From an optimization exercise on the open Yosys and OpenROAD flow, aimed at small area, a short achievable clock period and few clock cycles per item; shortcuts taken in it are not production practice.
Only simulation tests tie the RTL to the original design; equivalence was not proved.
Not every run is shown, and edits may drop behaviour that the tests do not exercise.
The clock cells of runs 11, 12 and 14 come from the design's own scripts or RTL, not from TritonCTS.
The flow treats the clock pin as an ideal source. Dropping or thinning the clock tree relies on that and would not hold on a real chip.

## design/flow/standard.sh

```bash
#!/bin/bash
# synth_recipe.tcl (not shown) runs the flow's synth.tcl, then flattens the netlist and writes it again
# the make line also repeats each setting of config.mk as NAME=value (left out here)
make -C /OpenROAD-flow-scripts/flow DESIGN_CONFIG=/design/flow/config.mk WORK_HOME=/design/flow/orfs CLKGATE_MAP_FILE= SYNTH_SCRIPT=/design/flow/synth_recipe.tcl "${@:-finish}"
```

## design/flow/design.v

```verilog
`timescale 1ns / 1ps
module full_adder(
    input a,
    input b,
    input cin,
    output s,
    output cout
    );
    assign s = a ^ b ^ cin;
    assign cout = (a & b) | (a & cin) | (b & cin);
endmodule
`timescale 1ns / 1ps
module ntt_bfly (
    input clk,
    input rst,
    input in_valid,
    input inv,
    input sub,
    input [16:0] a,
    input [16:0] b,
    input [16:0] tf,
    output out_valid,
    output [16:0] p
    );
    reg v0, v1;
    reg inv_q, sub_q;
    reg [16:0] a_q, b_q, tf_q, p_q;
    wire [16:0] p_d;
    always @(posedge clk) begin
        if (rst) begin
            v0 <= 1'b0;
            v1 <= 1'b0;
        end else begin
            v0 <= in_valid;
            v1 <= v0;
        end
        inv_q <= inv;
        sub_q <= sub;
        a_q <= a;
        b_q <= b;
        tf_q <= tf;
        p_q <= p_d;
    end
    wire n1, n2, n3, n4, n5, n6, n7, n8, n9, n10, n11, n12, n13, n14, n15, n16, n17, n18, n19, n20, n21, n22, n23, n24, n25, n26, n27, n28, n29, n30, n31, n32, n33, n34, n35, n36, n37, n38, n39, n40, n41, n42, n43, n44, n45, n46, n47, n48, n49, n50, n51, n52, n53, n54, n55, n56, n57, n58, n59, n60, n61, n62, n63, n64, n65, n66, n67, n68, n69, n70, n71, n72, n73, n74, n75, n76, n77, n78, n79, n80, n81, n82, n83, n84, n85, n86, n87, n88, n89, n90, n91, n92, n93, n94, n95, n96, n97, n98, n99, n100, n101, n102, n103, n104, n105, n106, n107, n108, n109, n110, n111, n112, n113, n114, n115, n116, n117, n118, n119, n120, n121, n122, n123, n124, n125, n126, n127, n128, n129, n130, n131, n132, n133, n134, n135, n136, n137, n138, n139, n140, n141, n142, n143, n144, n145, n146, n147, n148, n149, n150, n151, n152, n153, n154, n155, n156, n157, n158, n159, n160, n161, n162, n163, n164, n165, n166, n167, n168, n169, n170, n171, n172, n173, n174, n175, n176, n177, n178, n179, n180, n181, n182, n183, n184, n185, n186, n187, n188, n189, n190, n191, n192, n193, n194, n195, n196, n197, n198, n199, n200, n201, n202, n203, n204, n205, n206, n207, n208, n209, n210, n211, n212, n213, n214, n215, n216, n217, n218, n219, n220, n221, n222, n223, n224, n225, n226, n227, n228, n229, n230, n231, n232, n233, n234, n235, n236, n237, n238, n239, n240, n241, n242, n243, n244, n245, n246, n247, n248, n249, n250, n251, n252, n253, n254, n255, n256, n257, n258, n259, n260, n261, n262, n263, n264, n265, n266, n267, n268, n269, n270, n271, n272, n273, n274, n275, n276, n277, n278, n279, n280, n281, n282, n283, n284, n285, n286, n287, n288, n289, n290, n291, n292, n293, n294, n295, n296, n297, n298, n299, n300, n301, n302, n303, n304, n305, n306, n307, n308, n309, n310, n311, n312, n313, n314, n315, n316, n317, n318, n319, n320, n321, n322, n323, n324, n325, n326, n327, n328, n329, n330, n331, n332, n333, n334, n335, n336, n337, n338, n339, n340, n341, n342, n343, n344, n345, n346, n347, n348, n349, n350, n351, n352, n353, n354, n355, n356, n357, n358, n359, n360, n361, n362, n363, n364, n365, n366, n367, n368, n369, n370, n371, n372, n373, n374, n375, n376, n377, n378, n379, n380, n381, n382, n383, n384, n385, n386, n387, n388, n389, n390, n391, n392, n393, n394, n395, n396, n397, n398, n399, n400, n401, n402, n403, n404, n405, n406, n407, n408, n409, n410, n411, n412, n413, n414, n415, n416, n417, n418, n419, n420, n421, n422, n423, n424, n425, n426, n427, n428, n429, n430, n431, n432, n433, n434, n435, n436, n437, n438, n439, n440, n441, n442, n443, n444, n445, n446, n447, n448, n449, n450, n451, n452, n453, n454, n455, n456, n457, n458, n459, n460, n461, n462, n463, n464, n465, n466, n467, n468, n469, n470, n471, n472, n473, n474, n475, n476, n477, n478, n479, n480, n481, n482, n483, n484, n485, n486, n487, n488, n489, n490, n491, n492, n493, n494, n495, n496, n497, n498, n499, n500, n501, n502, n503, n504, n505, n506, n507, n508, n509, n510, n511, n512, n513, n514, n515, n516, n517, n518, n519, n520, n521, n522, n523, n524, n525, n526, n527, n528, n529, n530, n531, n532, n533, n534, n535, n536, n537, n538, n539, n540, n541, n542, n543, n544, n545, n546, n547, n548, n549, n550, n551, n552, n553, n554, n555, n556, n557, n558, n559, n560, n561, n562, n563, n564, n565, n566, n567, n568, n569, n570, n571, n572, n573, n574, n575, n576, n577, n578, n579, n580, n581, n582, n583, n584, n585, n586, n587, n588, n589, n590, n591, n592, n593, n594, n595, n596, n597, n598, n599, n600, n601, n602, n603, n604, n605, n606, n607, n608, n609, n610, n611, n612, n613, n614, n615, n616, n617, n618, n619, n620, n621, n622, n623, n624, n625, n626, n627, n628, n629, n630, n631, n632, n633, n634, n635, n636, n637, n638, n639, n640, n641, n642, n643, n644, n645, n646, n647, n648, n649, n650, n651, n652, n653, n654, n655, n656, n657, n658, n659, n660, n661, n662, n663, n664, n665, n666, n667, n668, n669, n670, n671, n672, n673, n674, n675, n676, n677, n678, n679, n680, n681, n682, n683, n684, n685, n686, n687, n688, n689, n690, n691, n692, n693, n694, n695, n696, n697, n698, n699, n700, n701, n702, n703, n704, n705, n706, n707, n708, n709, n710, n711, n712, n713, n714, n715, n716, n717, n718, n719, n720, n721, n722, n723, n724, n725, n726, n727, n728, n729, n730, n731, n732, n733, n734, n735, n736, n737, n738, n739, n740, n741, n742, n743, n744, n745, n746, n747, n748, n749, n750, n751, n752, n753, n754, n755, n756, n757, n758, n759, n760, n761, n762, n763, n764, n765, n766, n767, n768, n769, n770, n771, n772, n773, n774, n775, n776, n777, n778, n779, n780, n781, n782, n783, n784, n785, n786, n787, n788, n789, n790, n791, n792, n793, n794, n795, n796, n797, n798, n799, n800, n801, n802, n803, n804, n805, n806, n807, n808, n809, n810, n811, n812, n813, n814, n815, n816, n817, n818, n819, n820, n821, n822, n823, n824, n825, n826, n827, n828, n829, n830, n831, n832, n833, n834, n835, n836, n837, n838, n839, n840, n841, n842, n843, n844, n845, n846, n847, n848, n849, n850, n851, n852, n853, n854, n855, n856, n857, n858, n859, n860, n861, n862, n863, n864, n865, n866, n867, n868, n869, n870, n871, n872, n873, n874, n875, n876, n877, n878, n879, n880, n881, n882, n883, n884, n885, n886, n887, n888, n889, n890, n891, n892, n893, n894, n895, n896, n897, n898, n899, n900, n901, n902, n903, n904, n905, n906, n907, n908, n909, n910, n911, n912, n913, n914, n915, n916, n917, n918, n919, n920, n921, n922, n923, n924, n925, n926, n927, n928, n929, n930, n931, n932, n933, n934, n935, n936, n937, n938, n939, n940, n941, n942, n943, n944, n945, n946, n947, n948, n949, n950, n951, n952, n953, n954, n955, n956, n957, n958, n959, n960, n961, n962, n963, n964, n965, n966, n967, n968, n969, n970, n971, n972, n973, n974, n975, n976, n977, n978, n979, n980, n981, n982, n983, n984, n985, n986, n987, n988, n989, n990, n991, n992, n993, n994, n995, n996, n997, n998, n999, n1000, n1001, n1002, n1003, n1004, n1005, n1006, n1007, n1008, n1009, n1010, n1011, n1012, n1013, n1014, n1015, n1016, n1017, n1018, n1019, n1020, n1021, n1022, n1023, n1024, n1025, n1026, n1027, n1028, n1029, n1030, n1031, n1032, n1033, n1034, n1035, n1036, n1037, n1038, n1039, n1040, n1041, n1042, n1043, n1044, n1045, n1046, n1047, n1048, n1049, n1050, n1051, n1052, n1053, n1054, n1055, n1056, n1057, n1058, n1059, n1060, n1061, n1062, n1063, n1064, n1065, n1066, n1067, n1068, n1069, n1070, n1071, n1072, n1073, n1074, n1075, n1076;
    c_inv u1(.a(inv_q), .y(n1));
    c_inv u2(.a(sub_q), .y(n2));
    c_nor2 u3(.a(inv_q), .b(sub_q), .y(n3));
    c_buf u4(.a(n3), .y(n4));
    c_or2 u5(.a(inv_q), .b(sub_q), .y(n5));
    c_buf u6(.a(n5), .y(n6));
    c_nor2 u7(.a(inv_q), .b(n2), .y(n7));
    c_buf u8(.a(n7), .y(n8));
    c_nand2 u9(.a(n1), .b(sub_q), .y(n9));
    c_buf u10(.a(n9), .y(n10));
    c_nor2 u11(.a(n1), .b(sub_q), .y(n11));
    c_nand2 u12(.a(inv_q), .b(n2), .y(n12));
    c_buf u13(.a(n12), .y(n13));
    c_and2 u14(.a(inv_q), .b(sub_q), .y(n14));
    c_buf u15(.a(n14), .y(n15));
    c_nor2 u16(.a(a_q[0]), .b(a_q[16]), .y(n16));
    c_nor2 u17(.a(b_q[0]), .b(b_q[16]), .y(n17));
    c_nor2 u18(.a(n17), .b(n8), .y(n18));
    c_xor2 u19(.a(n16), .b(n15), .y(n19));
    c_nor2 u20(.a(n4), .b(n19), .y(n20));
    c_o22ai u21(.a1(n6), .a2(n16), .b1(n10), .b2(n17), .y(n21));
    c_nor2 u22(.a(a_q[1]), .b(a_q[16]), .y(n22));
    c_nor2 u23(.a(b_q[1]), .b(b_q[16]), .y(n23));
    c_nor2 u24(.a(n23), .b(n8), .y(n24));
    c_xor2 u25(.a(n22), .b(n15), .y(n25));
    c_nor2 u26(.a(n4), .b(n25), .y(n26));
    c_o22ai u27(.a1(n6), .a2(n22), .b1(n10), .b2(n23), .y(n27));
    c_nor2 u28(.a(a_q[2]), .b(a_q[16]), .y(n28));
    c_nor2 u29(.a(b_q[2]), .b(b_q[16]), .y(n29));
    c_nor2 u30(.a(n29), .b(n8), .y(n30));
    c_xor2 u31(.a(n28), .b(n15), .y(n31));
    c_nor2 u32(.a(n4), .b(n31), .y(n32));
    c_o22ai u33(.a1(n6), .a2(n28), .b1(n10), .b2(n29), .y(n33));
    c_nor2 u34(.a(a_q[3]), .b(a_q[16]), .y(n34));
    c_nor2 u35(.a(b_q[3]), .b(b_q[16]), .y(n35));
    c_nor2 u36(.a(n35), .b(n8), .y(n36));
    c_xor2 u37(.a(n34), .b(n15), .y(n37));
    c_nor2 u38(.a(n4), .b(n37), .y(n38));
    c_o22ai u39(.a1(n6), .a2(n34), .b1(n10), .b2(n35), .y(n39));
    c_nor2 u40(.a(a_q[4]), .b(a_q[16]), .y(n40));
    c_nor2 u41(.a(b_q[4]), .b(b_q[16]), .y(n41));
    c_nor2 u42(.a(n41), .b(n8), .y(n42));
    c_xor2 u43(.a(n40), .b(n15), .y(n43));
    c_nor2 u44(.a(n4), .b(n43), .y(n44));
    c_o22ai u45(.a1(n6), .a2(n40), .b1(n10), .b2(n41), .y(n45));
    c_nor2 u46(.a(a_q[5]), .b(a_q[16]), .y(n46));
    c_nor2 u47(.a(b_q[5]), .b(b_q[16]), .y(n47));
    c_nor2 u48(.a(n47), .b(n8), .y(n48));
    c_xor2 u49(.a(n46), .b(n15), .y(n49));
    c_nor2 u50(.a(n4), .b(n49), .y(n50));
    c_o22ai u51(.a1(n6), .a2(n46), .b1(n10), .b2(n47), .y(n51));
    c_nor2 u52(.a(a_q[6]), .b(a_q[16]), .y(n52));
    c_nor2 u53(.a(b_q[6]), .b(b_q[16]), .y(n53));
    c_nor2 u54(.a(n53), .b(n8), .y(n54));
    c_xor2 u55(.a(n52), .b(n15), .y(n55));
    c_nor2 u56(.a(n4), .b(n55), .y(n56));
    c_o22ai u57(.a1(n6), .a2(n52), .b1(n10), .b2(n53), .y(n57));
    c_nor2 u58(.a(a_q[7]), .b(a_q[16]), .y(n58));
    c_nor2 u59(.a(b_q[7]), .b(b_q[16]), .y(n59));
    c_nor2 u60(.a(n59), .b(n8), .y(n60));
    c_xor2 u61(.a(n58), .b(n15), .y(n61));
    c_nor2 u62(.a(n4), .b(n61), .y(n62));
    c_o22ai u63(.a1(n6), .a2(n58), .b1(n10), .b2(n59), .y(n63));
    c_nor2 u64(.a(a_q[8]), .b(a_q[16]), .y(n64));
    c_nor2 u65(.a(b_q[8]), .b(b_q[16]), .y(n65));
    c_nor2 u66(.a(n65), .b(n8), .y(n66));
    c_xor2 u67(.a(n64), .b(n15), .y(n67));
    c_nor2 u68(.a(n4), .b(n67), .y(n68));
    c_o22ai u69(.a1(n6), .a2(n64), .b1(n10), .b2(n65), .y(n69));
    c_nor2 u70(.a(a_q[9]), .b(a_q[16]), .y(n70));
    c_nor2 u71(.a(b_q[9]), .b(b_q[16]), .y(n71));
    c_nor2 u72(.a(n71), .b(n8), .y(n72));
    c_xor2 u73(.a(n70), .b(n15), .y(n73));
    c_nor2 u74(.a(n4), .b(n73), .y(n74));
    c_o22ai u75(.a1(n6), .a2(n70), .b1(n10), .b2(n71), .y(n75));
    c_nor2 u76(.a(a_q[10]), .b(a_q[16]), .y(n76));
    c_nor2 u77(.a(b_q[10]), .b(b_q[16]), .y(n77));
    c_nor2 u78(.a(n77), .b(n8), .y(n78));
    c_xor2 u79(.a(n76), .b(n15), .y(n79));
    c_nor2 u80(.a(n4), .b(n79), .y(n80));
    c_o22ai u81(.a1(n6), .a2(n76), .b1(n10), .b2(n77), .y(n81));
    c_nor2 u82(.a(a_q[11]), .b(a_q[16]), .y(n82));
    c_nor2 u83(.a(b_q[11]), .b(b_q[16]), .y(n83));
    c_nor2 u84(.a(n83), .b(n8), .y(n84));
    c_xor2 u85(.a(n82), .b(n15), .y(n85));
    c_nor2 u86(.a(n4), .b(n85), .y(n86));
    c_o22ai u87(.a1(n6), .a2(n82), .b1(n10), .b2(n83), .y(n87));
    c_nor2 u88(.a(a_q[12]), .b(a_q[16]), .y(n88));
    c_nor2 u89(.a(b_q[12]), .b(b_q[16]), .y(n89));
    c_nor2 u90(.a(n89), .b(n8), .y(n90));
    c_xor2 u91(.a(n88), .b(n15), .y(n91));
    c_nor2 u92(.a(n4), .b(n91), .y(n92));
    c_o22ai u93(.a1(n6), .a2(n88), .b1(n10), .b2(n89), .y(n93));
    c_nor2 u94(.a(a_q[13]), .b(a_q[16]), .y(n94));
    c_nor2 u95(.a(b_q[13]), .b(b_q[16]), .y(n95));
    c_nor2 u96(.a(n95), .b(n8), .y(n96));
    c_xor2 u97(.a(n94), .b(n15), .y(n97));
    c_nor2 u98(.a(n4), .b(n97), .y(n98));
    c_o22ai u99(.a1(n6), .a2(n94), .b1(n10), .b2(n95), .y(n99));
    c_nor2 u100(.a(a_q[14]), .b(a_q[16]), .y(n100));
    c_nor2 u101(.a(b_q[14]), .b(b_q[16]), .y(n101));
    c_nor2 u102(.a(n101), .b(n8), .y(n102));
    c_xor2 u103(.a(n100), .b(n15), .y(n103));
    c_nor2 u104(.a(n4), .b(n103), .y(n104));
    c_o22ai u105(.a1(n6), .a2(n100), .b1(n10), .b2(n101), .y(n105));
    c_nor2 u106(.a(a_q[15]), .b(a_q[16]), .y(n106));
    c_nor2 u107(.a(b_q[15]), .b(b_q[16]), .y(n107));
    c_nor2 u108(.a(n107), .b(n8), .y(n108));
    c_xor2 u109(.a(n106), .b(n15), .y(n109));
    c_nor2 u110(.a(n4), .b(n109), .y(n110));
    c_o22ai u111(.a1(n6), .a2(n106), .b1(n10), .b2(n107), .y(n111));
    c_inv u112(.a(a_q[16]), .y(n112));
    c_inv u113(.a(b_q[16]), .y(n113));
    c_nor2 u114(.a(n113), .b(n8), .y(n114));
    c_xor2 u115(.a(n112), .b(n15), .y(n115));
    c_nor2 u116(.a(n4), .b(n115), .y(n116));
    c_a22o u117(.a1(n4), .a2(a_q[16]), .b1(n8), .b2(b_q[16]), .y(n117));
    c_ha u119(.a(n18), .b(n20), .s(n118), .co(n119));
    c_ha u121(.a(n24), .b(n26), .s(n120), .co(n121));
    c_ha u123(.a(n30), .b(n32), .s(n122), .co(n123));
    c_ha u125(.a(n36), .b(n38), .s(n124), .co(n125));
    c_ha u127(.a(n42), .b(n44), .s(n126), .co(n127));
    c_ha u129(.a(n48), .b(n50), .s(n128), .co(n129));
    c_ha u131(.a(n54), .b(n56), .s(n130), .co(n131));
    c_ha u133(.a(n60), .b(n62), .s(n132), .co(n133));
    c_ha u135(.a(n66), .b(n68), .s(n134), .co(n135));
    c_ha u137(.a(n72), .b(n74), .s(n136), .co(n137));
    c_ha u139(.a(n78), .b(n80), .s(n138), .co(n139));
    c_ha u141(.a(n84), .b(n86), .s(n140), .co(n141));
    c_ha u143(.a(n90), .b(n92), .s(n142), .co(n143));
    c_ha u145(.a(n96), .b(n98), .s(n144), .co(n145));
    c_ha u147(.a(n102), .b(n104), .s(n146), .co(n147));
    c_ha u149(.a(n108), .b(n110), .s(n148), .co(n149));
    c_ha u151(.a(n114), .b(n116), .s(n150), .co(n151));
    c_ha u153(.a(n114), .b(n116), .s(n152), .co(n153));
    c_a21o u154(.a1(n118), .a2(n15), .b1(n119), .y(n154));
    c_a21o u155(.a1(n122), .a2(n121), .b1(n123), .y(n155));
    c_and2 u156(.a(n122), .b(n120), .y(n156));
    c_a21o u157(.a1(n126), .a2(n125), .b1(n127), .y(n157));
    c_and2 u158(.a(n126), .b(n124), .y(n158));
    c_a21o u159(.a1(n130), .a2(n129), .b1(n131), .y(n159));
    c_and2 u160(.a(n130), .b(n128), .y(n160));
    c_a21o u161(.a1(n134), .a2(n133), .b1(n135), .y(n161));
    c_and2 u162(.a(n134), .b(n132), .y(n162));
    c_a21o u163(.a1(n138), .a2(n137), .b1(n139), .y(n163));
    c_and2 u164(.a(n138), .b(n136), .y(n164));
    c_a21o u165(.a1(n142), .a2(n141), .b1(n143), .y(n165));
    c_and2 u166(.a(n142), .b(n140), .y(n166));
    c_a21o u167(.a1(n146), .a2(n145), .b1(n147), .y(n167));
    c_and2 u168(.a(n146), .b(n144), .y(n168));
    c_a21o u169(.a1(n150), .a2(n149), .b1(n151), .y(n169));
    c_and2 u170(.a(n150), .b(n148), .y(n170));
    c_a21o u171(.a1(n156), .a2(n154), .b1(n155), .y(n171));
    c_a21o u172(.a1(n160), .a2(n157), .b1(n159), .y(n172));
    c_and2 u173(.a(n160), .b(n158), .y(n173));
    c_a21o u174(.a1(n164), .a2(n161), .b1(n163), .y(n174));
    c_and2 u175(.a(n164), .b(n162), .y(n175));
    c_a21o u176(.a1(n168), .a2(n165), .b1(n167), .y(n176));
    c_and2 u177(.a(n168), .b(n166), .y(n177));
    c_a21o u178(.a1(n173), .a2(n171), .b1(n172), .y(n178));
    c_a21o u179(.a1(n177), .a2(n174), .b1(n176), .y(n179));
    c_and2 u180(.a(n177), .b(n175), .y(n180));
    c_a21o u181(.a1(n180), .a2(n178), .b1(n179), .y(n181));
    c_a21o u182(.a1(n175), .a2(n178), .b1(n174), .y(n182));
    c_a21o u183(.a1(n158), .a2(n171), .b1(n157), .y(n183));
    c_a21o u184(.a1(n162), .a2(n178), .b1(n161), .y(n184));
    c_a21o u185(.a1(n166), .a2(n182), .b1(n165), .y(n185));
    c_a21o u186(.a1(n170), .a2(n181), .b1(n169), .y(n186));
    c_a21o u187(.a1(n120), .a2(n154), .b1(n121), .y(n187));
    c_a21o u188(.a1(n124), .a2(n171), .b1(n125), .y(n188));
    c_a21o u189(.a1(n128), .a2(n183), .b1(n129), .y(n189));
    c_a21o u190(.a1(n132), .a2(n178), .b1(n133), .y(n190));
    c_a21o u191(.a1(n136), .a2(n184), .b1(n137), .y(n191));
    c_a21o u192(.a1(n140), .a2(n182), .b1(n141), .y(n192));
    c_a21o u193(.a1(n144), .a2(n185), .b1(n145), .y(n193));
    c_a21o u194(.a1(n148), .a2(n181), .b1(n149), .y(n194));
    c_a21o u195(.a1(n152), .a2(n186), .b1(n153), .y(n195));
    c_xor2 u196(.a(n118), .b(n15), .y(n196));
    c_xor2 u197(.a(n120), .b(n154), .y(n197));
    c_xor2 u198(.a(n122), .b(n187), .y(n198));
    c_xor2 u199(.a(n124), .b(n171), .y(n199));
    c_xor2 u200(.a(n126), .b(n188), .y(n200));
    c_xor2 u201(.a(n128), .b(n183), .y(n201));
    c_xor2 u202(.a(n130), .b(n189), .y(n202));
    c_xor2 u203(.a(n132), .b(n178), .y(n203));
    c_xor2 u204(.a(n134), .b(n190), .y(n204));
    c_xor2 u205(.a(n136), .b(n184), .y(n205));
    c_xor2 u206(.a(n138), .b(n191), .y(n206));
    c_xor2 u207(.a(n140), .b(n182), .y(n207));
    c_xor2 u208(.a(n142), .b(n192), .y(n208));
    c_xor2 u209(.a(n144), .b(n185), .y(n209));
    c_xor2 u210(.a(n146), .b(n193), .y(n210));
    c_xor2 u211(.a(n148), .b(n181), .y(n211));
    c_xor2 u212(.a(n150), .b(n194), .y(n212));
    c_xor2 u213(.a(n152), .b(n186), .y(n213));
    c_nor2 u214(.a(tf_q[0]), .b(tf_q[1]), .y(n214));
    c_nor2 u215(.a(tf_q[2]), .b(tf_q[3]), .y(n215));
    c_nor2 u216(.a(tf_q[4]), .b(tf_q[5]), .y(n216));
    c_nor2 u217(.a(tf_q[6]), .b(tf_q[7]), .y(n217));
    c_nor2 u218(.a(tf_q[8]), .b(tf_q[9]), .y(n218));
    c_nor2 u219(.a(tf_q[10]), .b(tf_q[11]), .y(n219));
    c_nor2 u220(.a(tf_q[12]), .b(tf_q[13]), .y(n220));
    c_inv u221(.a(tf_q[14]), .y(n221));
    c_nand2 u222(.a(n214), .b(n215), .y(n222));
    c_nand2 u223(.a(n216), .b(n217), .y(n223));
    c_nand2 u224(.a(n218), .b(n219), .y(n224));
    c_nand2 u225(.a(n220), .b(n221), .y(n225));
    c_nor2 u226(.a(n222), .b(n223), .y(n226));
    c_nor2 u227(.a(n224), .b(n225), .y(n227));
    c_nand2 u228(.a(n226), .b(n227), .y(n228));
    c_inv u229(.a(tf_q[15]), .y(n229));
    c_nor2 u230(.a(n228), .b(n229), .y(n230));
    c_nor2 u231(.a(tf_q[16]), .b(n230), .y(n231));
    c_nor2 u232(.a(n11), .b(n231), .y(n232));
    c_or2 u233(.a(tf_q[0]), .b(n11), .y(n233));
    c_nor2 u234(.a(n233), .b(n232), .y(n234));
    c_nand2 u235(.a(tf_q[1]), .b(n13), .y(n235));
    c_nand2 u236(.a(tf_q[2]), .b(n13), .y(n236));
    c_nand2 u237(.a(tf_q[3]), .b(n13), .y(n237));
    c_nand2 u238(.a(tf_q[4]), .b(n13), .y(n238));
    c_nand2 u239(.a(tf_q[5]), .b(n13), .y(n239));
    c_nand2 u240(.a(tf_q[6]), .b(n13), .y(n240));
    c_nand2 u241(.a(tf_q[7]), .b(n13), .y(n241));
    c_nand2 u242(.a(tf_q[8]), .b(n13), .y(n242));
    c_nand2 u243(.a(tf_q[9]), .b(n13), .y(n243));
    c_nand2 u244(.a(tf_q[10]), .b(n13), .y(n244));
    c_nand2 u245(.a(tf_q[11]), .b(n13), .y(n245));
    c_nand2 u246(.a(tf_q[12]), .b(n13), .y(n246));
    c_nand2 u247(.a(tf_q[13]), .b(n13), .y(n247));
    c_nand2 u248(.a(tf_q[14]), .b(n13), .y(n248));
    c_nor2 u249(.a(tf_q[15]), .b(n11), .y(n249));
    c_inv u250(.a(n249), .y(n250));
    c_or2 u251(.a(tf_q[2]), .b(tf_q[1]), .y(n251));
    c_or2 u252(.a(tf_q[4]), .b(tf_q[3]), .y(n252));
    c_or2 u253(.a(tf_q[6]), .b(tf_q[5]), .y(n253));
    c_or2 u254(.a(tf_q[8]), .b(tf_q[7]), .y(n254));
    c_or2 u255(.a(tf_q[10]), .b(tf_q[9]), .y(n255));
    c_or2 u256(.a(tf_q[12]), .b(tf_q[11]), .y(n256));
    c_or2 u257(.a(n252), .b(n251), .y(n257));
    c_or2 u258(.a(n254), .b(n253), .y(n258));
    c_or2 u259(.a(n256), .b(n255), .y(n259));
    c_or2 u260(.a(n258), .b(n257), .y(n260));
    c_or2 u261(.a(n259), .b(n260), .y(n261));
    c_or2 u262(.a(n253), .b(n257), .y(n262));
    c_or2 u263(.a(n255), .b(n260), .y(n263));
    c_or2 u264(.a(tf_q[3]), .b(n251), .y(n264));
    c_or2 u265(.a(tf_q[5]), .b(n257), .y(n265));
    c_or2 u266(.a(tf_q[7]), .b(n262), .y(n266));
    c_or2 u267(.a(tf_q[9]), .b(n260), .y(n267));
    c_or2 u268(.a(tf_q[11]), .b(n263), .y(n268));
    c_or2 u269(.a(tf_q[13]), .b(n261), .y(n269));
    c_inv u270(.a(tf_q[15]), .y(n270));
    c_nor2 u271(.a(n270), .b(n11), .y(n271));
    c_inv u272(.a(n228), .y(n272));
    c_nor2 u273(.a(tf_q[0]), .b(n272), .y(n273));
    c_nand2 u274(.a(n271), .b(n273), .y(n274));
    c_buf u275(.a(n274), .y(n275));
    c_inv u276(.a(n275), .y(n276));
    c_nor2 u277(.a(n275), .b(tf_q[1]), .y(n277));
    c_nor2 u278(.a(n275), .b(n251), .y(n278));
    c_nor2 u279(.a(n275), .b(n264), .y(n279));
    c_nor2 u280(.a(n275), .b(n257), .y(n280));
    c_nor2 u281(.a(n275), .b(n265), .y(n281));
    c_nor2 u282(.a(n275), .b(n262), .y(n282));
    c_nor2 u283(.a(n275), .b(n266), .y(n283));
    c_nor2 u284(.a(n275), .b(n260), .y(n284));
    c_nor2 u285(.a(n275), .b(n267), .y(n285));
    c_nor2 u286(.a(n275), .b(n263), .y(n286));
    c_nor2 u287(.a(n275), .b(n268), .y(n287));
    c_nor2 u288(.a(n275), .b(n261), .y(n288));
    c_nor2 u289(.a(n275), .b(n269), .y(n289));
    c_xor2 u290(.a(n234), .b(n250), .y(n290));
    c_xor2 u291(.a(n235), .b(n276), .y(n291));
    c_xor2 u292(.a(n236), .b(n277), .y(n292));
    c_xor2 u293(.a(n237), .b(n278), .y(n293));
    c_xor2 u294(.a(n238), .b(n279), .y(n294));
    c_xor2 u295(.a(n239), .b(n280), .y(n295));
    c_xor2 u296(.a(n240), .b(n281), .y(n296));
    c_xor2 u297(.a(n241), .b(n282), .y(n297));
    c_xor2 u298(.a(n242), .b(n283), .y(n298));
    c_xor2 u299(.a(n243), .b(n284), .y(n299));
    c_xor2 u300(.a(n244), .b(n285), .y(n300));
    c_xor2 u301(.a(n245), .b(n286), .y(n301));
    c_xor2 u302(.a(n246), .b(n287), .y(n302));
    c_xor2 u303(.a(n247), .b(n288), .y(n303));
    c_xor2 u304(.a(n248), .b(n289), .y(n304));
    c_xor2 u305(.a(n8), .b(n232), .y(n305));
    c_inv u306(.a(n196), .y(n306));
    c_xor2 u307(.a(n197), .b(n196), .y(n307));
    c_nand2 u308(.a(n307), .b(n306), .y(n308));
    c_xor2 u309(.a(n197), .b(n305), .y(n309));
    c_buf u310(.a(n306), .y(n310));
    c_buf u311(.a(n308), .y(n311));
    c_buf u312(.a(n309), .y(n312));
    c_xnor2 u313(.a(n198), .b(n197), .y(n313));
    c_xor2 u314(.a(n199), .b(n198), .y(n314));
    c_nand2 u315(.a(n314), .b(n313), .y(n315));
    c_xor2 u316(.a(n199), .b(n305), .y(n316));
    c_buf u317(.a(n313), .y(n317));
    c_buf u318(.a(n315), .y(n318));
    c_buf u319(.a(n316), .y(n319));
    c_xnor2 u320(.a(n200), .b(n199), .y(n320));
    c_xor2 u321(.a(n201), .b(n200), .y(n321));
    c_nand2 u322(.a(n321), .b(n320), .y(n322));
    c_xor2 u323(.a(n201), .b(n305), .y(n323));
    c_buf u324(.a(n320), .y(n324));
    c_buf u325(.a(n322), .y(n325));
    c_buf u326(.a(n323), .y(n326));
    c_xnor2 u327(.a(n202), .b(n201), .y(n327));
    c_xor2 u328(.a(n203), .b(n202), .y(n328));
    c_nand2 u329(.a(n328), .b(n327), .y(n329));
    c_xor2 u330(.a(n203), .b(n305), .y(n330));
    c_buf u331(.a(n327), .y(n331));
    c_buf u332(.a(n329), .y(n332));
    c_buf u333(.a(n330), .y(n333));
    c_xnor2 u334(.a(n204), .b(n203), .y(n334));
    c_xor2 u335(.a(n205), .b(n204), .y(n335));
    c_nand2 u336(.a(n335), .b(n334), .y(n336));
    c_xor2 u337(.a(n205), .b(n305), .y(n337));
    c_buf u338(.a(n334), .y(n338));
    c_buf u339(.a(n336), .y(n339));
    c_buf u340(.a(n337), .y(n340));
    c_xnor2 u341(.a(n206), .b(n205), .y(n341));
    c_xor2 u342(.a(n207), .b(n206), .y(n342));
    c_nand2 u343(.a(n342), .b(n341), .y(n343));
    c_xor2 u344(.a(n207), .b(n305), .y(n344));
    c_buf u345(.a(n341), .y(n345));
    c_buf u346(.a(n343), .y(n346));
    c_buf u347(.a(n344), .y(n347));
    c_xnor2 u348(.a(n208), .b(n207), .y(n348));
    c_xor2 u349(.a(n209), .b(n208), .y(n349));
    c_nand2 u350(.a(n349), .b(n348), .y(n350));
    c_xor2 u351(.a(n209), .b(n305), .y(n351));
    c_buf u352(.a(n348), .y(n352));
    c_buf u353(.a(n350), .y(n353));
    c_buf u354(.a(n351), .y(n354));
    c_xnor2 u355(.a(n210), .b(n209), .y(n355));
    c_xor2 u356(.a(n211), .b(n210), .y(n356));
    c_nand2 u357(.a(n356), .b(n355), .y(n357));
    c_xor2 u358(.a(n211), .b(n305), .y(n358));
    c_buf u359(.a(n355), .y(n359));
    c_buf u360(.a(n357), .y(n360));
    c_buf u361(.a(n358), .y(n361));
    c_xnor2 u362(.a(n212), .b(n211), .y(n362));
    c_xor2 u363(.a(n213), .b(n212), .y(n363));
    c_nand2 u364(.a(n363), .b(n362), .y(n364));
    c_xnor2 u365(.a(n213), .b(n305), .y(n365));
    c_buf u366(.a(n362), .y(n366));
    c_buf u367(.a(n364), .y(n367));
    c_buf u368(.a(n365), .y(n368));
    c_o22ai u369(.a1(n310), .a2(n234), .b1(n311), .b2(n249), .y(n369));
    c_xor2 u370(.a(n369), .b(n312), .y(n370));
    c_o22ai u371(.a1(n310), .a2(n235), .b1(n311), .b2(n290), .y(n371));
    c_xor2 u372(.a(n371), .b(n312), .y(n372));
    c_o22ai u373(.a1(n310), .a2(n236), .b1(n311), .b2(n291), .y(n373));
    c_xor2 u374(.a(n373), .b(n312), .y(n374));
    c_o22ai u375(.a1(n310), .a2(n237), .b1(n311), .b2(n292), .y(n375));
    c_xor2 u376(.a(n375), .b(n312), .y(n376));
    c_o22ai u377(.a1(n310), .a2(n238), .b1(n311), .b2(n293), .y(n377));
    c_xor2 u378(.a(n377), .b(n312), .y(n378));
    c_o22ai u379(.a1(n310), .a2(n239), .b1(n311), .b2(n294), .y(n379));
    c_xor2 u380(.a(n379), .b(n312), .y(n380));
    c_o22ai u381(.a1(n310), .a2(n240), .b1(n311), .b2(n295), .y(n381));
    c_xor2 u382(.a(n381), .b(n312), .y(n382));
    c_o22ai u383(.a1(n310), .a2(n241), .b1(n311), .b2(n296), .y(n383));
    c_xor2 u384(.a(n383), .b(n312), .y(n384));
    c_o22ai u385(.a1(n310), .a2(n242), .b1(n311), .b2(n297), .y(n385));
    c_xor2 u386(.a(n385), .b(n312), .y(n386));
    c_o22ai u387(.a1(n310), .a2(n243), .b1(n311), .b2(n298), .y(n387));
    c_xor2 u388(.a(n387), .b(n312), .y(n388));
    c_o22ai u389(.a1(n310), .a2(n244), .b1(n311), .b2(n299), .y(n389));
    c_xor2 u390(.a(n389), .b(n312), .y(n390));
    c_o22ai u391(.a1(n310), .a2(n245), .b1(n311), .b2(n300), .y(n391));
    c_xor2 u392(.a(n391), .b(n312), .y(n392));
    c_o22ai u393(.a1(n310), .a2(n246), .b1(n311), .b2(n301), .y(n393));
    c_xor2 u394(.a(n393), .b(n312), .y(n394));
    c_o22ai u395(.a1(n310), .a2(n247), .b1(n311), .b2(n302), .y(n395));
    c_xor2 u396(.a(n395), .b(n312), .y(n396));
    c_o22ai u397(.a1(n310), .a2(n248), .b1(n311), .b2(n303), .y(n397));
    c_xor2 u398(.a(n397), .b(n312), .y(n398));
    c_o22ai u399(.a1(n310), .a2(n249), .b1(n311), .b2(n304), .y(n399));
    c_xor2 u400(.a(n399), .b(n312), .y(n400));
    c_o22ai u401(.a1(n317), .a2(n248), .b1(n318), .b2(n303), .y(n401));
    c_xnor2 u402(.a(n401), .b(n319), .y(n402));
    c_o22ai u403(.a1(n317), .a2(n249), .b1(n318), .b2(n304), .y(n403));
    c_xnor2 u404(.a(n403), .b(n319), .y(n404));
    c_o22ai u405(.a1(n317), .a2(n234), .b1(n318), .b2(n249), .y(n405));
    c_xor2 u406(.a(n405), .b(n319), .y(n406));
    c_o22ai u407(.a1(n317), .a2(n235), .b1(n318), .b2(n290), .y(n407));
    c_xor2 u408(.a(n407), .b(n319), .y(n408));
    c_o22ai u409(.a1(n317), .a2(n236), .b1(n318), .b2(n291), .y(n409));
    c_xor2 u410(.a(n409), .b(n319), .y(n410));
    c_o22ai u411(.a1(n317), .a2(n237), .b1(n318), .b2(n292), .y(n411));
    c_xor2 u412(.a(n411), .b(n319), .y(n412));
    c_o22ai u413(.a1(n317), .a2(n238), .b1(n318), .b2(n293), .y(n413));
    c_xor2 u414(.a(n413), .b(n319), .y(n414));
    c_o22ai u415(.a1(n317), .a2(n239), .b1(n318), .b2(n294), .y(n415));
    c_xor2 u416(.a(n415), .b(n319), .y(n416));
    c_o22ai u417(.a1(n317), .a2(n240), .b1(n318), .b2(n295), .y(n417));
    c_xor2 u418(.a(n417), .b(n319), .y(n418));
    c_o22ai u419(.a1(n317), .a2(n241), .b1(n318), .b2(n296), .y(n419));
    c_xor2 u420(.a(n419), .b(n319), .y(n420));
    c_o22ai u421(.a1(n317), .a2(n242), .b1(n318), .b2(n297), .y(n421));
    c_xor2 u422(.a(n421), .b(n319), .y(n422));
    c_o22ai u423(.a1(n317), .a2(n243), .b1(n318), .b2(n298), .y(n423));
    c_xor2 u424(.a(n423), .b(n319), .y(n424));
    c_o22ai u425(.a1(n317), .a2(n244), .b1(n318), .b2(n299), .y(n425));
    c_xor2 u426(.a(n425), .b(n319), .y(n426));
    c_o22ai u427(.a1(n317), .a2(n245), .b1(n318), .b2(n300), .y(n427));
    c_xor2 u428(.a(n427), .b(n319), .y(n428));
    c_o22ai u429(.a1(n317), .a2(n246), .b1(n318), .b2(n301), .y(n429));
    c_xor2 u430(.a(n429), .b(n319), .y(n430));
    c_o22ai u431(.a1(n317), .a2(n247), .b1(n318), .b2(n302), .y(n431));
    c_xor2 u432(.a(n431), .b(n319), .y(n432));
    c_o22ai u433(.a1(n324), .a2(n246), .b1(n325), .b2(n301), .y(n433));
    c_xnor2 u434(.a(n433), .b(n326), .y(n434));
    c_o22ai u435(.a1(n324), .a2(n247), .b1(n325), .b2(n302), .y(n435));
    c_xnor2 u436(.a(n435), .b(n326), .y(n436));
    c_o22ai u437(.a1(n324), .a2(n248), .b1(n325), .b2(n303), .y(n437));
    c_xnor2 u438(.a(n437), .b(n326), .y(n438));
    c_o22ai u439(.a1(n324), .a2(n249), .b1(n325), .b2(n304), .y(n439));
    c_xnor2 u440(.a(n439), .b(n326), .y(n440));
    c_o22ai u441(.a1(n324), .a2(n234), .b1(n325), .b2(n249), .y(n441));
    c_xor2 u442(.a(n441), .b(n326), .y(n442));
    c_o22ai u443(.a1(n324), .a2(n235), .b1(n325), .b2(n290), .y(n443));
    c_xor2 u444(.a(n443), .b(n326), .y(n444));
    c_o22ai u445(.a1(n324), .a2(n236), .b1(n325), .b2(n291), .y(n445));
    c_xor2 u446(.a(n445), .b(n326), .y(n446));
    c_o22ai u447(.a1(n324), .a2(n237), .b1(n325), .b2(n292), .y(n447));
    c_xor2 u448(.a(n447), .b(n326), .y(n448));
    c_o22ai u449(.a1(n324), .a2(n238), .b1(n325), .b2(n293), .y(n449));
    c_xor2 u450(.a(n449), .b(n326), .y(n450));
    c_o22ai u451(.a1(n324), .a2(n239), .b1(n325), .b2(n294), .y(n451));
    c_xor2 u452(.a(n451), .b(n326), .y(n452));
    c_o22ai u453(.a1(n324), .a2(n240), .b1(n325), .b2(n295), .y(n453));
    c_xor2 u454(.a(n453), .b(n326), .y(n454));
    c_o22ai u455(.a1(n324), .a2(n241), .b1(n325), .b2(n296), .y(n455));
    c_xor2 u456(.a(n455), .b(n326), .y(n456));
    c_o22ai u457(.a1(n324), .a2(n242), .b1(n325), .b2(n297), .y(n457));
    c_xor2 u458(.a(n457), .b(n326), .y(n458));
    c_o22ai u459(.a1(n324), .a2(n243), .b1(n325), .b2(n298), .y(n459));
    c_xor2 u460(.a(n459), .b(n326), .y(n460));
    c_o22ai u461(.a1(n324), .a2(n244), .b1(n325), .b2(n299), .y(n461));
    c_xor2 u462(.a(n461), .b(n326), .y(n462));
    c_o22ai u463(.a1(n324), .a2(n245), .b1(n325), .b2(n300), .y(n463));
    c_xor2 u464(.a(n463), .b(n326), .y(n464));
    c_o22ai u465(.a1(n331), .a2(n244), .b1(n332), .b2(n299), .y(n465));
    c_xnor2 u466(.a(n465), .b(n333), .y(n466));
    c_o22ai u467(.a1(n331), .a2(n245), .b1(n332), .b2(n300), .y(n467));
    c_xnor2 u468(.a(n467), .b(n333), .y(n468));
    c_o22ai u469(.a1(n331), .a2(n246), .b1(n332), .b2(n301), .y(n469));
    c_xnor2 u470(.a(n469), .b(n333), .y(n470));
    c_o22ai u471(.a1(n331), .a2(n247), .b1(n332), .b2(n302), .y(n471));
    c_xnor2 u472(.a(n471), .b(n333), .y(n472));
    c_o22ai u473(.a1(n331), .a2(n248), .b1(n332), .b2(n303), .y(n473));
    c_xnor2 u474(.a(n473), .b(n333), .y(n474));
    c_o22ai u475(.a1(n331), .a2(n249), .b1(n332), .b2(n304), .y(n475));
    c_xnor2 u476(.a(n475), .b(n333), .y(n476));
    c_o22ai u477(.a1(n331), .a2(n234), .b1(n332), .b2(n249), .y(n477));
    c_xor2 u478(.a(n477), .b(n333), .y(n478));
    c_o22ai u479(.a1(n331), .a2(n235), .b1(n332), .b2(n290), .y(n479));
    c_xor2 u480(.a(n479), .b(n333), .y(n480));
    c_o22ai u481(.a1(n331), .a2(n236), .b1(n332), .b2(n291), .y(n481));
    c_xor2 u482(.a(n481), .b(n333), .y(n482));
    c_o22ai u483(.a1(n331), .a2(n237), .b1(n332), .b2(n292), .y(n483));
    c_xor2 u484(.a(n483), .b(n333), .y(n484));
    c_o22ai u485(.a1(n331), .a2(n238), .b1(n332), .b2(n293), .y(n485));
    c_xor2 u486(.a(n485), .b(n333), .y(n486));
    c_o22ai u487(.a1(n331), .a2(n239), .b1(n332), .b2(n294), .y(n487));
    c_xor2 u488(.a(n487), .b(n333), .y(n488));
    c_o22ai u489(.a1(n331), .a2(n240), .b1(n332), .b2(n295), .y(n489));
    c_xor2 u490(.a(n489), .b(n333), .y(n490));
    c_o22ai u491(.a1(n331), .a2(n241), .b1(n332), .b2(n296), .y(n491));
    c_xor2 u492(.a(n491), .b(n333), .y(n492));
    c_o22ai u493(.a1(n331), .a2(n242), .b1(n332), .b2(n297), .y(n493));
    c_xor2 u494(.a(n493), .b(n333), .y(n494));
    c_o22ai u495(.a1(n331), .a2(n243), .b1(n332), .b2(n298), .y(n495));
    c_xor2 u496(.a(n495), .b(n333), .y(n496));
    c_o22ai u497(.a1(n338), .a2(n242), .b1(n339), .b2(n297), .y(n497));
    c_xnor2 u498(.a(n497), .b(n340), .y(n498));
    c_o22ai u499(.a1(n338), .a2(n243), .b1(n339), .b2(n298), .y(n499));
    c_xnor2 u500(.a(n499), .b(n340), .y(n500));
    c_o22ai u501(.a1(n338), .a2(n244), .b1(n339), .b2(n299), .y(n501));
    c_xnor2 u502(.a(n501), .b(n340), .y(n502));
    c_o22ai u503(.a1(n338), .a2(n245), .b1(n339), .b2(n300), .y(n503));
    c_xnor2 u504(.a(n503), .b(n340), .y(n504));
    c_o22ai u505(.a1(n338), .a2(n246), .b1(n339), .b2(n301), .y(n505));
    c_xnor2 u506(.a(n505), .b(n340), .y(n506));
    c_o22ai u507(.a1(n338), .a2(n247), .b1(n339), .b2(n302), .y(n507));
    c_xnor2 u508(.a(n507), .b(n340), .y(n508));
    c_o22ai u509(.a1(n338), .a2(n248), .b1(n339), .b2(n303), .y(n509));
    c_xnor2 u510(.a(n509), .b(n340), .y(n510));
    c_o22ai u511(.a1(n338), .a2(n249), .b1(n339), .b2(n304), .y(n511));
    c_xnor2 u512(.a(n511), .b(n340), .y(n512));
    c_o22ai u513(.a1(n338), .a2(n234), .b1(n339), .b2(n249), .y(n513));
    c_xor2 u514(.a(n513), .b(n340), .y(n514));
    c_o22ai u515(.a1(n338), .a2(n235), .b1(n339), .b2(n290), .y(n515));
    c_xor2 u516(.a(n515), .b(n340), .y(n516));
    c_o22ai u517(.a1(n338), .a2(n236), .b1(n339), .b2(n291), .y(n517));
    c_xor2 u518(.a(n517), .b(n340), .y(n518));
    c_o22ai u519(.a1(n338), .a2(n237), .b1(n339), .b2(n292), .y(n519));
    c_xor2 u520(.a(n519), .b(n340), .y(n520));
    c_o22ai u521(.a1(n338), .a2(n238), .b1(n339), .b2(n293), .y(n521));
    c_xor2 u522(.a(n521), .b(n340), .y(n522));
    c_o22ai u523(.a1(n338), .a2(n239), .b1(n339), .b2(n294), .y(n523));
    c_xor2 u524(.a(n523), .b(n340), .y(n524));
    c_o22ai u525(.a1(n338), .a2(n240), .b1(n339), .b2(n295), .y(n525));
    c_xor2 u526(.a(n525), .b(n340), .y(n526));
    c_o22ai u527(.a1(n338), .a2(n241), .b1(n339), .b2(n296), .y(n527));
    c_xor2 u528(.a(n527), .b(n340), .y(n528));
    c_o22ai u529(.a1(n345), .a2(n240), .b1(n346), .b2(n295), .y(n529));
    c_xnor2 u530(.a(n529), .b(n347), .y(n530));
    c_o22ai u531(.a1(n345), .a2(n241), .b1(n346), .b2(n296), .y(n531));
    c_xnor2 u532(.a(n531), .b(n347), .y(n532));
    c_o22ai u533(.a1(n345), .a2(n242), .b1(n346), .b2(n297), .y(n533));
    c_xnor2 u534(.a(n533), .b(n347), .y(n534));
    c_o22ai u535(.a1(n345), .a2(n243), .b1(n346), .b2(n298), .y(n535));
    c_xnor2 u536(.a(n535), .b(n347), .y(n536));
    c_o22ai u537(.a1(n345), .a2(n244), .b1(n346), .b2(n299), .y(n537));
    c_xnor2 u538(.a(n537), .b(n347), .y(n538));
    c_o22ai u539(.a1(n345), .a2(n245), .b1(n346), .b2(n300), .y(n539));
    c_xnor2 u540(.a(n539), .b(n347), .y(n540));
    c_o22ai u541(.a1(n345), .a2(n246), .b1(n346), .b2(n301), .y(n541));
    c_xnor2 u542(.a(n541), .b(n347), .y(n542));
    c_o22ai u543(.a1(n345), .a2(n247), .b1(n346), .b2(n302), .y(n543));
    c_xnor2 u544(.a(n543), .b(n347), .y(n544));
    c_o22ai u545(.a1(n345), .a2(n248), .b1(n346), .b2(n303), .y(n545));
    c_xnor2 u546(.a(n545), .b(n347), .y(n546));
    c_o22ai u547(.a1(n345), .a2(n249), .b1(n346), .b2(n304), .y(n547));
    c_xnor2 u548(.a(n547), .b(n347), .y(n548));
    c_o22ai u549(.a1(n345), .a2(n234), .b1(n346), .b2(n249), .y(n549));
    c_xor2 u550(.a(n549), .b(n347), .y(n550));
    c_o22ai u551(.a1(n345), .a2(n235), .b1(n346), .b2(n290), .y(n551));
    c_xor2 u552(.a(n551), .b(n347), .y(n552));
    c_o22ai u553(.a1(n345), .a2(n236), .b1(n346), .b2(n291), .y(n553));
    c_xor2 u554(.a(n553), .b(n347), .y(n554));
    c_o22ai u555(.a1(n345), .a2(n237), .b1(n346), .b2(n292), .y(n555));
    c_xor2 u556(.a(n555), .b(n347), .y(n556));
    c_o22ai u557(.a1(n345), .a2(n238), .b1(n346), .b2(n293), .y(n557));
    c_xor2 u558(.a(n557), .b(n347), .y(n558));
    c_o22ai u559(.a1(n345), .a2(n239), .b1(n346), .b2(n294), .y(n559));
    c_xor2 u560(.a(n559), .b(n347), .y(n560));
    c_o22ai u561(.a1(n352), .a2(n238), .b1(n353), .b2(n293), .y(n561));
    c_xnor2 u562(.a(n561), .b(n354), .y(n562));
    c_o22ai u563(.a1(n352), .a2(n239), .b1(n353), .b2(n294), .y(n563));
    c_xnor2 u564(.a(n563), .b(n354), .y(n564));
    c_o22ai u565(.a1(n352), .a2(n240), .b1(n353), .b2(n295), .y(n565));
    c_xnor2 u566(.a(n565), .b(n354), .y(n566));
    c_o22ai u567(.a1(n352), .a2(n241), .b1(n353), .b2(n296), .y(n567));
    c_xnor2 u568(.a(n567), .b(n354), .y(n568));
    c_o22ai u569(.a1(n352), .a2(n242), .b1(n353), .b2(n297), .y(n569));
    c_xnor2 u570(.a(n569), .b(n354), .y(n570));
    c_o22ai u571(.a1(n352), .a2(n243), .b1(n353), .b2(n298), .y(n571));
    c_xnor2 u572(.a(n571), .b(n354), .y(n572));
    c_o22ai u573(.a1(n352), .a2(n244), .b1(n353), .b2(n299), .y(n573));
    c_xnor2 u574(.a(n573), .b(n354), .y(n574));
    c_o22ai u575(.a1(n352), .a2(n245), .b1(n353), .b2(n300), .y(n575));
    c_xnor2 u576(.a(n575), .b(n354), .y(n576));
    c_o22ai u577(.a1(n352), .a2(n246), .b1(n353), .b2(n301), .y(n577));
    c_xnor2 u578(.a(n577), .b(n354), .y(n578));
    c_o22ai u579(.a1(n352), .a2(n247), .b1(n353), .b2(n302), .y(n579));
    c_xnor2 u580(.a(n579), .b(n354), .y(n580));
    c_o22ai u581(.a1(n352), .a2(n248), .b1(n353), .b2(n303), .y(n581));
    c_xnor2 u582(.a(n581), .b(n354), .y(n582));
    c_o22ai u583(.a1(n352), .a2(n249), .b1(n353), .b2(n304), .y(n583));
    c_xnor2 u584(.a(n583), .b(n354), .y(n584));
    c_o22ai u585(.a1(n352), .a2(n234), .b1(n353), .b2(n249), .y(n585));
    c_xor2 u586(.a(n585), .b(n354), .y(n586));
    c_o22ai u587(.a1(n352), .a2(n235), .b1(n353), .b2(n290), .y(n587));
    c_xor2 u588(.a(n587), .b(n354), .y(n588));
    c_o22ai u589(.a1(n352), .a2(n236), .b1(n353), .b2(n291), .y(n589));
    c_xor2 u590(.a(n589), .b(n354), .y(n590));
    c_o22ai u591(.a1(n352), .a2(n237), .b1(n353), .b2(n292), .y(n591));
    c_xor2 u592(.a(n591), .b(n354), .y(n592));
    c_o22ai u593(.a1(n359), .a2(n236), .b1(n360), .b2(n291), .y(n593));
    c_xnor2 u594(.a(n593), .b(n361), .y(n594));
    c_o22ai u595(.a1(n359), .a2(n237), .b1(n360), .b2(n292), .y(n595));
    c_xnor2 u596(.a(n595), .b(n361), .y(n596));
    c_o22ai u597(.a1(n359), .a2(n238), .b1(n360), .b2(n293), .y(n597));
    c_xnor2 u598(.a(n597), .b(n361), .y(n598));
    c_o22ai u599(.a1(n359), .a2(n239), .b1(n360), .b2(n294), .y(n599));
    c_xnor2 u600(.a(n599), .b(n361), .y(n600));
    c_o22ai u601(.a1(n359), .a2(n240), .b1(n360), .b2(n295), .y(n601));
    c_xnor2 u602(.a(n601), .b(n361), .y(n602));
    c_o22ai u603(.a1(n359), .a2(n241), .b1(n360), .b2(n296), .y(n603));
    c_xnor2 u604(.a(n603), .b(n361), .y(n604));
    c_o22ai u605(.a1(n359), .a2(n242), .b1(n360), .b2(n297), .y(n605));
    c_xnor2 u606(.a(n605), .b(n361), .y(n606));
    c_o22ai u607(.a1(n359), .a2(n243), .b1(n360), .b2(n298), .y(n607));
    c_xnor2 u608(.a(n607), .b(n361), .y(n608));
    c_o22ai u609(.a1(n359), .a2(n244), .b1(n360), .b2(n299), .y(n609));
    c_xnor2 u610(.a(n609), .b(n361), .y(n610));
    c_o22ai u611(.a1(n359), .a2(n245), .b1(n360), .b2(n300), .y(n611));
    c_xnor2 u612(.a(n611), .b(n361), .y(n612));
    c_o22ai u613(.a1(n359), .a2(n246), .b1(n360), .b2(n301), .y(n613));
    c_xnor2 u614(.a(n613), .b(n361), .y(n614));
    c_o22ai u615(.a1(n359), .a2(n247), .b1(n360), .b2(n302), .y(n615));
    c_xnor2 u616(.a(n615), .b(n361), .y(n616));
    c_o22ai u617(.a1(n359), .a2(n248), .b1(n360), .b2(n303), .y(n617));
    c_xnor2 u618(.a(n617), .b(n361), .y(n618));
    c_o22ai u619(.a1(n359), .a2(n249), .b1(n360), .b2(n304), .y(n619));
    c_xnor2 u620(.a(n619), .b(n361), .y(n620));
    c_o22ai u621(.a1(n359), .a2(n234), .b1(n360), .b2(n249), .y(n621));
    c_xor2 u622(.a(n621), .b(n361), .y(n622));
    c_o22ai u623(.a1(n359), .a2(n235), .b1(n360), .b2(n290), .y(n623));
    c_xor2 u624(.a(n623), .b(n361), .y(n624));
    c_o22ai u625(.a1(n366), .a2(n234), .b1(n367), .b2(n249), .y(n625));
    c_xor2 u626(.a(n625), .b(n368), .y(n626));
    c_o22ai u627(.a1(n366), .a2(n235), .b1(n367), .b2(n290), .y(n627));
    c_xor2 u628(.a(n627), .b(n368), .y(n628));
    c_o22ai u629(.a1(n366), .a2(n236), .b1(n367), .b2(n291), .y(n629));
    c_xor2 u630(.a(n629), .b(n368), .y(n630));
    c_o22ai u631(.a1(n366), .a2(n237), .b1(n367), .b2(n292), .y(n631));
    c_xor2 u632(.a(n631), .b(n368), .y(n632));
    c_o22ai u633(.a1(n366), .a2(n238), .b1(n367), .b2(n293), .y(n633));
    c_xor2 u634(.a(n633), .b(n368), .y(n634));
    c_o22ai u635(.a1(n366), .a2(n239), .b1(n367), .b2(n294), .y(n635));
    c_xor2 u636(.a(n635), .b(n368), .y(n636));
    c_o22ai u637(.a1(n366), .a2(n240), .b1(n367), .b2(n295), .y(n637));
    c_xor2 u638(.a(n637), .b(n368), .y(n638));
    c_o22ai u639(.a1(n366), .a2(n241), .b1(n367), .b2(n296), .y(n639));
    c_xor2 u640(.a(n639), .b(n368), .y(n640));
    c_o22ai u641(.a1(n366), .a2(n242), .b1(n367), .b2(n297), .y(n641));
    c_xor2 u642(.a(n641), .b(n368), .y(n642));
    c_o22ai u643(.a1(n366), .a2(n243), .b1(n367), .b2(n298), .y(n643));
    c_xor2 u644(.a(n643), .b(n368), .y(n644));
    c_o22ai u645(.a1(n366), .a2(n244), .b1(n367), .b2(n299), .y(n645));
    c_xor2 u646(.a(n645), .b(n368), .y(n646));
    c_o22ai u647(.a1(n366), .a2(n245), .b1(n367), .b2(n300), .y(n647));
    c_xor2 u648(.a(n647), .b(n368), .y(n648));
    c_o22ai u649(.a1(n366), .a2(n246), .b1(n367), .b2(n301), .y(n649));
    c_xor2 u650(.a(n649), .b(n368), .y(n650));
    c_o22ai u651(.a1(n366), .a2(n247), .b1(n367), .b2(n302), .y(n651));
    c_xor2 u652(.a(n651), .b(n368), .y(n652));
    c_o22ai u653(.a1(n366), .a2(n248), .b1(n367), .b2(n303), .y(n653));
    c_xor2 u654(.a(n653), .b(n368), .y(n654));
    c_o22ai u655(.a1(n366), .a2(n249), .b1(n367), .b2(n304), .y(n655));
    c_xor2 u656(.a(n655), .b(n368), .y(n656));
    c_xnor2 u657(.a(n21), .b(n117), .y(n657));
    c_or2 u658(.a(n21), .b(n117), .y(n658));
    full_adder u660(.a(n27), .b(n658), .cin(n312), .s(n659), .cout(n660));
    c_xnor2 u661(.a(n39), .b(n319), .y(n661));
    c_or2 u662(.a(n39), .b(n319), .y(n662));
    c_xnor2 u663(.a(n51), .b(n326), .y(n663));
    c_or2 u664(.a(n51), .b(n326), .y(n664));
    c_xnor2 u665(.a(n63), .b(n333), .y(n665));
    c_or2 u666(.a(n63), .b(n333), .y(n666));
    full_adder u668(.a(n33), .b(n660), .cin(n374), .s(n667), .cout(n668));
    c_xnor2 u669(.a(n75), .b(n388), .y(n669));
    c_or2 u670(.a(n75), .b(n388), .y(n670));
    c_xnor2 u671(.a(n87), .b(n392), .y(n671));
    c_or2 u672(.a(n87), .b(n392), .y(n672));
    c_xnor2 u673(.a(n99), .b(n396), .y(n673));
    c_or2 u674(.a(n99), .b(n396), .y(n674));
    c_xnor2 u675(.a(n111), .b(n400), .y(n675));
    c_or2 u676(.a(n111), .b(n400), .y(n676));
    full_adder u678(.a(n45), .b(n378), .cin(n662), .s(n677), .cout(n678));
    full_adder u680(.a(n657), .b(n370), .cin(n402), .s(n679), .cout(n680));
    full_adder u682(.a(n659), .b(n372), .cin(n404), .s(n681), .cout(n682));
    full_adder u684(.a(n376), .b(n661), .cin(n408), .s(n683), .cout(n684));
    full_adder u686(.a(n57), .b(n382), .cin(n414), .s(n685), .cout(n686));
    full_adder u688(.a(n69), .b(n386), .cin(n418), .s(n687), .cout(n688));
    full_adder u690(.a(n81), .b(n390), .cin(n422), .s(n689), .cout(n690));
    full_adder u692(.a(n93), .b(n394), .cin(n426), .s(n691), .cout(n692));
    full_adder u694(.a(n105), .b(n398), .cin(n430), .s(n693), .cout(n694));
    full_adder u696(.a(n380), .b(n412), .cin(n663), .s(n695), .cout(n696));
    full_adder u698(.a(n384), .b(n416), .cin(n665), .s(n697), .cout(n698));
    full_adder u700(.a(n340), .b(n420), .cin(n452), .s(n699), .cout(n700));
    full_adder u702(.a(n347), .b(n424), .cin(n456), .s(n701), .cout(n702));
    full_adder u704(.a(n428), .b(n354), .cin(n460), .s(n703), .cout(n704));
    full_adder u706(.a(n361), .b(n432), .cin(n464), .s(n705), .cout(n706));
    full_adder u708(.a(n406), .b(n438), .cin(n667), .s(n707), .cout(n708));
    full_adder u710(.a(n410), .b(n442), .cin(n677), .s(n709), .cout(n710));
    full_adder u712(.a(n368), .b(n436), .cin(n680), .s(n711), .cout(n712));
    c_inv u713(.a(n676), .y(n713));
    full_adder u715(.a(n434), .b(n713), .cin(n466), .s(n714), .cout(n715));
    full_adder u717(.a(n682), .b(n470), .cin(n502), .s(n716), .cout(n717));
    full_adder u719(.a(n440), .b(n668), .cin(n472), .s(n718), .cout(n719));
    full_adder u721(.a(n684), .b(n474), .cin(n506), .s(n720), .cout(n721));
    full_adder u723(.a(n444), .b(n678), .cin(n476), .s(n722), .cout(n723));
    full_adder u725(.a(n664), .b(n446), .cin(n478), .s(n724), .cout(n725));
    full_adder u727(.a(n448), .b(n686), .cin(n480), .s(n726), .cout(n727));
    full_adder u729(.a(n666), .b(n450), .cin(n482), .s(n728), .cout(n729));
    full_adder u731(.a(n669), .b(n688), .cin(n484), .s(n730), .cout(n731));
    full_adder u733(.a(n454), .b(n670), .cin(n486), .s(n732), .cout(n733));
    full_adder u735(.a(n671), .b(n690), .cin(n488), .s(n734), .cout(n735));
    full_adder u737(.a(n458), .b(n672), .cin(n490), .s(n736), .cout(n737));
    full_adder u739(.a(n673), .b(n692), .cin(n492), .s(n738), .cout(n739));
    full_adder u741(.a(n462), .b(n674), .cin(n494), .s(n740), .cout(n741));
    full_adder u743(.a(n675), .b(n694), .cin(n496), .s(n742), .cout(n743));
    full_adder u745(.a(n468), .b(n500), .cin(n681), .s(n744), .cout(n745));
    full_adder u747(.a(n510), .b(n685), .cin(n696), .s(n746), .cout(n747));
    full_adder u749(.a(n514), .b(n687), .cin(n698), .s(n748), .cout(n749));
    full_adder u751(.a(n518), .b(n689), .cin(n700), .s(n750), .cout(n751));
    full_adder u753(.a(n522), .b(n691), .cin(n702), .s(n752), .cout(n753));
    full_adder u755(.a(n526), .b(n693), .cin(n704), .s(n754), .cout(n755));
    full_adder u757(.a(n498), .b(n679), .cin(n530), .s(n756), .cout(n757));
    full_adder u759(.a(n532), .b(n564), .cin(n628), .s(n758), .cout(n759));
    full_adder u761(.a(n534), .b(n566), .cin(n630), .s(n760), .cout(n761));
    full_adder u763(.a(n504), .b(n683), .cin(n536), .s(n762), .cout(n763));
    full_adder u765(.a(n538), .b(n570), .cin(n634), .s(n764), .cout(n765));
    full_adder u767(.a(n508), .b(n695), .cin(n540), .s(n766), .cout(n767));
    full_adder u769(.a(n542), .b(n574), .cin(n638), .s(n768), .cout(n769));
    full_adder u771(.a(n512), .b(n697), .cin(n544), .s(n770), .cout(n771));
    full_adder u773(.a(n546), .b(n578), .cin(n642), .s(n772), .cout(n773));
    full_adder u775(.a(n516), .b(n548), .cin(n580), .s(n774), .cout(n775));
    full_adder u777(.a(n550), .b(n582), .cin(n646), .s(n776), .cout(n777));
    full_adder u779(.a(n520), .b(n552), .cin(n584), .s(n778), .cout(n779));
    full_adder u781(.a(n554), .b(n586), .cin(n650), .s(n780), .cout(n781));
    full_adder u783(.a(n524), .b(n556), .cin(n588), .s(n782), .cout(n783));
    full_adder u785(.a(n558), .b(n590), .cin(n654), .s(n784), .cout(n785));
    full_adder u787(.a(n528), .b(n560), .cin(n592), .s(n786), .cout(n787));
    full_adder u789(.a(n568), .b(n632), .cin(n708), .s(n788), .cout(n789));
    c_inv u790(.a(n706), .y(n790));
    full_adder u792(.a(n562), .b(n626), .cin(n790), .s(n791), .cout(n792));
    full_adder u794(.a(n572), .b(n636), .cin(n710), .s(n793), .cout(n794));
    full_adder u796(.a(n707), .b(n598), .cin(n712), .s(n795), .cout(n796));
    full_adder u798(.a(n709), .b(n602), .cin(n719), .s(n797), .cout(n798));
    full_adder u800(.a(n576), .b(n640), .cin(n608), .s(n799), .cout(n800));
    full_adder u802(.a(n644), .b(n699), .cin(n612), .s(n801), .cout(n802));
    full_adder u804(.a(n648), .b(n701), .cin(n616), .s(n803), .cout(n804));
    full_adder u806(.a(n652), .b(n703), .cin(n620), .s(n805), .cout(n806));
    full_adder u808(.a(n656), .b(n705), .cin(n624), .s(n807), .cout(n808));
    full_adder u810(.a(n596), .b(n715), .cin(n711), .s(n809), .cout(n810));
    full_adder u812(.a(n600), .b(n717), .cin(n718), .s(n811), .cout(n812));
    full_adder u814(.a(n604), .b(n721), .cin(n722), .s(n813), .cout(n814));
    full_adder u816(.a(n606), .b(n723), .cin(n724), .s(n815), .cout(n816));
    full_adder u818(.a(n610), .b(n727), .cin(n728), .s(n817), .cout(n818));
    full_adder u820(.a(n614), .b(n731), .cin(n732), .s(n819), .cout(n820));
    full_adder u822(.a(n618), .b(n735), .cin(n736), .s(n821), .cout(n822));
    full_adder u824(.a(n622), .b(n739), .cin(n740), .s(n823), .cout(n824));
    c_inv u825(.a(n743), .y(n825));
    full_adder u827(.a(n594), .b(n714), .cin(n825), .s(n826), .cout(n827));
    full_adder u829(.a(n725), .b(n726), .cin(n747), .s(n828), .cout(n829));
    full_adder u831(.a(n729), .b(n730), .cin(n749), .s(n830), .cout(n831));
    full_adder u833(.a(n716), .b(n745), .cin(n759), .s(n832), .cout(n833));
    full_adder u835(.a(n733), .b(n734), .cin(n751), .s(n834), .cout(n835));
    full_adder u837(.a(n737), .b(n738), .cin(n753), .s(n836), .cout(n837));
    full_adder u839(.a(n741), .b(n742), .cin(n755), .s(n838), .cout(n839));
    full_adder u841(.a(n744), .b(n757), .cin(n758), .s(n840), .cout(n841));
    full_adder u843(.a(n720), .b(n763), .cin(n764), .s(n842), .cout(n843));
    full_adder u845(.a(n746), .b(n767), .cin(n768), .s(n844), .cout(n845));
    full_adder u847(.a(n748), .b(n771), .cin(n772), .s(n846), .cout(n847));
    full_adder u849(.a(n775), .b(n750), .cin(n776), .s(n848), .cout(n849));
    full_adder u851(.a(n779), .b(n752), .cin(n780), .s(n850), .cout(n851));
    full_adder u853(.a(n783), .b(n754), .cin(n784), .s(n852), .cout(n853));
    full_adder u855(.a(n761), .b(n762), .cin(n788), .s(n854), .cout(n855));
    c_inv u856(.a(n787), .y(n856));
    full_adder u858(.a(n756), .b(n856), .cin(n791), .s(n857), .cout(n858));
    full_adder u860(.a(n765), .b(n766), .cin(n793), .s(n859), .cout(n860));
    full_adder u862(.a(n760), .b(n795), .cin(n810), .s(n861), .cout(n862));
    full_adder u864(.a(n789), .b(n797), .cin(n812), .s(n863), .cout(n864));
    full_adder u866(.a(n769), .b(n770), .cin(n799), .s(n865), .cout(n866));
    full_adder u868(.a(n773), .b(n774), .cin(n801), .s(n867), .cout(n868));
    full_adder u870(.a(n777), .b(n778), .cin(n803), .s(n869), .cout(n870));
    full_adder u872(.a(n781), .b(n782), .cin(n805), .s(n871), .cout(n872));
    full_adder u874(.a(n785), .b(n786), .cin(n807), .s(n873), .cout(n874));
    full_adder u876(.a(n792), .b(n827), .cin(n809), .s(n875), .cout(n876));
    full_adder u878(.a(n794), .b(n814), .cin(n815), .s(n877), .cout(n878));
    full_adder u880(.a(n800), .b(n817), .cin(n829), .s(n879), .cout(n880));
    full_adder u882(.a(n802), .b(n819), .cin(n831), .s(n881), .cout(n882));
    full_adder u884(.a(n796), .b(n811), .cin(n833), .s(n883), .cout(n884));
    full_adder u886(.a(n804), .b(n821), .cin(n835), .s(n885), .cout(n886));
    full_adder u888(.a(n806), .b(n823), .cin(n837), .s(n887), .cout(n888));
    full_adder u890(.a(n798), .b(n813), .cin(n843), .s(n889), .cout(n890));
    full_adder u892(.a(n816), .b(n828), .cin(n845), .s(n891), .cout(n892));
    full_adder u894(.a(n818), .b(n830), .cin(n847), .s(n893), .cout(n894));
    full_adder u896(.a(n820), .b(n834), .cin(n849), .s(n895), .cout(n896));
    full_adder u898(.a(n822), .b(n836), .cin(n851), .s(n897), .cout(n898));
    full_adder u900(.a(n824), .b(n838), .cin(n853), .s(n899), .cout(n900));
    c_inv u901(.a(n808), .y(n901));
    c_inv u902(.a(n839), .y(n902));
    full_adder u904(.a(n901), .b(n826), .cin(n902), .s(n903), .cout(n904));
    full_adder u906(.a(n832), .b(n841), .cin(n861), .s(n905), .cout(n906));
    full_adder u908(.a(n842), .b(n855), .cin(n863), .s(n907), .cout(n908));
    full_adder u910(.a(n840), .b(n858), .cin(n875), .s(n909), .cout(n910));
    full_adder u912(.a(n844), .b(n860), .cin(n877), .s(n911), .cout(n912));
    full_adder u914(.a(n846), .b(n866), .cin(n879), .s(n913), .cout(n914));
    full_adder u916(.a(n848), .b(n868), .cin(n881), .s(n915), .cout(n916));
    full_adder u918(.a(n854), .b(n862), .cin(n883), .s(n917), .cout(n918));
    full_adder u920(.a(n850), .b(n870), .cin(n885), .s(n919), .cout(n920));
    full_adder u922(.a(n852), .b(n872), .cin(n887), .s(n921), .cout(n922));
    full_adder u924(.a(n859), .b(n864), .cin(n889), .s(n923), .cout(n924));
    full_adder u926(.a(n865), .b(n878), .cin(n891), .s(n925), .cout(n926));
    full_adder u928(.a(n867), .b(n880), .cin(n893), .s(n927), .cout(n928));
    full_adder u930(.a(n869), .b(n882), .cin(n895), .s(n929), .cout(n930));
    full_adder u932(.a(n871), .b(n886), .cin(n897), .s(n931), .cout(n932));
    full_adder u934(.a(n873), .b(n888), .cin(n899), .s(n933), .cout(n934));
    c_inv u935(.a(n874), .y(n935));
    c_inv u936(.a(n900), .y(n936));
    full_adder u938(.a(n857), .b(n935), .cin(n936), .s(n937), .cout(n938));
    full_adder u940(.a(n876), .b(n905), .cin(n910), .s(n939), .cout(n940));
    full_adder u942(.a(n884), .b(n907), .cin(n918), .s(n941), .cout(n942));
    full_adder u944(.a(n890), .b(n911), .cin(n924), .s(n943), .cout(n944));
    full_adder u946(.a(n892), .b(n913), .cin(n926), .s(n945), .cout(n946));
    full_adder u948(.a(n894), .b(n915), .cin(n928), .s(n947), .cout(n948));
    full_adder u950(.a(n896), .b(n919), .cin(n930), .s(n949), .cout(n950));
    full_adder u952(.a(n898), .b(n921), .cin(n932), .s(n951), .cout(n952));
    full_adder u954(.a(n904), .b(n909), .cin(n938), .s(n953), .cout(n954));
    c_inv u955(.a(n934), .y(n955));
    full_adder u957(.a(n903), .b(n955), .cin(n937), .s(n956), .cout(n957));
    full_adder u959(.a(n906), .b(n917), .cin(n940), .s(n958), .cout(n959));
    full_adder u961(.a(n908), .b(n923), .cin(n942), .s(n960), .cout(n961));
    full_adder u963(.a(n912), .b(n925), .cin(n944), .s(n962), .cout(n963));
    full_adder u965(.a(n914), .b(n927), .cin(n946), .s(n964), .cout(n965));
    full_adder u967(.a(n916), .b(n929), .cin(n948), .s(n966), .cout(n967));
    full_adder u969(.a(n920), .b(n931), .cin(n950), .s(n968), .cout(n969));
    full_adder u971(.a(n922), .b(n933), .cin(n952), .s(n970), .cout(n971));
    c_inv u972(.a(n971), .y(n972));
    c_ha u974(.a(n956), .b(n972), .s(n973), .co(n974));
    c_ha u976(.a(n953), .b(n957), .s(n975), .co(n976));
    c_ha u978(.a(n939), .b(n954), .s(n977), .co(n978));
    c_ha u980(.a(n941), .b(n959), .s(n979), .co(n980));
    c_ha u982(.a(n943), .b(n961), .s(n981), .co(n982));
    c_ha u984(.a(n945), .b(n963), .s(n983), .co(n984));
    c_ha u986(.a(n947), .b(n965), .s(n985), .co(n986));
    c_ha u988(.a(n949), .b(n967), .s(n987), .co(n988));
    c_ha u990(.a(n951), .b(n969), .s(n989), .co(n990));
    c_a21o u991(.a1(n975), .a2(n974), .b1(n976), .y(n991));
    c_and2 u992(.a(n975), .b(n973), .y(n992));
    c_a21o u993(.a1(n958), .a2(n978), .b1(1'b0), .y(n993));
    c_and2 u994(.a(n958), .b(n977), .y(n994));
    c_a21o u995(.a1(n960), .a2(n980), .b1(1'b0), .y(n995));
    c_and2 u996(.a(n960), .b(n979), .y(n996));
    c_a21o u997(.a1(n962), .a2(n982), .b1(1'b0), .y(n997));
    c_and2 u998(.a(n962), .b(n981), .y(n998));
    c_a21o u999(.a1(n964), .a2(n984), .b1(1'b0), .y(n999));
    c_and2 u1000(.a(n964), .b(n983), .y(n1000));
    c_a21o u1001(.a1(n966), .a2(n986), .b1(1'b0), .y(n1001));
    c_and2 u1002(.a(n966), .b(n985), .y(n1002));
    c_a21o u1003(.a1(n968), .a2(n988), .b1(1'b0), .y(n1003));
    c_and2 u1004(.a(n968), .b(n987), .y(n1004));
    c_a21o u1005(.a1(n970), .a2(n990), .b1(1'b0), .y(n1005));
    c_and2 u1006(.a(n970), .b(n989), .y(n1006));
    c_a21o u1007(.a1(n994), .a2(n991), .b1(n993), .y(n1007));
    c_and2 u1008(.a(n994), .b(n992), .y(n1008));
    c_a21o u1009(.a1(n998), .a2(n995), .b1(n997), .y(n1009));
    c_and2 u1010(.a(n998), .b(n996), .y(n1010));
    c_a21o u1011(.a1(n1002), .a2(n999), .b1(n1001), .y(n1011));
    c_and2 u1012(.a(n1002), .b(n1000), .y(n1012));
    c_a21o u1013(.a1(n1006), .a2(n1003), .b1(n1005), .y(n1013));
    c_and2 u1014(.a(n1006), .b(n1004), .y(n1014));
    c_a21o u1015(.a1(n1010), .a2(n1007), .b1(n1009), .y(n1015));
    c_and2 u1016(.a(n1010), .b(n1008), .y(n1016));
    c_a21o u1017(.a1(n1014), .a2(n1011), .b1(n1013), .y(n1017));
    c_and2 u1018(.a(n1014), .b(n1012), .y(n1018));
    c_a21o u1019(.a1(n1018), .a2(n1015), .b1(n1017), .y(n1019));
    c_and2 u1020(.a(n1018), .b(n1016), .y(n1020));
    c_a21o u1021(.a1(n1012), .a2(n1015), .b1(n1011), .y(n1021));
    c_and2 u1022(.a(n1012), .b(n1016), .y(n1022));
    c_a21o u1023(.a1(n996), .a2(n1007), .b1(n995), .y(n1023));
    c_and2 u1024(.a(n996), .b(n1008), .y(n1024));
    c_a21o u1025(.a1(n1000), .a2(n1015), .b1(n999), .y(n1025));
    c_and2 u1026(.a(n1000), .b(n1016), .y(n1026));
    c_a21o u1027(.a1(n1004), .a2(n1021), .b1(n1003), .y(n1027));
    c_and2 u1028(.a(n1004), .b(n1022), .y(n1028));
    c_a21o u1029(.a1(n977), .a2(n991), .b1(n978), .y(n1029));
    c_and2 u1030(.a(n977), .b(n992), .y(n1030));
    c_a21o u1031(.a1(n979), .a2(n1007), .b1(n980), .y(n1031));
    c_and2 u1032(.a(n979), .b(n1008), .y(n1032));
    c_a21o u1033(.a1(n981), .a2(n1023), .b1(n982), .y(n1033));
    c_and2 u1034(.a(n981), .b(n1024), .y(n1034));
    c_a21o u1035(.a1(n983), .a2(n1015), .b1(n984), .y(n1035));
    c_and2 u1036(.a(n983), .b(n1016), .y(n1036));
    c_a21o u1037(.a1(n985), .a2(n1025), .b1(n986), .y(n1037));
    c_and2 u1038(.a(n985), .b(n1026), .y(n1038));
    c_a21o u1039(.a1(n987), .a2(n1021), .b1(n988), .y(n1039));
    c_and2 u1040(.a(n987), .b(n1022), .y(n1040));
    c_a21o u1041(.a1(n989), .a2(n1027), .b1(n990), .y(n1041));
    c_and2 u1042(.a(n989), .b(n1028), .y(n1042));
    c_inv u1043(.a(n1019), .y(n1043));
    c_buf u1044(.a(n1043), .y(n1044));
    c_xor2 u1045(.a(n973), .b(n1044), .y(n1045));
    c_a21o u1046(.a1(n973), .a2(n1044), .b1(n974), .y(n1046));
    c_xor2 u1047(.a(n975), .b(n1046), .y(n1047));
    c_a21o u1048(.a1(n992), .a2(n1044), .b1(n991), .y(n1048));
    c_xor2 u1049(.a(n977), .b(n1048), .y(n1049));
    c_a21o u1050(.a1(n1030), .a2(n1044), .b1(n1029), .y(n1050));
    c_xor2 u1051(.a(n958), .b(n1050), .y(n1051));
    c_a21o u1052(.a1(n1008), .a2(n1044), .b1(n1007), .y(n1052));
    c_xor2 u1053(.a(n979), .b(n1052), .y(n1053));
    c_a21o u1054(.a1(n1032), .a2(n1044), .b1(n1031), .y(n1054));
    c_xor2 u1055(.a(n960), .b(n1054), .y(n1055));
    c_a21o u1056(.a1(n1024), .a2(n1044), .b1(n1023), .y(n1056));
    c_xor2 u1057(.a(n981), .b(n1056), .y(n1057));
    c_a21o u1058(.a1(n1034), .a2(n1044), .b1(n1033), .y(n1058));
    c_xor2 u1059(.a(n962), .b(n1058), .y(n1059));
    c_a21o u1060(.a1(n1016), .a2(n1044), .b1(n1015), .y(n1060));
    c_xor2 u1061(.a(n983), .b(n1060), .y(n1061));
    c_a21o u1062(.a1(n1036), .a2(n1044), .b1(n1035), .y(n1062));
    c_xor2 u1063(.a(n964), .b(n1062), .y(n1063));
    c_a21o u1064(.a1(n1026), .a2(n1044), .b1(n1025), .y(n1064));
    c_xor2 u1065(.a(n985), .b(n1064), .y(n1065));
    c_a21o u1066(.a1(n1038), .a2(n1044), .b1(n1037), .y(n1066));
    c_xor2 u1067(.a(n966), .b(n1066), .y(n1067));
    c_a21o u1068(.a1(n1022), .a2(n1044), .b1(n1021), .y(n1068));
    c_xor2 u1069(.a(n987), .b(n1068), .y(n1069));
    c_a21o u1070(.a1(n1040), .a2(n1044), .b1(n1039), .y(n1070));
    c_xor2 u1071(.a(n968), .b(n1070), .y(n1071));
    c_a21o u1072(.a1(n1028), .a2(n1044), .b1(n1027), .y(n1072));
    c_xor2 u1073(.a(n989), .b(n1072), .y(n1073));
    c_a21o u1074(.a1(n1042), .a2(n1044), .b1(n1041), .y(n1074));
    c_xor2 u1075(.a(n970), .b(n1074), .y(n1075));
    c_and2 u1076(.a(n1043), .b(n1020), .y(n1076));
    assign p_d[0] = n1045;
    assign p_d[1] = n1047;
    assign p_d[2] = n1049;
    assign p_d[3] = n1051;
    assign p_d[4] = n1053;
    assign p_d[5] = n1055;
    assign p_d[6] = n1057;
    assign p_d[7] = n1059;
    assign p_d[8] = n1061;
    assign p_d[9] = n1063;
    assign p_d[10] = n1065;
    assign p_d[11] = n1067;
    assign p_d[12] = n1069;
    assign p_d[13] = n1071;
    assign p_d[14] = n1073;
    assign p_d[15] = n1075;
    assign p_d[16] = n1076;
    assign out_valid = v1;
    assign p = p_q;
endmodule
module c_inv(input a, output y); assign y = ~a; endmodule
module c_buf(input a, output y); assign y = a; endmodule
module c_nand2(input a, input b, output y); assign y = ~(a & b); endmodule
module c_nor2(input a, input b, output y); assign y = ~(a | b); endmodule
module c_and2(input a, input b, output y); assign y = a & b; endmodule
module c_or2(input a, input b, output y); assign y = a | b; endmodule
module c_xor2(input a, input b, output y); assign y = a ^ b; endmodule
module c_xnor2(input a, input b, output y); assign y = ~(a ^ b); endmodule
module c_a21o(input a1, input a2, input b1, output y); assign y = (a1 & a2) | b1; endmodule
module c_o22ai(input a1, input a2, input b1, input b2, output y); assign y = ~((a1 | a2) & (b1 | b2)); endmodule
module c_a22o(input a1, input a2, input b1, input b2, output y); assign y = (a1 & a2) | (b1 & b2); endmodule
module c_ha(input a, input b, output s, output co); assign s = a ^ b; assign co = a & b; endmodule
```

## design/flow/flow/run.sh

```bash
#!/bin/bash
# Own flow: the standard layout (standard.sh: the standard synthesis and
# steps), except:
#  - the cells that buffer_ports puts on the ports: buf_2 on each output
#    (hook before global placement), buf_1 on each input.  Every port still
#    gets a buffer of its own.
#  - clock tree synthesis without dummy load cells.
set -euo pipefail
here=$(pwd)
printf 'buffer_ports -outputs -buffer_cell sky130_fd_sc_hd__buf_2\n' > "$here/buffer_outputs.tcl"
export PRE_GLOBAL_PLACE_TCL="$here/buffer_outputs.tcl"
export BUFFER_PORTS_ARGS="-inputs -buffer_cell sky130_fd_sc_hd__buf_1"
export CTS_ARGS="-sink_clustering_enable -repair_clock_nets -dont_use_dummy_load -buf_list sky130_fd_sc_hd__clkbuf_8 -sink_clustering_size 24 -sink_clustering_max_diameter 200"
bash standard.sh finish > standard_make.log 2>&1
```

## design/flow/config.mk

```make
export PLATFORM = sky130hd
export DESIGN_NAME = ntt_bfly
export DESIGN_NICKNAME = ntt_bfly
export VERILOG_FILES = /design/flow/design.v
export SDC_FILE = /design/flow/constraint.sdc
export NUM_CORES = 4
export LEC_CHECK = 0
export CAP_MARGIN = 20
export CORE_MARGIN = 2
export CORE_UTILIZATION = 40
export GPL_TIMING_DRIVEN = 0
export SLEW_MARGIN = 20
export SYNTH_HIERARCHICAL = 1
```

## design/flow/constraint.sdc

```tcl
create_clock -name core_clock -period 42.0 [get_ports {clk}]
set_input_delay 8.4000 -clock core_clock [delete_from_list [all_inputs] [get_ports {clk}]]
set_output_delay 8.4000 -clock core_clock [all_outputs]
set_load 0.01 [all_outputs]
```

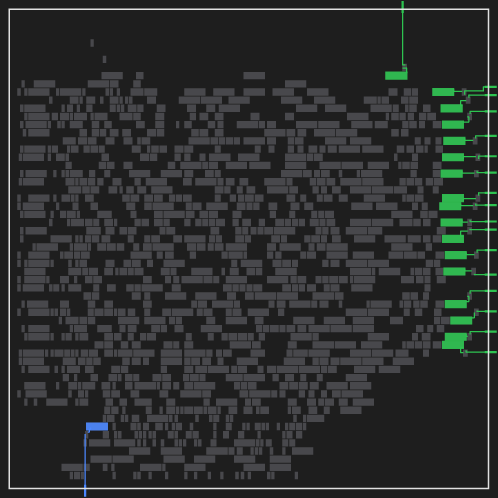
**Above:** run 1 (wires at chosen ports, followed through buffers).
(3 px per µm)
Blue is `inv`, direction input, edge bottom, end cells 1, buffers 1, wire 19.8 µm. Green is `p`, direction output, edge 16 right, 1 top, end cells 17, buffers 17, wire 163 µm.

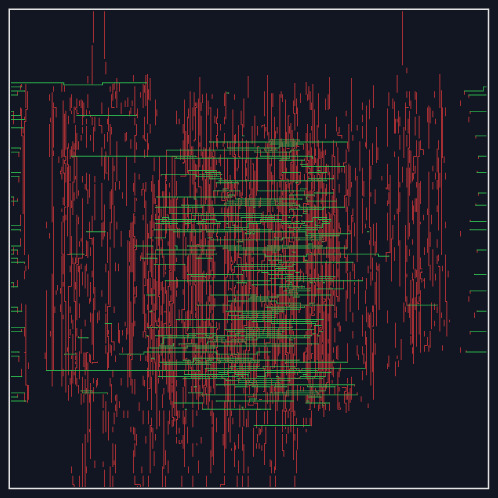
**Above:** run 1 (routed metal, one color a layer).
(3 px per µm) Two of the layers only.
Green is M3, wire length 3090 µm. Red is M2, wire length 12300 µm.

==> out/summary.txt, run 1 <==
Worst Setup SP - v1
Clock buf/inv share - 1.18%
GR Util met2 - 34.2%
FF-to-FF setup slack - 33930 ps
PortBufs - 73
Die H - 159 µm
Levels on crit path - 1
via count - 7693
Via density - 5.55
Max H-tree Level - 3
fmax - 109 MHz
fin crit period - 9190 ps
Seq Cell Count - 72
Clock Latency Late Sink - 380 ps
cts hold-fix bufs - 0
adder-cell area share of the yosys netlist - 33.6%
placed cell count - 1377
DRT met1 WL - 11.3 mm
synthesized cell area - 9640 µm²
CP startpoint kind - flip-flop
critical hold path startpoint - v0
Reg-to-Reg Start - a_q[16]
Resized Gates After CTS - 0
r2r worst-path depth - 25
WL/cell - 20.0 µm
Initial Util - 40.9%
Pre-Repair DR Iteration Count - 8
RePlAce Congestion - 0.946
outcome - complete, no violations
met1 usage - 29.7%
end point of the critical path - out_valid
clkbuf count - 9
post-synthesis simple-gate area fraction - 9.63%
Antenna Cells - 1
RSZ-0062 raised after global routing - false
Post-synth EDFFs - 0
die footprint - 25400 µm²
Fin. Hold Viols - 0
Data buffer area share - 5.42%
Testbench counts for the RTL of run 1, summed over its fixed seeds: cycles 24,008, items 24,000.
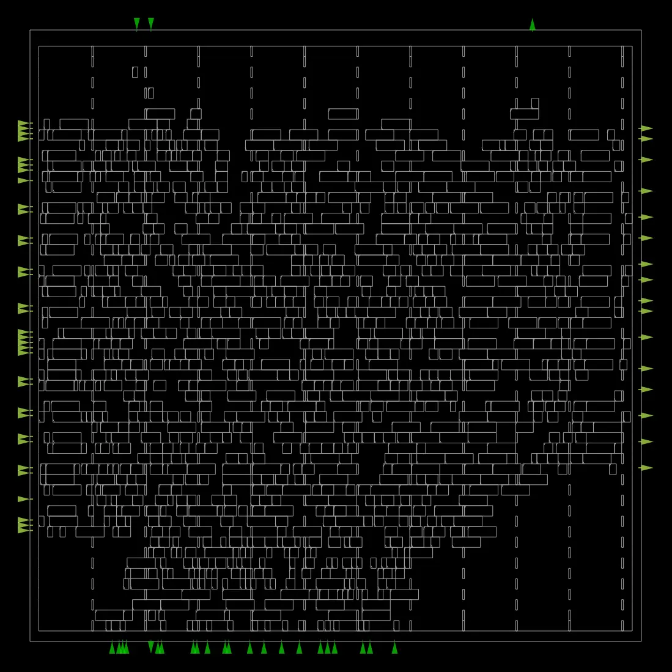
**Above:** run 1 (placed standard cells).
register share of the cell area: 13.7%
Tapcell Cnt: 319
fin util: 44.7%
core area: 23500 µm²

run 1: per-module statistics from Yosys (local to each module, per instance):
module | cells | area (µm²) | flip-flops and latches
c_o22ai | 1 | 6.26 | 0
c_and2 | 1 | 6.26 | 0
ntt_bfly | 75 | 1460 | 72
full_adder | 1 | 20.0 | 0
c_buf | 1 | 7.51 | 0
c_nor2 | 1 | 3.75 | 0
c_or2 | 1 | 6.26 | 0
c_a21o | 1 | 7.51 | 0
c_xor2 | 1 | 8.76 | 0
c_ha | 1 | 12.5 | 0
c_a22o | 1 | 8.76 | 0
c_inv | 1 | 3.75 | 0
c_nand2 | 1 | 3.75 | 0
c_xnor2 | 1 | 8.76 | 0
run 1: through the flow:
stage	worst slack (ps)	cell area, µm²	util (%)
after CTS	32790	10500	44.6
after detailed placement	33200	10400	44.1
after global placement	33190	10400	44.0
after floorplan	33270	9660	-
after global routing	32760	10500	44.7
final	32810	10500	44.7
==> run 2: changes to the inputs <==
==> design/flow/flow/run.sh (replaced) <==
#!/bin/bash
# Own flow: the standard layout (standard.sh, unchanged synthesis and
# steps), except that the ports get buf_2 buffers instead of the cell that
# buffer_ports picks by default.  Every port still gets its own buffer.
set -euo pipefail
export BUFFER_PORTS_ARGS="-buffer_cell sky130_fd_sc_hd__buf_2"
bash standard.sh finish > standard_make.log 2>&1
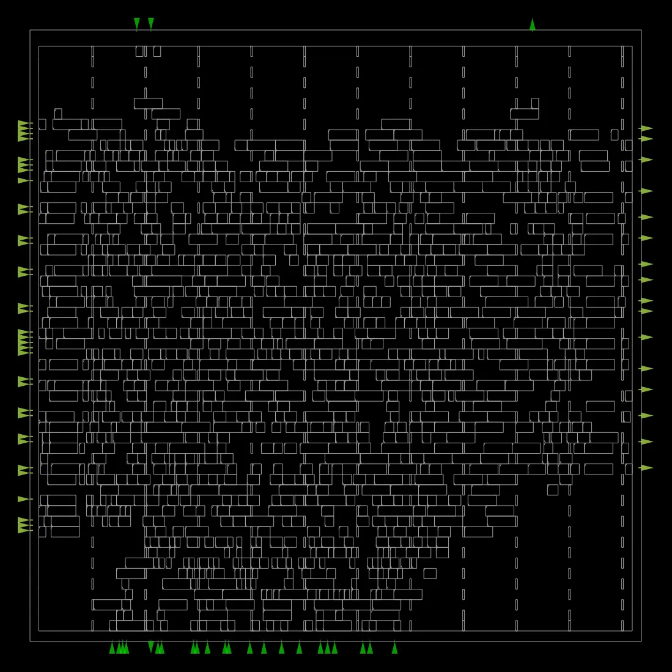
**Above:** run 2 (placed standard cells).
Fillers: 2308
Seq Cell Count: 72
register share of the cell area: 13.3%
FP Rows: 56

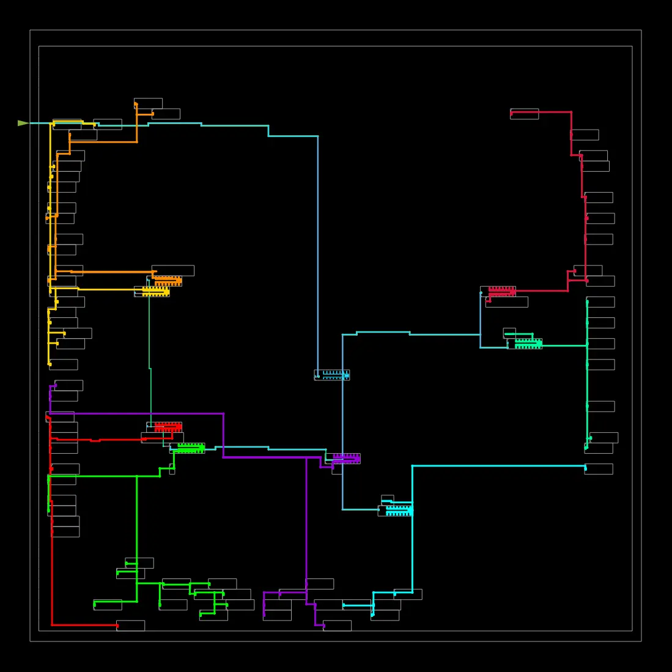
**Above:** run 2 (CTS result over the die).
Max H-tree Level: 3
CTS buffer count: 9

==> run 2 against run 1 <==
Against the previous run: synthesized area unchanged; largest cell class unchanged; worst setup slack better by 26 ps; critical path type unchanged; flip-flop and latch count unchanged.
==> out/summary.txt, run 2 <==
outcome - complete, no violations
Die H - 159 µm
post-place setup slack - 33200 ps
fin util - 45.9%
WL/cell - 19.9 µm
critical path capture point type - output pin
Initial Util - 40.9%
Ys Warns - 7
PortBufs - 73
critical path type - flip-flop to output pin
via count - 7747
adder-cell area share of the yosys netlist - 33.6%
crit path max fanout - 1
die footprint - 25400 µm²
CP startpoint kind - flip-flop
Total Neg Setup Slack - 0 ps
deepest clock path buffer count - 2
final non-filler cell total - 1393
Post-synth EDFFs - 0
dominant cells by area after synthesis - fa_1 30%, xor2_1 16%, dfxtp_1 15%
fin crit period - 9160 ps
Worst-path clk slew - 70 ps
initial antenna violation count - 0
RSZ-0062 raised after global routing - false
worst hold stages - 1
Design Area, Final - 10800 µm²
RePlAce Congestion - 0.946
placed cell count - 1377
core area - 23500 µm²
Clock Latency Late Sink - 350 ps
Worst EP required - 33600 ps
Resized Gates After CTS - 0
Antenna Cells - 0
largest area contributor in the netlist - fa_1
maxcap violations - 0
post-synthesis simple-gate area fraction - 9.63%
r2r worst-path depth - 25
final worst slack - 32840 ps
fmax - 109 MHz
Via density - 5.56
synthesized cell area - 9640 µm²
Fin. Hold Viols - 0
cts hold-fix bufs - 0
Pre-Repair DR Iteration Count - 5
Levels on crit path - 1
main combinational cell family by area after synthesis - adder cells
placed inst area - 10400 µm²
==> run 2: worst paths after layout <==
path | start | to | slack (ps)
worst max-delay path | p_q[13] | p[13] | 32840
worst min-delay path | v0 | v1 | 450
worst max register to register | tf_q[1] | p_q[15] | 33860
worst min register to register | v0 | v1 | 450
==> run 2: area by class of cell <==
type	count	share of cell area, %
timing repair buffer	74	3.52
multi-input combinational	855	73.1
clock inverter	6	1.07
clock buffer	10	2.12
buffer	35	2.43
inverter	22	0.765
sequential	72	13.3
tap	319	3.70
==> run 2: per-layer routing <==
metal | share of wire, % | up-vias | wire [µm] | GRT usage, %
li1 | - | 3491 | - | -
met1 | 41 | 3645 | 11300 | 29.7
met2 | 44 | 507 | 12100 | 34.1
met3 | 12 | 104 | 3330 | 5.57
met4 | 3.4 | 0 | 945 | 8.43
met5 | 0 | - | 0 | 0
==> run 2: logic make-up after synthesis <==
family | Yosys count
buffers and inverters | 57
adder cells (fa/ha/maj) | 172
AO/OA/AOI/OAI | 231
other | 1
AND/OR/NAND/NOR | 200
flip-flops | 72
XOR/XNOR | 245
==> run 3: a larger rewrite; changed files in full <==
==> design/flow/design.v <==
`timescale 1ns / 1ps
module full_adder(
    input a,
    input b,
    input cin,
    output s,
    output cout
    );
    assign s = a ^ b ^ cin;
    assign cout = (a & b) | (a & cin) | (b & cin);
endmodule
`timescale 1ns / 1ps
module ntt_bfly (
    input clk,
    input rst,
    input in_valid,
    input inv,
    input sub,
    input [16:0] a,
    input [16:0] b,
    input [16:0] tf,
    output out_valid,
    output [16:0] p
    );
    reg v0, v1;
    reg inv_q, sub_q;
    reg [16:0] a_q, b_q, tf_q, p_q;
    wire [16:0] p_d;
    always @(posedge clk) begin
        if (rst) begin
            v0 <= 1'b0;
            v1 <= 1'b0;
        end else begin
            v0 <= in_valid;
            v1 <= v0;
        end
        inv_q <= inv;
        sub_q <= sub;
        a_q <= a;
        b_q <= b;
        tf_q <= tf;
        p_q <= p_d;
    end
    wire n1, n2, n3, n4, n5, n6, n7, n8, n9, n10, n11, n12, n13, n14, n15, n16, n17, n18, n19, n20, n21, n22, n23, n24, n25, n26, n27, n28, n29, n30, n31, n32, n33, n34, n35, n36, n37, n38, n39, n40, n41, n42, n43, n44, n45, n46, n47, n48, n49, n50, n51, n52, n53, n54, n55, n56, n57, n58, n59, n60, n61, n62, n63, n64, n65, n66, n67, n68, n69, n70, n71, n72, n73, n74, n75, n76, n77, n78, n79, n80, n81, n82, n83, n84, n85, n86, n87, n88, n89, n90, n91, n92, n93, n94, n95, n96, n97, n98, n99, n100, n101, n102, n103, n104, n105, n106, n107, n108, n109, n110, n111, n112, n113, n114, n115, n116, n117, n118, n119, n120, n121, n122, n123, n124, n125, n126, n127, n128, n129, n130, n131, n132, n133, n134, n135, n136, n137, n138, n139, n140, n141, n142, n143, n144, n145, n146, n147, n148, n149, n150, n151, n152, n153, n154, n155, n156, n157, n158, n159, n160, n161, n162, n163, n164, n165, n166, n167, n168, n169, n170, n171, n172, n173, n174, n175, n176, n177, n178, n179, n180, n181, n182, n183, n184, n185, n186, n187, n188, n189, n190, n191, n192, n193, n194, n195, n196, n197, n198, n199, n200, n201, n202, n203, n204, n205, n206, n207, n208, n209, n210, n211, n212, n213, n214, n215, n216, n217, n218, n219, n220, n221, n222, n223, n224, n225, n226, n227, n228, n229, n230, n231, n232, n233, n234, n235, n236, n237, n238, n239, n240, n241, n242, n243, n244, n245, n246, n247, n248, n249, n250, n251, n252, n253, n254, n255, n256, n257, n258, n259, n260, n261, n262, n263, n264, n265, n266, n267, n268, n269, n270, n271, n272, n273, n274, n275, n276, n277, n278, n279, n280, n281, n282, n283, n284, n285, n286, n287, n288, n289, n290, n291, n292, n293, n294, n295, n296, n297, n298, n299, n300, n301, n302, n303, n304, n305, n306, n307, n308, n309, n310, n311, n312, n313, n314, n315, n316, n317, n318, n319, n320, n321, n322, n323, n324, n325, n326, n327, n328, n329, n330, n331, n332, n333, n334, n335, n336, n337, n338, n339, n340, n341, n342, n343, n344, n345, n346, n347, n348, n349, n350, n351, n352, n353, n354, n355, n356, n357, n358, n359, n360, n361, n362, n363, n364, n365, n366, n367, n368, n369, n370, n371, n372, n373, n374, n375, n376, n377, n378, n379, n380, n381, n382, n383, n384, n385, n386, n387, n388, n389, n390, n391, n392, n393, n394, n395, n396, n397, n398, n399, n400, n401, n402, n403, n404, n405, n406, n407, n408, n409, n410, n411, n412, n413, n414, n415, n416, n417, n418, n419, n420, n421, n422, n423, n424, n425, n426, n427, n428, n429, n430, n431, n432, n433, n434, n435, n436, n437, n438, n439, n440, n441, n442, n443, n444, n445, n446, n447, n448, n449, n450, n451, n452, n453, n454, n455, n456, n457, n458, n459, n460, n461, n462, n463, n464, n465, n466, n467, n468, n469, n470, n471, n472, n473, n474, n475, n476, n477, n478, n479, n480, n481, n482, n483, n484, n485, n486, n487, n488, n489, n490, n491, n492, n493, n494, n495, n496, n497, n498, n499, n500, n501, n502, n503, n504, n505, n506, n507, n508, n509, n510, n511, n512, n513, n514, n515, n516, n517, n518, n519, n520, n521, n522, n523, n524, n525, n526, n527, n528, n529, n530, n531, n532, n533, n534, n535, n536, n537, n538, n539, n540, n541, n542, n543, n544, n545, n546, n547, n548, n549, n550, n551, n552, n553, n554, n555, n556, n557, n558, n559, n560, n561, n562, n563, n564, n565, n566, n567, n568, n569, n570, n571, n572, n573, n574, n575, n576, n577, n578, n579, n580, n581, n582, n583, n584, n585, n586, n587, n588, n589, n590, n591, n592, n593, n594, n595, n596, n597, n598, n599, n600, n601, n602, n603, n604, n605, n606, n607, n608, n609, n610, n611, n612, n613, n614, n615, n616, n617, n618, n619, n620, n621, n622, n623, n624, n625, n626, n627, n628, n629, n630, n631, n632, n633, n634, n635, n636, n637, n638, n639, n640, n641, n642, n643, n644, n645, n646, n647, n648, n649, n650, n651, n652, n653, n654, n655, n656, n657, n658, n659, n660, n661, n662, n663, n664, n665, n666, n667, n668, n669, n670, n671, n672, n673, n674, n675, n676, n677, n678, n679, n680, n681, n682, n683, n684, n685, n686, n687, n688, n689, n690, n691, n692, n693, n694, n695, n696, n697, n698, n699, n700, n701, n702, n703, n704, n705, n706, n707, n708, n709, n710, n711, n712, n713, n714, n715, n716, n717, n718, n719, n720, n721, n722, n723, n724, n725, n726, n727, n728, n729, n730, n731, n732, n733, n734, n735, n736, n737, n738, n739, n740, n741, n742, n743, n744, n745, n746, n747, n748, n749, n750, n751, n752, n753, n754, n755, n756, n757, n758, n759, n760, n761, n762, n763, n764, n765, n766, n767, n768, n769, n770, n771, n772, n773, n774, n775, n776, n777, n778, n779, n780, n781, n782, n783, n784, n785, n786, n787, n788, n789, n790, n791, n792, n793, n794, n795, n796, n797, n798, n799, n800, n801, n802, n803, n804, n805, n806, n807, n808, n809, n810, n811, n812, n813, n814, n815, n816, n817, n818, n819, n820, n821, n822, n823, n824, n825, n826, n827, n828, n829, n830, n831, n832, n833, n834, n835, n836, n837, n838, n839, n840, n841, n842, n843, n844, n845, n846, n847, n848, n849, n850, n851, n852, n853, n854, n855, n856, n857, n858, n859, n860, n861, n862, n863, n864, n865, n866, n867, n868, n869, n870, n871, n872, n873, n874, n875, n876, n877, n878, n879, n880, n881, n882, n883, n884, n885, n886, n887, n888, n889, n890, n891, n892, n893, n894, n895, n896, n897, n898, n899, n900, n901, n902, n903, n904, n905, n906, n907, n908, n909, n910, n911, n912, n913, n914, n915, n916, n917, n918, n919, n920, n921, n922, n923, n924, n925, n926, n927, n928, n929, n930, n931, n932, n933, n934, n935, n936, n937, n938, n939, n940, n941, n942, n943, n944, n945, n946, n947, n948, n949, n950, n951, n952, n953, n954, n955, n956, n957, n958, n959, n960, n961, n962, n963, n964, n965, n966, n967, n968, n969, n970, n971, n972, n973, n974, n975, n976, n977, n978, n979, n980, n981, n982, n983, n984, n985, n986, n987, n988, n989, n990, n991, n992, n993, n994, n995, n996, n997, n998, n999, n1000, n1001, n1002, n1003, n1004, n1005, n1006, n1007, n1008, n1009, n1010, n1011, n1012, n1013, n1014, n1015, n1016, n1017, n1018, n1019, n1020, n1021, n1022, n1023, n1024, n1025, n1026, n1027, n1028, n1029, n1030, n1031, n1032, n1033, n1034, n1035, n1036, n1037, n1038, n1039, n1040, n1041, n1042, n1043, n1044, n1045, n1046, n1047, n1048, n1049, n1050, n1051, n1052, n1053, n1054, n1055, n1056;
    c_inv u1(.a(inv_q), .y(n1));
    c_inv u2(.a(sub_q), .y(n2));
    c_nor2 u3(.a(inv_q), .b(sub_q), .y(n3));
    c_buf u4(.a(n3), .y(n4));
    c_or2 u5(.a(inv_q), .b(sub_q), .y(n5));
    c_buf u6(.a(n5), .y(n6));
    c_nor2 u7(.a(inv_q), .b(n2), .y(n7));
    c_buf u8(.a(n7), .y(n8));
    c_nand2 u9(.a(n1), .b(sub_q), .y(n9));
    c_buf u10(.a(n9), .y(n10));
    c_nor2 u11(.a(n1), .b(sub_q), .y(n11));
    c_nand2 u12(.a(inv_q), .b(n2), .y(n12));
    c_buf u13(.a(n12), .y(n13));
    c_and2 u14(.a(inv_q), .b(sub_q), .y(n14));
    c_buf u15(.a(n14), .y(n15));
    c_nor2 u16(.a(a_q[0]), .b(a_q[16]), .y(n16));
    c_nor2 u17(.a(b_q[0]), .b(b_q[16]), .y(n17));
    c_nor2 u18(.a(n17), .b(n8), .y(n18));
    c_xor2 u19(.a(n16), .b(n15), .y(n19));
    c_nor2 u20(.a(n4), .b(n19), .y(n20));
    c_o22ai u21(.a1(n6), .a2(n16), .b1(n10), .b2(n17), .y(n21));
    c_nor2 u22(.a(a_q[1]), .b(a_q[16]), .y(n22));
    c_nor2 u23(.a(b_q[1]), .b(b_q[16]), .y(n23));
    c_nor2 u24(.a(n23), .b(n8), .y(n24));
    c_xor2 u25(.a(n22), .b(n15), .y(n25));
    c_nor2 u26(.a(n4), .b(n25), .y(n26));
    c_o22ai u27(.a1(n6), .a2(n22), .b1(n10), .b2(n23), .y(n27));
    c_nor2 u28(.a(a_q[2]), .b(a_q[16]), .y(n28));
    c_nor2 u29(.a(b_q[2]), .b(b_q[16]), .y(n29));
    c_nor2 u30(.a(n29), .b(n8), .y(n30));
    c_xor2 u31(.a(n28), .b(n15), .y(n31));
    c_nor2 u32(.a(n4), .b(n31), .y(n32));
    c_o22ai u33(.a1(n6), .a2(n28), .b1(n10), .b2(n29), .y(n33));
    c_nor2 u34(.a(a_q[3]), .b(a_q[16]), .y(n34));
    c_nor2 u35(.a(b_q[3]), .b(b_q[16]), .y(n35));
    c_nor2 u36(.a(n35), .b(n8), .y(n36));
    c_xor2 u37(.a(n34), .b(n15), .y(n37));
    c_nor2 u38(.a(n4), .b(n37), .y(n38));
    c_o22ai u39(.a1(n6), .a2(n34), .b1(n10), .b2(n35), .y(n39));
    c_nor2 u40(.a(a_q[4]), .b(a_q[16]), .y(n40));
    c_nor2 u41(.a(b_q[4]), .b(b_q[16]), .y(n41));
    c_nor2 u42(.a(n41), .b(n8), .y(n42));
    c_xor2 u43(.a(n40), .b(n15), .y(n43));
    c_nor2 u44(.a(n4), .b(n43), .y(n44));
    c_o22ai u45(.a1(n6), .a2(n40), .b1(n10), .b2(n41), .y(n45));
    c_nor2 u46(.a(a_q[5]), .b(a_q[16]), .y(n46));
    c_nor2 u47(.a(b_q[5]), .b(b_q[16]), .y(n47));
    c_nor2 u48(.a(n47), .b(n8), .y(n48));
    c_xor2 u49(.a(n46), .b(n15), .y(n49));
    c_nor2 u50(.a(n4), .b(n49), .y(n50));
    c_o22ai u51(.a1(n6), .a2(n46), .b1(n10), .b2(n47), .y(n51));
    c_nor2 u52(.a(a_q[6]), .b(a_q[16]), .y(n52));
    c_nor2 u53(.a(b_q[6]), .b(b_q[16]), .y(n53));
    c_nor2 u54(.a(n53), .b(n8), .y(n54));
    c_xor2 u55(.a(n52), .b(n15), .y(n55));
    c_nor2 u56(.a(n4), .b(n55), .y(n56));
    c_o22ai u57(.a1(n6), .a2(n52), .b1(n10), .b2(n53), .y(n57));
    c_nor2 u58(.a(a_q[7]), .b(a_q[16]), .y(n58));
    c_nor2 u59(.a(b_q[7]), .b(b_q[16]), .y(n59));
    c_nor2 u60(.a(n59), .b(n8), .y(n60));
    c_xor2 u61(.a(n58), .b(n15), .y(n61));
    c_nor2 u62(.a(n4), .b(n61), .y(n62));
    c_o22ai u63(.a1(n6), .a2(n58), .b1(n10), .b2(n59), .y(n63));
    c_nor2 u64(.a(a_q[8]), .b(a_q[16]), .y(n64));
    c_nor2 u65(.a(b_q[8]), .b(b_q[16]), .y(n65));
    c_nor2 u66(.a(n65), .b(n8), .y(n66));
    c_xor2 u67(.a(n64), .b(n15), .y(n67));
    c_nor2 u68(.a(n4), .b(n67), .y(n68));
    c_o22ai u69(.a1(n6), .a2(n64), .b1(n10), .b2(n65), .y(n69));
    c_nor2 u70(.a(a_q[9]), .b(a_q[16]), .y(n70));
    c_nor2 u71(.a(b_q[9]), .b(b_q[16]), .y(n71));
    c_nor2 u72(.a(n71), .b(n8), .y(n72));
    c_xor2 u73(.a(n70), .b(n15), .y(n73));
    c_nor2 u74(.a(n4), .b(n73), .y(n74));
    c_o22ai u75(.a1(n6), .a2(n70), .b1(n10), .b2(n71), .y(n75));
    c_nor2 u76(.a(a_q[10]), .b(a_q[16]), .y(n76));
    c_nor2 u77(.a(b_q[10]), .b(b_q[16]), .y(n77));
    c_nor2 u78(.a(n77), .b(n8), .y(n78));
    c_xor2 u79(.a(n76), .b(n15), .y(n79));
    c_nor2 u80(.a(n4), .b(n79), .y(n80));
    c_o22ai u81(.a1(n6), .a2(n76), .b1(n10), .b2(n77), .y(n81));
    c_nor2 u82(.a(a_q[11]), .b(a_q[16]), .y(n82));
    c_nor2 u83(.a(b_q[11]), .b(b_q[16]), .y(n83));
    c_nor2 u84(.a(n83), .b(n8), .y(n84));
    c_xor2 u85(.a(n82), .b(n15), .y(n85));
    c_nor2 u86(.a(n4), .b(n85), .y(n86));
    c_o22ai u87(.a1(n6), .a2(n82), .b1(n10), .b2(n83), .y(n87));
    c_nor2 u88(.a(a_q[12]), .b(a_q[16]), .y(n88));
    c_nor2 u89(.a(b_q[12]), .b(b_q[16]), .y(n89));
    c_nor2 u90(.a(n89), .b(n8), .y(n90));
    c_xor2 u91(.a(n88), .b(n15), .y(n91));
    c_nor2 u92(.a(n4), .b(n91), .y(n92));
    c_o22ai u93(.a1(n6), .a2(n88), .b1(n10), .b2(n89), .y(n93));
    c_nor2 u94(.a(a_q[13]), .b(a_q[16]), .y(n94));
    c_nor2 u95(.a(b_q[13]), .b(b_q[16]), .y(n95));
    c_nor2 u96(.a(n95), .b(n8), .y(n96));
    c_xor2 u97(.a(n94), .b(n15), .y(n97));
    c_nor2 u98(.a(n4), .b(n97), .y(n98));
    c_o22ai u99(.a1(n6), .a2(n94), .b1(n10), .b2(n95), .y(n99));
    c_nor2 u100(.a(a_q[14]), .b(a_q[16]), .y(n100));
    c_nor2 u101(.a(b_q[14]), .b(b_q[16]), .y(n101));
    c_nor2 u102(.a(n101), .b(n8), .y(n102));
    c_xor2 u103(.a(n100), .b(n15), .y(n103));
    c_nor2 u104(.a(n4), .b(n103), .y(n104));
    c_o22ai u105(.a1(n6), .a2(n100), .b1(n10), .b2(n101), .y(n105));
    c_nor2 u106(.a(a_q[15]), .b(a_q[16]), .y(n106));
    c_nor2 u107(.a(b_q[15]), .b(b_q[16]), .y(n107));
    c_nor2 u108(.a(n107), .b(n8), .y(n108));
    c_xor2 u109(.a(n106), .b(n15), .y(n109));
    c_nor2 u110(.a(n4), .b(n109), .y(n110));
    c_o22ai u111(.a1(n6), .a2(n106), .b1(n10), .b2(n107), .y(n111));
    c_inv u112(.a(a_q[16]), .y(n112));
    c_inv u113(.a(b_q[16]), .y(n113));
    c_nor2 u114(.a(n113), .b(n8), .y(n114));
    c_xor2 u115(.a(n112), .b(n15), .y(n115));
    c_nor2 u116(.a(n4), .b(n115), .y(n116));
    c_a22o u117(.a1(n4), .a2(a_q[16]), .b1(n8), .b2(b_q[16]), .y(n117));
    c_ha u119(.a(n18), .b(n20), .s(n118), .co(n119));
    c_ha u121(.a(n24), .b(n26), .s(n120), .co(n121));
    c_ha u123(.a(n30), .b(n32), .s(n122), .co(n123));
    c_ha u125(.a(n36), .b(n38), .s(n124), .co(n125));
    c_ha u127(.a(n42), .b(n44), .s(n126), .co(n127));
    c_ha u129(.a(n48), .b(n50), .s(n128), .co(n129));
    c_ha u131(.a(n54), .b(n56), .s(n130), .co(n131));
    c_ha u133(.a(n60), .b(n62), .s(n132), .co(n133));
    c_ha u135(.a(n66), .b(n68), .s(n134), .co(n135));
    c_ha u137(.a(n72), .b(n74), .s(n136), .co(n137));
    c_ha u139(.a(n78), .b(n80), .s(n138), .co(n139));
    c_ha u141(.a(n84), .b(n86), .s(n140), .co(n141));
    c_ha u143(.a(n90), .b(n92), .s(n142), .co(n143));
    c_ha u145(.a(n96), .b(n98), .s(n144), .co(n145));
    c_ha u147(.a(n102), .b(n104), .s(n146), .co(n147));
    c_ha u149(.a(n108), .b(n110), .s(n148), .co(n149));
    c_ha u151(.a(n118), .b(n15), .s(n150), .co(n151));
    c_nor2 u152(.a(n119), .b(n151), .y(n152));
    c_xnor2 u153(.a(n152), .b(n120), .y(n153));
    c_nand2b u154(.a_n(n120), .b(n152), .y(n154));
    c_ha u156(.a(n122), .b(n121), .s(n155), .co(n156));
    c_nor2 u157(.a(n123), .b(n156), .y(n157));
    c_xnor2 u158(.a(n157), .b(n124), .y(n158));
    c_nand2b u159(.a_n(n124), .b(n157), .y(n159));
    c_ha u161(.a(n126), .b(n125), .s(n160), .co(n161));
    c_nor2 u162(.a(n127), .b(n161), .y(n162));
    c_xnor2 u163(.a(n162), .b(n128), .y(n163));
    c_nand2b u164(.a_n(n128), .b(n162), .y(n164));
    c_ha u166(.a(n130), .b(n129), .s(n165), .co(n166));
    c_nor2 u167(.a(n131), .b(n166), .y(n167));
    c_xnor2 u168(.a(n167), .b(n132), .y(n168));
    c_nand2b u169(.a_n(n132), .b(n167), .y(n169));
    c_ha u171(.a(n134), .b(n133), .s(n170), .co(n171));
    c_nor2 u172(.a(n135), .b(n171), .y(n172));
    c_xnor2 u173(.a(n172), .b(n136), .y(n173));
    c_nand2b u174(.a_n(n136), .b(n172), .y(n174));
    c_ha u176(.a(n138), .b(n137), .s(n175), .co(n176));
    c_nor2 u177(.a(n139), .b(n176), .y(n177));
    c_xnor2 u178(.a(n177), .b(n140), .y(n178));
    c_nand2b u179(.a_n(n140), .b(n177), .y(n179));
    c_ha u181(.a(n142), .b(n141), .s(n180), .co(n181));
    c_nor2 u182(.a(n143), .b(n181), .y(n182));
    c_xnor2 u183(.a(n182), .b(n144), .y(n183));
    c_nand2b u184(.a_n(n144), .b(n182), .y(n184));
    c_ha u186(.a(n146), .b(n145), .s(n185), .co(n186));
    c_nor2 u187(.a(n147), .b(n186), .y(n187));
    c_xnor2 u188(.a(n187), .b(n148), .y(n188));
    c_nand2b u189(.a_n(n148), .b(n187), .y(n189));
    c_ha u191(.a(n114), .b(n116), .s(n190), .co(n191));
    c_xor2 u192(.a(n149), .b(n190), .y(n192));
    c_a21o u193(.a1(n190), .a2(n192), .b1(n191), .y(n193));
    c_nor2 u194(.a(tf_q[0]), .b(tf_q[1]), .y(n194));
    c_nor2 u195(.a(tf_q[2]), .b(tf_q[3]), .y(n195));
    c_nor2 u196(.a(tf_q[4]), .b(tf_q[5]), .y(n196));
    c_nor2 u197(.a(tf_q[6]), .b(tf_q[7]), .y(n197));
    c_nor2 u198(.a(tf_q[8]), .b(tf_q[9]), .y(n198));
    c_nor2 u199(.a(tf_q[10]), .b(tf_q[11]), .y(n199));
    c_nor2 u200(.a(tf_q[12]), .b(tf_q[13]), .y(n200));
    c_inv u201(.a(tf_q[14]), .y(n201));
    c_nand2 u202(.a(n194), .b(n195), .y(n202));
    c_nand2 u203(.a(n196), .b(n197), .y(n203));
    c_nand2 u204(.a(n198), .b(n199), .y(n204));
    c_nand2 u205(.a(n200), .b(n201), .y(n205));
    c_nor2 u206(.a(n202), .b(n203), .y(n206));
    c_nor2 u207(.a(n204), .b(n205), .y(n207));
    c_nand2 u208(.a(n206), .b(n207), .y(n208));
    c_inv u209(.a(tf_q[15]), .y(n209));
    c_nor2 u210(.a(n208), .b(n209), .y(n210));
    c_nor2 u211(.a(tf_q[16]), .b(n210), .y(n211));
    c_nor2 u212(.a(n11), .b(n211), .y(n212));
    c_or2 u213(.a(tf_q[0]), .b(n11), .y(n213));
    c_nor2 u214(.a(n213), .b(n212), .y(n214));
    c_nand2 u215(.a(tf_q[1]), .b(n13), .y(n215));
    c_nand2 u216(.a(tf_q[2]), .b(n13), .y(n216));
    c_nand2 u217(.a(tf_q[3]), .b(n13), .y(n217));
    c_nand2 u218(.a(tf_q[4]), .b(n13), .y(n218));
    c_nand2 u219(.a(tf_q[5]), .b(n13), .y(n219));
    c_nand2 u220(.a(tf_q[6]), .b(n13), .y(n220));
    c_nand2 u221(.a(tf_q[7]), .b(n13), .y(n221));
    c_nand2 u222(.a(tf_q[8]), .b(n13), .y(n222));
    c_nand2 u223(.a(tf_q[9]), .b(n13), .y(n223));
    c_nand2 u224(.a(tf_q[10]), .b(n13), .y(n224));
    c_nand2 u225(.a(tf_q[11]), .b(n13), .y(n225));
    c_nand2 u226(.a(tf_q[12]), .b(n13), .y(n226));
    c_nand2 u227(.a(tf_q[13]), .b(n13), .y(n227));
    c_nand2 u228(.a(tf_q[14]), .b(n13), .y(n228));
    c_nor2 u229(.a(tf_q[15]), .b(n11), .y(n229));
    c_inv u230(.a(n229), .y(n230));
    c_or2 u231(.a(tf_q[2]), .b(tf_q[1]), .y(n231));
    c_or2 u232(.a(tf_q[4]), .b(tf_q[3]), .y(n232));
    c_or2 u233(.a(tf_q[6]), .b(tf_q[5]), .y(n233));
    c_or2 u234(.a(tf_q[8]), .b(tf_q[7]), .y(n234));
    c_or2 u235(.a(tf_q[10]), .b(tf_q[9]), .y(n235));
    c_or2 u236(.a(tf_q[12]), .b(tf_q[11]), .y(n236));
    c_or2 u237(.a(n232), .b(n231), .y(n237));
    c_or2 u238(.a(n234), .b(n233), .y(n238));
    c_or2 u239(.a(n236), .b(n235), .y(n239));
    c_or2 u240(.a(n238), .b(n237), .y(n240));
    c_or2 u241(.a(n239), .b(n240), .y(n241));
    c_or2 u242(.a(n233), .b(n237), .y(n242));
    c_or2 u243(.a(n235), .b(n240), .y(n243));
    c_or2 u244(.a(tf_q[3]), .b(n231), .y(n244));
    c_or2 u245(.a(tf_q[5]), .b(n237), .y(n245));
    c_or2 u246(.a(tf_q[7]), .b(n242), .y(n246));
    c_or2 u247(.a(tf_q[9]), .b(n240), .y(n247));
    c_or2 u248(.a(tf_q[11]), .b(n243), .y(n248));
    c_or2 u249(.a(tf_q[13]), .b(n241), .y(n249));
    c_inv u250(.a(tf_q[15]), .y(n250));
    c_nor2 u251(.a(n250), .b(n11), .y(n251));
    c_inv u252(.a(n208), .y(n252));
    c_nor2 u253(.a(tf_q[0]), .b(n252), .y(n253));
    c_nand2 u254(.a(n251), .b(n253), .y(n254));
    c_buf u255(.a(n254), .y(n255));
    c_inv u256(.a(n255), .y(n256));
    c_nor2 u257(.a(n255), .b(tf_q[1]), .y(n257));
    c_nor2 u258(.a(n255), .b(n231), .y(n258));
    c_nor2 u259(.a(n255), .b(n244), .y(n259));
    c_nor2 u260(.a(n255), .b(n237), .y(n260));
    c_nor2 u261(.a(n255), .b(n245), .y(n261));
    c_nor2 u262(.a(n255), .b(n242), .y(n262));
    c_nor2 u263(.a(n255), .b(n246), .y(n263));
    c_nor2 u264(.a(n255), .b(n240), .y(n264));
    c_nor2 u265(.a(n255), .b(n247), .y(n265));
    c_nor2 u266(.a(n255), .b(n243), .y(n266));
    c_nor2 u267(.a(n255), .b(n248), .y(n267));
    c_nor2 u268(.a(n255), .b(n241), .y(n268));
    c_nor2 u269(.a(n255), .b(n249), .y(n269));
    c_xor2 u270(.a(n214), .b(n230), .y(n270));
    c_xor2 u271(.a(n215), .b(n256), .y(n271));
    c_xor2 u272(.a(n216), .b(n257), .y(n272));
    c_xor2 u273(.a(n217), .b(n258), .y(n273));
    c_xor2 u274(.a(n218), .b(n259), .y(n274));
    c_xor2 u275(.a(n219), .b(n260), .y(n275));
    c_xor2 u276(.a(n220), .b(n261), .y(n276));
    c_xor2 u277(.a(n221), .b(n262), .y(n277));
    c_xor2 u278(.a(n222), .b(n263), .y(n278));
    c_xor2 u279(.a(n223), .b(n264), .y(n279));
    c_xor2 u280(.a(n224), .b(n265), .y(n280));
    c_xor2 u281(.a(n225), .b(n266), .y(n281));
    c_xor2 u282(.a(n226), .b(n267), .y(n282));
    c_xor2 u283(.a(n227), .b(n268), .y(n283));
    c_xor2 u284(.a(n228), .b(n269), .y(n284));
    c_xor2 u285(.a(n8), .b(n212), .y(n285));
    c_inv u286(.a(n150), .y(n286));
    c_xor2 u287(.a(n153), .b(n150), .y(n287));
    c_nand2 u288(.a(n287), .b(n286), .y(n288));
    c_xor2 u289(.a(n153), .b(n285), .y(n289));
    c_buf u290(.a(n286), .y(n290));
    c_buf u291(.a(n288), .y(n291));
    c_buf u292(.a(n289), .y(n292));
    c_xnor2 u293(.a(n155), .b(n154), .y(n293));
    c_xor2 u294(.a(n158), .b(n155), .y(n294));
    c_nand2 u295(.a(n294), .b(n293), .y(n295));
    c_xor2 u296(.a(n158), .b(n285), .y(n296));
    c_buf u297(.a(n293), .y(n297));
    c_buf u298(.a(n295), .y(n298));
    c_buf u299(.a(n296), .y(n299));
    c_xnor2 u300(.a(n160), .b(n159), .y(n300));
    c_xor2 u301(.a(n163), .b(n160), .y(n301));
    c_nand2 u302(.a(n301), .b(n300), .y(n302));
    c_xor2 u303(.a(n163), .b(n285), .y(n303));
    c_buf u304(.a(n300), .y(n304));
    c_buf u305(.a(n302), .y(n305));
    c_buf u306(.a(n303), .y(n306));
    c_xnor2 u307(.a(n165), .b(n164), .y(n307));
    c_xor2 u308(.a(n168), .b(n165), .y(n308));
    c_nand2 u309(.a(n308), .b(n307), .y(n309));
    c_xor2 u310(.a(n168), .b(n285), .y(n310));
    c_buf u311(.a(n307), .y(n311));
    c_buf u312(.a(n309), .y(n312));
    c_buf u313(.a(n310), .y(n313));
    c_xnor2 u314(.a(n170), .b(n169), .y(n314));
    c_xor2 u315(.a(n173), .b(n170), .y(n315));
    c_nand2 u316(.a(n315), .b(n314), .y(n316));
    c_xor2 u317(.a(n173), .b(n285), .y(n317));
    c_buf u318(.a(n314), .y(n318));
    c_buf u319(.a(n316), .y(n319));
    c_buf u320(.a(n317), .y(n320));
    c_xnor2 u321(.a(n175), .b(n174), .y(n321));
    c_xor2 u322(.a(n178), .b(n175), .y(n322));
    c_nand2 u323(.a(n322), .b(n321), .y(n323));
    c_xor2 u324(.a(n178), .b(n285), .y(n324));
    c_buf u325(.a(n321), .y(n325));
    c_buf u326(.a(n323), .y(n326));
    c_buf u327(.a(n324), .y(n327));
    c_xnor2 u328(.a(n180), .b(n179), .y(n328));
    c_xor2 u329(.a(n183), .b(n180), .y(n329));
    c_nand2 u330(.a(n329), .b(n328), .y(n330));
    c_xor2 u331(.a(n183), .b(n285), .y(n331));
    c_buf u332(.a(n328), .y(n332));
    c_buf u333(.a(n330), .y(n333));
    c_buf u334(.a(n331), .y(n334));
    c_xnor2 u335(.a(n185), .b(n184), .y(n335));
    c_xor2 u336(.a(n188), .b(n185), .y(n336));
    c_nand2 u337(.a(n336), .b(n335), .y(n337));
    c_xor2 u338(.a(n188), .b(n285), .y(n338));
    c_buf u339(.a(n335), .y(n339));
    c_buf u340(.a(n337), .y(n340));
    c_buf u341(.a(n338), .y(n341));
    c_xnor2 u342(.a(n192), .b(n189), .y(n342));
    c_xor2 u343(.a(n193), .b(n192), .y(n343));
    c_nand2 u344(.a(n343), .b(n342), .y(n344));
    c_xnor2 u345(.a(n193), .b(n285), .y(n345));
    c_buf u346(.a(n342), .y(n346));
    c_buf u347(.a(n344), .y(n347));
    c_buf u348(.a(n345), .y(n348));
    c_o22ai u349(.a1(n290), .a2(n214), .b1(n291), .b2(n229), .y(n349));
    c_xor2 u350(.a(n349), .b(n292), .y(n350));
    c_o22ai u351(.a1(n290), .a2(n215), .b1(n291), .b2(n270), .y(n351));
    c_xor2 u352(.a(n351), .b(n292), .y(n352));
    c_o22ai u353(.a1(n290), .a2(n216), .b1(n291), .b2(n271), .y(n353));
    c_xor2 u354(.a(n353), .b(n292), .y(n354));
    c_o22ai u355(.a1(n290), .a2(n217), .b1(n291), .b2(n272), .y(n355));
    c_xor2 u356(.a(n355), .b(n292), .y(n356));
    c_o22ai u357(.a1(n290), .a2(n218), .b1(n291), .b2(n273), .y(n357));
    c_xor2 u358(.a(n357), .b(n292), .y(n358));
    c_o22ai u359(.a1(n290), .a2(n219), .b1(n291), .b2(n274), .y(n359));
    c_xor2 u360(.a(n359), .b(n292), .y(n360));
    c_o22ai u361(.a1(n290), .a2(n220), .b1(n291), .b2(n275), .y(n361));
    c_xor2 u362(.a(n361), .b(n292), .y(n362));
    c_o22ai u363(.a1(n290), .a2(n221), .b1(n291), .b2(n276), .y(n363));
    c_xor2 u364(.a(n363), .b(n292), .y(n364));
    c_o22ai u365(.a1(n290), .a2(n222), .b1(n291), .b2(n277), .y(n365));
    c_xor2 u366(.a(n365), .b(n292), .y(n366));
    c_o22ai u367(.a1(n290), .a2(n223), .b1(n291), .b2(n278), .y(n367));
    c_xor2 u368(.a(n367), .b(n292), .y(n368));
    c_o22ai u369(.a1(n290), .a2(n224), .b1(n291), .b2(n279), .y(n369));
    c_xor2 u370(.a(n369), .b(n292), .y(n370));
    c_o22ai u371(.a1(n290), .a2(n225), .b1(n291), .b2(n280), .y(n371));
    c_xor2 u372(.a(n371), .b(n292), .y(n372));
    c_o22ai u373(.a1(n290), .a2(n226), .b1(n291), .b2(n281), .y(n373));
    c_xor2 u374(.a(n373), .b(n292), .y(n374));
    c_o22ai u375(.a1(n290), .a2(n227), .b1(n291), .b2(n282), .y(n375));
    c_xor2 u376(.a(n375), .b(n292), .y(n376));
    c_o22ai u377(.a1(n290), .a2(n228), .b1(n291), .b2(n283), .y(n377));
    c_xor2 u378(.a(n377), .b(n292), .y(n378));
    c_o22ai u379(.a1(n290), .a2(n229), .b1(n291), .b2(n284), .y(n379));
    c_xor2 u380(.a(n379), .b(n292), .y(n380));
    c_o22ai u381(.a1(n297), .a2(n228), .b1(n298), .b2(n283), .y(n381));
    c_xnor2 u382(.a(n381), .b(n299), .y(n382));
    c_o22ai u383(.a1(n297), .a2(n229), .b1(n298), .b2(n284), .y(n383));
    c_xnor2 u384(.a(n383), .b(n299), .y(n384));
    c_o22ai u385(.a1(n297), .a2(n214), .b1(n298), .b2(n229), .y(n385));
    c_xor2 u386(.a(n385), .b(n299), .y(n386));
    c_o22ai u387(.a1(n297), .a2(n215), .b1(n298), .b2(n270), .y(n387));
    c_xor2 u388(.a(n387), .b(n299), .y(n388));
    c_o22ai u389(.a1(n297), .a2(n216), .b1(n298), .b2(n271), .y(n389));
    c_xor2 u390(.a(n389), .b(n299), .y(n390));
    c_o22ai u391(.a1(n297), .a2(n217), .b1(n298), .b2(n272), .y(n391));
    c_xor2 u392(.a(n391), .b(n299), .y(n392));
    c_o22ai u393(.a1(n297), .a2(n218), .b1(n298), .b2(n273), .y(n393));
    c_xor2 u394(.a(n393), .b(n299), .y(n394));
    c_o22ai u395(.a1(n297), .a2(n219), .b1(n298), .b2(n274), .y(n395));
    c_xor2 u396(.a(n395), .b(n299), .y(n396));
    c_o22ai u397(.a1(n297), .a2(n220), .b1(n298), .b2(n275), .y(n397));
    c_xor2 u398(.a(n397), .b(n299), .y(n398));
    c_o22ai u399(.a1(n297), .a2(n221), .b1(n298), .b2(n276), .y(n399));
    c_xor2 u400(.a(n399), .b(n299), .y(n400));
    c_o22ai u401(.a1(n297), .a2(n222), .b1(n298), .b2(n277), .y(n401));
    c_xor2 u402(.a(n401), .b(n299), .y(n402));
    c_o22ai u403(.a1(n297), .a2(n223), .b1(n298), .b2(n278), .y(n403));
    c_xor2 u404(.a(n403), .b(n299), .y(n404));
    c_o22ai u405(.a1(n297), .a2(n224), .b1(n298), .b2(n279), .y(n405));
    c_xor2 u406(.a(n405), .b(n299), .y(n406));
    c_o22ai u407(.a1(n297), .a2(n225), .b1(n298), .b2(n280), .y(n407));
    c_xor2 u408(.a(n407), .b(n299), .y(n408));
    c_o22ai u409(.a1(n297), .a2(n226), .b1(n298), .b2(n281), .y(n409));
    c_xor2 u410(.a(n409), .b(n299), .y(n410));
    c_o22ai u411(.a1(n297), .a2(n227), .b1(n298), .b2(n282), .y(n411));
    c_xor2 u412(.a(n411), .b(n299), .y(n412));
    c_o22ai u413(.a1(n304), .a2(n226), .b1(n305), .b2(n281), .y(n413));
    c_xnor2 u414(.a(n413), .b(n306), .y(n414));
    c_o22ai u415(.a1(n304), .a2(n227), .b1(n305), .b2(n282), .y(n415));
    c_xnor2 u416(.a(n415), .b(n306), .y(n416));
    c_o22ai u417(.a1(n304), .a2(n228), .b1(n305), .b2(n283), .y(n417));
    c_xnor2 u418(.a(n417), .b(n306), .y(n418));
    c_o22ai u419(.a1(n304), .a2(n229), .b1(n305), .b2(n284), .y(n419));
    c_xnor2 u420(.a(n419), .b(n306), .y(n420));
    c_o22ai u421(.a1(n304), .a2(n214), .b1(n305), .b2(n229), .y(n421));
    c_xor2 u422(.a(n421), .b(n306), .y(n422));
    c_o22ai u423(.a1(n304), .a2(n215), .b1(n305), .b2(n270), .y(n423));
    c_xor2 u424(.a(n423), .b(n306), .y(n424));
    c_o22ai u425(.a1(n304), .a2(n216), .b1(n305), .b2(n271), .y(n425));
    c_xor2 u426(.a(n425), .b(n306), .y(n426));
    c_o22ai u427(.a1(n304), .a2(n217), .b1(n305), .b2(n272), .y(n427));
    c_xor2 u428(.a(n427), .b(n306), .y(n428));
    c_o22ai u429(.a1(n304), .a2(n218), .b1(n305), .b2(n273), .y(n429));
    c_xor2 u430(.a(n429), .b(n306), .y(n430));
    c_o22ai u431(.a1(n304), .a2(n219), .b1(n305), .b2(n274), .y(n431));
    c_xor2 u432(.a(n431), .b(n306), .y(n432));
    c_o22ai u433(.a1(n304), .a2(n220), .b1(n305), .b2(n275), .y(n433));
    c_xor2 u434(.a(n433), .b(n306), .y(n434));
    c_o22ai u435(.a1(n304), .a2(n221), .b1(n305), .b2(n276), .y(n435));
    c_xor2 u436(.a(n435), .b(n306), .y(n436));
    c_o22ai u437(.a1(n304), .a2(n222), .b1(n305), .b2(n277), .y(n437));
    c_xor2 u438(.a(n437), .b(n306), .y(n438));
    c_o22ai u439(.a1(n304), .a2(n223), .b1(n305), .b2(n278), .y(n439));
    c_xor2 u440(.a(n439), .b(n306), .y(n440));
    c_o22ai u441(.a1(n304), .a2(n224), .b1(n305), .b2(n279), .y(n441));
    c_xor2 u442(.a(n441), .b(n306), .y(n442));
    c_o22ai u443(.a1(n304), .a2(n225), .b1(n305), .b2(n280), .y(n443));
    c_xor2 u444(.a(n443), .b(n306), .y(n444));
    c_o22ai u445(.a1(n311), .a2(n224), .b1(n312), .b2(n279), .y(n445));
    c_xnor2 u446(.a(n445), .b(n313), .y(n446));
    c_o22ai u447(.a1(n311), .a2(n225), .b1(n312), .b2(n280), .y(n447));
    c_xnor2 u448(.a(n447), .b(n313), .y(n448));
    c_o22ai u449(.a1(n311), .a2(n226), .b1(n312), .b2(n281), .y(n449));
    c_xnor2 u450(.a(n449), .b(n313), .y(n450));
    c_o22ai u451(.a1(n311), .a2(n227), .b1(n312), .b2(n282), .y(n451));
    c_xnor2 u452(.a(n451), .b(n313), .y(n452));
    c_o22ai u453(.a1(n311), .a2(n228), .b1(n312), .b2(n283), .y(n453));
    c_xnor2 u454(.a(n453), .b(n313), .y(n454));
    c_o22ai u455(.a1(n311), .a2(n229), .b1(n312), .b2(n284), .y(n455));
    c_xnor2 u456(.a(n455), .b(n313), .y(n456));
    c_o22ai u457(.a1(n311), .a2(n214), .b1(n312), .b2(n229), .y(n457));
    c_xor2 u458(.a(n457), .b(n313), .y(n458));
    c_o22ai u459(.a1(n311), .a2(n215), .b1(n312), .b2(n270), .y(n459));
    c_xor2 u460(.a(n459), .b(n313), .y(n460));
    c_o22ai u461(.a1(n311), .a2(n216), .b1(n312), .b2(n271), .y(n461));
    c_xor2 u462(.a(n461), .b(n313), .y(n462));
    c_o22ai u463(.a1(n311), .a2(n217), .b1(n312), .b2(n272), .y(n463));
    c_xor2 u464(.a(n463), .b(n313), .y(n464));
    c_o22ai u465(.a1(n311), .a2(n218), .b1(n312), .b2(n273), .y(n465));
    c_xor2 u466(.a(n465), .b(n313), .y(n466));
    c_o22ai u467(.a1(n311), .a2(n219), .b1(n312), .b2(n274), .y(n467));
    c_xor2 u468(.a(n467), .b(n313), .y(n468));
    c_o22ai u469(.a1(n311), .a2(n220), .b1(n312), .b2(n275), .y(n469));
    c_xor2 u470(.a(n469), .b(n313), .y(n470));
    c_o22ai u471(.a1(n311), .a2(n221), .b1(n312), .b2(n276), .y(n471));
    c_xor2 u472(.a(n471), .b(n313), .y(n472));
    c_o22ai u473(.a1(n311), .a2(n222), .b1(n312), .b2(n277), .y(n473));
    c_xor2 u474(.a(n473), .b(n313), .y(n474));
    c_o22ai u475(.a1(n311), .a2(n223), .b1(n312), .b2(n278), .y(n475));
    c_xor2 u476(.a(n475), .b(n313), .y(n476));
    c_o22ai u477(.a1(n318), .a2(n222), .b1(n319), .b2(n277), .y(n477));
    c_xnor2 u478(.a(n477), .b(n320), .y(n478));
    c_o22ai u479(.a1(n318), .a2(n223), .b1(n319), .b2(n278), .y(n479));
    c_xnor2 u480(.a(n479), .b(n320), .y(n480));
    c_o22ai u481(.a1(n318), .a2(n224), .b1(n319), .b2(n279), .y(n481));
    c_xnor2 u482(.a(n481), .b(n320), .y(n482));
    c_o22ai u483(.a1(n318), .a2(n225), .b1(n319), .b2(n280), .y(n483));
    c_xnor2 u484(.a(n483), .b(n320), .y(n484));
    c_o22ai u485(.a1(n318), .a2(n226), .b1(n319), .b2(n281), .y(n485));
    c_xnor2 u486(.a(n485), .b(n320), .y(n486));
    c_o22ai u487(.a1(n318), .a2(n227), .b1(n319), .b2(n282), .y(n487));
    c_xnor2 u488(.a(n487), .b(n320), .y(n488));
    c_o22ai u489(.a1(n318), .a2(n228), .b1(n319), .b2(n283), .y(n489));
    c_xnor2 u490(.a(n489), .b(n320), .y(n490));
    c_o22ai u491(.a1(n318), .a2(n229), .b1(n319), .b2(n284), .y(n491));
    c_xnor2 u492(.a(n491), .b(n320), .y(n492));
    c_o22ai u493(.a1(n318), .a2(n214), .b1(n319), .b2(n229), .y(n493));
    c_xor2 u494(.a(n493), .b(n320), .y(n494));
    c_o22ai u495(.a1(n318), .a2(n215), .b1(n319), .b2(n270), .y(n495));
    c_xor2 u496(.a(n495), .b(n320), .y(n496));
    c_o22ai u497(.a1(n318), .a2(n216), .b1(n319), .b2(n271), .y(n497));
    c_xor2 u498(.a(n497), .b(n320), .y(n498));
    c_o22ai u499(.a1(n318), .a2(n217), .b1(n319), .b2(n272), .y(n499));
    c_xor2 u500(.a(n499), .b(n320), .y(n500));
    c_o22ai u501(.a1(n318), .a2(n218), .b1(n319), .b2(n273), .y(n501));
    c_xor2 u502(.a(n501), .b(n320), .y(n502));
    c_o22ai u503(.a1(n318), .a2(n219), .b1(n319), .b2(n274), .y(n503));
    c_xor2 u504(.a(n503), .b(n320), .y(n504));
    c_o22ai u505(.a1(n318), .a2(n220), .b1(n319), .b2(n275), .y(n505));
    c_xor2 u506(.a(n505), .b(n320), .y(n506));
    c_o22ai u507(.a1(n318), .a2(n221), .b1(n319), .b2(n276), .y(n507));
    c_xor2 u508(.a(n507), .b(n320), .y(n508));
    c_o22ai u509(.a1(n325), .a2(n220), .b1(n326), .b2(n275), .y(n509));
    c_xnor2 u510(.a(n509), .b(n327), .y(n510));
    c_o22ai u511(.a1(n325), .a2(n221), .b1(n326), .b2(n276), .y(n511));
    c_xnor2 u512(.a(n511), .b(n327), .y(n512));
    c_o22ai u513(.a1(n325), .a2(n222), .b1(n326), .b2(n277), .y(n513));
    c_xnor2 u514(.a(n513), .b(n327), .y(n514));
    c_o22ai u515(.a1(n325), .a2(n223), .b1(n326), .b2(n278), .y(n515));
    c_xnor2 u516(.a(n515), .b(n327), .y(n516));
    c_o22ai u517(.a1(n325), .a2(n224), .b1(n326), .b2(n279), .y(n517));
    c_xnor2 u518(.a(n517), .b(n327), .y(n518));
    c_o22ai u519(.a1(n325), .a2(n225), .b1(n326), .b2(n280), .y(n519));
    c_xnor2 u520(.a(n519), .b(n327), .y(n520));
    c_o22ai u521(.a1(n325), .a2(n226), .b1(n326), .b2(n281), .y(n521));
    c_xnor2 u522(.a(n521), .b(n327), .y(n522));
    c_o22ai u523(.a1(n325), .a2(n227), .b1(n326), .b2(n282), .y(n523));
    c_xnor2 u524(.a(n523), .b(n327), .y(n524));
    c_o22ai u525(.a1(n325), .a2(n228), .b1(n326), .b2(n283), .y(n525));
    c_xnor2 u526(.a(n525), .b(n327), .y(n526));
    c_o22ai u527(.a1(n325), .a2(n229), .b1(n326), .b2(n284), .y(n527));
    c_xnor2 u528(.a(n527), .b(n327), .y(n528));
    c_o22ai u529(.a1(n325), .a2(n214), .b1(n326), .b2(n229), .y(n529));
    c_xor2 u530(.a(n529), .b(n327), .y(n530));
    c_o22ai u531(.a1(n325), .a2(n215), .b1(n326), .b2(n270), .y(n531));
    c_xor2 u532(.a(n531), .b(n327), .y(n532));
    c_o22ai u533(.a1(n325), .a2(n216), .b1(n326), .b2(n271), .y(n533));
    c_xor2 u534(.a(n533), .b(n327), .y(n534));
    c_o22ai u535(.a1(n325), .a2(n217), .b1(n326), .b2(n272), .y(n535));
    c_xor2 u536(.a(n535), .b(n327), .y(n536));
    c_o22ai u537(.a1(n325), .a2(n218), .b1(n326), .b2(n273), .y(n537));
    c_xor2 u538(.a(n537), .b(n327), .y(n538));
    c_o22ai u539(.a1(n325), .a2(n219), .b1(n326), .b2(n274), .y(n539));
    c_xor2 u540(.a(n539), .b(n327), .y(n540));
    c_o22ai u541(.a1(n332), .a2(n218), .b1(n333), .b2(n273), .y(n541));
    c_xnor2 u542(.a(n541), .b(n334), .y(n542));
    c_o22ai u543(.a1(n332), .a2(n219), .b1(n333), .b2(n274), .y(n543));
    c_xnor2 u544(.a(n543), .b(n334), .y(n544));
    c_o22ai u545(.a1(n332), .a2(n220), .b1(n333), .b2(n275), .y(n545));
    c_xnor2 u546(.a(n545), .b(n334), .y(n546));
    c_o22ai u547(.a1(n332), .a2(n221), .b1(n333), .b2(n276), .y(n547));
    c_xnor2 u548(.a(n547), .b(n334), .y(n548));
    c_o22ai u549(.a1(n332), .a2(n222), .b1(n333), .b2(n277), .y(n549));
    c_xnor2 u550(.a(n549), .b(n334), .y(n550));
    c_o22ai u551(.a1(n332), .a2(n223), .b1(n333), .b2(n278), .y(n551));
    c_xnor2 u552(.a(n551), .b(n334), .y(n552));
    c_o22ai u553(.a1(n332), .a2(n224), .b1(n333), .b2(n279), .y(n553));
    c_xnor2 u554(.a(n553), .b(n334), .y(n554));
    c_o22ai u555(.a1(n332), .a2(n225), .b1(n333), .b2(n280), .y(n555));
    c_xnor2 u556(.a(n555), .b(n334), .y(n556));
    c_o22ai u557(.a1(n332), .a2(n226), .b1(n333), .b2(n281), .y(n557));
    c_xnor2 u558(.a(n557), .b(n334), .y(n558));
    c_o22ai u559(.a1(n332), .a2(n227), .b1(n333), .b2(n282), .y(n559));
    c_xnor2 u560(.a(n559), .b(n334), .y(n560));
    c_o22ai u561(.a1(n332), .a2(n228), .b1(n333), .b2(n283), .y(n561));
    c_xnor2 u562(.a(n561), .b(n334), .y(n562));
    c_o22ai u563(.a1(n332), .a2(n229), .b1(n333), .b2(n284), .y(n563));
    c_xnor2 u564(.a(n563), .b(n334), .y(n564));
    c_o22ai u565(.a1(n332), .a2(n214), .b1(n333), .b2(n229), .y(n565));
    c_xor2 u566(.a(n565), .b(n334), .y(n566));
    c_o22ai u567(.a1(n332), .a2(n215), .b1(n333), .b2(n270), .y(n567));
    c_xor2 u568(.a(n567), .b(n334), .y(n568));
    c_o22ai u569(.a1(n332), .a2(n216), .b1(n333), .b2(n271), .y(n569));
    c_xor2 u570(.a(n569), .b(n334), .y(n570));
    c_o22ai u571(.a1(n332), .a2(n217), .b1(n333), .b2(n272), .y(n571));
    c_xor2 u572(.a(n571), .b(n334), .y(n572));
    c_o22ai u573(.a1(n339), .a2(n216), .b1(n340), .b2(n271), .y(n573));
    c_xnor2 u574(.a(n573), .b(n341), .y(n574));
    c_o22ai u575(.a1(n339), .a2(n217), .b1(n340), .b2(n272), .y(n575));
    c_xnor2 u576(.a(n575), .b(n341), .y(n576));
    c_o22ai u577(.a1(n339), .a2(n218), .b1(n340), .b2(n273), .y(n577));
    c_xnor2 u578(.a(n577), .b(n341), .y(n578));
    c_o22ai u579(.a1(n339), .a2(n219), .b1(n340), .b2(n274), .y(n579));
    c_xnor2 u580(.a(n579), .b(n341), .y(n580));
    c_o22ai u581(.a1(n339), .a2(n220), .b1(n340), .b2(n275), .y(n581));
    c_xnor2 u582(.a(n581), .b(n341), .y(n582));
    c_o22ai u583(.a1(n339), .a2(n221), .b1(n340), .b2(n276), .y(n583));
    c_xnor2 u584(.a(n583), .b(n341), .y(n584));
    c_o22ai u585(.a1(n339), .a2(n222), .b1(n340), .b2(n277), .y(n585));
    c_xnor2 u586(.a(n585), .b(n341), .y(n586));
    c_o22ai u587(.a1(n339), .a2(n223), .b1(n340), .b2(n278), .y(n587));
    c_xnor2 u588(.a(n587), .b(n341), .y(n588));
    c_o22ai u589(.a1(n339), .a2(n224), .b1(n340), .b2(n279), .y(n589));
    c_xnor2 u590(.a(n589), .b(n341), .y(n590));
    c_o22ai u591(.a1(n339), .a2(n225), .b1(n340), .b2(n280), .y(n591));
    c_xnor2 u592(.a(n591), .b(n341), .y(n592));
    c_o22ai u593(.a1(n339), .a2(n226), .b1(n340), .b2(n281), .y(n593));
    c_xnor2 u594(.a(n593), .b(n341), .y(n594));
    c_o22ai u595(.a1(n339), .a2(n227), .b1(n340), .b2(n282), .y(n595));
    c_xnor2 u596(.a(n595), .b(n341), .y(n596));
    c_o22ai u597(.a1(n339), .a2(n228), .b1(n340), .b2(n283), .y(n597));
    c_xnor2 u598(.a(n597), .b(n341), .y(n598));
    c_o22ai u599(.a1(n339), .a2(n229), .b1(n340), .b2(n284), .y(n599));
    c_xnor2 u600(.a(n599), .b(n341), .y(n600));
    c_o22ai u601(.a1(n339), .a2(n214), .b1(n340), .b2(n229), .y(n601));
    c_xor2 u602(.a(n601), .b(n341), .y(n602));
    c_o22ai u603(.a1(n339), .a2(n215), .b1(n340), .b2(n270), .y(n603));
    c_xor2 u604(.a(n603), .b(n341), .y(n604));
    c_o22ai u605(.a1(n346), .a2(n214), .b1(n347), .b2(n229), .y(n605));
    c_xor2 u606(.a(n605), .b(n348), .y(n606));
    c_o22ai u607(.a1(n346), .a2(n215), .b1(n347), .b2(n270), .y(n607));
    c_xor2 u608(.a(n607), .b(n348), .y(n608));
    c_o22ai u609(.a1(n346), .a2(n216), .b1(n347), .b2(n271), .y(n609));
    c_xor2 u610(.a(n609), .b(n348), .y(n610));
    c_o22ai u611(.a1(n346), .a2(n217), .b1(n347), .b2(n272), .y(n611));
    c_xor2 u612(.a(n611), .b(n348), .y(n612));
    c_o22ai u613(.a1(n346), .a2(n218), .b1(n347), .b2(n273), .y(n613));
    c_xor2 u614(.a(n613), .b(n348), .y(n614));
    c_o22ai u615(.a1(n346), .a2(n219), .b1(n347), .b2(n274), .y(n615));
    c_xor2 u616(.a(n615), .b(n348), .y(n616));
    c_o22ai u617(.a1(n346), .a2(n220), .b1(n347), .b2(n275), .y(n617));
    c_xor2 u618(.a(n617), .b(n348), .y(n618));
    c_o22ai u619(.a1(n346), .a2(n221), .b1(n347), .b2(n276), .y(n619));
    c_xor2 u620(.a(n619), .b(n348), .y(n620));
    c_o22ai u621(.a1(n346), .a2(n222), .b1(n347), .b2(n277), .y(n621));
    c_xor2 u622(.a(n621), .b(n348), .y(n622));
    c_o22ai u623(.a1(n346), .a2(n223), .b1(n347), .b2(n278), .y(n623));
    c_xor2 u624(.a(n623), .b(n348), .y(n624));
    c_o22ai u625(.a1(n346), .a2(n224), .b1(n347), .b2(n279), .y(n625));
    c_xor2 u626(.a(n625), .b(n348), .y(n626));
    c_o22ai u627(.a1(n346), .a2(n225), .b1(n347), .b2(n280), .y(n627));
    c_xor2 u628(.a(n627), .b(n348), .y(n628));
    c_o22ai u629(.a1(n346), .a2(n226), .b1(n347), .b2(n281), .y(n629));
    c_xor2 u630(.a(n629), .b(n348), .y(n630));
    c_o22ai u631(.a1(n346), .a2(n227), .b1(n347), .b2(n282), .y(n631));
    c_xor2 u632(.a(n631), .b(n348), .y(n632));
    c_o22ai u633(.a1(n346), .a2(n228), .b1(n347), .b2(n283), .y(n633));
    c_xor2 u634(.a(n633), .b(n348), .y(n634));
    c_o22ai u635(.a1(n346), .a2(n229), .b1(n347), .b2(n284), .y(n635));
    c_xor2 u636(.a(n635), .b(n348), .y(n636));
    c_xnor2 u637(.a(n21), .b(n117), .y(n637));
    c_or2 u638(.a(n21), .b(n117), .y(n638));
    full_adder u640(.a(n27), .b(n638), .cin(n348), .s(n639), .cout(n640));
    c_xnor2 u641(.a(n39), .b(n299), .y(n641));
    c_or2 u642(.a(n39), .b(n299), .y(n642));
    c_xnor2 u643(.a(n51), .b(n306), .y(n643));
    c_or2 u644(.a(n51), .b(n306), .y(n644));
    c_xnor2 u645(.a(n63), .b(n313), .y(n645));
    c_or2 u646(.a(n63), .b(n313), .y(n646));
    c_xnor2 u647(.a(n75), .b(n320), .y(n647));
    c_or2 u648(.a(n75), .b(n320), .y(n648));
    c_xnor2 u649(.a(n87), .b(n327), .y(n649));
    c_or2 u650(.a(n87), .b(n327), .y(n650));
    c_xnor2 u651(.a(n99), .b(n334), .y(n651));
    c_or2 u652(.a(n99), .b(n334), .y(n652));
    c_xnor2 u653(.a(n111), .b(n341), .y(n653));
    c_or2 u654(.a(n111), .b(n341), .y(n654));
    c_inv u655(.a(n654), .y(n655));
    full_adder u657(.a(n637), .b(n655), .cin(n606), .s(n656), .cout(n657));
    full_adder u659(.a(n292), .b(n639), .cin(n608), .s(n658), .cout(n659));
    full_adder u661(.a(n33), .b(n640), .cin(n610), .s(n660), .cout(n661));
    full_adder u663(.a(n45), .b(n642), .cin(n614), .s(n662), .cout(n663));
    full_adder u665(.a(n57), .b(n644), .cin(n618), .s(n664), .cout(n665));
    full_adder u667(.a(n69), .b(n646), .cin(n622), .s(n666), .cout(n667));
    full_adder u669(.a(n81), .b(n648), .cin(n626), .s(n668), .cout(n669));
    full_adder u671(.a(n93), .b(n650), .cin(n630), .s(n670), .cout(n671));
    full_adder u673(.a(n105), .b(n652), .cin(n634), .s(n672), .cout(n673));
    full_adder u675(.a(n350), .b(n382), .cin(n414), .s(n674), .cout(n675));
    full_adder u677(.a(n446), .b(n478), .cin(n510), .s(n676), .cout(n677));
    full_adder u679(.a(n352), .b(n384), .cin(n416), .s(n678), .cout(n679));
    full_adder u681(.a(n448), .b(n480), .cin(n512), .s(n680), .cout(n681));
    full_adder u683(.a(n354), .b(n386), .cin(n418), .s(n682), .cout(n683));
    full_adder u685(.a(n450), .b(n482), .cin(n514), .s(n684), .cout(n685));
    full_adder u687(.a(n641), .b(n612), .cin(n356), .s(n686), .cout(n687));
    full_adder u689(.a(n388), .b(n420), .cin(n452), .s(n688), .cout(n689));
    full_adder u691(.a(n484), .b(n516), .cin(n548), .s(n690), .cout(n691));
    full_adder u693(.a(n358), .b(n390), .cin(n422), .s(n692), .cout(n693));
    full_adder u695(.a(n454), .b(n486), .cin(n518), .s(n694), .cout(n695));
    full_adder u697(.a(n643), .b(n616), .cin(n360), .s(n696), .cout(n697));
    full_adder u699(.a(n392), .b(n424), .cin(n456), .s(n698), .cout(n699));
    full_adder u701(.a(n488), .b(n520), .cin(n552), .s(n700), .cout(n701));
    full_adder u703(.a(n362), .b(n394), .cin(n426), .s(n702), .cout(n703));
    full_adder u705(.a(n458), .b(n490), .cin(n522), .s(n704), .cout(n705));
    full_adder u707(.a(n645), .b(n620), .cin(n364), .s(n706), .cout(n707));
    full_adder u709(.a(n396), .b(n428), .cin(n460), .s(n708), .cout(n709));
    full_adder u711(.a(n492), .b(n524), .cin(n556), .s(n710), .cout(n711));
    full_adder u713(.a(n366), .b(n398), .cin(n430), .s(n712), .cout(n713));
    full_adder u715(.a(n462), .b(n494), .cin(n526), .s(n714), .cout(n715));
    full_adder u717(.a(n647), .b(n624), .cin(n368), .s(n716), .cout(n717));
    full_adder u719(.a(n400), .b(n432), .cin(n464), .s(n718), .cout(n719));
    full_adder u721(.a(n496), .b(n528), .cin(n560), .s(n720), .cout(n721));
    full_adder u723(.a(n370), .b(n402), .cin(n434), .s(n722), .cout(n723));
    full_adder u725(.a(n466), .b(n498), .cin(n530), .s(n724), .cout(n725));
    full_adder u727(.a(n649), .b(n628), .cin(n372), .s(n726), .cout(n727));
    full_adder u729(.a(n404), .b(n436), .cin(n468), .s(n728), .cout(n729));
    full_adder u731(.a(n500), .b(n532), .cin(n564), .s(n730), .cout(n731));
    full_adder u733(.a(n374), .b(n406), .cin(n438), .s(n732), .cout(n733));
    full_adder u735(.a(n470), .b(n502), .cin(n534), .s(n734), .cout(n735));
    full_adder u737(.a(n651), .b(n632), .cin(n376), .s(n736), .cout(n737));
    full_adder u739(.a(n408), .b(n440), .cin(n472), .s(n738), .cout(n739));
    full_adder u741(.a(n504), .b(n536), .cin(n568), .s(n740), .cout(n741));
    full_adder u743(.a(n378), .b(n410), .cin(n442), .s(n742), .cout(n743));
    full_adder u745(.a(n474), .b(n506), .cin(n538), .s(n744), .cout(n745));
    full_adder u747(.a(n653), .b(n636), .cin(n380), .s(n746), .cout(n747));
    full_adder u749(.a(n412), .b(n444), .cin(n476), .s(n748), .cout(n749));
    full_adder u751(.a(n508), .b(n540), .cin(n572), .s(n750), .cout(n751));
    full_adder u753(.a(n544), .b(n576), .cin(n657), .s(n752), .cout(n753));
    full_adder u755(.a(n546), .b(n578), .cin(n659), .s(n754), .cout(n755));
    full_adder u757(.a(n580), .b(n661), .cin(n683), .s(n756), .cout(n757));
    full_adder u759(.a(n550), .b(n582), .cin(n687), .s(n758), .cout(n759));
    full_adder u761(.a(n584), .b(n663), .cin(n693), .s(n760), .cout(n761));
    full_adder u763(.a(n554), .b(n586), .cin(n697), .s(n762), .cout(n763));
    full_adder u765(.a(n588), .b(n665), .cin(n703), .s(n764), .cout(n765));
    full_adder u767(.a(n558), .b(n590), .cin(n707), .s(n766), .cout(n767));
    full_adder u769(.a(n592), .b(n667), .cin(n713), .s(n768), .cout(n769));
    full_adder u771(.a(n562), .b(n594), .cin(n717), .s(n770), .cout(n771));
    full_adder u773(.a(n596), .b(n669), .cin(n723), .s(n772), .cout(n773));
    full_adder u775(.a(n566), .b(n598), .cin(n727), .s(n774), .cout(n775));
    full_adder u777(.a(n600), .b(n671), .cin(n733), .s(n776), .cout(n777));
    full_adder u779(.a(n570), .b(n602), .cin(n737), .s(n778), .cout(n779));
    full_adder u781(.a(n604), .b(n673), .cin(n743), .s(n780), .cout(n781));
    full_adder u783(.a(n542), .b(n574), .cin(n656), .s(n782), .cout(n783));
    full_adder u785(.a(n675), .b(n677), .cin(n658), .s(n784), .cout(n785));
    full_adder u787(.a(n679), .b(n681), .cin(n660), .s(n786), .cout(n787));
    full_adder u789(.a(n689), .b(n691), .cin(n662), .s(n788), .cout(n789));
    full_adder u791(.a(n699), .b(n701), .cin(n664), .s(n790), .cout(n791));
    full_adder u793(.a(n709), .b(n711), .cin(n666), .s(n792), .cout(n793));
    full_adder u795(.a(n719), .b(n721), .cin(n668), .s(n794), .cout(n795));
    full_adder u797(.a(n729), .b(n731), .cin(n670), .s(n796), .cout(n797));
    full_adder u799(.a(n739), .b(n741), .cin(n672), .s(n798), .cout(n799));
    full_adder u801(.a(n685), .b(n686), .cin(n688), .s(n800), .cout(n801));
    full_adder u803(.a(n695), .b(n696), .cin(n698), .s(n802), .cout(n803));
    full_adder u805(.a(n705), .b(n706), .cin(n708), .s(n804), .cout(n805));
    full_adder u807(.a(n715), .b(n716), .cin(n718), .s(n806), .cout(n807));
    full_adder u809(.a(n725), .b(n726), .cin(n728), .s(n808), .cout(n809));
    full_adder u811(.a(n735), .b(n736), .cin(n738), .s(n810), .cout(n811));
    full_adder u813(.a(n745), .b(n746), .cin(n748), .s(n812), .cout(n813));
    c_inv u814(.a(n747), .y(n814));
    full_adder u816(.a(n674), .b(n676), .cin(n814), .s(n815), .cout(n816));
    full_adder u818(.a(n682), .b(n684), .cin(n753), .s(n817), .cout(n818));
    full_adder u820(.a(n692), .b(n694), .cin(n757), .s(n819), .cout(n820));
    full_adder u822(.a(n702), .b(n704), .cin(n761), .s(n821), .cout(n822));
    full_adder u824(.a(n712), .b(n714), .cin(n765), .s(n823), .cout(n824));
    full_adder u826(.a(n722), .b(n724), .cin(n769), .s(n825), .cout(n826));
    full_adder u828(.a(n732), .b(n734), .cin(n773), .s(n827), .cout(n828));
    full_adder u830(.a(n742), .b(n744), .cin(n777), .s(n829), .cout(n830));
    full_adder u832(.a(n678), .b(n680), .cin(n752), .s(n831), .cout(n832));
    full_adder u834(.a(n690), .b(n755), .cin(n787), .s(n833), .cout(n834));
    full_adder u836(.a(n700), .b(n759), .cin(n789), .s(n835), .cout(n836));
    full_adder u838(.a(n710), .b(n763), .cin(n791), .s(n837), .cout(n838));
    full_adder u840(.a(n720), .b(n767), .cin(n793), .s(n839), .cout(n840));
    full_adder u842(.a(n730), .b(n771), .cin(n795), .s(n841), .cout(n842));
    full_adder u844(.a(n740), .b(n775), .cin(n797), .s(n843), .cout(n844));
    full_adder u846(.a(n750), .b(n779), .cin(n799), .s(n845), .cout(n846));
    c_inv u847(.a(n749), .y(n847));
    c_inv u848(.a(n751), .y(n848));
    full_adder u850(.a(n847), .b(n848), .cin(n782), .s(n849), .cout(n850));
    full_adder u852(.a(n754), .b(n785), .cin(n786), .s(n851), .cout(n852));
    full_adder u854(.a(n758), .b(n801), .cin(n788), .s(n853), .cout(n854));
    full_adder u856(.a(n762), .b(n803), .cin(n790), .s(n855), .cout(n856));
    full_adder u858(.a(n766), .b(n805), .cin(n792), .s(n857), .cout(n858));
    full_adder u860(.a(n770), .b(n807), .cin(n794), .s(n859), .cout(n860));
    full_adder u862(.a(n774), .b(n809), .cin(n796), .s(n861), .cout(n862));
    full_adder u864(.a(n778), .b(n811), .cin(n798), .s(n863), .cout(n864));
    full_adder u866(.a(n783), .b(n784), .cin(n816), .s(n865), .cout(n866));
    c_inv u867(.a(n781), .y(n867));
    c_inv u868(.a(n813), .y(n868));
    full_adder u870(.a(n867), .b(n868), .cin(n815), .s(n869), .cout(n870));
    full_adder u872(.a(n756), .b(n800), .cin(n818), .s(n871), .cout(n872));
    full_adder u874(.a(n760), .b(n802), .cin(n820), .s(n873), .cout(n874));
    full_adder u876(.a(n764), .b(n804), .cin(n822), .s(n875), .cout(n876));
    full_adder u878(.a(n768), .b(n806), .cin(n824), .s(n877), .cout(n878));
    full_adder u880(.a(n772), .b(n808), .cin(n826), .s(n879), .cout(n880));
    full_adder u882(.a(n776), .b(n810), .cin(n828), .s(n881), .cout(n882));
    full_adder u884(.a(n780), .b(n812), .cin(n830), .s(n883), .cout(n884));
    full_adder u886(.a(n817), .b(n832), .cin(n866), .s(n885), .cout(n886));
    full_adder u888(.a(n834), .b(n819), .cin(n853), .s(n887), .cout(n888));
    full_adder u890(.a(n836), .b(n821), .cin(n855), .s(n889), .cout(n890));
    full_adder u892(.a(n838), .b(n823), .cin(n857), .s(n891), .cout(n892));
    full_adder u894(.a(n840), .b(n825), .cin(n859), .s(n893), .cout(n894));
    full_adder u896(.a(n842), .b(n827), .cin(n861), .s(n895), .cout(n896));
    full_adder u898(.a(n844), .b(n829), .cin(n863), .s(n897), .cout(n898));
    full_adder u900(.a(n831), .b(n850), .cin(n865), .s(n899), .cout(n900));
    c_inv u901(.a(n846), .y(n901));
    full_adder u903(.a(n901), .b(n849), .cin(n869), .s(n902), .cout(n903));
    full_adder u905(.a(n833), .b(n852), .cin(n871), .s(n904), .cout(n905));
    full_adder u907(.a(n835), .b(n854), .cin(n873), .s(n906), .cout(n907));
    full_adder u909(.a(n837), .b(n856), .cin(n875), .s(n908), .cout(n909));
    full_adder u911(.a(n839), .b(n858), .cin(n877), .s(n910), .cout(n911));
    full_adder u913(.a(n841), .b(n860), .cin(n879), .s(n912), .cout(n913));
    full_adder u915(.a(n843), .b(n862), .cin(n881), .s(n914), .cout(n915));
    full_adder u917(.a(n845), .b(n864), .cin(n883), .s(n916), .cout(n917));
    full_adder u919(.a(n851), .b(n885), .cin(n900), .s(n918), .cout(n919));
    full_adder u921(.a(n870), .b(n899), .cin(n903), .s(n920), .cout(n921));
    full_adder u923(.a(n872), .b(n887), .cin(n905), .s(n922), .cout(n923));
    full_adder u925(.a(n874), .b(n889), .cin(n907), .s(n924), .cout(n925));
    full_adder u927(.a(n876), .b(n891), .cin(n909), .s(n926), .cout(n927));
    full_adder u929(.a(n878), .b(n893), .cin(n911), .s(n928), .cout(n929));
    full_adder u931(.a(n880), .b(n895), .cin(n913), .s(n930), .cout(n931));
    full_adder u933(.a(n882), .b(n897), .cin(n915), .s(n932), .cout(n933));
    c_inv u934(.a(n884), .y(n934));
    c_inv u935(.a(n917), .y(n935));
    full_adder u937(.a(n934), .b(n902), .cin(n935), .s(n936), .cout(n937));
    full_adder u939(.a(n886), .b(n904), .cin(n919), .s(n938), .cout(n939));
    full_adder u941(.a(n888), .b(n906), .cin(n923), .s(n940), .cout(n941));
    full_adder u943(.a(n890), .b(n908), .cin(n925), .s(n942), .cout(n943));
    full_adder u945(.a(n892), .b(n910), .cin(n927), .s(n944), .cout(n945));
    full_adder u947(.a(n894), .b(n912), .cin(n929), .s(n946), .cout(n947));
    full_adder u949(.a(n896), .b(n914), .cin(n931), .s(n948), .cout(n949));
    full_adder u951(.a(n898), .b(n916), .cin(n933), .s(n950), .cout(n951));
    c_inv u952(.a(n951), .y(n952));
    c_ha u954(.a(n936), .b(n952), .s(n953), .co(n954));
    c_ha u956(.a(n920), .b(n937), .s(n955), .co(n956));
    c_ha u958(.a(n918), .b(n921), .s(n957), .co(n958));
    c_ha u960(.a(n922), .b(n939), .s(n959), .co(n960));
    c_ha u962(.a(n924), .b(n941), .s(n961), .co(n962));
    c_ha u964(.a(n926), .b(n943), .s(n963), .co(n964));
    c_ha u966(.a(n928), .b(n945), .s(n965), .co(n966));
    c_ha u968(.a(n930), .b(n947), .s(n967), .co(n968));
    c_ha u970(.a(n932), .b(n949), .s(n969), .co(n970));
    c_a21o u971(.a1(n955), .a2(n954), .b1(n956), .y(n971));
    c_and2 u972(.a(n955), .b(n953), .y(n972));
    c_and2 u973(.a(n938), .b(n958), .y(n973));
    c_and2 u974(.a(n938), .b(n957), .y(n974));
    c_and2 u975(.a(n940), .b(n960), .y(n975));
    c_and2 u976(.a(n940), .b(n959), .y(n976));
    c_and2 u977(.a(n942), .b(n962), .y(n977));
    c_and2 u978(.a(n942), .b(n961), .y(n978));
    c_and2 u979(.a(n944), .b(n964), .y(n979));
    c_and2 u980(.a(n944), .b(n963), .y(n980));
    c_and2 u981(.a(n946), .b(n966), .y(n981));
    c_and2 u982(.a(n946), .b(n965), .y(n982));
    c_and2 u983(.a(n948), .b(n968), .y(n983));
    c_and2 u984(.a(n948), .b(n967), .y(n984));
    c_and2 u985(.a(n950), .b(n970), .y(n985));
    c_and2 u986(.a(n950), .b(n969), .y(n986));
    c_a21o u987(.a1(n974), .a2(n971), .b1(n973), .y(n987));
    c_and2 u988(.a(n974), .b(n972), .y(n988));
    c_a21o u989(.a1(n978), .a2(n975), .b1(n977), .y(n989));
    c_and2 u990(.a(n978), .b(n976), .y(n990));
    c_a21o u991(.a1(n982), .a2(n979), .b1(n981), .y(n991));
    c_and2 u992(.a(n982), .b(n980), .y(n992));
    c_a21o u993(.a1(n986), .a2(n983), .b1(n985), .y(n993));
    c_and2 u994(.a(n986), .b(n984), .y(n994));
    c_a21o u995(.a1(n990), .a2(n987), .b1(n989), .y(n995));
    c_and2 u996(.a(n990), .b(n988), .y(n996));
    c_a21o u997(.a1(n994), .a2(n991), .b1(n993), .y(n997));
    c_and2 u998(.a(n994), .b(n992), .y(n998));
    c_a21o u999(.a1(n998), .a2(n995), .b1(n997), .y(n999));
    c_and2 u1000(.a(n998), .b(n996), .y(n1000));
    c_a21o u1001(.a1(n992), .a2(n995), .b1(n991), .y(n1001));
    c_and2 u1002(.a(n992), .b(n996), .y(n1002));
    c_a21o u1003(.a1(n976), .a2(n987), .b1(n975), .y(n1003));
    c_and2 u1004(.a(n976), .b(n988), .y(n1004));
    c_a21o u1005(.a1(n980), .a2(n995), .b1(n979), .y(n1005));
    c_and2 u1006(.a(n980), .b(n996), .y(n1006));
    c_a21o u1007(.a1(n984), .a2(n1001), .b1(n983), .y(n1007));
    c_and2 u1008(.a(n984), .b(n1002), .y(n1008));
    c_a21o u1009(.a1(n957), .a2(n971), .b1(n958), .y(n1009));
    c_and2 u1010(.a(n957), .b(n972), .y(n1010));
    c_a21o u1011(.a1(n959), .a2(n987), .b1(n960), .y(n1011));
    c_and2 u1012(.a(n959), .b(n988), .y(n1012));
    c_a21o u1013(.a1(n961), .a2(n1003), .b1(n962), .y(n1013));
    c_and2 u1014(.a(n961), .b(n1004), .y(n1014));
    c_a21o u1015(.a1(n963), .a2(n995), .b1(n964), .y(n1015));
    c_and2 u1016(.a(n963), .b(n996), .y(n1016));
    c_a21o u1017(.a1(n965), .a2(n1005), .b1(n966), .y(n1017));
    c_and2 u1018(.a(n965), .b(n1006), .y(n1018));
    c_a21o u1019(.a1(n967), .a2(n1001), .b1(n968), .y(n1019));
    c_and2 u1020(.a(n967), .b(n1002), .y(n1020));
    c_a21o u1021(.a1(n969), .a2(n1007), .b1(n970), .y(n1021));
    c_and2 u1022(.a(n969), .b(n1008), .y(n1022));
    c_inv u1023(.a(n999), .y(n1023));
    c_buf u1024(.a(n1023), .y(n1024));
    c_xor2 u1025(.a(n953), .b(n1024), .y(n1025));
    c_a21o u1026(.a1(n953), .a2(n1024), .b1(n954), .y(n1026));
    c_xor2 u1027(.a(n955), .b(n1026), .y(n1027));
    c_a21o u1028(.a1(n972), .a2(n1024), .b1(n971), .y(n1028));
    c_xor2 u1029(.a(n957), .b(n1028), .y(n1029));
    c_a21o u1030(.a1(n1010), .a2(n1024), .b1(n1009), .y(n1030));
    c_xor2 u1031(.a(n938), .b(n1030), .y(n1031));
    c_a21o u1032(.a1(n988), .a2(n1024), .b1(n987), .y(n1032));
    c_xor2 u1033(.a(n959), .b(n1032), .y(n1033));
    c_a21o u1034(.a1(n1012), .a2(n1024), .b1(n1011), .y(n1034));
    c_xor2 u1035(.a(n940), .b(n1034), .y(n1035));
    c_a21o u1036(.a1(n1004), .a2(n1024), .b1(n1003), .y(n1036));
    c_xor2 u1037(.a(n961), .b(n1036), .y(n1037));
    c_a21o u1038(.a1(n1014), .a2(n1024), .b1(n1013), .y(n1038));
    c_xor2 u1039(.a(n942), .b(n1038), .y(n1039));
    c_a21o u1040(.a1(n996), .a2(n1024), .b1(n995), .y(n1040));
    c_xor2 u1041(.a(n963), .b(n1040), .y(n1041));
    c_a21o u1042(.a1(n1016), .a2(n1024), .b1(n1015), .y(n1042));
    c_xor2 u1043(.a(n944), .b(n1042), .y(n1043));
    c_a21o u1044(.a1(n1006), .a2(n1024), .b1(n1005), .y(n1044));
    c_xor2 u1045(.a(n965), .b(n1044), .y(n1045));
    c_a21o u1046(.a1(n1018), .a2(n1024), .b1(n1017), .y(n1046));
    c_xor2 u1047(.a(n946), .b(n1046), .y(n1047));
    c_a21o u1048(.a1(n1002), .a2(n1024), .b1(n1001), .y(n1048));
    c_xor2 u1049(.a(n967), .b(n1048), .y(n1049));
    c_a21o u1050(.a1(n1020), .a2(n1024), .b1(n1019), .y(n1050));
    c_xor2 u1051(.a(n948), .b(n1050), .y(n1051));
    c_a21o u1052(.a1(n1008), .a2(n1024), .b1(n1007), .y(n1052));
    c_xor2 u1053(.a(n969), .b(n1052), .y(n1053));
    c_a21o u1054(.a1(n1022), .a2(n1024), .b1(n1021), .y(n1054));
    c_xor2 u1055(.a(n950), .b(n1054), .y(n1055));
    c_and2 u1056(.a(n1023), .b(n1000), .y(n1056));
    assign p_d[0] = n1025;
    assign p_d[1] = n1027;
    assign p_d[2] = n1029;
    assign p_d[3] = n1031;
    assign p_d[4] = n1033;
    assign p_d[5] = n1035;
    assign p_d[6] = n1037;
    assign p_d[7] = n1039;
    assign p_d[8] = n1041;
    assign p_d[9] = n1043;
    assign p_d[10] = n1045;
    assign p_d[11] = n1047;
    assign p_d[12] = n1049;
    assign p_d[13] = n1051;
    assign p_d[14] = n1053;
    assign p_d[15] = n1055;
    assign p_d[16] = n1056;
    assign out_valid = v1;
    assign p = p_q;
endmodule
module c_inv(input a, output y); assign y = ~a; endmodule
module c_buf(input a, output y); assign y = a; endmodule
module c_nand2(input a, input b, output y); assign y = ~(a & b); endmodule
module c_nor2(input a, input b, output y); assign y = ~(a | b); endmodule
module c_and2(input a, input b, output y); assign y = a & b; endmodule
module c_or2(input a, input b, output y); assign y = a | b; endmodule
module c_xor2(input a, input b, output y); assign y = a ^ b; endmodule
module c_xnor2(input a, input b, output y); assign y = ~(a ^ b); endmodule
module c_a21o(input a1, input a2, input b1, output y); assign y = (a1 & a2) | b1; endmodule
module c_o22ai(input a1, input a2, input b1, input b2, output y); assign y = ~((a1 | a2) & (b1 | b2)); endmodule
module c_a22o(input a1, input a2, input b1, input b2, output y); assign y = (a1 & a2) | (b1 & b2); endmodule
module c_ha(input a, input b, output s, output co); assign s = a ^ b; assign co = a & b; endmodule
module c_nand2b(input a_n, input b, output y); assign y = ~(~a_n & b); endmodule
==> design/flow/flow/run.sh <==
#!/bin/bash
# Own flow: the standard layout (standard.sh: the standard synthesis and
# steps), except:
#  - the cells that buffer_ports puts on the ports: buf_2 on each output
#    (hook before global placement), buf_1 on each input.  Every port still
#    gets a buffer of its own.
#  - clock tree synthesis without dummy load cells.
set -euo pipefail
here=$(pwd)
printf 'buffer_ports -outputs -buffer_cell sky130_fd_sc_hd__buf_2\n' > "$here/buffer_outputs.tcl"
export PRE_GLOBAL_PLACE_TCL="$here/buffer_outputs.tcl"
export BUFFER_PORTS_ARGS="-inputs -buffer_cell sky130_fd_sc_hd__buf_1"
export CTS_ARGS="-sink_clustering_enable -repair_clock_nets -dont_use_dummy_load -buf_list sky130_fd_sc_hd__clkbuf_16 -sink_clustering_size 72 -sink_clustering_max_diameter 500"
bash standard.sh finish > standard_make.log 2>&1
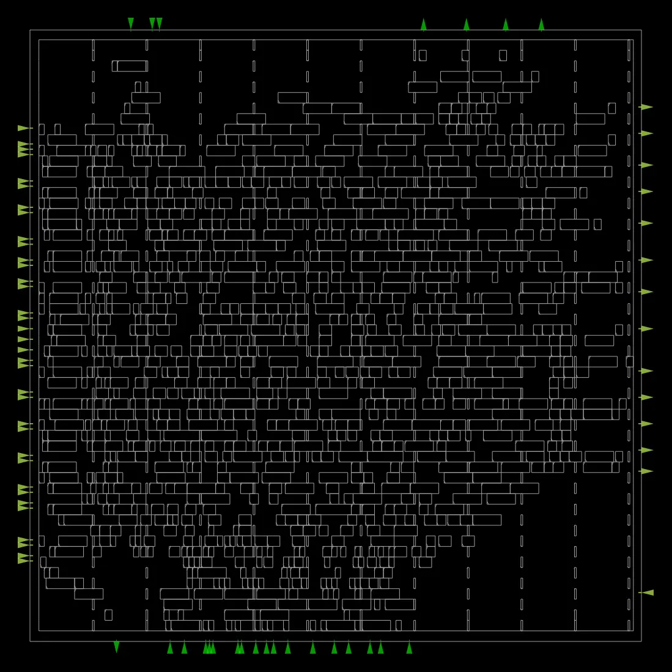
**Above:** run 3 (placed standard cells).
core area: 23300 µm²
fin util: 44.5%
register share of the cell area: 13.9%
final non-filler cell total: 1353

==> run 3 against run 2 <==
Against the previous run: global-route usage rose by 1.6 points; first-iteration DRC count fell by 9.2%; sequential share of layout area rose by 0.53 points; worst setup slack got worse by 5.8 ps; cell count fell by 2.9%; fmax barely moved; critical path type unchanged.
==> out/summary.txt, run 3 <==
FP Rows - 56
Antenna Cells - 0
GR Util met2 - 36.5%
Top Metal Used - met4
Worst EP required - 33600 ps
post-synthesis simple-gate area fraction - 10.4%
PortBufs - 73
FF-to-FF setup slack - 34250 ps
met2 WL post-DR - 12.2 mm
Clock buf/inv share - 2.17%
CTS buffer count - 9
r2r worst-path depth - 24
met1 usage - 30.8%
Ys Warns - 7
synthesized cell area - 9430 µm²
critical path type - flip-flop to output pin
Reg-to-Reg Start - tf_q[1]
outcome - complete, no violations
CP startpoint kind - flip-flop
Hold Path End - v1
Levels on crit path - 1
Via density - 5.51
DRT met1 WL - 11.3 mm
multi-input gate share of total cell area - 73.8%
end of the worst register-to-register path - p_q[15]
Initial Util - 40.4%
Clock Latency Late Sink - 350 ps
buffers outside the clock class - 109
maxcap violations - 0
cts hold-fix bufs - 0
Total Neg Setup Slack - 0 ps
Fillers - 2345
fmax - 109 MHz
placed cell count - 1344
end point of the critical path - out_valid
Worst Setup SP - v1
placed inst area - 10200 µm²
dominant kind of cell by area - multi-input gates
die footprint - 24800 µm²
fin crit period - 9170 ps
Worst-path clk slew - 70 ps
inverters - 22
Tapcell Cnt - 319
Max H-tree Level - 3
Testbench counts for the RTL of run 3, summed over its fixed seeds: cycles 24,008, items 24,000.
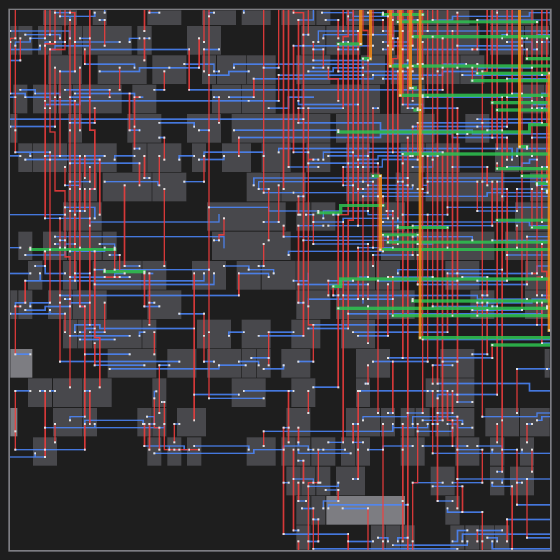
**Above:** run 3 (layout detail).
Region (14, 14) to (64, 64) µm. Cells in gray, sequential cells in the stronger gray; small squares are vias.
Red is M2. Blue is M1. Orange is M4. Green is M3.
Sequential cells in the window: 1. 181 logic cells have their middle in the window. Most frequent: nor2_1 (40), xor2_1 (28), o22ai_1 (23). Netlist names of flops here include `tf_q` (1).

-- run 3: changes by cell type after synthesis, sizes merged --
cell,previous run,this run
a21o,70,35
xor2,172,155
nand2b,0,8
nor2,98,106
xnor2,73,81
ha,27,34
and2,40,35
conb,1,0
-- run 3: modules after synthesis, one instance, submodules excluded, a selection --
| module | area, µm² | times used | flip-flops and latches | cells inside |
|---|---|---|---|---|
| c_o22ai | 6.26 | 160 | 0 | 1 |
| c_xnor2 | 8.76 | 81 | 0 | 1 |
| full_adder | 20.0 | 145 | 0 | 1 |
| c_ha | 12.5 | 34 | 0 | 1 |
| c_xor2 | 8.76 | 155 | 0 | 1 |
| ntt_bfly | 1450 | 1 | 72 | 74 |
| c_a21o | 7.51 | 35 | 0 | 1 |
| c_inv | 3.75 | 22 | 0 | 1 |
| c_buf | 7.51 | 35 | 0 | 1 |
| c_nand2 | 3.75 | 31 | 0 | 1 |
| c_or2 | 6.26 | 29 | 0 | 1 |
| c_a22o | 8.76 | 1 | 0 | 1 |
| c_and2 | 6.26 | 35 | 0 | 1 |
| c_nor2 | 3.75 | 106 | 0 | 1 |
==> run 4: changes to the inputs <==
--- a/design/flow/flow/run.sh
+++ b/design/flow/flow/run.sh
@@ -11,4 +11,4 @@
 export PRE_GLOBAL_PLACE_TCL="$here/buffer_outputs.tcl"
 export BUFFER_PORTS_ARGS="-inputs -buffer_cell sky130_fd_sc_hd__buf_1"
-export CTS_ARGS="-sink_clustering_enable -repair_clock_nets -dont_use_dummy_load -buf_list sky130_fd_sc_hd__clkbuf_16 -sink_clustering_size 72 -sink_clustering_max_diameter 500"
+export CTS_ARGS="-sink_clustering_enable -repair_clock_nets -dont_use_dummy_load -buf_list sky130_fd_sc_hd__clkbuf_4 -sink_clustering_size 24 -sink_clustering_max_diameter 200"
 bash standard.sh finish > standard_make.log 2>&1
--- a/design/flow/config.mk
+++ b/design/flow/config.mk
@@ -8,5 +8,5 @@
 export CAP_MARGIN = 20
 export CORE_MARGIN = 2
-export CORE_UTILIZATION = 40
+export CORE_UTILIZATION = 55
 export GPL_TIMING_DRIVEN = 0
 export SLEW_MARGIN = 20
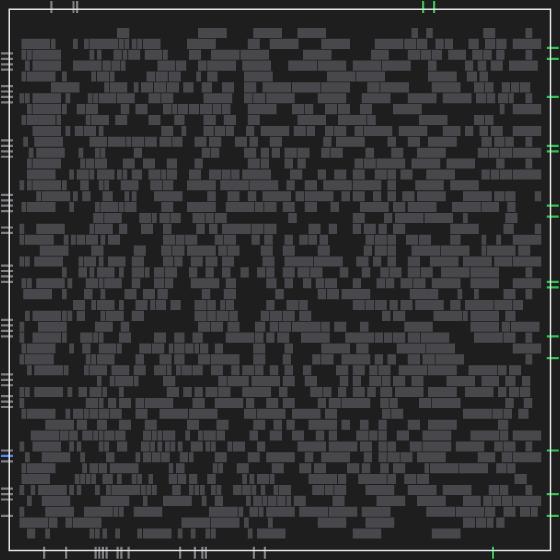
**Above:** run 4 (I/O pins on the die edge).
(4 px per µm) Pins as bars across the die edge, other pins in gray.
Blue is `inv`, pins 1, direction input, edge left. Green is `p`, pins 17, direction output, edge 14 right, 2 top, 1 bottom.

==> run 4 against run 3 <==
Against the previous run: still clean on timing, DRC and antenna; clock skew rose by 4.2 ps; core utilization rose by 16 points; via count barely moved; sequential share of layout area rose by 0.39 points; critical path depth did not move; critical path type unchanged.
==> out/summary.txt, run 4 <==
outcome - complete, no violations
FF-to-FF setup slack - 34160 ps
Netlist cell types - 16
synthesized cell area - 9430 µm²
Worst EP required - 33600 ps
met2 WL post-DR - 12.2 mm
Reg-to-Reg Start - tf_q[1]
Main synth FF type - dfxtp_1
inverters - 22
Tapcell Cnt - 220
Top Metal Used - met4
critical path type - flip-flop to output pin
dominant cells by area after synthesis - fa_1 31%, dfxtp_1 15%, xor2_1 14%
grt total ovfl - 0
comb_multi_in - 822
maxcap violations - 0
Min-Delay Path Class - flip-flop to flip-flop
register share of the cell area - 14.3%
Design Area, Final - 10100 µm²
most common cell after layout, fill and taps aside - o22ai_1
buffers outside the clock class - 110
RePlAce Congestion - 0.952
crit-path cells - buf_2
met3 wire len - 3.42 mm
CTS buffer count - 9
Clock buf/inv share - 0.669%
Fillers - 1536
RSZ-0062 raised after global routing - false
Hold Path End - v1
Clock Latency Late Sink - 440 ps
r2r worst-path depth - 24
Total Neg Setup Slack - 0 ps
Post-synth top cells - 160 x o22ai_1, 155 x xor2_1, 145 x fa_1
worst hold stages - 1
Seq Cell Count - 72
Ys Warns - 7
die width - 135 µm
dominant kind of cell by area - multi-input gates
total wire length - 27.3 mm
CP startpoint kind - flip-flop
end of the worst register-to-register path - p_q[15]
clkbuf count - 9
# setup viols final - 0
Seq cells post-synth - 72
placed inst area - 10000 µm²
multi-input gate share of total cell area - 75.7%
Initial Util - 56.5%
core area - 16700 µm²
Yosys top cell area share - 30.8%
critical path's slowest cell - dfxtp_1
met1 usage - 41.7%
deepest clock path buffer count - 2
Data buffer area share - 5.76%
grt peak-use layer - met2
crit path max fanout - 1
Via density - 5.93
GR Util met2 - 48.8%
Worst-path clk slew - 120 ps
Levels on crit path - 1
Die H - 135 µm
first-pass GRT wire length - 42.2 mm
fmax - 107 MHz
FP Rows - 47
Slew Limit Headroom - 16.5%
Worst Setup SP - p_q[13]
vias in the first global route - 7389
Fin. Hold Viols - 0
clk_skew - 25.5 ps
Final #Nets - 1272
WL/cell - 21.7 µm
fin crit period - 9300 ps
register area - 1440 µm²
Resized Gates After CTS - 0
Post-synth ARST share - 0%
DRT met1 WL - 10.6 mm
Buf/Inv on CP - 1
fin util - 60.5%
Post-synth EDFFs - 0
via count - 7448
share of cells above drive strength 1 - 6.38%
Antenna Cells - 2
Max H-tree Level - 3
most frequent cells in the layout - 160 x o22ai_1, 155 x xor2_1, 145 x fa_1
GR Util met3 - 7.39%
cts hold-fix bufs - 0
die footprint - 18200 µm²
Pre-Repair DR Iteration Count - 7
critical hold path startpoint - v0
end point of the critical path - p[13]
Data arrival, critical path - 900 ps
PortBufs - 73
Detail Placement HPWL - 20.3 mm
initial antenna violation count - 1
multi-input logic area - 7650 µm²
critical path capture point type - output pin
largest area contributor in the netlist - fa_1
cell family with the largest share of critical-path delay - flip-flops
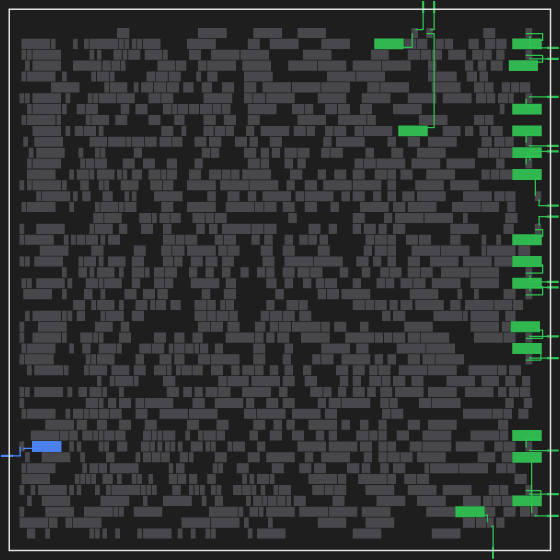
**Above:** run 4 (wires at chosen ports, followed through buffers).
(4 px per µm)
Green is `p`, direction output, edge 14 right, 2 top, 1 bottom, end cells 17, buffers 17, wire 220 µm. Blue is `inv`, direction input, edge left, end cells 1, buffers 1, wire 8.10 µm.

run 4: cell counts after synthesis:
Identical to the previous run, type by type.
run 4: kinds of logic (layout without fill, tap and decap cells):
kind of cell             Yosys count  after routing  synth area share, %
AND/OR/NAND/NOR                  211            211                 10.4
AO/OA/AOI/OAI                    196            196                 13.5
flip-flops                        72             72                 15.3
adder cells (fa/ha/maj)          179            179                 35.3
XOR/XNOR                         236            236                 21.9
buffers and inverters             57            141                 3.66
other                              0              2                    0
run 4: per-stage QoR:
step / cells / worst slack (ps)
2_1_floorplan: 951 / 33270
3_5_place_dp: 1245 / 33170
6_report: 1257 / 32700
4_1_cts: 1254 / 32640
5_1_grt: 1256 / 32630
3_3_place_gp: 1244 / 33200
**Run 4: routed metal, one color a layer**

(4 px per µm) Two of the layers only.
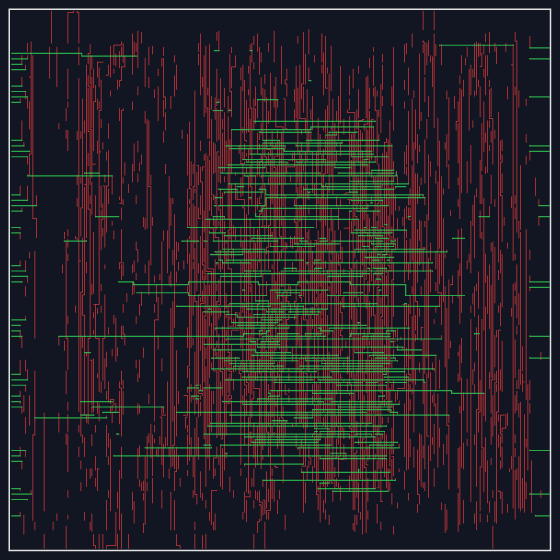

==> run 5: changes to the inputs <==
--- a/design/flow/flow/run.sh
+++ b/design/flow/flow/run.sh
@@ -11,4 +11,4 @@
 export PRE_GLOBAL_PLACE_TCL="$here/buffer_outputs.tcl"
 export BUFFER_PORTS_ARGS="-inputs -buffer_cell sky130_fd_sc_hd__buf_1"
-export CTS_ARGS="-sink_clustering_enable -repair_clock_nets -dont_use_dummy_load -buf_list sky130_fd_sc_hd__clkbuf_4 -sink_clustering_size 24 -sink_clustering_max_diameter 200"
+export CTS_ARGS="-sink_clustering_enable -repair_clock_nets -dont_use_dummy_load -buf_list sky130_fd_sc_hd__clkbuf_8 -sink_clustering_size 24 -sink_clustering_max_diameter 200"
 bash standard.sh finish > standard_make.log 2>&1
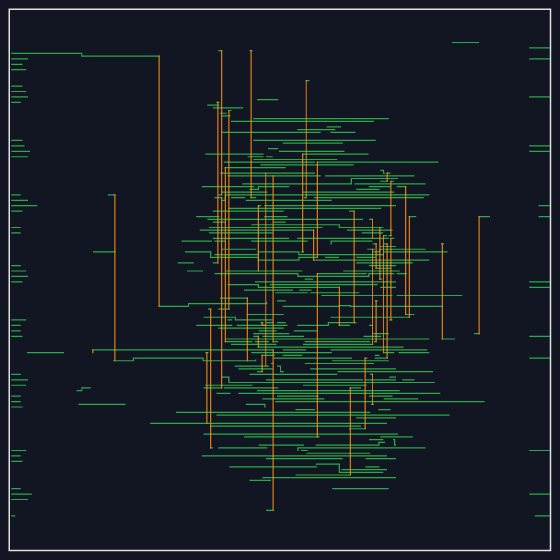
**Above:** run 5 (routed metal, one color a layer).
(4 px per µm) Two of the layers only.
Orange is M4, wire length 1050 µm. Green is M3, wire length 3270 µm.

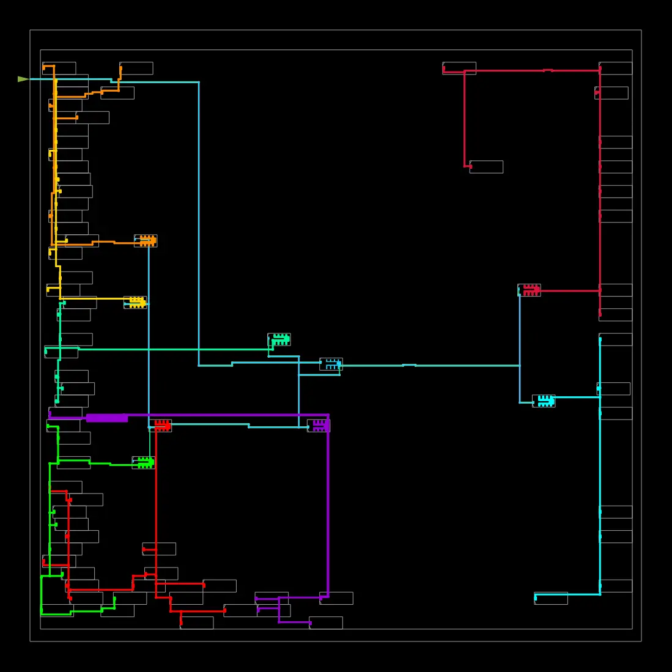
**Above:** run 5 (CTS result over the die).
root buffer cell: clkbuf_8
clk sinks: 72

==> run 5 against run 4 <==
Against the previous run: worst setup slack better by 93 ps; synthesized area unchanged; critical path type unchanged; largest cell class unchanged.
==> out/summary.txt, run 5 <==
outcome - complete, no violations
die footprint - 18200 µm²
CTS buffer count - 9
Levels on crit path - 1
share of cells above drive strength 1 - 6.38%
total wire length - 27.3 mm
critical path type - flip-flop to output pin
cts hold-fix bufs - 0
final worst slack - 32790 ps
RePlAce Congestion - 0.952
fin crit period - 9210 ps
end of the worst register-to-register path - p_q[15]
Clock Latency Late Sink - 370 ps
Detail Placement HPWL - 20.3 mm
crit-path cells - buf_2
critical path's slowest cell - dfxtp_1
fmax - 109 MHz
Data arrival, critical path - 810 ps
largest area contributor in the netlist - fa_1
most common cell after layout, fill and taps aside - o22ai_1
Final #Nets - 1272
Seq cells post-synth - 72
Via density - 5.92
core area - 16700 µm²
die width - 135 µm
Min-Delay Path Class - flip-flop to flip-flop
critical path capture point type - output pin
placed cell count - 1245
clk_skew - 23.3 ps
Worst EP required - 33600 ps
most frequent cells in the layout - 160 x o22ai_1, 155 x xor2_1, 145 x fa_1
Post-synth EDFFs - 0
Pre-Repair DR Iteration Count - 8
Design Area, Final - 10200 µm²
deepest clock path buffer count - 2
Hold Path End - v1
Main synth FF type - dfxtp_1
synthesized cell area - 9430 µm²
critical hold path startpoint - v0
# setup viols final - 0
Fin. Hold Viols - 0
Total Neg Setup Slack - 0 ps
post-place setup slack - 33170 ps
grt total ovfl - 0
fin util - 60.8%
CP startpoint kind - flip-flop
Post-synth ARST share - 0%
final non-filler cell total - 1255
first-pass GRT wire length - 42.3 mm
worst hold stages - 1
GR Util met2 - 49.0%
Post-synth top cells - 160 x o22ai_1, 155 x xor2_1, 145 x fa_1
GR Util met3 - 8.30%
Max H-tree Level - 3
via count - 7425
Ys Warns - 7
## run 5: cell count changes in the layout (fill, tap and decap cells not counted), sizes merged
cell   change
diode      -2
## run 5: per-module statistics from Yosys, one instance, submodules excluded, excerpt
module,area (µm²),cells inside
c_ha,12.5,1
c_nand2b,6.26,1
full_adder,20.0,1
c_xor2,8.76,1
ntt_bfly,1450,74
c_a21o,7.51,1
## run 5: metal layers
metal / part of all wire (%) / wire, µm
met1: 40 / 10900
met2: 44 / 12100
met3: 12 / 3270
met4: 3.9 / 1050
met5: 0.026 / 7
## run 5: logic make-up after synthesis
family                   synth area share, %
AO/OA/AOI/OAI                           13.5
XOR/XNOR                                21.9
adder cells (fa/ha/maj)                 35.3
buffers and inverters                   3.66
flip-flops                              15.3
AND/OR/NAND/NOR                         10.4
## run 5: worst max-delay path by stage
stage,startpoint,endpoint
after floorplan,v1,out_valid
after global placement,p_q[0],p[0]
after detailed placement,p_q[13],p[13]
after CTS,p_q[13],p[13]
after global routing,p_q[13],p[13]
final,p_q[13],p[13]
## run 5: cell type report
type	instances	area [µm²]
multi-input combinational	822	7650
fill	1525	6550
sequential	72	1440
timing repair buffer	75	319
tap	220	275
buffer	35	263
clock buffer	9	124
inverter	22	82.6
==> run 6: changes to the inputs <==
--- a/design/flow/config.mk
+++ b/design/flow/config.mk
@@ -8,5 +8,5 @@
 export CAP_MARGIN = 20
 export CORE_MARGIN = 2
-export CORE_UTILIZATION = 55
+export CORE_UTILIZATION = 40
 export GPL_TIMING_DRIVEN = 0
 export SLEW_MARGIN = 20
==> run 6 against run 5 <==
Against the previous run: still clean on timing, DRC and antenna; cell count is 7.8% higher; critical path depth unchanged; synthesized area unchanged; final area is 1.3% higher; first-iteration DRC count grew 2.0%; sequential share of layout area is 0.18 points lower; die area is 36% higher; routed wire length rose by 2.4%; global-route usage is 7.4 points lower; worst hold slack improved by 20 ps; critical endpoint is now out_valid; largest cell class unchanged.
==> out/summary.txt, run 6 <==
Pre-Repair DR Iteration Count - 5
Worst EP required - 33600 ps
Total Neg Setup Slack - 0 ps
r2r worst-path depth - 24
Ys Warns - 7
cts hold-fix bufs - 0
FF-to-FF setup slack - 34230 ps
vias in the first global route - 7643
# setup viols final - 0
largest area contributor in the netlist - fa_1
core area - 23300 µm²
Data arrival, critical path - 800 ps
Yosys top cell area share - 30.8%
critical path type - flip-flop to output pin
placed cell count - 1344
crit path max fanout - 1
PortBufs - 73
dominant cells by area after synthesis - fa_1 31%, dfxtp_1 15%, xor2_1 14%
clk sinks - 72
CTS buffer count - 9
cell family with the largest share of critical-path delay - flip-flops
Design Area, Final - 10300 µm²
maxcap violations - 0
end point of the critical path - out_valid
critical path's slowest cell - dfxtp_1
Levels on crit path - 1
Min-Delay Path Class - flip-flop to flip-flop
Slew Limit Headroom - 18.1%
post-place setup slack - 33190 ps
grt total ovfl - 0
Final #Nets - 1271
via count - 7467
initial antenna violation count - 0
Post-synth EDFFs - 0
Fin. Hold Viols - 0
die footprint - 24800 µm²
RSZ-0062 raised after global routing - false
Seq cells post-synth - 72
Antenna Cells - 0
Main synth FF type - dfxtp_1
outcome - complete, no violations
Clock Latency Late Sink - 370 ps
WL/cell - 20.7 µm
crit-path cells - buf_2
critical hold path startpoint - v0
Netlist cell types - 16
end of the worst register-to-register path - p_q[15]
placed inst area - 10200 µm²
RePlAce Congestion - 0.964
Worst-path clk slew - 90 ps
worst hold stages - 1
first-pass GRT wire length - 43.7 mm
Resized Gates After CTS - 0
FP Rows - 56
Initial Util - 40.4%
Hold Path End - v1
root buffer cell - clkbuf_8
-- run 6: kinds of logic (layout without fill, tap and decap cells) --
kind of cell / count (synthesis) / after routing / synth area share, %
compound gates: 196 / 196 / 13.5
flops: 72 / 72 / 15.3
buf+inv: 57 / 140 / 3.66
simple gates: 211 / 211 / 10.4
fa+ha+maj: 179 / 179 / 35.3
xor+xnor: 236 / 236 / 21.9
-- run 6: cell type report --
class,instances,area [µm²]
tap,319,399
inverter,22,82.6
clock buffer,9,124
timing repair buffer,74,308
multi-input combinational,822,7660
buffer,35,263
sequential,72,1440
fill,2351,13100
-- run 6: layer usage --
layer,vias to the layer above,wire length [µm],track usage [%]
li1,3376,-,-
met1,3530,11300,31.0
met2,476,12300,36.5
met3,85,3360,6.42
met4,0,1050,10.4
met5,-,0,0
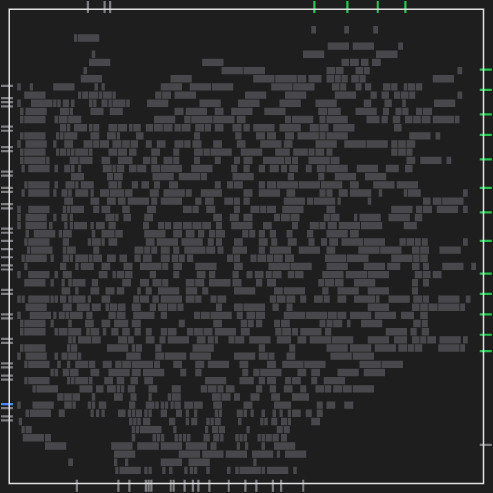
**Above:** run 6 (I/O pins on the die edge).
(3 px per µm) Pins as bars across the die edge, other pins in gray.
Green is `p`, pins 17, direction output, edge 13 right, 4 top. Blue is `inv`, pins 1, direction input, edge left.
All pins by edge: 35 left, 18 bottom, 14 right, 7 top.

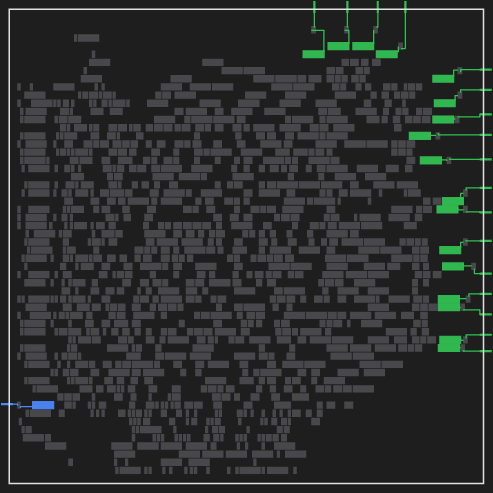
**Above:** run 6 (wires at chosen ports, followed through buffers).
(3 px per µm)
Blue is `inv`, direction input, edge left, end cells 1, buffers 1, wire 8.30 µm. Green is `p`, direction output, edge 13 right, 4 top, end cells 17, buffers 17, wire 178 µm.

==> run 7: too many edits to list; what changed since run 6 <==
design/flow/design.v: 954 -> 932 lines; modules unchanged: 14
  ntt_bfly: edited, 929 -> 907 lines
--- a/design/flow/flow/run.sh
+++ b/design/flow/flow/run.sh
@@ -11,4 +11,4 @@
 export PRE_GLOBAL_PLACE_TCL="$here/buffer_outputs.tcl"
 export BUFFER_PORTS_ARGS="-inputs -buffer_cell sky130_fd_sc_hd__buf_1"
-export CTS_ARGS="-sink_clustering_enable -repair_clock_nets -dont_use_dummy_load -buf_list sky130_fd_sc_hd__clkbuf_8 -sink_clustering_size 24 -sink_clustering_max_diameter 200"
+export CTS_ARGS="-sink_clustering_enable -repair_clock_nets -dont_use_dummy_load -root_buf sky130_fd_sc_hd__clkbuf_16 -buf_list sky130_fd_sc_hd__clkbuf_8 -sink_clustering_size 24 -sink_clustering_max_diameter 200"
 bash standard.sh finish > standard_make.log 2>&1
==> run 7 against run 6 <==
Against the previous run: critical path type unchanged; critical path depth did not move; non-clock buffer count did not move; worst hold slack improved by 8.8 ps; clock-buffer cell count did not move; clock skew fell by 8.0 ps; sequential share of layout area rose by 0.14 points; worst setup slack improved by 27 ps.
==> out/summary.txt, run 7 <==
GR Util met2 - 36.3%
# setup viols final - 0
Via density - 5.58
core area - 22700 µm²
Total Neg Setup Slack - 0 ps
Initial Util - 40.9%
Reg-to-Reg Start - tf_q[1]
final worst slack - 32830 ps
worst hold stages - 1
post-synthesis simple-gate area fraction - 9.79%
first-pass GRT wire length - 42.6 mm
Fillers - 2235
post-synthesis compound-gate area fraction - 12.8%
Seq Cell Count - 72
cell family with the largest share of critical-path delay - flip-flops
Hold Path End - v1
clk sinks - 72
die width - 156 µm
Die H - 156 µm
grt total ovfl - 0
Final #Nets - 1249
PortBufs - 73
post-place setup slack - 33050 ps
largest area contributor in the netlist - fa_1
clkbuf count - 9
met1 usage - 31.8%
DR iter-0 viols - 762
adder-cell area share of the yosys netlist - 35.9%
main combinational cell family by area after synthesis - adder cells
vias in the first global route - 7370
synthesized cell area - 9280 µm²
Worst Setup SP - v1
RePlAce Congestion - 1.01
multi-input gate share of total cell area - 73.7%
Worst EP required - 33600 ps
Levels on crit path - 1
Netlist cell types - 16
most frequent cells in the layout - 160 x o22ai_1, 154 x xor2_1, 145 x fa_1
CTS buffer count - 9
XOR/XNOR Fraction of Synth Area - 22.3%
multi-input logic area - 7510 µm²
fin util - 44.8%
Clock Latency Late Sink - 350 ps
crit path max fanout - 1
comb_multi_in - 800
RSZ-0062 raised after global routing - false
dominant cells by area after synthesis - fa_1 31%, dfxtp_1 16%, xor2_1 15%
crit-path cells - buf_2
Data arrival, critical path - 770 ps
fin crit period - 9170 ps
mux cell area share after synthesis - 0%
end point of the critical path - out_valid
die footprint - 24400 µm²
outcome - complete, no violations
WL/cell - 21.1 µm
r2r worst-path depth - 36
deepest clock path buffer count - 2
Post-synth ARST share - 0%
clk_skew - 19.3 ps
dominant kind of cell by area - multi-input gates
Fin. Hold Viols - 0
Antenna Cells - 0
cts hold-fix bufs - 0
Pre-Repair DR Iteration Count - 6
via count - 7243
FP Rows - 55
Ys Warns - 7
Resized Gates After CTS - 0
critical path type - flip-flop to output pin
critical path's slowest cell - dfxtp_1
Post-synth EDFFs - 0
Yosys top cell area share - 31.3%
Min-Delay Path Class - flip-flop to flip-flop
Buf/Inv on CP - 1
Tapcell Cnt - 285
register share of the cell area - 14.2%
register area - 1440 µm²
Testbench counts for the RTL of run 7, summed over its fixed seeds: cycles 24,008, items 24,000.
-- run 7: per-module statistics from Yosys (local to each module, per instance) --
module      times used  cell area [µm²]  flip-flops and latches  cells inside
c_nor2             106             3.75                       0             1
c_xnor2             81             8.76                       0             1
c_and2              24             6.26                       0             1
c_a21o              24             7.51                       0             1
c_a22o               1             8.76                       0             1
c_nand2b             8             6.26                       0             1
c_inv               22             3.75                       0             1
full_adder         145             20.0                       0             1
c_or2               29             6.26                       0             1
c_o22ai            160             6.26                       0             1
c_nand2             31             3.75                       0             1
c_ha                34             12.5                       0             1
c_buf               35             7.51                       0             1
c_xor2             155             8.76                       0             1
ntt_bfly             1             1450                      72            74
-- run 7: layer usage --
metal	vias to the layer above	wire length, µm	share of wire (%)
met5	-	0	0
met4	0	683	2.5
met3	58	3130	11
met2	445	12200	45
met1	3451	11300	41
li1	3289	-	-
-- run 7: through the flow --
stage	instances	cell area [µm²]
2_1_floorplan	929	9280
3_3_place_gp	1287	9930
3_5_place_dp	1288	9950
4_1_cts	1297	10200
5_1_grt	1297	10200
6_report	1297	10200
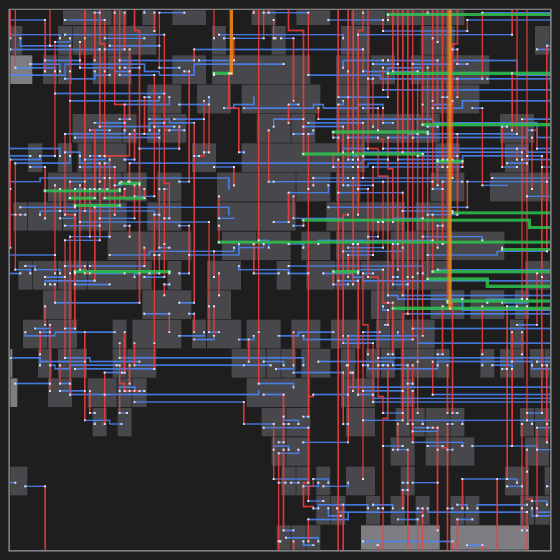
**Above:** run 7 (layout detail).
Region (14, 14) to (64, 64) µm. Cells in gray, sequential cells in the stronger gray; small squares are vias.
Blue is M1. Red is M2. Orange is M4. Green is M3.
170 logic cells have their middle in the window. Netlist names of flops here include `tf_q` (2). Sequential cells in the window: 2. Most frequent: nor2_1 (39), xor2_1 (24), nand2_1 (15).

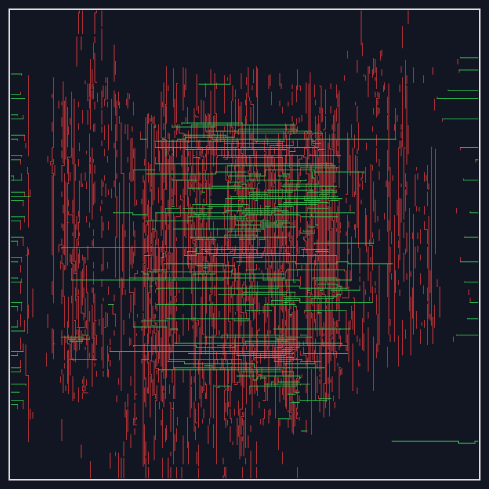
**Above:** run 7 (routed metal, one color a layer).
(3 px per µm) Two of the layers only.
Red is M2, wire length 12200 µm. Green is M3, wire length 3130 µm.

==> run 8: changes to the inputs <==
--- a/design/flow/flow/run.sh
+++ b/design/flow/flow/run.sh
@@ -11,4 +11,4 @@
 export PRE_GLOBAL_PLACE_TCL="$here/buffer_outputs.tcl"
 export BUFFER_PORTS_ARGS="-inputs -buffer_cell sky130_fd_sc_hd__buf_1"
-export CTS_ARGS="-sink_clustering_enable -repair_clock_nets -dont_use_dummy_load -root_buf sky130_fd_sc_hd__clkbuf_16 -buf_list sky130_fd_sc_hd__clkbuf_8 -sink_clustering_size 24 -sink_clustering_max_diameter 200"
+export CTS_ARGS="-sink_clustering_enable -repair_clock_nets -dont_use_dummy_load -buf_list sky130_fd_sc_hd__clkbuf_8 -sink_clustering_size 36 -sink_clustering_max_diameter 400 -sink_clustering_levels 1"
 bash standard.sh finish > standard_make.log 2>&1
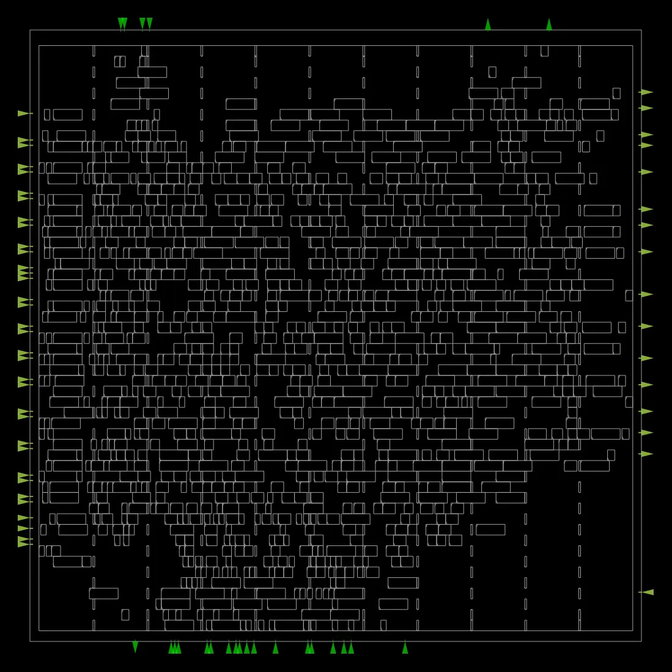
**Above:** run 8 (placed standard cells).
Fillers: 2240
core area: 22700 µm²
Tapcell Cnt: 285

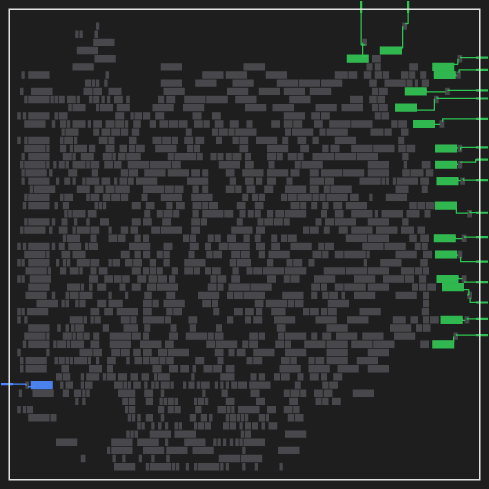
**Above:** run 8 (wires at chosen ports, followed through buffers).
(3 px per µm)
Green is `p`, direction output, edge 15 right, 2 top, end cells 17, buffers 17, wire 181 µm. Blue is `inv`, direction input, edge left, end cells 1, buffers 1, wire 7.80 µm.

==> run 8 against run 7 <==
Against the previous run: core utilization decreased by 0.45 points; clock skew rose by 8.3 ps; routed wire length up 0.58%; global-route usage about the same; largest cell class unchanged; fmax shrank 0.35%; synthesized cell count is the same; critical path depth unchanged; highest routed layer unchanged.
==> out/summary.txt, run 8 <==
Hold Path End - v1
Clock Latency Late Sink - 370 ps
Levels on crit path - 1
Post-synth top cells - 160 x o22ai_1, 155 x xor2_1, 145 x fa_1
CTS buffer count - 9
final worst slack - 32790 ps
critical path's slowest cell - dfxtp_1
root buffer cell - clkbuf_8
fin crit period - 9210 ps
Yosys top cell area share - 31.3%
clk sinks - 72
Antenna Cells - 0
RSZ-0062 raised after global routing - false
initial antenna violation count - 0
WL/cell - 21.2 µm
Via density - 5.62
crit path max fanout - 1
die footprint - 24400 µm²
placed inst area - 9950 µm²
critical path capture point type - output pin
CP startpoint kind - flip-flop
Buf/Inv on CP - 1
GR Util met2 - 36.3%
deepest clock path buffer count - 2
share of cells above drive strength 1 - 6.52%
end point of the critical path - out_valid
first-pass GRT wire length - 42.6 mm
DRT met1 WL - 11.4 mm
Post-synth ARST share - 0%
outcome - complete, no violations
fin util - 44.4%
Netlist cell types - 16
met1 usage - 31.9%
# setup viols final - 0
Pre-Repair DR Iteration Count - 8
worst hold stages - 1
Seq cells post-synth - 72
Slew Limit Headroom - 13.7%
largest area contributor in the netlist - fa_1
final non-filler cell total - 1297
Data arrival, critical path - 810 ps
Worst-path clk slew - 90 ps
GR Util met3 - 5.23%
cell family with the largest share of critical-path delay - flip-flops
run 8: cell counts after synthesis:
Identical to the previous run, type by type.
run 8: kinds of logic after synthesis:
logic type      count (synthesis)  synth area share, %
flops                          72                 15.5
xor+xnor                      236                 22.3
buf+inv                        57                 3.72
compound gates                185                 12.8
simple gates                  200                 9.79
fa+ha+maj                     179                 35.9
run 8: cell type report:
cell class | count | area [µm²]
Buffer | 35 | 263
Inverter | 22 | 82.6
Clock buffer | 9 | 124
Timing Repair Buffer | 74 | 308
Sequential cell | 72 | 1440
Fill cell | 2240 | 12600
Multi-Input combinational cell | 800 | 7510
Tap cell | 285 | 357
run 8: Yosys stat by module (local to each module, per instance), excerpt:
module      flip-flops and latches  times used  area (µm²)
c_and2                           0          24        6.26
c_buf                            0          35        7.51
c_o22ai                          0         160        6.26
c_a21o                           0          24        7.51
c_xor2                           0         155        8.76
c_xnor2                          0          81        8.76
c_nand2                          0          31        3.75
c_nand2b                         0           8        6.26
c_or2                            0          29        6.26
c_a22o                           0           1        8.76
ntt_bfly                        72           1        1450
c_inv                            0          22        3.75
full_adder                       0         145        20.0
==> run 9: changes to the inputs <==
--- a/design/flow/flow/run.sh
+++ b/design/flow/flow/run.sh
@@ -11,4 +11,4 @@
 export PRE_GLOBAL_PLACE_TCL="$here/buffer_outputs.tcl"
 export BUFFER_PORTS_ARGS="-inputs -buffer_cell sky130_fd_sc_hd__buf_1"
-export CTS_ARGS="-sink_clustering_enable -repair_clock_nets -dont_use_dummy_load -buf_list sky130_fd_sc_hd__clkbuf_8 -sink_clustering_size 36 -sink_clustering_max_diameter 400 -sink_clustering_levels 1"
+export CTS_ARGS="-sink_clustering_enable -repair_clock_nets -dont_use_dummy_load -buf_list sky130_fd_sc_hd__clkbuf_8 -sink_clustering_size 24 -sink_clustering_max_diameter 200"
 bash standard.sh finish > standard_make.log 2>&1
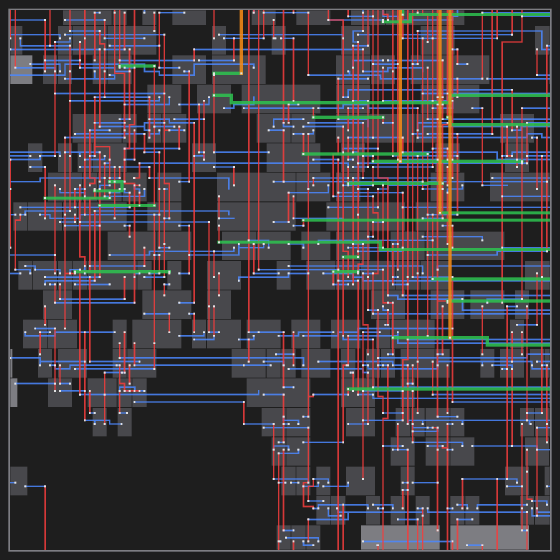
**Above:** run 9 (layout detail).
Region (14, 14) to (64, 64) µm. Cells in gray, sequential cells in the stronger gray; small squares are vias.
Blue is M1. Orange is M4. Red is M2. Green is M3.
170 logic cells have their middle in the window. Netlist names of flops here include `tf_q` (2). Most frequent: nor2_1 (39), xor2_1 (24), nand2_1 (15). Sequential cells in the window: 2.

==> run 9 against run 8 <==
Against the previous run: non-clock buffer count unchanged; routed wire length is the same; fmax unchanged; register-to-register slack hardly changed; via count did not move; first-iteration DRC count unchanged; sequential share of layout area is the same; clock skew did not move; core utilization did not move; worst setup slack stayed put; cell count is the same.
==> out/summary.txt, run 9 <==
Fillers - 2240
r2r worst-path depth - 36
Final #Nets - 1249
RSZ-0062 raised after global routing - false
Post-synth ARST share - 0%
most frequent cells in the layout - 160 x o22ai_1, 154 x xor2_1, 145 x fa_1
Worst-path clk slew - 90 ps
share of cells above drive strength 1 - 6.52%
Max H-tree Level - 3
end point of the critical path - out_valid
deepest clock path buffer count - 2
register share of the cell area - 14.3%
worst hold stages - 1
Yosys top cell area share - 31.3%
Tapcell Cnt - 285
largest area contributor in the netlist - fa_1
cell family with the largest share of critical-path delay - flip-flops
critical path capture point type - output pin
core area - 22700 µm²
vias in the first global route - 7337
die footprint - 24400 µm²
fin crit period - 9210 ps
synthesized cell area - 9280 µm²
Main synth FF type - dfxtp_1
Data arrival, critical path - 810 ps
clkbuf count - 9
Die H - 156 µm
dominant cells by area after synthesis - fa_1 31%, dfxtp_1 16%, xor2_1 15%
Initial Util - 40.9%
CP startpoint kind - flip-flop
critical path type - flip-flop to output pin
comb_multi_in - 800
die width - 156 µm
maxcap violations - 0
clk sinks - 72
FP Rows - 55
total wire length - 27.5 mm
placed inst area - 9950 µm²
register area - 1440 µm²
via count - 7293
buffers outside the clock class - 109
inverters - 22
RePlAce Congestion - 1.01
fin util - 44.4%
multi-input gate share of total cell area - 74.5%
Design Area, Final - 10100 µm²
Resized Gates After CTS - 0
critical path's slowest cell - dfxtp_1
Clock Latency Late Sink - 370 ps
Hold Path End - v1
Seq cells post-synth - 72
Buf/Inv on CP - 1
FF-to-FF setup slack - 32970 ps
crit path max fanout - 1
PortBufs - 73
Reg-to-Reg Start - tf_q[1]
multi-input logic area - 7510 µm²
Total Neg Setup Slack - 0 ps
outcome - complete, no violations
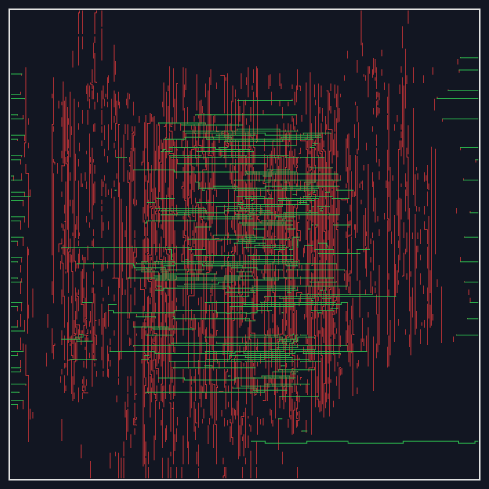
**Above:** run 9 (routed metal, one color a layer).
(3 px per µm) Two of the layers only.
Green is M3, wire length 3160 µm. Red is M2, wire length 12000 µm.

-- run 9: cell counts after synthesis --
No cell type changed its count.
-- run 9: modules after synthesis (local to each module, per instance), excerpt --
module,flip-flops and latches,cells
ntt_bfly,72,74
c_a22o,0,1
c_xor2,0,1
c_nor2,0,1
c_nand2b,0,1
c_a21o,0,1
c_or2,0,1
full_adder,0,1
-- run 9: kinds of logic after synthesis --
logic type               after synthesis  synth area share, %
AO/OA/AOI/OAI                        185                 12.8
XOR/XNOR                             236                 22.3
adder cells (fa/ha/maj)              179                 35.9
buffers and inverters                 57                 3.72
flip-flops                            72                 15.5
AND/OR/NAND/NOR                      200                 9.79
-- run 9: stage by stage --
step	hold WS (ps)	cells	worst slack (ps)
after floorplan	414	929	33270
after global placement	447	1287	32700
after detailed placement	442	1288	33050
after CTS	458	1297	32770
after global routing	475	1297	32500
final	455	1297	32790
-- run 9: layer usage --
layer,track usage [%],vias to the layer above,wire (µm)
met5,0,-,0
met4,7.25,0,831
met3,5.23,68,3160
met2,36.3,465,12000
met1,31.9,3465,11400
li1,-,3295,-
==> run 10: too many edits to list; what changed since run 9 <==
design/flow/design.v: 932 -> 932 lines; modules unchanged: 14
  ntt_bfly: edited, 907 -> 907 lines
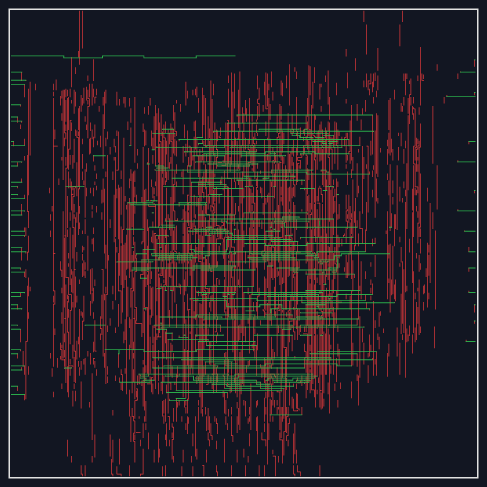
**Above:** run 10 (routed metal, one color a layer).
(3 px per µm) Two of the layers only.
Green is M3, wire length 3210 µm. Red is M2, wire length 12200 µm.

==> run 10 against run 9 <==
Against the previous run: core utilization down 0.17 points; flip-flop and latch count unchanged; critical endpoint unchanged; clock skew rose by 8.3 ps; synthesized cell count is the same; sequential share of layout area up 0.10 points; non-clock buffer count decreased by 9; largest cell class unchanged; global-route usage is 0.77 points higher; clock-buffer cell count is the same; synthesized area decreased by 0.81%.
==> out/summary.txt, run 10 <==
fin crit period - 9200 ps
Worst-path clk slew - 80 ps
Seq Cell Count - 72
register share of the cell area - 14.4%
Data buffer area share - 5.02%
Post-synth top cells - 160 x o22ai_1, 155 x xor2_1, 145 x fa_1
final worst slack - 32800 ps
clk sinks - 72
Seq cells post-synth - 72
vias in the first global route - 7365
clkbuf count - 9
RePlAce Congestion - 0.972
fin util - 44.2%
critical path's slowest cell - dfxtp_1
Avg Inst Size Synth - 9.91 µm²
Via density - 5.58
Resized Gates After CTS - 0
crit path max fanout - 1
Netlist cell types - 16
total wire length - 27.9 mm
inverters - 29
# setup viols final - 0
Post-synth ARST share - 0%
comb_multi_in - 803
FF-to-FF setup slack - 32940 ps
RSZ-0062 raised after global routing - false
DR iter-0 viols - 768
buffers outside the clock class - 100
critical path capture point type - output pin
post-place setup slack - 32980 ps
Worst EP required - 33600 ps
largest area contributor in the netlist - fa_1
Main synth FF type - dfxtp_1
register area - 1440 µm²
r2r worst-path depth - 37
most frequent cells in the layout - 160 x o22ai_1, 154 x xor2_1, 145 x fa_1
Pre-Repair DR Iteration Count - 5
root buffer cell - clkbuf_8
Slew Limit Headroom - 20.1%
Die H - 156 µm
Design Area, Final - 10000 µm²
most common cell after layout, fill and taps aside - o22ai_1
via count - 7247
dominant cells by area after synthesis - fa_1 32%, dfxtp_1 16%, xor2_1 15%
crit-path cells - buf_2
Clock buf/inv share - 1.24%
Post-synth EDFFs - 0
placed inst area - 9870 µm²
die footprint - 24200 µm²
Yosys top cell area share - 31.5%
CP startpoint kind - flip-flop
CTS buffer count - 9
Total Neg Setup Slack - 0 ps
multi-input logic area - 7480 µm²
cell family with the largest share of critical-path delay - flip-flops
die width - 156 µm
FP Rows - 55
initial antenna violation count - 0
Final #Nets - 1250
PortBufs - 73
WL/cell - 21.5 µm
worst hold stages - 1
Buf/Inv on CP - 1
Data arrival, critical path - 800 ps
placed cell count - 1288
Antenna Cells - 0
outcome - complete, no violations
clk_skew - 35.9 ps
cts hold-fix bufs - 0
share of cells above drive strength 1 - 5.53%
Reg-to-Reg Start - sub_q
Hold Path End - v1
Fin. Hold Viols - 0
first-pass GRT wire length - 43.3 mm
Initial Util - 40.7%
deepest clock path buffer count - 2
core area - 22600 µm²
most common cell in the netlist - o22ai_1
synthesized cell area - 9210 µm²
grt total ovfl - 0
Detail Placement HPWL - 20.3 mm
Ys Warns - 7
Fillers - 2226
critical path type - flip-flop to output pin
Hold WS - 450 ps
Testbench counts for the RTL of run 10, summed over its fixed seeds: cycles 24,008, items 24,000.
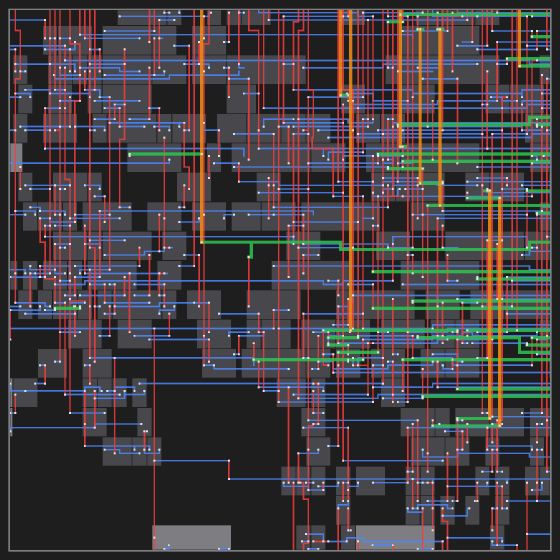
**Above:** run 10 (layout detail).
Region (14, 14) to (64, 64) µm. Cells in gray, sequential cells in the stronger gray; small squares are vias.
Blue is M1. Orange is M4. Red is M2. Green is M3.
Most frequent: nor2_1 (37), xor2_1 (28), o22ai_1 (23). 168 logic cells have their middle in the window. Sequential cells in the window: 2. Netlist names of flops here include `tf_q` (1), `v1` (1).

[run 10: changes by cell type after synthesis, sizes merged]
cell,delta
nand2,+12
nor2,+6
and2,+4
inv,+7
or2,-19
buf,-10
[run 10: cells by family after synthesis]
logic type	share of synthesized area (%)
xor+xnor	22.5
simple gates	9.58
compound gates	12.9
fa+ha+maj	36.2
flops	15.7
buf+inv	3.22
[run 10: worst max-delay path by stage]
stage	cells after the start	from	slack [ps]	end
6_report	1	v1	32800	out_valid
5_1_grt	40	sub_q	32330	p_q[4]
4_1_cts	1	v1	32760	out_valid
3_5_place_dp	36	tf_q[13]	32980	p_q[6]
3_3_place_gp	31	sub_q	32820	p_q[14]
2_1_floorplan	0	v1	33270	out_valid
[run 10: layer usage]
layer	wire [µm]	share of wire, %	vias up	GRT usage, %
li1	-	-	3303	-
met1	11600	41	3426	31.7
met2	12200	44	433	36.2
met3	3210	11	85	7.86
met4	980	3.5	0	9.57
met5	0	0	-	0
--- run 11: outline of the changes from run 10 ---
design/flow/design.v: 932 -> 942 lines; modules unchanged: 14
  ntt_bfly: edited, 907 -> 917 lines
==> design/flow/flow/run.sh (replaced) <==
#!/bin/bash
# Own flow: the standard layout (standard.sh: the standard synthesis and
# steps), except:
#  - the cells that buffer_ports puts on the ports: buf_2 on each output
#    (hook before global placement), buf_1 on each input.  Every port still
#    gets a buffer of its own.
#  - the clock tree: in place of TritonCTS, ktree_cts.tcl has the clock port
#    feed four clock buffers, each driving a cluster of nearby flip-flops,
#    so every register sees the same single buffer level.
# Each tool's full output goes to a log file of its own here.
set -euo pipefail
here=$(pwd)
printf 'buffer_ports -outputs -buffer_cell sky130_fd_sc_hd__buf_2\n' > "$here/buffer_outputs.tcl"
export PRE_GLOBAL_PLACE_TCL="$here/buffer_outputs.tcl"
export BUFFER_PORTS_ARGS="-inputs -buffer_cell sky130_fd_sc_hd__buf_1"
bash standard.sh place > standard_place.log 2>&1
export ORFS_RESULTS="$here/orfs/results/sky130hd/ntt_bfly/base"
export KTREE_K=4
export KTREE_BUF=sky130_fd_sc_hd__clkbuf_16
openroad -no_init -exit "$here/flow/ktree_cts.tcl" > ktree_cts.log 2>&1
bash standard.sh finish > standard_finish.log 2>&1
==> design/flow/flow/ktree_cts.tcl (new file) <==
# Clock tree for this design in place of TritonCTS: the clock port feeds K
# clock buffers, each of which drives one cluster of flip-flops (k-means on
# their placed locations), so every register's clock passes exactly one
# buffer.  Reads the placed design and writes the CTS results that the
# standard flow's later steps read.
set results $::env(ORFS_RESULTS)
set K $::env(KTREE_K)
set master_name $::env(KTREE_BUF)

read_liberty $::env(FLOW_HOME)/platforms/sky130hd/lib/sky130_fd_sc_hd__tt_025C_1v80.lib
read_db $results/3_place.odb
read_sdc $results/3_place.sdc

set block [ord::get_db_block]
set db [ord::get_db]
set master [$db findMaster $master_name]
set clknet [$block findNet clk]
set its {}
set pts {}
foreach it [$clknet getITerms] {
  set bb [[$it getInst] getBBox]
  lappend its $it
  lappend pts [list [expr {([$bb xMin] + [$bb xMax]) / 2.0}] [expr {([$bb yMin] + [$bb yMax]) / 2.0}]]
}
set n [llength $pts]
puts "clock sinks: $n"

# k-means, seeded with sinks spread through the list
set cent {}
for {set k 0} {$k < $K} {incr k} { lappend cent [lindex $pts [expr {int(($k + 0.5) * $n / $K)}]] }
for {set iter 0} {$iter < 100} {incr iter} {
  set asg {}
  foreach p $pts {
    set best 0
    set bd 1e30
    for {set k 0} {$k < $K} {incr k} {
      set c [lindex $cent $k]
      set d [expr {pow([lindex $p 0] - [lindex $c 0], 2) + pow([lindex $p 1] - [lindex $c 1], 2)}]
      if {$d < $bd} { set bd $d; set best $k }
    }
    lappend asg $best
  }
  set ncent {}
  for {set k 0} {$k < $K} {incr k} {
    set sx 0.0; set sy 0.0; set m 0
    foreach p $pts a $asg {
      if {$a == $k} { set sx [expr {$sx + [lindex $p 0]}]; set sy [expr {$sy + [lindex $p 1]}]; incr m }
    }
    if {$m == 0} { lappend ncent [lindex $cent $k] } else { lappend ncent [list [expr {$sx / $m}] [expr {$sy / $m}]] }
  }
  set cent $ncent
}

for {set k 0} {$k < $K} {incr k} {
  set inst [odb::dbInst_create $block $master "clkbuf_leaf_$k"]
  set net [odb::dbNet_create $block "clknet_leaf_$k"]
  $net setSigType CLOCK
  [$inst findITerm A] connect $clknet
  [$inst findITerm X] connect $net
  set m 0
  foreach it $its a $asg {
    if {$a == $k} { $it disconnect; $it connect $net; incr m }
  }
  set c [lindex $cent $k]
  $inst setLocation [expr {int([lindex $c 0])}] [expr {int([lindex $c 1])}]
  $inst setPlacementStatus PLACED
  puts "clock buffer $k ($master_name): $m sinks"
}
$clknet setSigType CLOCK

detailed_placement
check_placement -verbose

source $::env(FLOW_HOME)/platforms/sky130hd/setRC.tcl
set_propagated_clock [all_clocks]
estimate_parasitics -placement
report_clock_latency
report_clock_skew
report_check_types -max_slew -max_capacitance -violators

write_db $results/4_1_cts.odb
file copy -force $results/4_1_cts.odb $results/4_cts.odb
file copy -force $results/3_place.sdc $results/4_cts.sdc
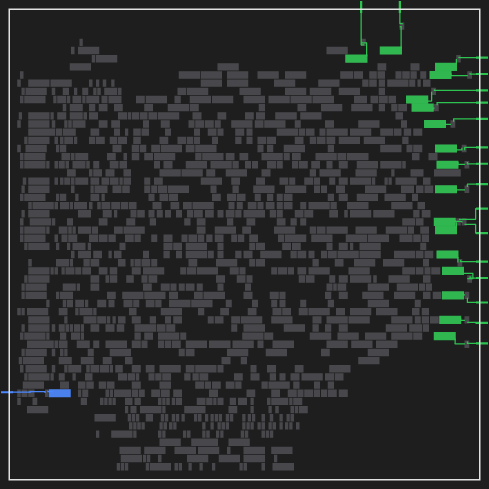
**Above:** run 11 (wires at chosen ports, followed through buffers).
(3 px per µm)
Green is `p`, direction output, edge 15 right, 2 top, end cells 17, buffers 17, wire 177 µm. Blue is `inv`, direction input, edge left, end cells 1, buffers 1, wire 13.8 µm.

==> run 11 against run 10 <==
Against the previous run: die area grew 0.79%; highest routed layer unchanged; synthesized area grew 0.82%; critical path depth is the same.
==> out/summary.txt, run 11 <==
cell family with the largest share of critical-path delay - flip-flops
die footprint - 24400 µm²
Worst Setup SP - p_q[13]
r2r worst-path depth - 34
RSZ-0062 raised after global routing - false
total wire length - 27.4 mm
Design Area, Final - 10100 µm²
Slew Limit Headroom - 19.1%
outcome - complete, no violations
most common cell in the netlist - o22ai_1
FP Rows - 55
Reg-to-Reg Start - a_q[16]
Netlist cell types - 16
WL/cell - 21.0 µm
placed cell count - 1298
Total Neg Setup Slack - 0 ps
critical path's slowest cell - dfxtp_1
Avg Inst Size Synth - 9.88 µm²
Yosys top cell area share - 31.3%
die width - 156 µm
most common cell after layout, fill and taps aside - o22ai_1
crit-path cells - buf_2
Pre-Repair DR Iteration Count - 8
end of the worst register-to-register path - p_q[3]
clk_skew - 8.54 ps
vias in the first global route - 7342
Worst EP required - 33600 ps
CP startpoint kind - flip-flop
critical path type - flip-flop to output pin
maxcap violations - 0
largest area contributor in the netlist - fa_1
Clock Latency Late Sink - 140 ps
Worst-path clk slew - 70 ps
Detail Placement HPWL - 20.5 mm
via count - 7286
Via density - 5.60
Post-DRT Antenna Nets - 0
Fillers - 2239
Seq cells post-synth - 72
end point of the critical path - p[13]
FF-to-FF setup slack - 33250 ps
Final #Nets - 1254
share of cells above drive strength 1 - 6.10%
core area - 22700 µm²
Post-synth ARST share - 0%
Min-Delay Path Class - flip-flop to flip-flop
RePlAce Congestion - 0.965
post-synthesis compound-gate area fraction - 12.8%
final worst slack - 33040 ps
Main synth FF type - dfxtp_1
placed inst area - 9950 µm²
crit path max fanout - 1
main combinational cell family by area after synthesis - adder cells
gr usage total - 22.7%
DR iter-0 viols - 637
synthesized cell area - 9280 µm²
Levels on crit path - 1
fin util - 44.3%
Buf/Inv on CP - 1
dominant cells by area after synthesis - fa_1 31%, dfxtp_1 16%, xor2_1 15%
Data arrival, critical path - 560 ps
Ys Warns - 7
PortBufs - 73
# setup viols final - 0
fin crit period - 8960 ps
grt total ovfl - 0
Antenna Cells - 0
mux cell area share after synthesis - 0%
first-pass GRT wire length - 42.7 mm
most frequent cells in the layout - 160 x o22ai_1, 153 x xor2_1, 145 x fa_1
Testbench counts for the RTL of run 11, summed over its fixed seeds: cycles 24,008, items 24,000.
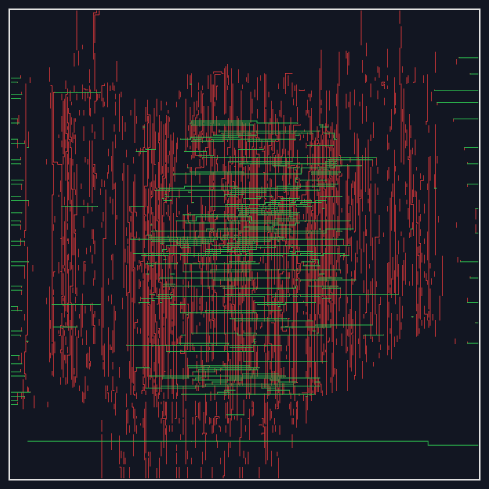
**Above:** run 11 (routed metal, one color a layer).
(3 px per µm) Two of the layers only.
Green is M3, wire length 3070 µm. Red is M2, wire length 11900 µm.

run 11: changes by cell type after synthesis, sizes merged:
cell	change
buf	+10
run 11: worst min-delay path by stage:
stage	slack, ps	start	end	depth (start not counted)
floorplan	410	v0	v1	1
global placement	420	v0	v1	1
detailed placement	440	v0	v1	1
global route	480	v0	v1	1
finish	450	v0	v1	1
run 11: layer usage:
layer  GRT usage, %  vias to the layer above  wire (µm)
met4           7.34                        0       1030
met2           35.3                      436      11900
met1           31.7                     3457      11400
met3           4.62                       83       3070
met5          0.207                        -          0
li1               -                     3310          -
run 11: area by class of cell:
class | instances | area, µm² | area share, %
multi-input cells | 803 | 7490 | 74.4
flip-flops and latches | 72 | 1440 | 14.3
plain buffers | 39 | 363 | 3.61
well taps | 285 | 357 | 3.54
repair buffers | 74 | 308 | 3.06
inverters | 29 | 109 | 1.08
run 11: stage by stage:
step                      hold WS [ps]
after global placement             423
final                              448
after detailed placement           440
after floorplan                    414
after global routing               476
==> run 12: changes to the inputs <==
--- a/design/flow/flow/run.sh
+++ b/design/flow/flow/run.sh
@@ -17,5 +17,5 @@
 export ORFS_RESULTS="$here/orfs/results/sky130hd/ntt_bfly/base"
 export KTREE_K=4
-export KTREE_BUF=sky130_fd_sc_hd__clkbuf_16
+export KTREE_BUF=sky130_fd_sc_hd__clkbuf_8
 openroad -no_init -exit "$here/flow/ktree_cts.tcl" > ktree_cts.log 2>&1
 bash standard.sh finish > standard_finish.log 2>&1
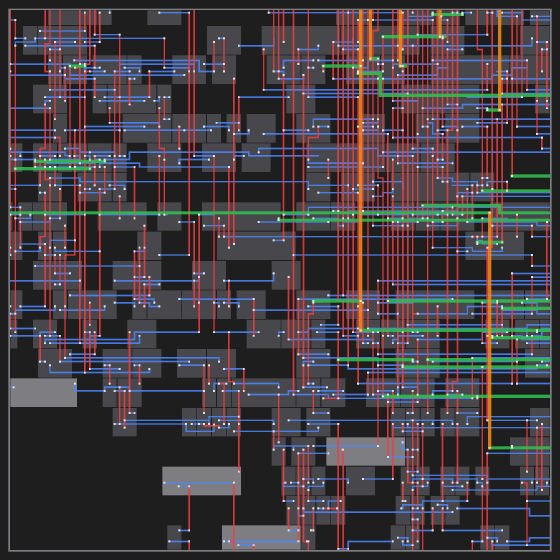
**Above:** run 12 (layout detail).
Region (14, 14) to (64, 64) µm. Cells in gray, sequential cells in the stronger gray; small squares are vias.
Green is M3. Blue is M1. Orange is M4. Red is M2.
Sequential cells in the window: 4. Most frequent: nor2_1 (38), xor2_1 (26), o22ai_1 (23). 174 logic cells have their middle in the window. Netlist names of flops here include `tf_q` (2).

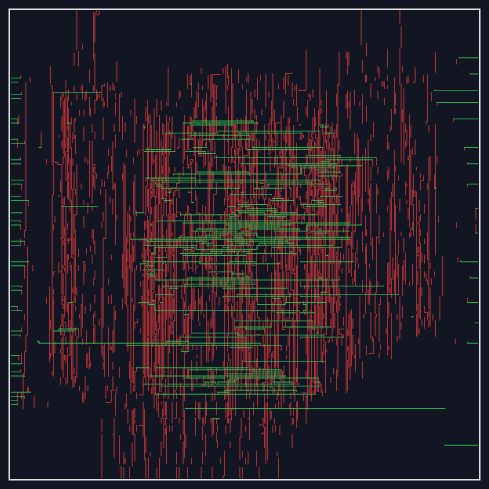
**Above:** run 12 (routed metal, one color a layer).
(3 px per µm) Two of the layers only.
Red is M2, wire length 11800 µm. Green is M3, wire length 3000 µm.

==> run 12 against run 11 <==
Against the previous run: still clean; sequential share of layout area up 0.064 points; cell count unchanged; final area down 0.45%; register-to-register slack about the same; synthesized cell count unchanged; first-iteration DRC count down 0.47%; worst setup slack worse by 29 ps.
==> out/summary.txt, run 12 <==
Post-DRT Antenna Nets - 0
largest area contributor in the netlist - fa_1
Reg-to-Reg Start - a_q[16]
Detail Placement HPWL - 20.5 mm
die footprint - 24400 µm²
Die H - 156 µm
Worst-path clk slew - 100 ps
inverters - 29
mux cell area share after synthesis - 0%
Worst Setup SP - p_q[13]
end point of the critical path - p[13]
Netlist cell types - 16
Buf/Inv on CP - 1
fin crit period - 8990 ps
Min-Delay Path Class - flip-flop to flip-flop
critical path type - flip-flop to output pin
register area - 1440 µm²
cell family with the largest share of critical-path delay - flip-flops
synthesized cell area - 9280 µm²
gr usage total - 22.7%
Tapcell Cnt - 285
vias in the first global route - 7348
multi-input gate share of total cell area - 74.7%
post-synthesis compound-gate area fraction - 12.8%
first-pass GRT wire length - 42.7 mm
Pre-Repair DR Iteration Count - 5
Seq cells post-synth - 72
maxcap violations - 0
outcome - complete, no violations
Seq Cell Count - 72
r2r worst-path depth - 34
Via density - 5.56
total wire length - 27.3 mm
crit path max fanout - 1
dominant kind of cell by area - multi-input gates
most frequent cells in the layout - 160 x o22ai_1, 153 x xor2_1, 145 x fa_1
PortBufs - 73
Post-synth ARST share - 0%
crit-path cells - buf_2
Avg Inst Size Synth - 9.88 µm²
RSZ-0062 raised after global routing - false
Yosys top cell area share - 31.3%
RePlAce Congestion - 0.965
register area share after synthesis - 15.5%
core area - 22700 µm²
critical path capture point type - output pin
FP Rows - 55
XOR/XNOR Fraction of Synth Area - 22.3%
Main synth FF type - dfxtp_1
# setup viols final - 0
FF-to-FF setup slack - 33240 ps
critical hold path startpoint - v0
Post-synth top cells - 160 x o22ai_1, 155 x xor2_1, 145 x fa_1
CP startpoint kind - flip-flop
most common cell after layout, fill and taps aside - o22ai_1
DR iter-0 viols - 634
WL/cell - 20.9 µm
Clock Latency Late Sink - 160 ps
Worst EP required - 33600 ps
grt total ovfl - 0
Data arrival, critical path - 590 ps
Hold WS - 453 ps
multi-input logic area - 7490 µm²
fmax - 111 MHz
Levels on crit path - 1
die width - 156 µm
Fin. Hold Viols - 0
most common cell in the netlist - o22ai_1
end of the worst register-to-register path - p_q[3]
Post-synth EDFFs - 0
Antenna Cells - 0
via count - 7234
final worst slack - 33010 ps
register share of the cell area - 14.4%
Final #Nets - 1254
initial antenna violation count - 0
critical path's slowest cell - dfxtp_1
clk_skew - 13.6 ps
post-synthesis simple-gate area fraction - 9.51%
comb_multi_in - 803
main combinational cell family by area after synthesis - adder cells
share of cells above drive strength 1 - 6.10%
Fillers - 2244
run 12: cell counts after synthesis:
No cell type changed its count.
run 12: Yosys stat by module, one instance, submodules excluded, a selection:
module      cells  cell area [µm²]  copies in the design  flops+latches
c_nand2         1             3.75                    43              0
c_o22ai         1             6.26                   160              0
c_ha            1             12.5                    34              0
c_a22o          1             8.76                     1              0
full_adder      1             20.0                   145              0
c_inv           1             3.75                    29              0
c_or2           1             6.26                    10              0
run 12: metrics by stage:
step | instances | utilization (%) | instance area (µm²)
finish | 1302 | 44.1 | 10000
global route | 1302 | 44.1 | 10000
detailed placement | 1298 | 43.8 | 9950
global placement | 1297 | 43.7 | 9930
floorplan | 939 | - | 9280
run 12: metal layers:
layer / vias to the layer above / global-route usage, % / part of all wire, %
met3: 81 / 4.60 / 11
met4: 0 / 7.25 / 3.7
li1: 3306 / - / -
met5: - / 0.207 / 0
met1: 3435 / 31.7 / 42
met2: 412 / 35.3 / 43
run 12: kinds of logic after synthesis:
| kind of cell | after synthesis |
|---|---|
| flops | 72 |
| simple gates | 203 |
| fa+ha+maj | 179 |
| xor+xnor | 236 |
| buf+inv | 64 |
| compound gates | 185 |
==> run 13: changes to the inputs <==
==> design/flow/flow/run.sh (replaced) <==
#!/bin/bash
# Own flow: the standard layout (standard.sh: the standard synthesis and
# steps), except:
#  - the cells that buffer_ports puts on the ports: buf_2 on each output
#    (hook before global placement), buf_1 on each input.  Every port still
#    gets a buffer of its own.
#  - clock tree synthesis without dummy load cells.
set -euo pipefail
here=$(pwd)
printf 'buffer_ports -outputs -buffer_cell sky130_fd_sc_hd__buf_2\n' > "$here/buffer_outputs.tcl"
export PRE_GLOBAL_PLACE_TCL="$here/buffer_outputs.tcl"
export BUFFER_PORTS_ARGS="-inputs -buffer_cell sky130_fd_sc_hd__buf_1"
export CTS_ARGS="-sink_clustering_enable -repair_clock_nets -dont_use_dummy_load -buf_list sky130_fd_sc_hd__clkbuf_8 -sink_clustering_size 24 -sink_clustering_max_diameter 200"
bash standard.sh finish > standard_make.log 2>&1
removed: design/flow/flow/ktree_cts.tcl
==> run 13 against run 12 <==
Against the previous run: fmax decreased by 2.2%; synthesized cell count unchanged; via count grew 0.71%; register-to-register slack got worse by 50 ps; worst setup slack lost 210 ps; sequential share of layout area shrank 0.098 points; final area grew 0.69%; synthesized area stayed put; global-route usage grew 1.1 points; critical path depth unchanged; flip-flop and latch count is the same.
==> out/summary.txt, run 13 <==
outcome - complete, no violations
Post-synth EDFFs - 0
dominant kind of cell by area - multi-input gates
Die H - 156 µm
Ys Warns - 7
deepest clock path buffer count - 2
RSZ-0062 raised after global routing - false
Levels on crit path - 1
Avg Inst Size Synth - 9.88 µm²
clk sinks - 72
first-pass GRT wire length - 43.4 mm
Slew Limit Headroom - 20.2%
die width - 156 µm
Worst-path clk slew - 80 ps
DRT met1 WL - 11.8 mm
GR Util met2 - 36.5%
Hold WS - 454 ps
end of the worst register-to-register path - p_q[2]
Clock Latency Late Sink - 370 ps
RePlAce Congestion - 0.965
fin crit period - 9200 ps
Worst Setup SP - v1
final non-filler cell total - 1307
register share of the cell area - 14.3%
multi-input gate share of total cell area - 74.2%
Top Metal Used - met4
WL/cell - 21.3 µm
clkbuf count - 9
Fin. Hold Viols - 0
die footprint - 24400 µm²
met3 wire len - 3.02 mm
Final #Nets - 1259
total wire length - 27.8 mm
most common cell after layout, fill and taps aside - o22ai_1
largest area contributor in the netlist - fa_1
cts hold-fix bufs - 0
Post-synth ARST share - 0%
Seq cells post-synth - 72
Post-synth top cells - 160 x o22ai_1, 155 x xor2_1, 145 x fa_1
FF-to-FF setup slack - 33190 ps
GR Util met3 - 6.26%
Fillers - 2240
Via density - 5.57
gr usage total - 23.8%
[run 13: cell counts after synthesis]
Identical to the previous run, type by type.
[run 13: per-stage QoR]
step	utilization, %	setup slack, ps	area (µm²)
CTS	44.4	32770	10100
floorplan	-	33270	9280
global route	44.4	32590	10100
finish	44.4	32800	10100
global placement	43.7	33000	9930
detailed placement	43.8	33120	9950
[run 13: cells by family (layout without fill, tap and decap cells)]
kind of cell / after synthesis / after routing / share of synthesized area (%)
buf+inv: 64 / 147 / 4.00
fa+ha+maj: 179 / 179 / 35.9
xor+xnor: 236 / 236 / 22.3
simple gates: 203 / 203 / 9.51
compound gates: 185 / 185 / 12.8
flops: 72 / 72 / 15.5
[run 13: how the worst min path moves through the flow]
stage,startpoint,slack [ps],depth (start not counted),to
2_1_floorplan,v0,410,1,v1
3_3_place_gp,v0,420,1,v1
3_5_place_dp,v0,440,1,v1
4_1_cts,v0,460,1,v1
5_1_grt,v0,480,1,v1
6_report,v0,450,1,v1
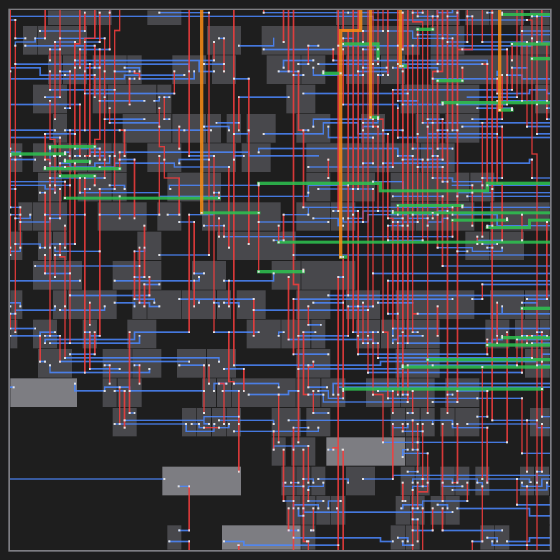
**Above:** run 13 (layout detail).
Region (14, 14) to (64, 64) µm. Cells in gray, sequential cells in the stronger gray; small squares are vias.
Orange is M4. Green is M3. Red is M2. Blue is M1.
Most frequent: nor2_1 (38), xor2_1 (26), o22ai_1 (23). 175 logic cells have their middle in the window. Sequential cells in the window: 4. Netlist names of flops here include `tf_q` (2).

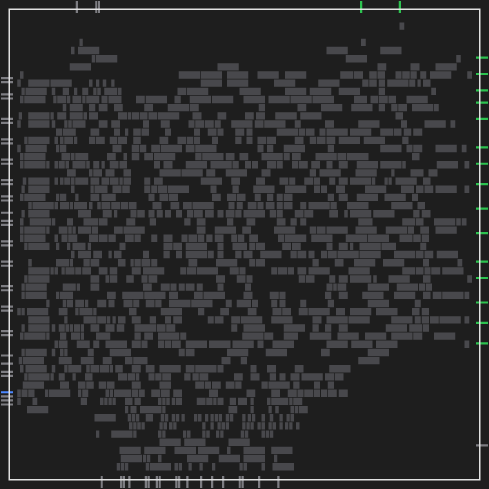
**Above:** run 13 (I/O pins on the die edge).
(3 px per µm) Pins as bars across the die edge, other pins in gray.
Blue is `inv`, pins 1, direction input, edge left. Green is `p`, pins 17, direction output, edge 15 right, 2 top.

**Run 13: placed standard cells**

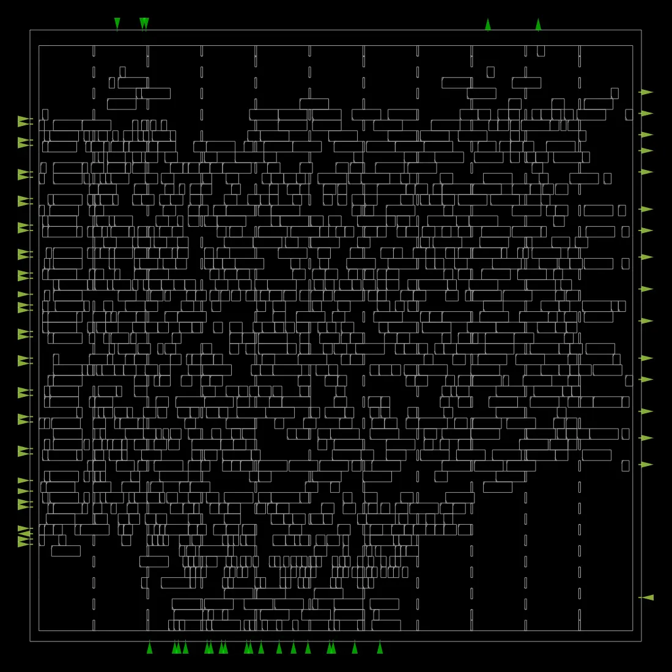

--- run 14: outline of the changes from run 13 ---
design/flow/design.v: 942 -> 939 lines; modules unchanged: 14
  ntt_bfly: edited, 917 -> 914 lines
==> design/flow/flow/run.sh (replaced) <==
#!/bin/bash
# Own flow: the standard layout (standard.sh: the standard synthesis and
# steps), except:
#  - the cells that buffer_ports puts on the ports: buf_2 on each output
#    (hook before global placement), buf_1 on each input.  Every port still
#    gets a buffer of its own.
#  - the clock tree: in place of TritonCTS, ktree_cts.tcl has the clock port
#    feed four clock buffers, each driving a cluster of nearby flip-flops,
#    so every register sees the same single buffer level.
# Each tool's full output goes to a log file of its own here.
set -euo pipefail
here=$(pwd)
printf 'buffer_ports -outputs -buffer_cell sky130_fd_sc_hd__buf_2\n' > "$here/buffer_outputs.tcl"
export PRE_GLOBAL_PLACE_TCL="$here/buffer_outputs.tcl"
export BUFFER_PORTS_ARGS="-inputs -buffer_cell sky130_fd_sc_hd__buf_1"
bash standard.sh place > standard_place.log 2>&1
export ORFS_RESULTS="$here/orfs/results/sky130hd/ntt_bfly/base"
export KTREE_K=4
export KTREE_BUF=sky130_fd_sc_hd__clkbuf_8
openroad -no_init -exit "$here/flow/ktree_cts.tcl" > ktree_cts.log 2>&1
bash standard.sh finish > standard_finish.log 2>&1
==> design/flow/flow/ktree_cts.tcl (new file) <==
# Clock tree for this design in place of TritonCTS: the clock port feeds K
# clock buffers, each of which drives one cluster of flip-flops (k-means on
# their placed locations), so every register's clock passes exactly one
# buffer.  Reads the placed design and writes the CTS results that the
# standard flow's later steps read.
set results $::env(ORFS_RESULTS)
set K $::env(KTREE_K)
set master_name $::env(KTREE_BUF)

read_liberty $::env(FLOW_HOME)/platforms/sky130hd/lib/sky130_fd_sc_hd__tt_025C_1v80.lib
read_db $results/3_place.odb
read_sdc $results/3_place.sdc

set block [ord::get_db_block]
set db [ord::get_db]
set master [$db findMaster $master_name]
set clknet [$block findNet clk]
set its {}
set pts {}
foreach it [$clknet getITerms] {
  set bb [[$it getInst] getBBox]
  lappend its $it
  lappend pts [list [expr {([$bb xMin] + [$bb xMax]) / 2.0}] [expr {([$bb yMin] + [$bb yMax]) / 2.0}]]
}
set n [llength $pts]
puts "clock sinks: $n"

# k-means, seeded with sinks spread through the list
set cent {}
for {set k 0} {$k < $K} {incr k} { lappend cent [lindex $pts [expr {int(($k + 0.5) * $n / $K)}]] }
for {set iter 0} {$iter < 100} {incr iter} {
  set asg {}
  foreach p $pts {
    set best 0
    set bd 1e30
    for {set k 0} {$k < $K} {incr k} {
      set c [lindex $cent $k]
      set d [expr {pow([lindex $p 0] - [lindex $c 0], 2) + pow([lindex $p 1] - [lindex $c 1], 2)}]
      if {$d < $bd} { set bd $d; set best $k }
    }
    lappend asg $best
  }
  set ncent {}
  for {set k 0} {$k < $K} {incr k} {
    set sx 0.0; set sy 0.0; set m 0
    foreach p $pts a $asg {
      if {$a == $k} { set sx [expr {$sx + [lindex $p 0]}]; set sy [expr {$sy + [lindex $p 1]}]; incr m }
    }
    if {$m == 0} { lappend ncent [lindex $cent $k] } else { lappend ncent [list [expr {$sx / $m}] [expr {$sy / $m}]] }
  }
  set cent $ncent
}

for {set k 0} {$k < $K} {incr k} {
  set inst [odb::dbInst_create $block $master "clkbuf_leaf_$k"]
  set net [odb::dbNet_create $block "clknet_leaf_$k"]
  $net setSigType CLOCK
  [$inst findITerm A] connect $clknet
  [$inst findITerm X] connect $net
  set m 0
  foreach it $its a $asg {
    if {$a == $k} { $it disconnect; $it connect $net; incr m }
  }
  set c [lindex $cent $k]
  $inst setLocation [expr {int([lindex $c 0])}] [expr {int([lindex $c 1])}]
  $inst setPlacementStatus PLACED
  puts "clock buffer $k ($master_name): $m sinks"
}
$clknet setSigType CLOCK

detailed_placement
check_placement -verbose

source $::env(FLOW_HOME)/platforms/sky130hd/setRC.tcl
set_propagated_clock [all_clocks]
estimate_parasitics -placement
report_clock_latency
report_clock_skew
report_check_types -max_slew -max_capacitance -violators

write_db $results/4_1_cts.odb
file copy -force $results/4_1_cts.odb $results/4_cts.odb
file copy -force $results/3_place.sdc $results/4_cts.sdc
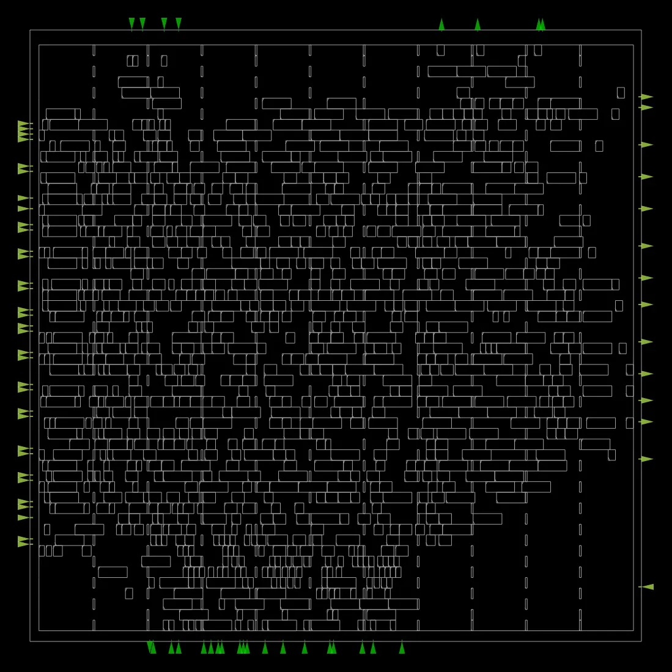
**Above:** run 14 (placed standard cells).
final non-filler cell total: 1299
register share of the cell area: 14.4%
FP Rows: 55
Fillers: 2268

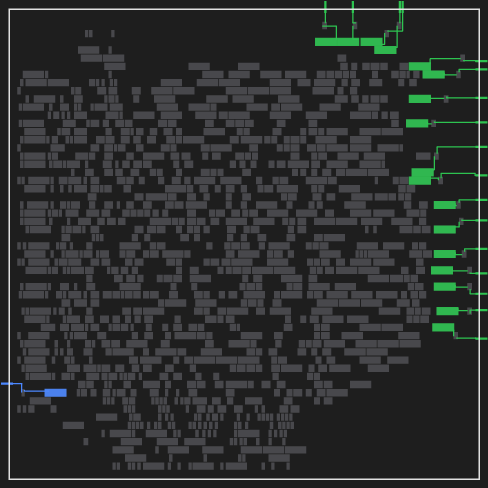
**Above:** run 14 (wires at chosen ports, followed through buffers).
(3 px per µm)
Green is `p`, direction output, edge 13 right, 4 top, end cells 17, buffers 17, wire 212 µm. Blue is `inv`, direction input, edge left, end cells 1, buffers 1, wire 14.8 µm.

==> run 14 against run 13 <==
Against the previous run: cell count fell by 0.61%; core utilization fell by 0.40 points; global-route usage fell by 1.3 points; routed wire length fell by 3.5%; sequential share of layout area rose by 0.13 points.
==> out/summary.txt, run 14 <==
DRT met1 WL - 11.1 mm
grt total ovfl - 0
outcome - complete, no violations
main combinational cell family by area after synthesis - adder cells
Hold WS - 453 ps
cell family with the largest share of critical-path delay - flip-flops
Antenna Cells - 0
crit path max fanout - 1
Post-synth ARST share - 0%
RSZ-0062 raised after global routing - false
most common cell after layout, fill and taps aside - o22ai_1
met2 WL post-DR - 11.7 mm
Initial Util - 40.8%
WL/cell - 20.7 µm
RePlAce Congestion - 0.982
fin crit period - 8990 ps
core area - 22700 µm²
die width - 156 µm
multi-input gate share of total cell area - 74.9%
total wire length - 26.9 mm
gr usage total - 22.5%
XOR/XNOR Fraction of Synth Area - 22.3%
Tapcell Cnt - 285
Post-synth EDFFs - 0
synthesized cell area - 9260 µm²
Worst-path clk slew - 100 ps
vias in the first global route - 7409
comb_multi_in - 803
Seq cells post-synth - 72
# setup viols final - 0
initial antenna violation count - 1
GR Util met3 - 6.03%
post-synthesis simple-gate area fraction - 9.53%
clk_skew - 8.44 ps
met1 usage - 30.3%
placed cell count - 1295
Clock Latency Late Sink - 160 ps
largest area contributor in the netlist - fa_1
register area - 1440 µm²
Min-Delay Path Class - flip-flop to flip-flop
Pre-Repair DR Iteration Count - 8
Seq Cell Count - 72
fmax - 111 MHz
first-pass GRT wire length - 42.6 mm
Final #Nets - 1251
most frequent cells in the layout - 160 x o22ai_1, 153 x xor2_1, 145 x fa_1
Ys Warns - 7
met3 wire len - 3.11 mm
Post-DRT Antenna Nets - 0
placed inst area - 9930 µm²
GR Util met2 - 35.5%
adder-cell area share of the yosys netlist - 36.0%
dominant kind of cell by area - multi-input gates
crit-path cells - buf_2
Die H - 156 µm
Design Area, Final - 10000 µm²
critical path's slowest cell - dfxtp_1
Post-synth top cells - 160 x o22ai_1, 155 x xor2_1, 145 x fa_1
grt peak-use layer - met2
share of cells above drive strength 1 - 5.82%
Netlist cell types - 16
register area share after synthesis - 15.6%
dominant cells by area after synthesis - fa_1 31%, dfxtp_1 16%, xor2_1 15%
Avg Inst Size Synth - 9.89 µm²
critical path capture point type - output pin
multi-input logic area - 7490 µm²
CP startpoint kind - flip-flop
Total Neg Setup Slack - 0 ps
PortBufs - 73
Yosys top cell area share - 31.4%
Slew Limit Headroom - 17.7%
Top Metal Used - met5
Worst EP required - 33600 ps
fin util - 44.0%
via count - 7253
most common cell in the netlist - o22ai_1
critical path type - flip-flop to output pin
DR iter-0 viols - 640
Fin. Hold Viols - 0
Detail Placement HPWL - 20.3 mm
post-synthesis compound-gate area fraction - 12.9%
Buf/Inv on CP - 1
inverters - 29
die footprint - 24400 µm²
Main synth FF type - dfxtp_1
maxcap violations - 0
Via density - 5.58
Testbench counts for the RTL of run 14, summed over its fixed seeds: cycles 24,008, items 24,000.
## run 14: modules after synthesis (local to each module, per instance), a selection
module      times used  cells inside  cell area [µm²]  flops+latches
c_ha                34             1             12.5              0
c_nand2b             8             1             6.26              0
c_xnor2             81             1             8.76              0
c_buf               32             1             7.51              0
c_a22o               1             1             8.76              0
c_inv               29             1             3.75              0
c_nand2             43             1             3.75              0
full_adder         145             1             20.0              0
c_a21o              24             1             7.51              0
c_nor2             112             1             3.75              0
c_xor2             155             1             8.76              0
## run 14: final timing paths
path,end,start,depth (start not counted),slack (ps)
setup / recovery,p[15],p_q[15],1,33010
hold / removal,v1,v0,1,450
setup reg to reg,p_q[11],tf_q[13],36,33100
hold reg to reg,v1,v0,1,450
## run 14: kinds of logic (layout without fill, tap and decap cells)
| logic type | Yosys count | count (layout) |
|---|---|---|
| xor gates and xnor gates | 236 | 236 |
| and+or+nand+nor | 203 | 203 |
| AOI/OAI and AO/OA | 185 | 185 |
| adders and majority gates | 179 | 179 |
| DFF | 72 | 72 |
| buffers and inverters | 61 | 139 |
## run 14: metrics by stage
stage	setup slack [ps]
final	33010
after global routing	32520
after detailed placement	33040
after global placement	32860
after floorplan	33270

==> screenshots <==
CTS result over the die.
Plate I
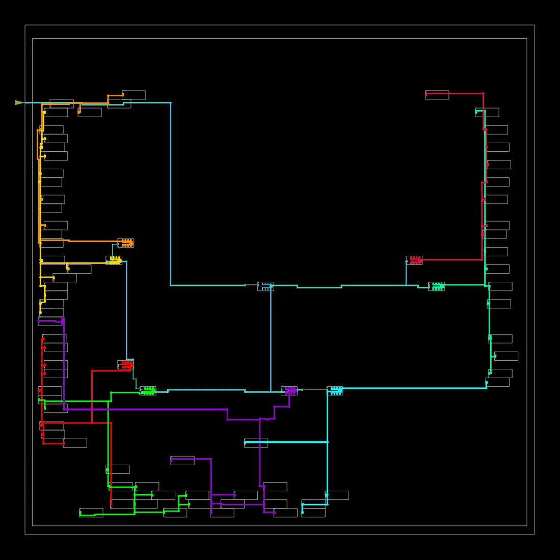
Plate II
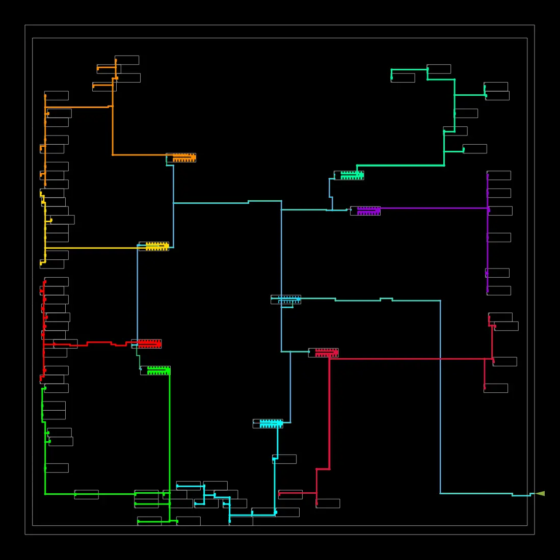
Plate III
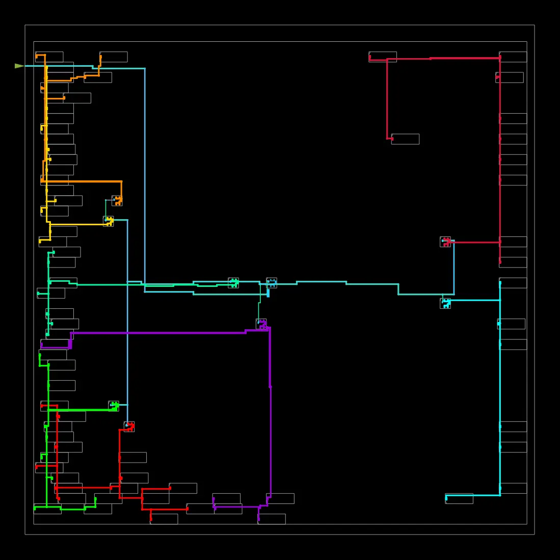
Plate IV
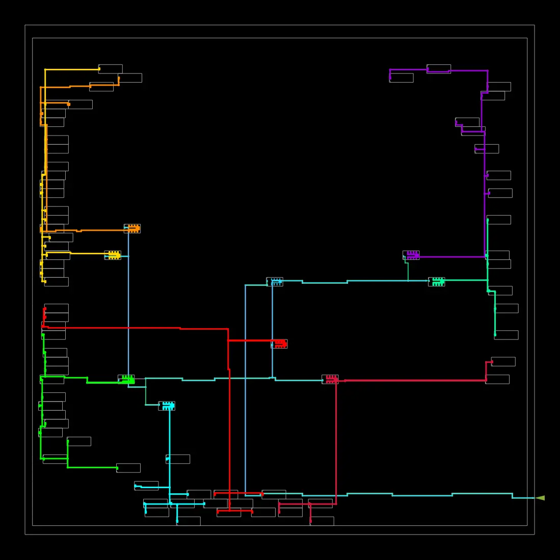
Plate V
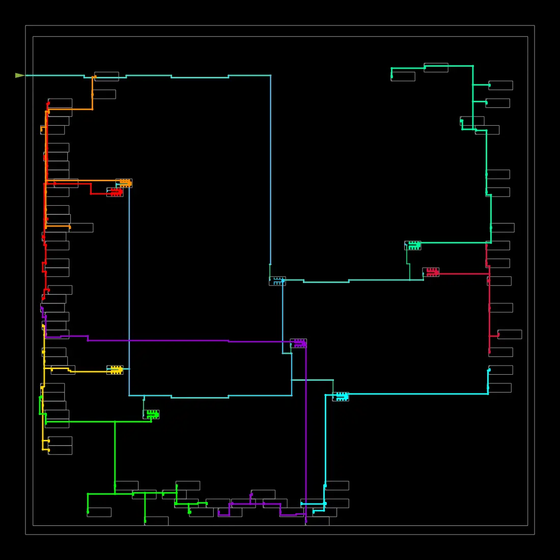
Plate VI
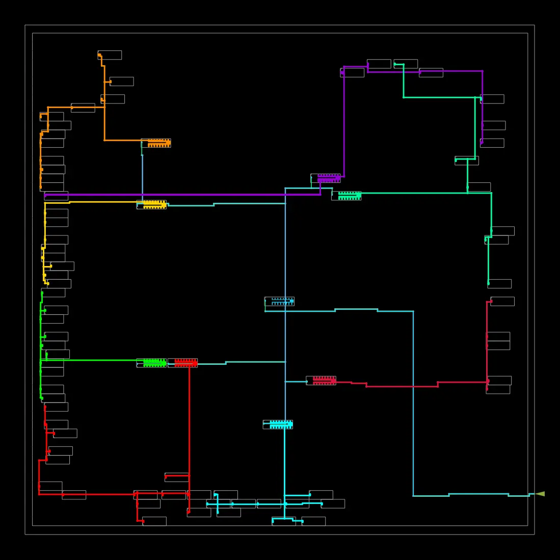
| picture | from |
|---|---|
| Plate I | run 1 |
| Plate VI | run 3 |
| Plate V | run 10 |
| Plate III | run 4 |
| Plate II | run 7 |
| Plate IV | run 13 |


==> gallery <==
I/O pins on the die edge.
picture 1
(3 px per µm) Pins as bars across the die edge, other pins in gray.
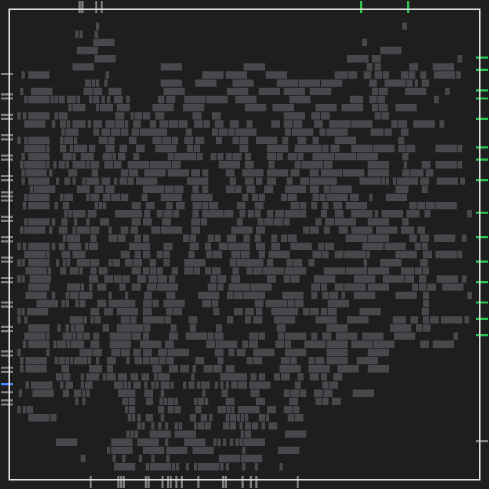
picture 2
(3 px per µm) Pins as bars across the die edge, other pins in gray.
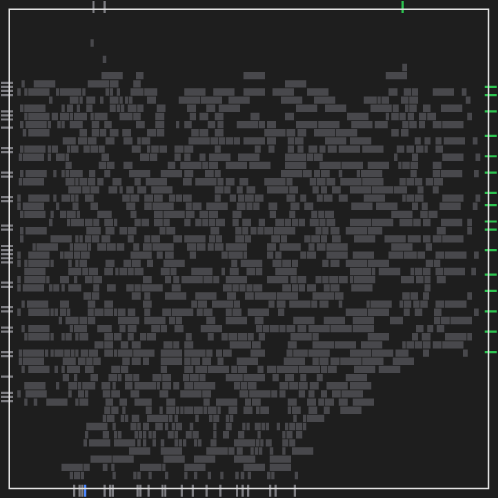
picture 3
(4 px per µm) Pins as bars across the die edge, other pins in gray.
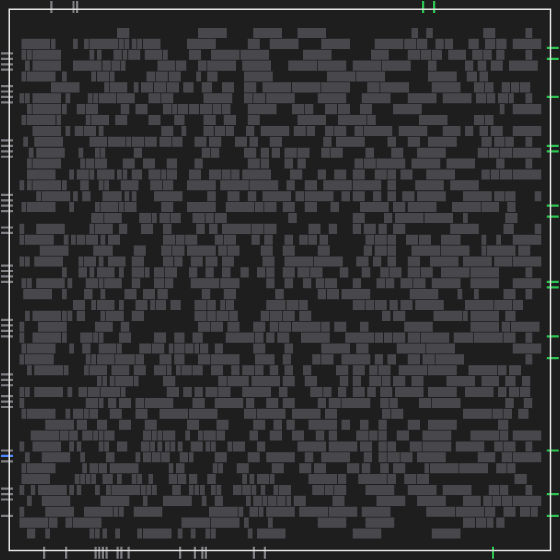
picture 2: run 1
picture 3: run 5
picture 1: run 7

==> re-timing with driven ports <==
How much do the figures lean on ideal ports? The routed layouts below were timed once more, with nothing changed but the port constraints.
Step 1, drivers: a clkbuf_16 drives clk and a buf_2 each remaining input, both assumed.
Step 2 adds t to the input delays and takes it off the output delays; t is the mean of the earliest and latest rising clock arrival at the registers after step 1. Input paths then give back, and output paths get back, about the clock's delay inside the block.
Slacks: no drivers / after step 1 / after step 2; pairs: no drivers / after step 1.
| run | shift t [ns] | setup slack, ns | clock arrival spread, ns | worst slew at a driven data input, ns |
|---|---|---|---|---|
| run 1 | 0.405 | 32.811 / 32.770 / 33.175 | 0.024 / 0.024 | 0.03 |
| run 2 | 0.387 | 32.837 / 32.791 / 33.178 | 0.018 / 0.018 | 0.03 |
| run 3 | 0.382 | 32.832 / 32.785 / 33.167 | 0.021 / 0.022 | 0.04 |
| run 4 | 0.465 | 32.695 / 32.655 / 33.119 | 0.026 / 0.027 | 0.03 |
| run 5 | 0.395 | 32.789 / 32.748 / 33.143 | 0.023 / 0.024 | 0.03 |
| run 6 | 0.400 | 32.801 / 32.757 / 33.157 | 0.027 / 0.028 | 0.03 |
| run 7 | 0.387 | 32.827 / 32.782 / 33.026 | 0.019 / 0.020 | 0.03 |
| run 8 | 0.400 | 32.795 / 32.755 / 32.966 | 0.028 / 0.028 | 0.03 |
| run 9 | 0.400 | 32.795 / 32.755 / 32.966 | 0.028 / 0.028 | 0.03 |
| run 10 | 0.405 | 32.796 / 32.755 / 32.937 | 0.036 / 0.036 | 0.03 |
| run 11 | 0.231 | 33.036 / 32.939 / 33.170 | 0.010 / 0.010 | 0.03 |
| run 12 | 0.234 | 33.007 / 32.924 / 33.159 | 0.018 / 0.019 | 0.03 |
| run 13 | 0.398 | 32.800 / 32.756 / 33.154 | 0.030 / 0.031 | 0.03 |
| run 14 | 0.235 | 33.005 / 32.923 / 33.099 | 0.013 / 0.013 | 0.03 |
After both steps setup and hold are still met in every run listed.
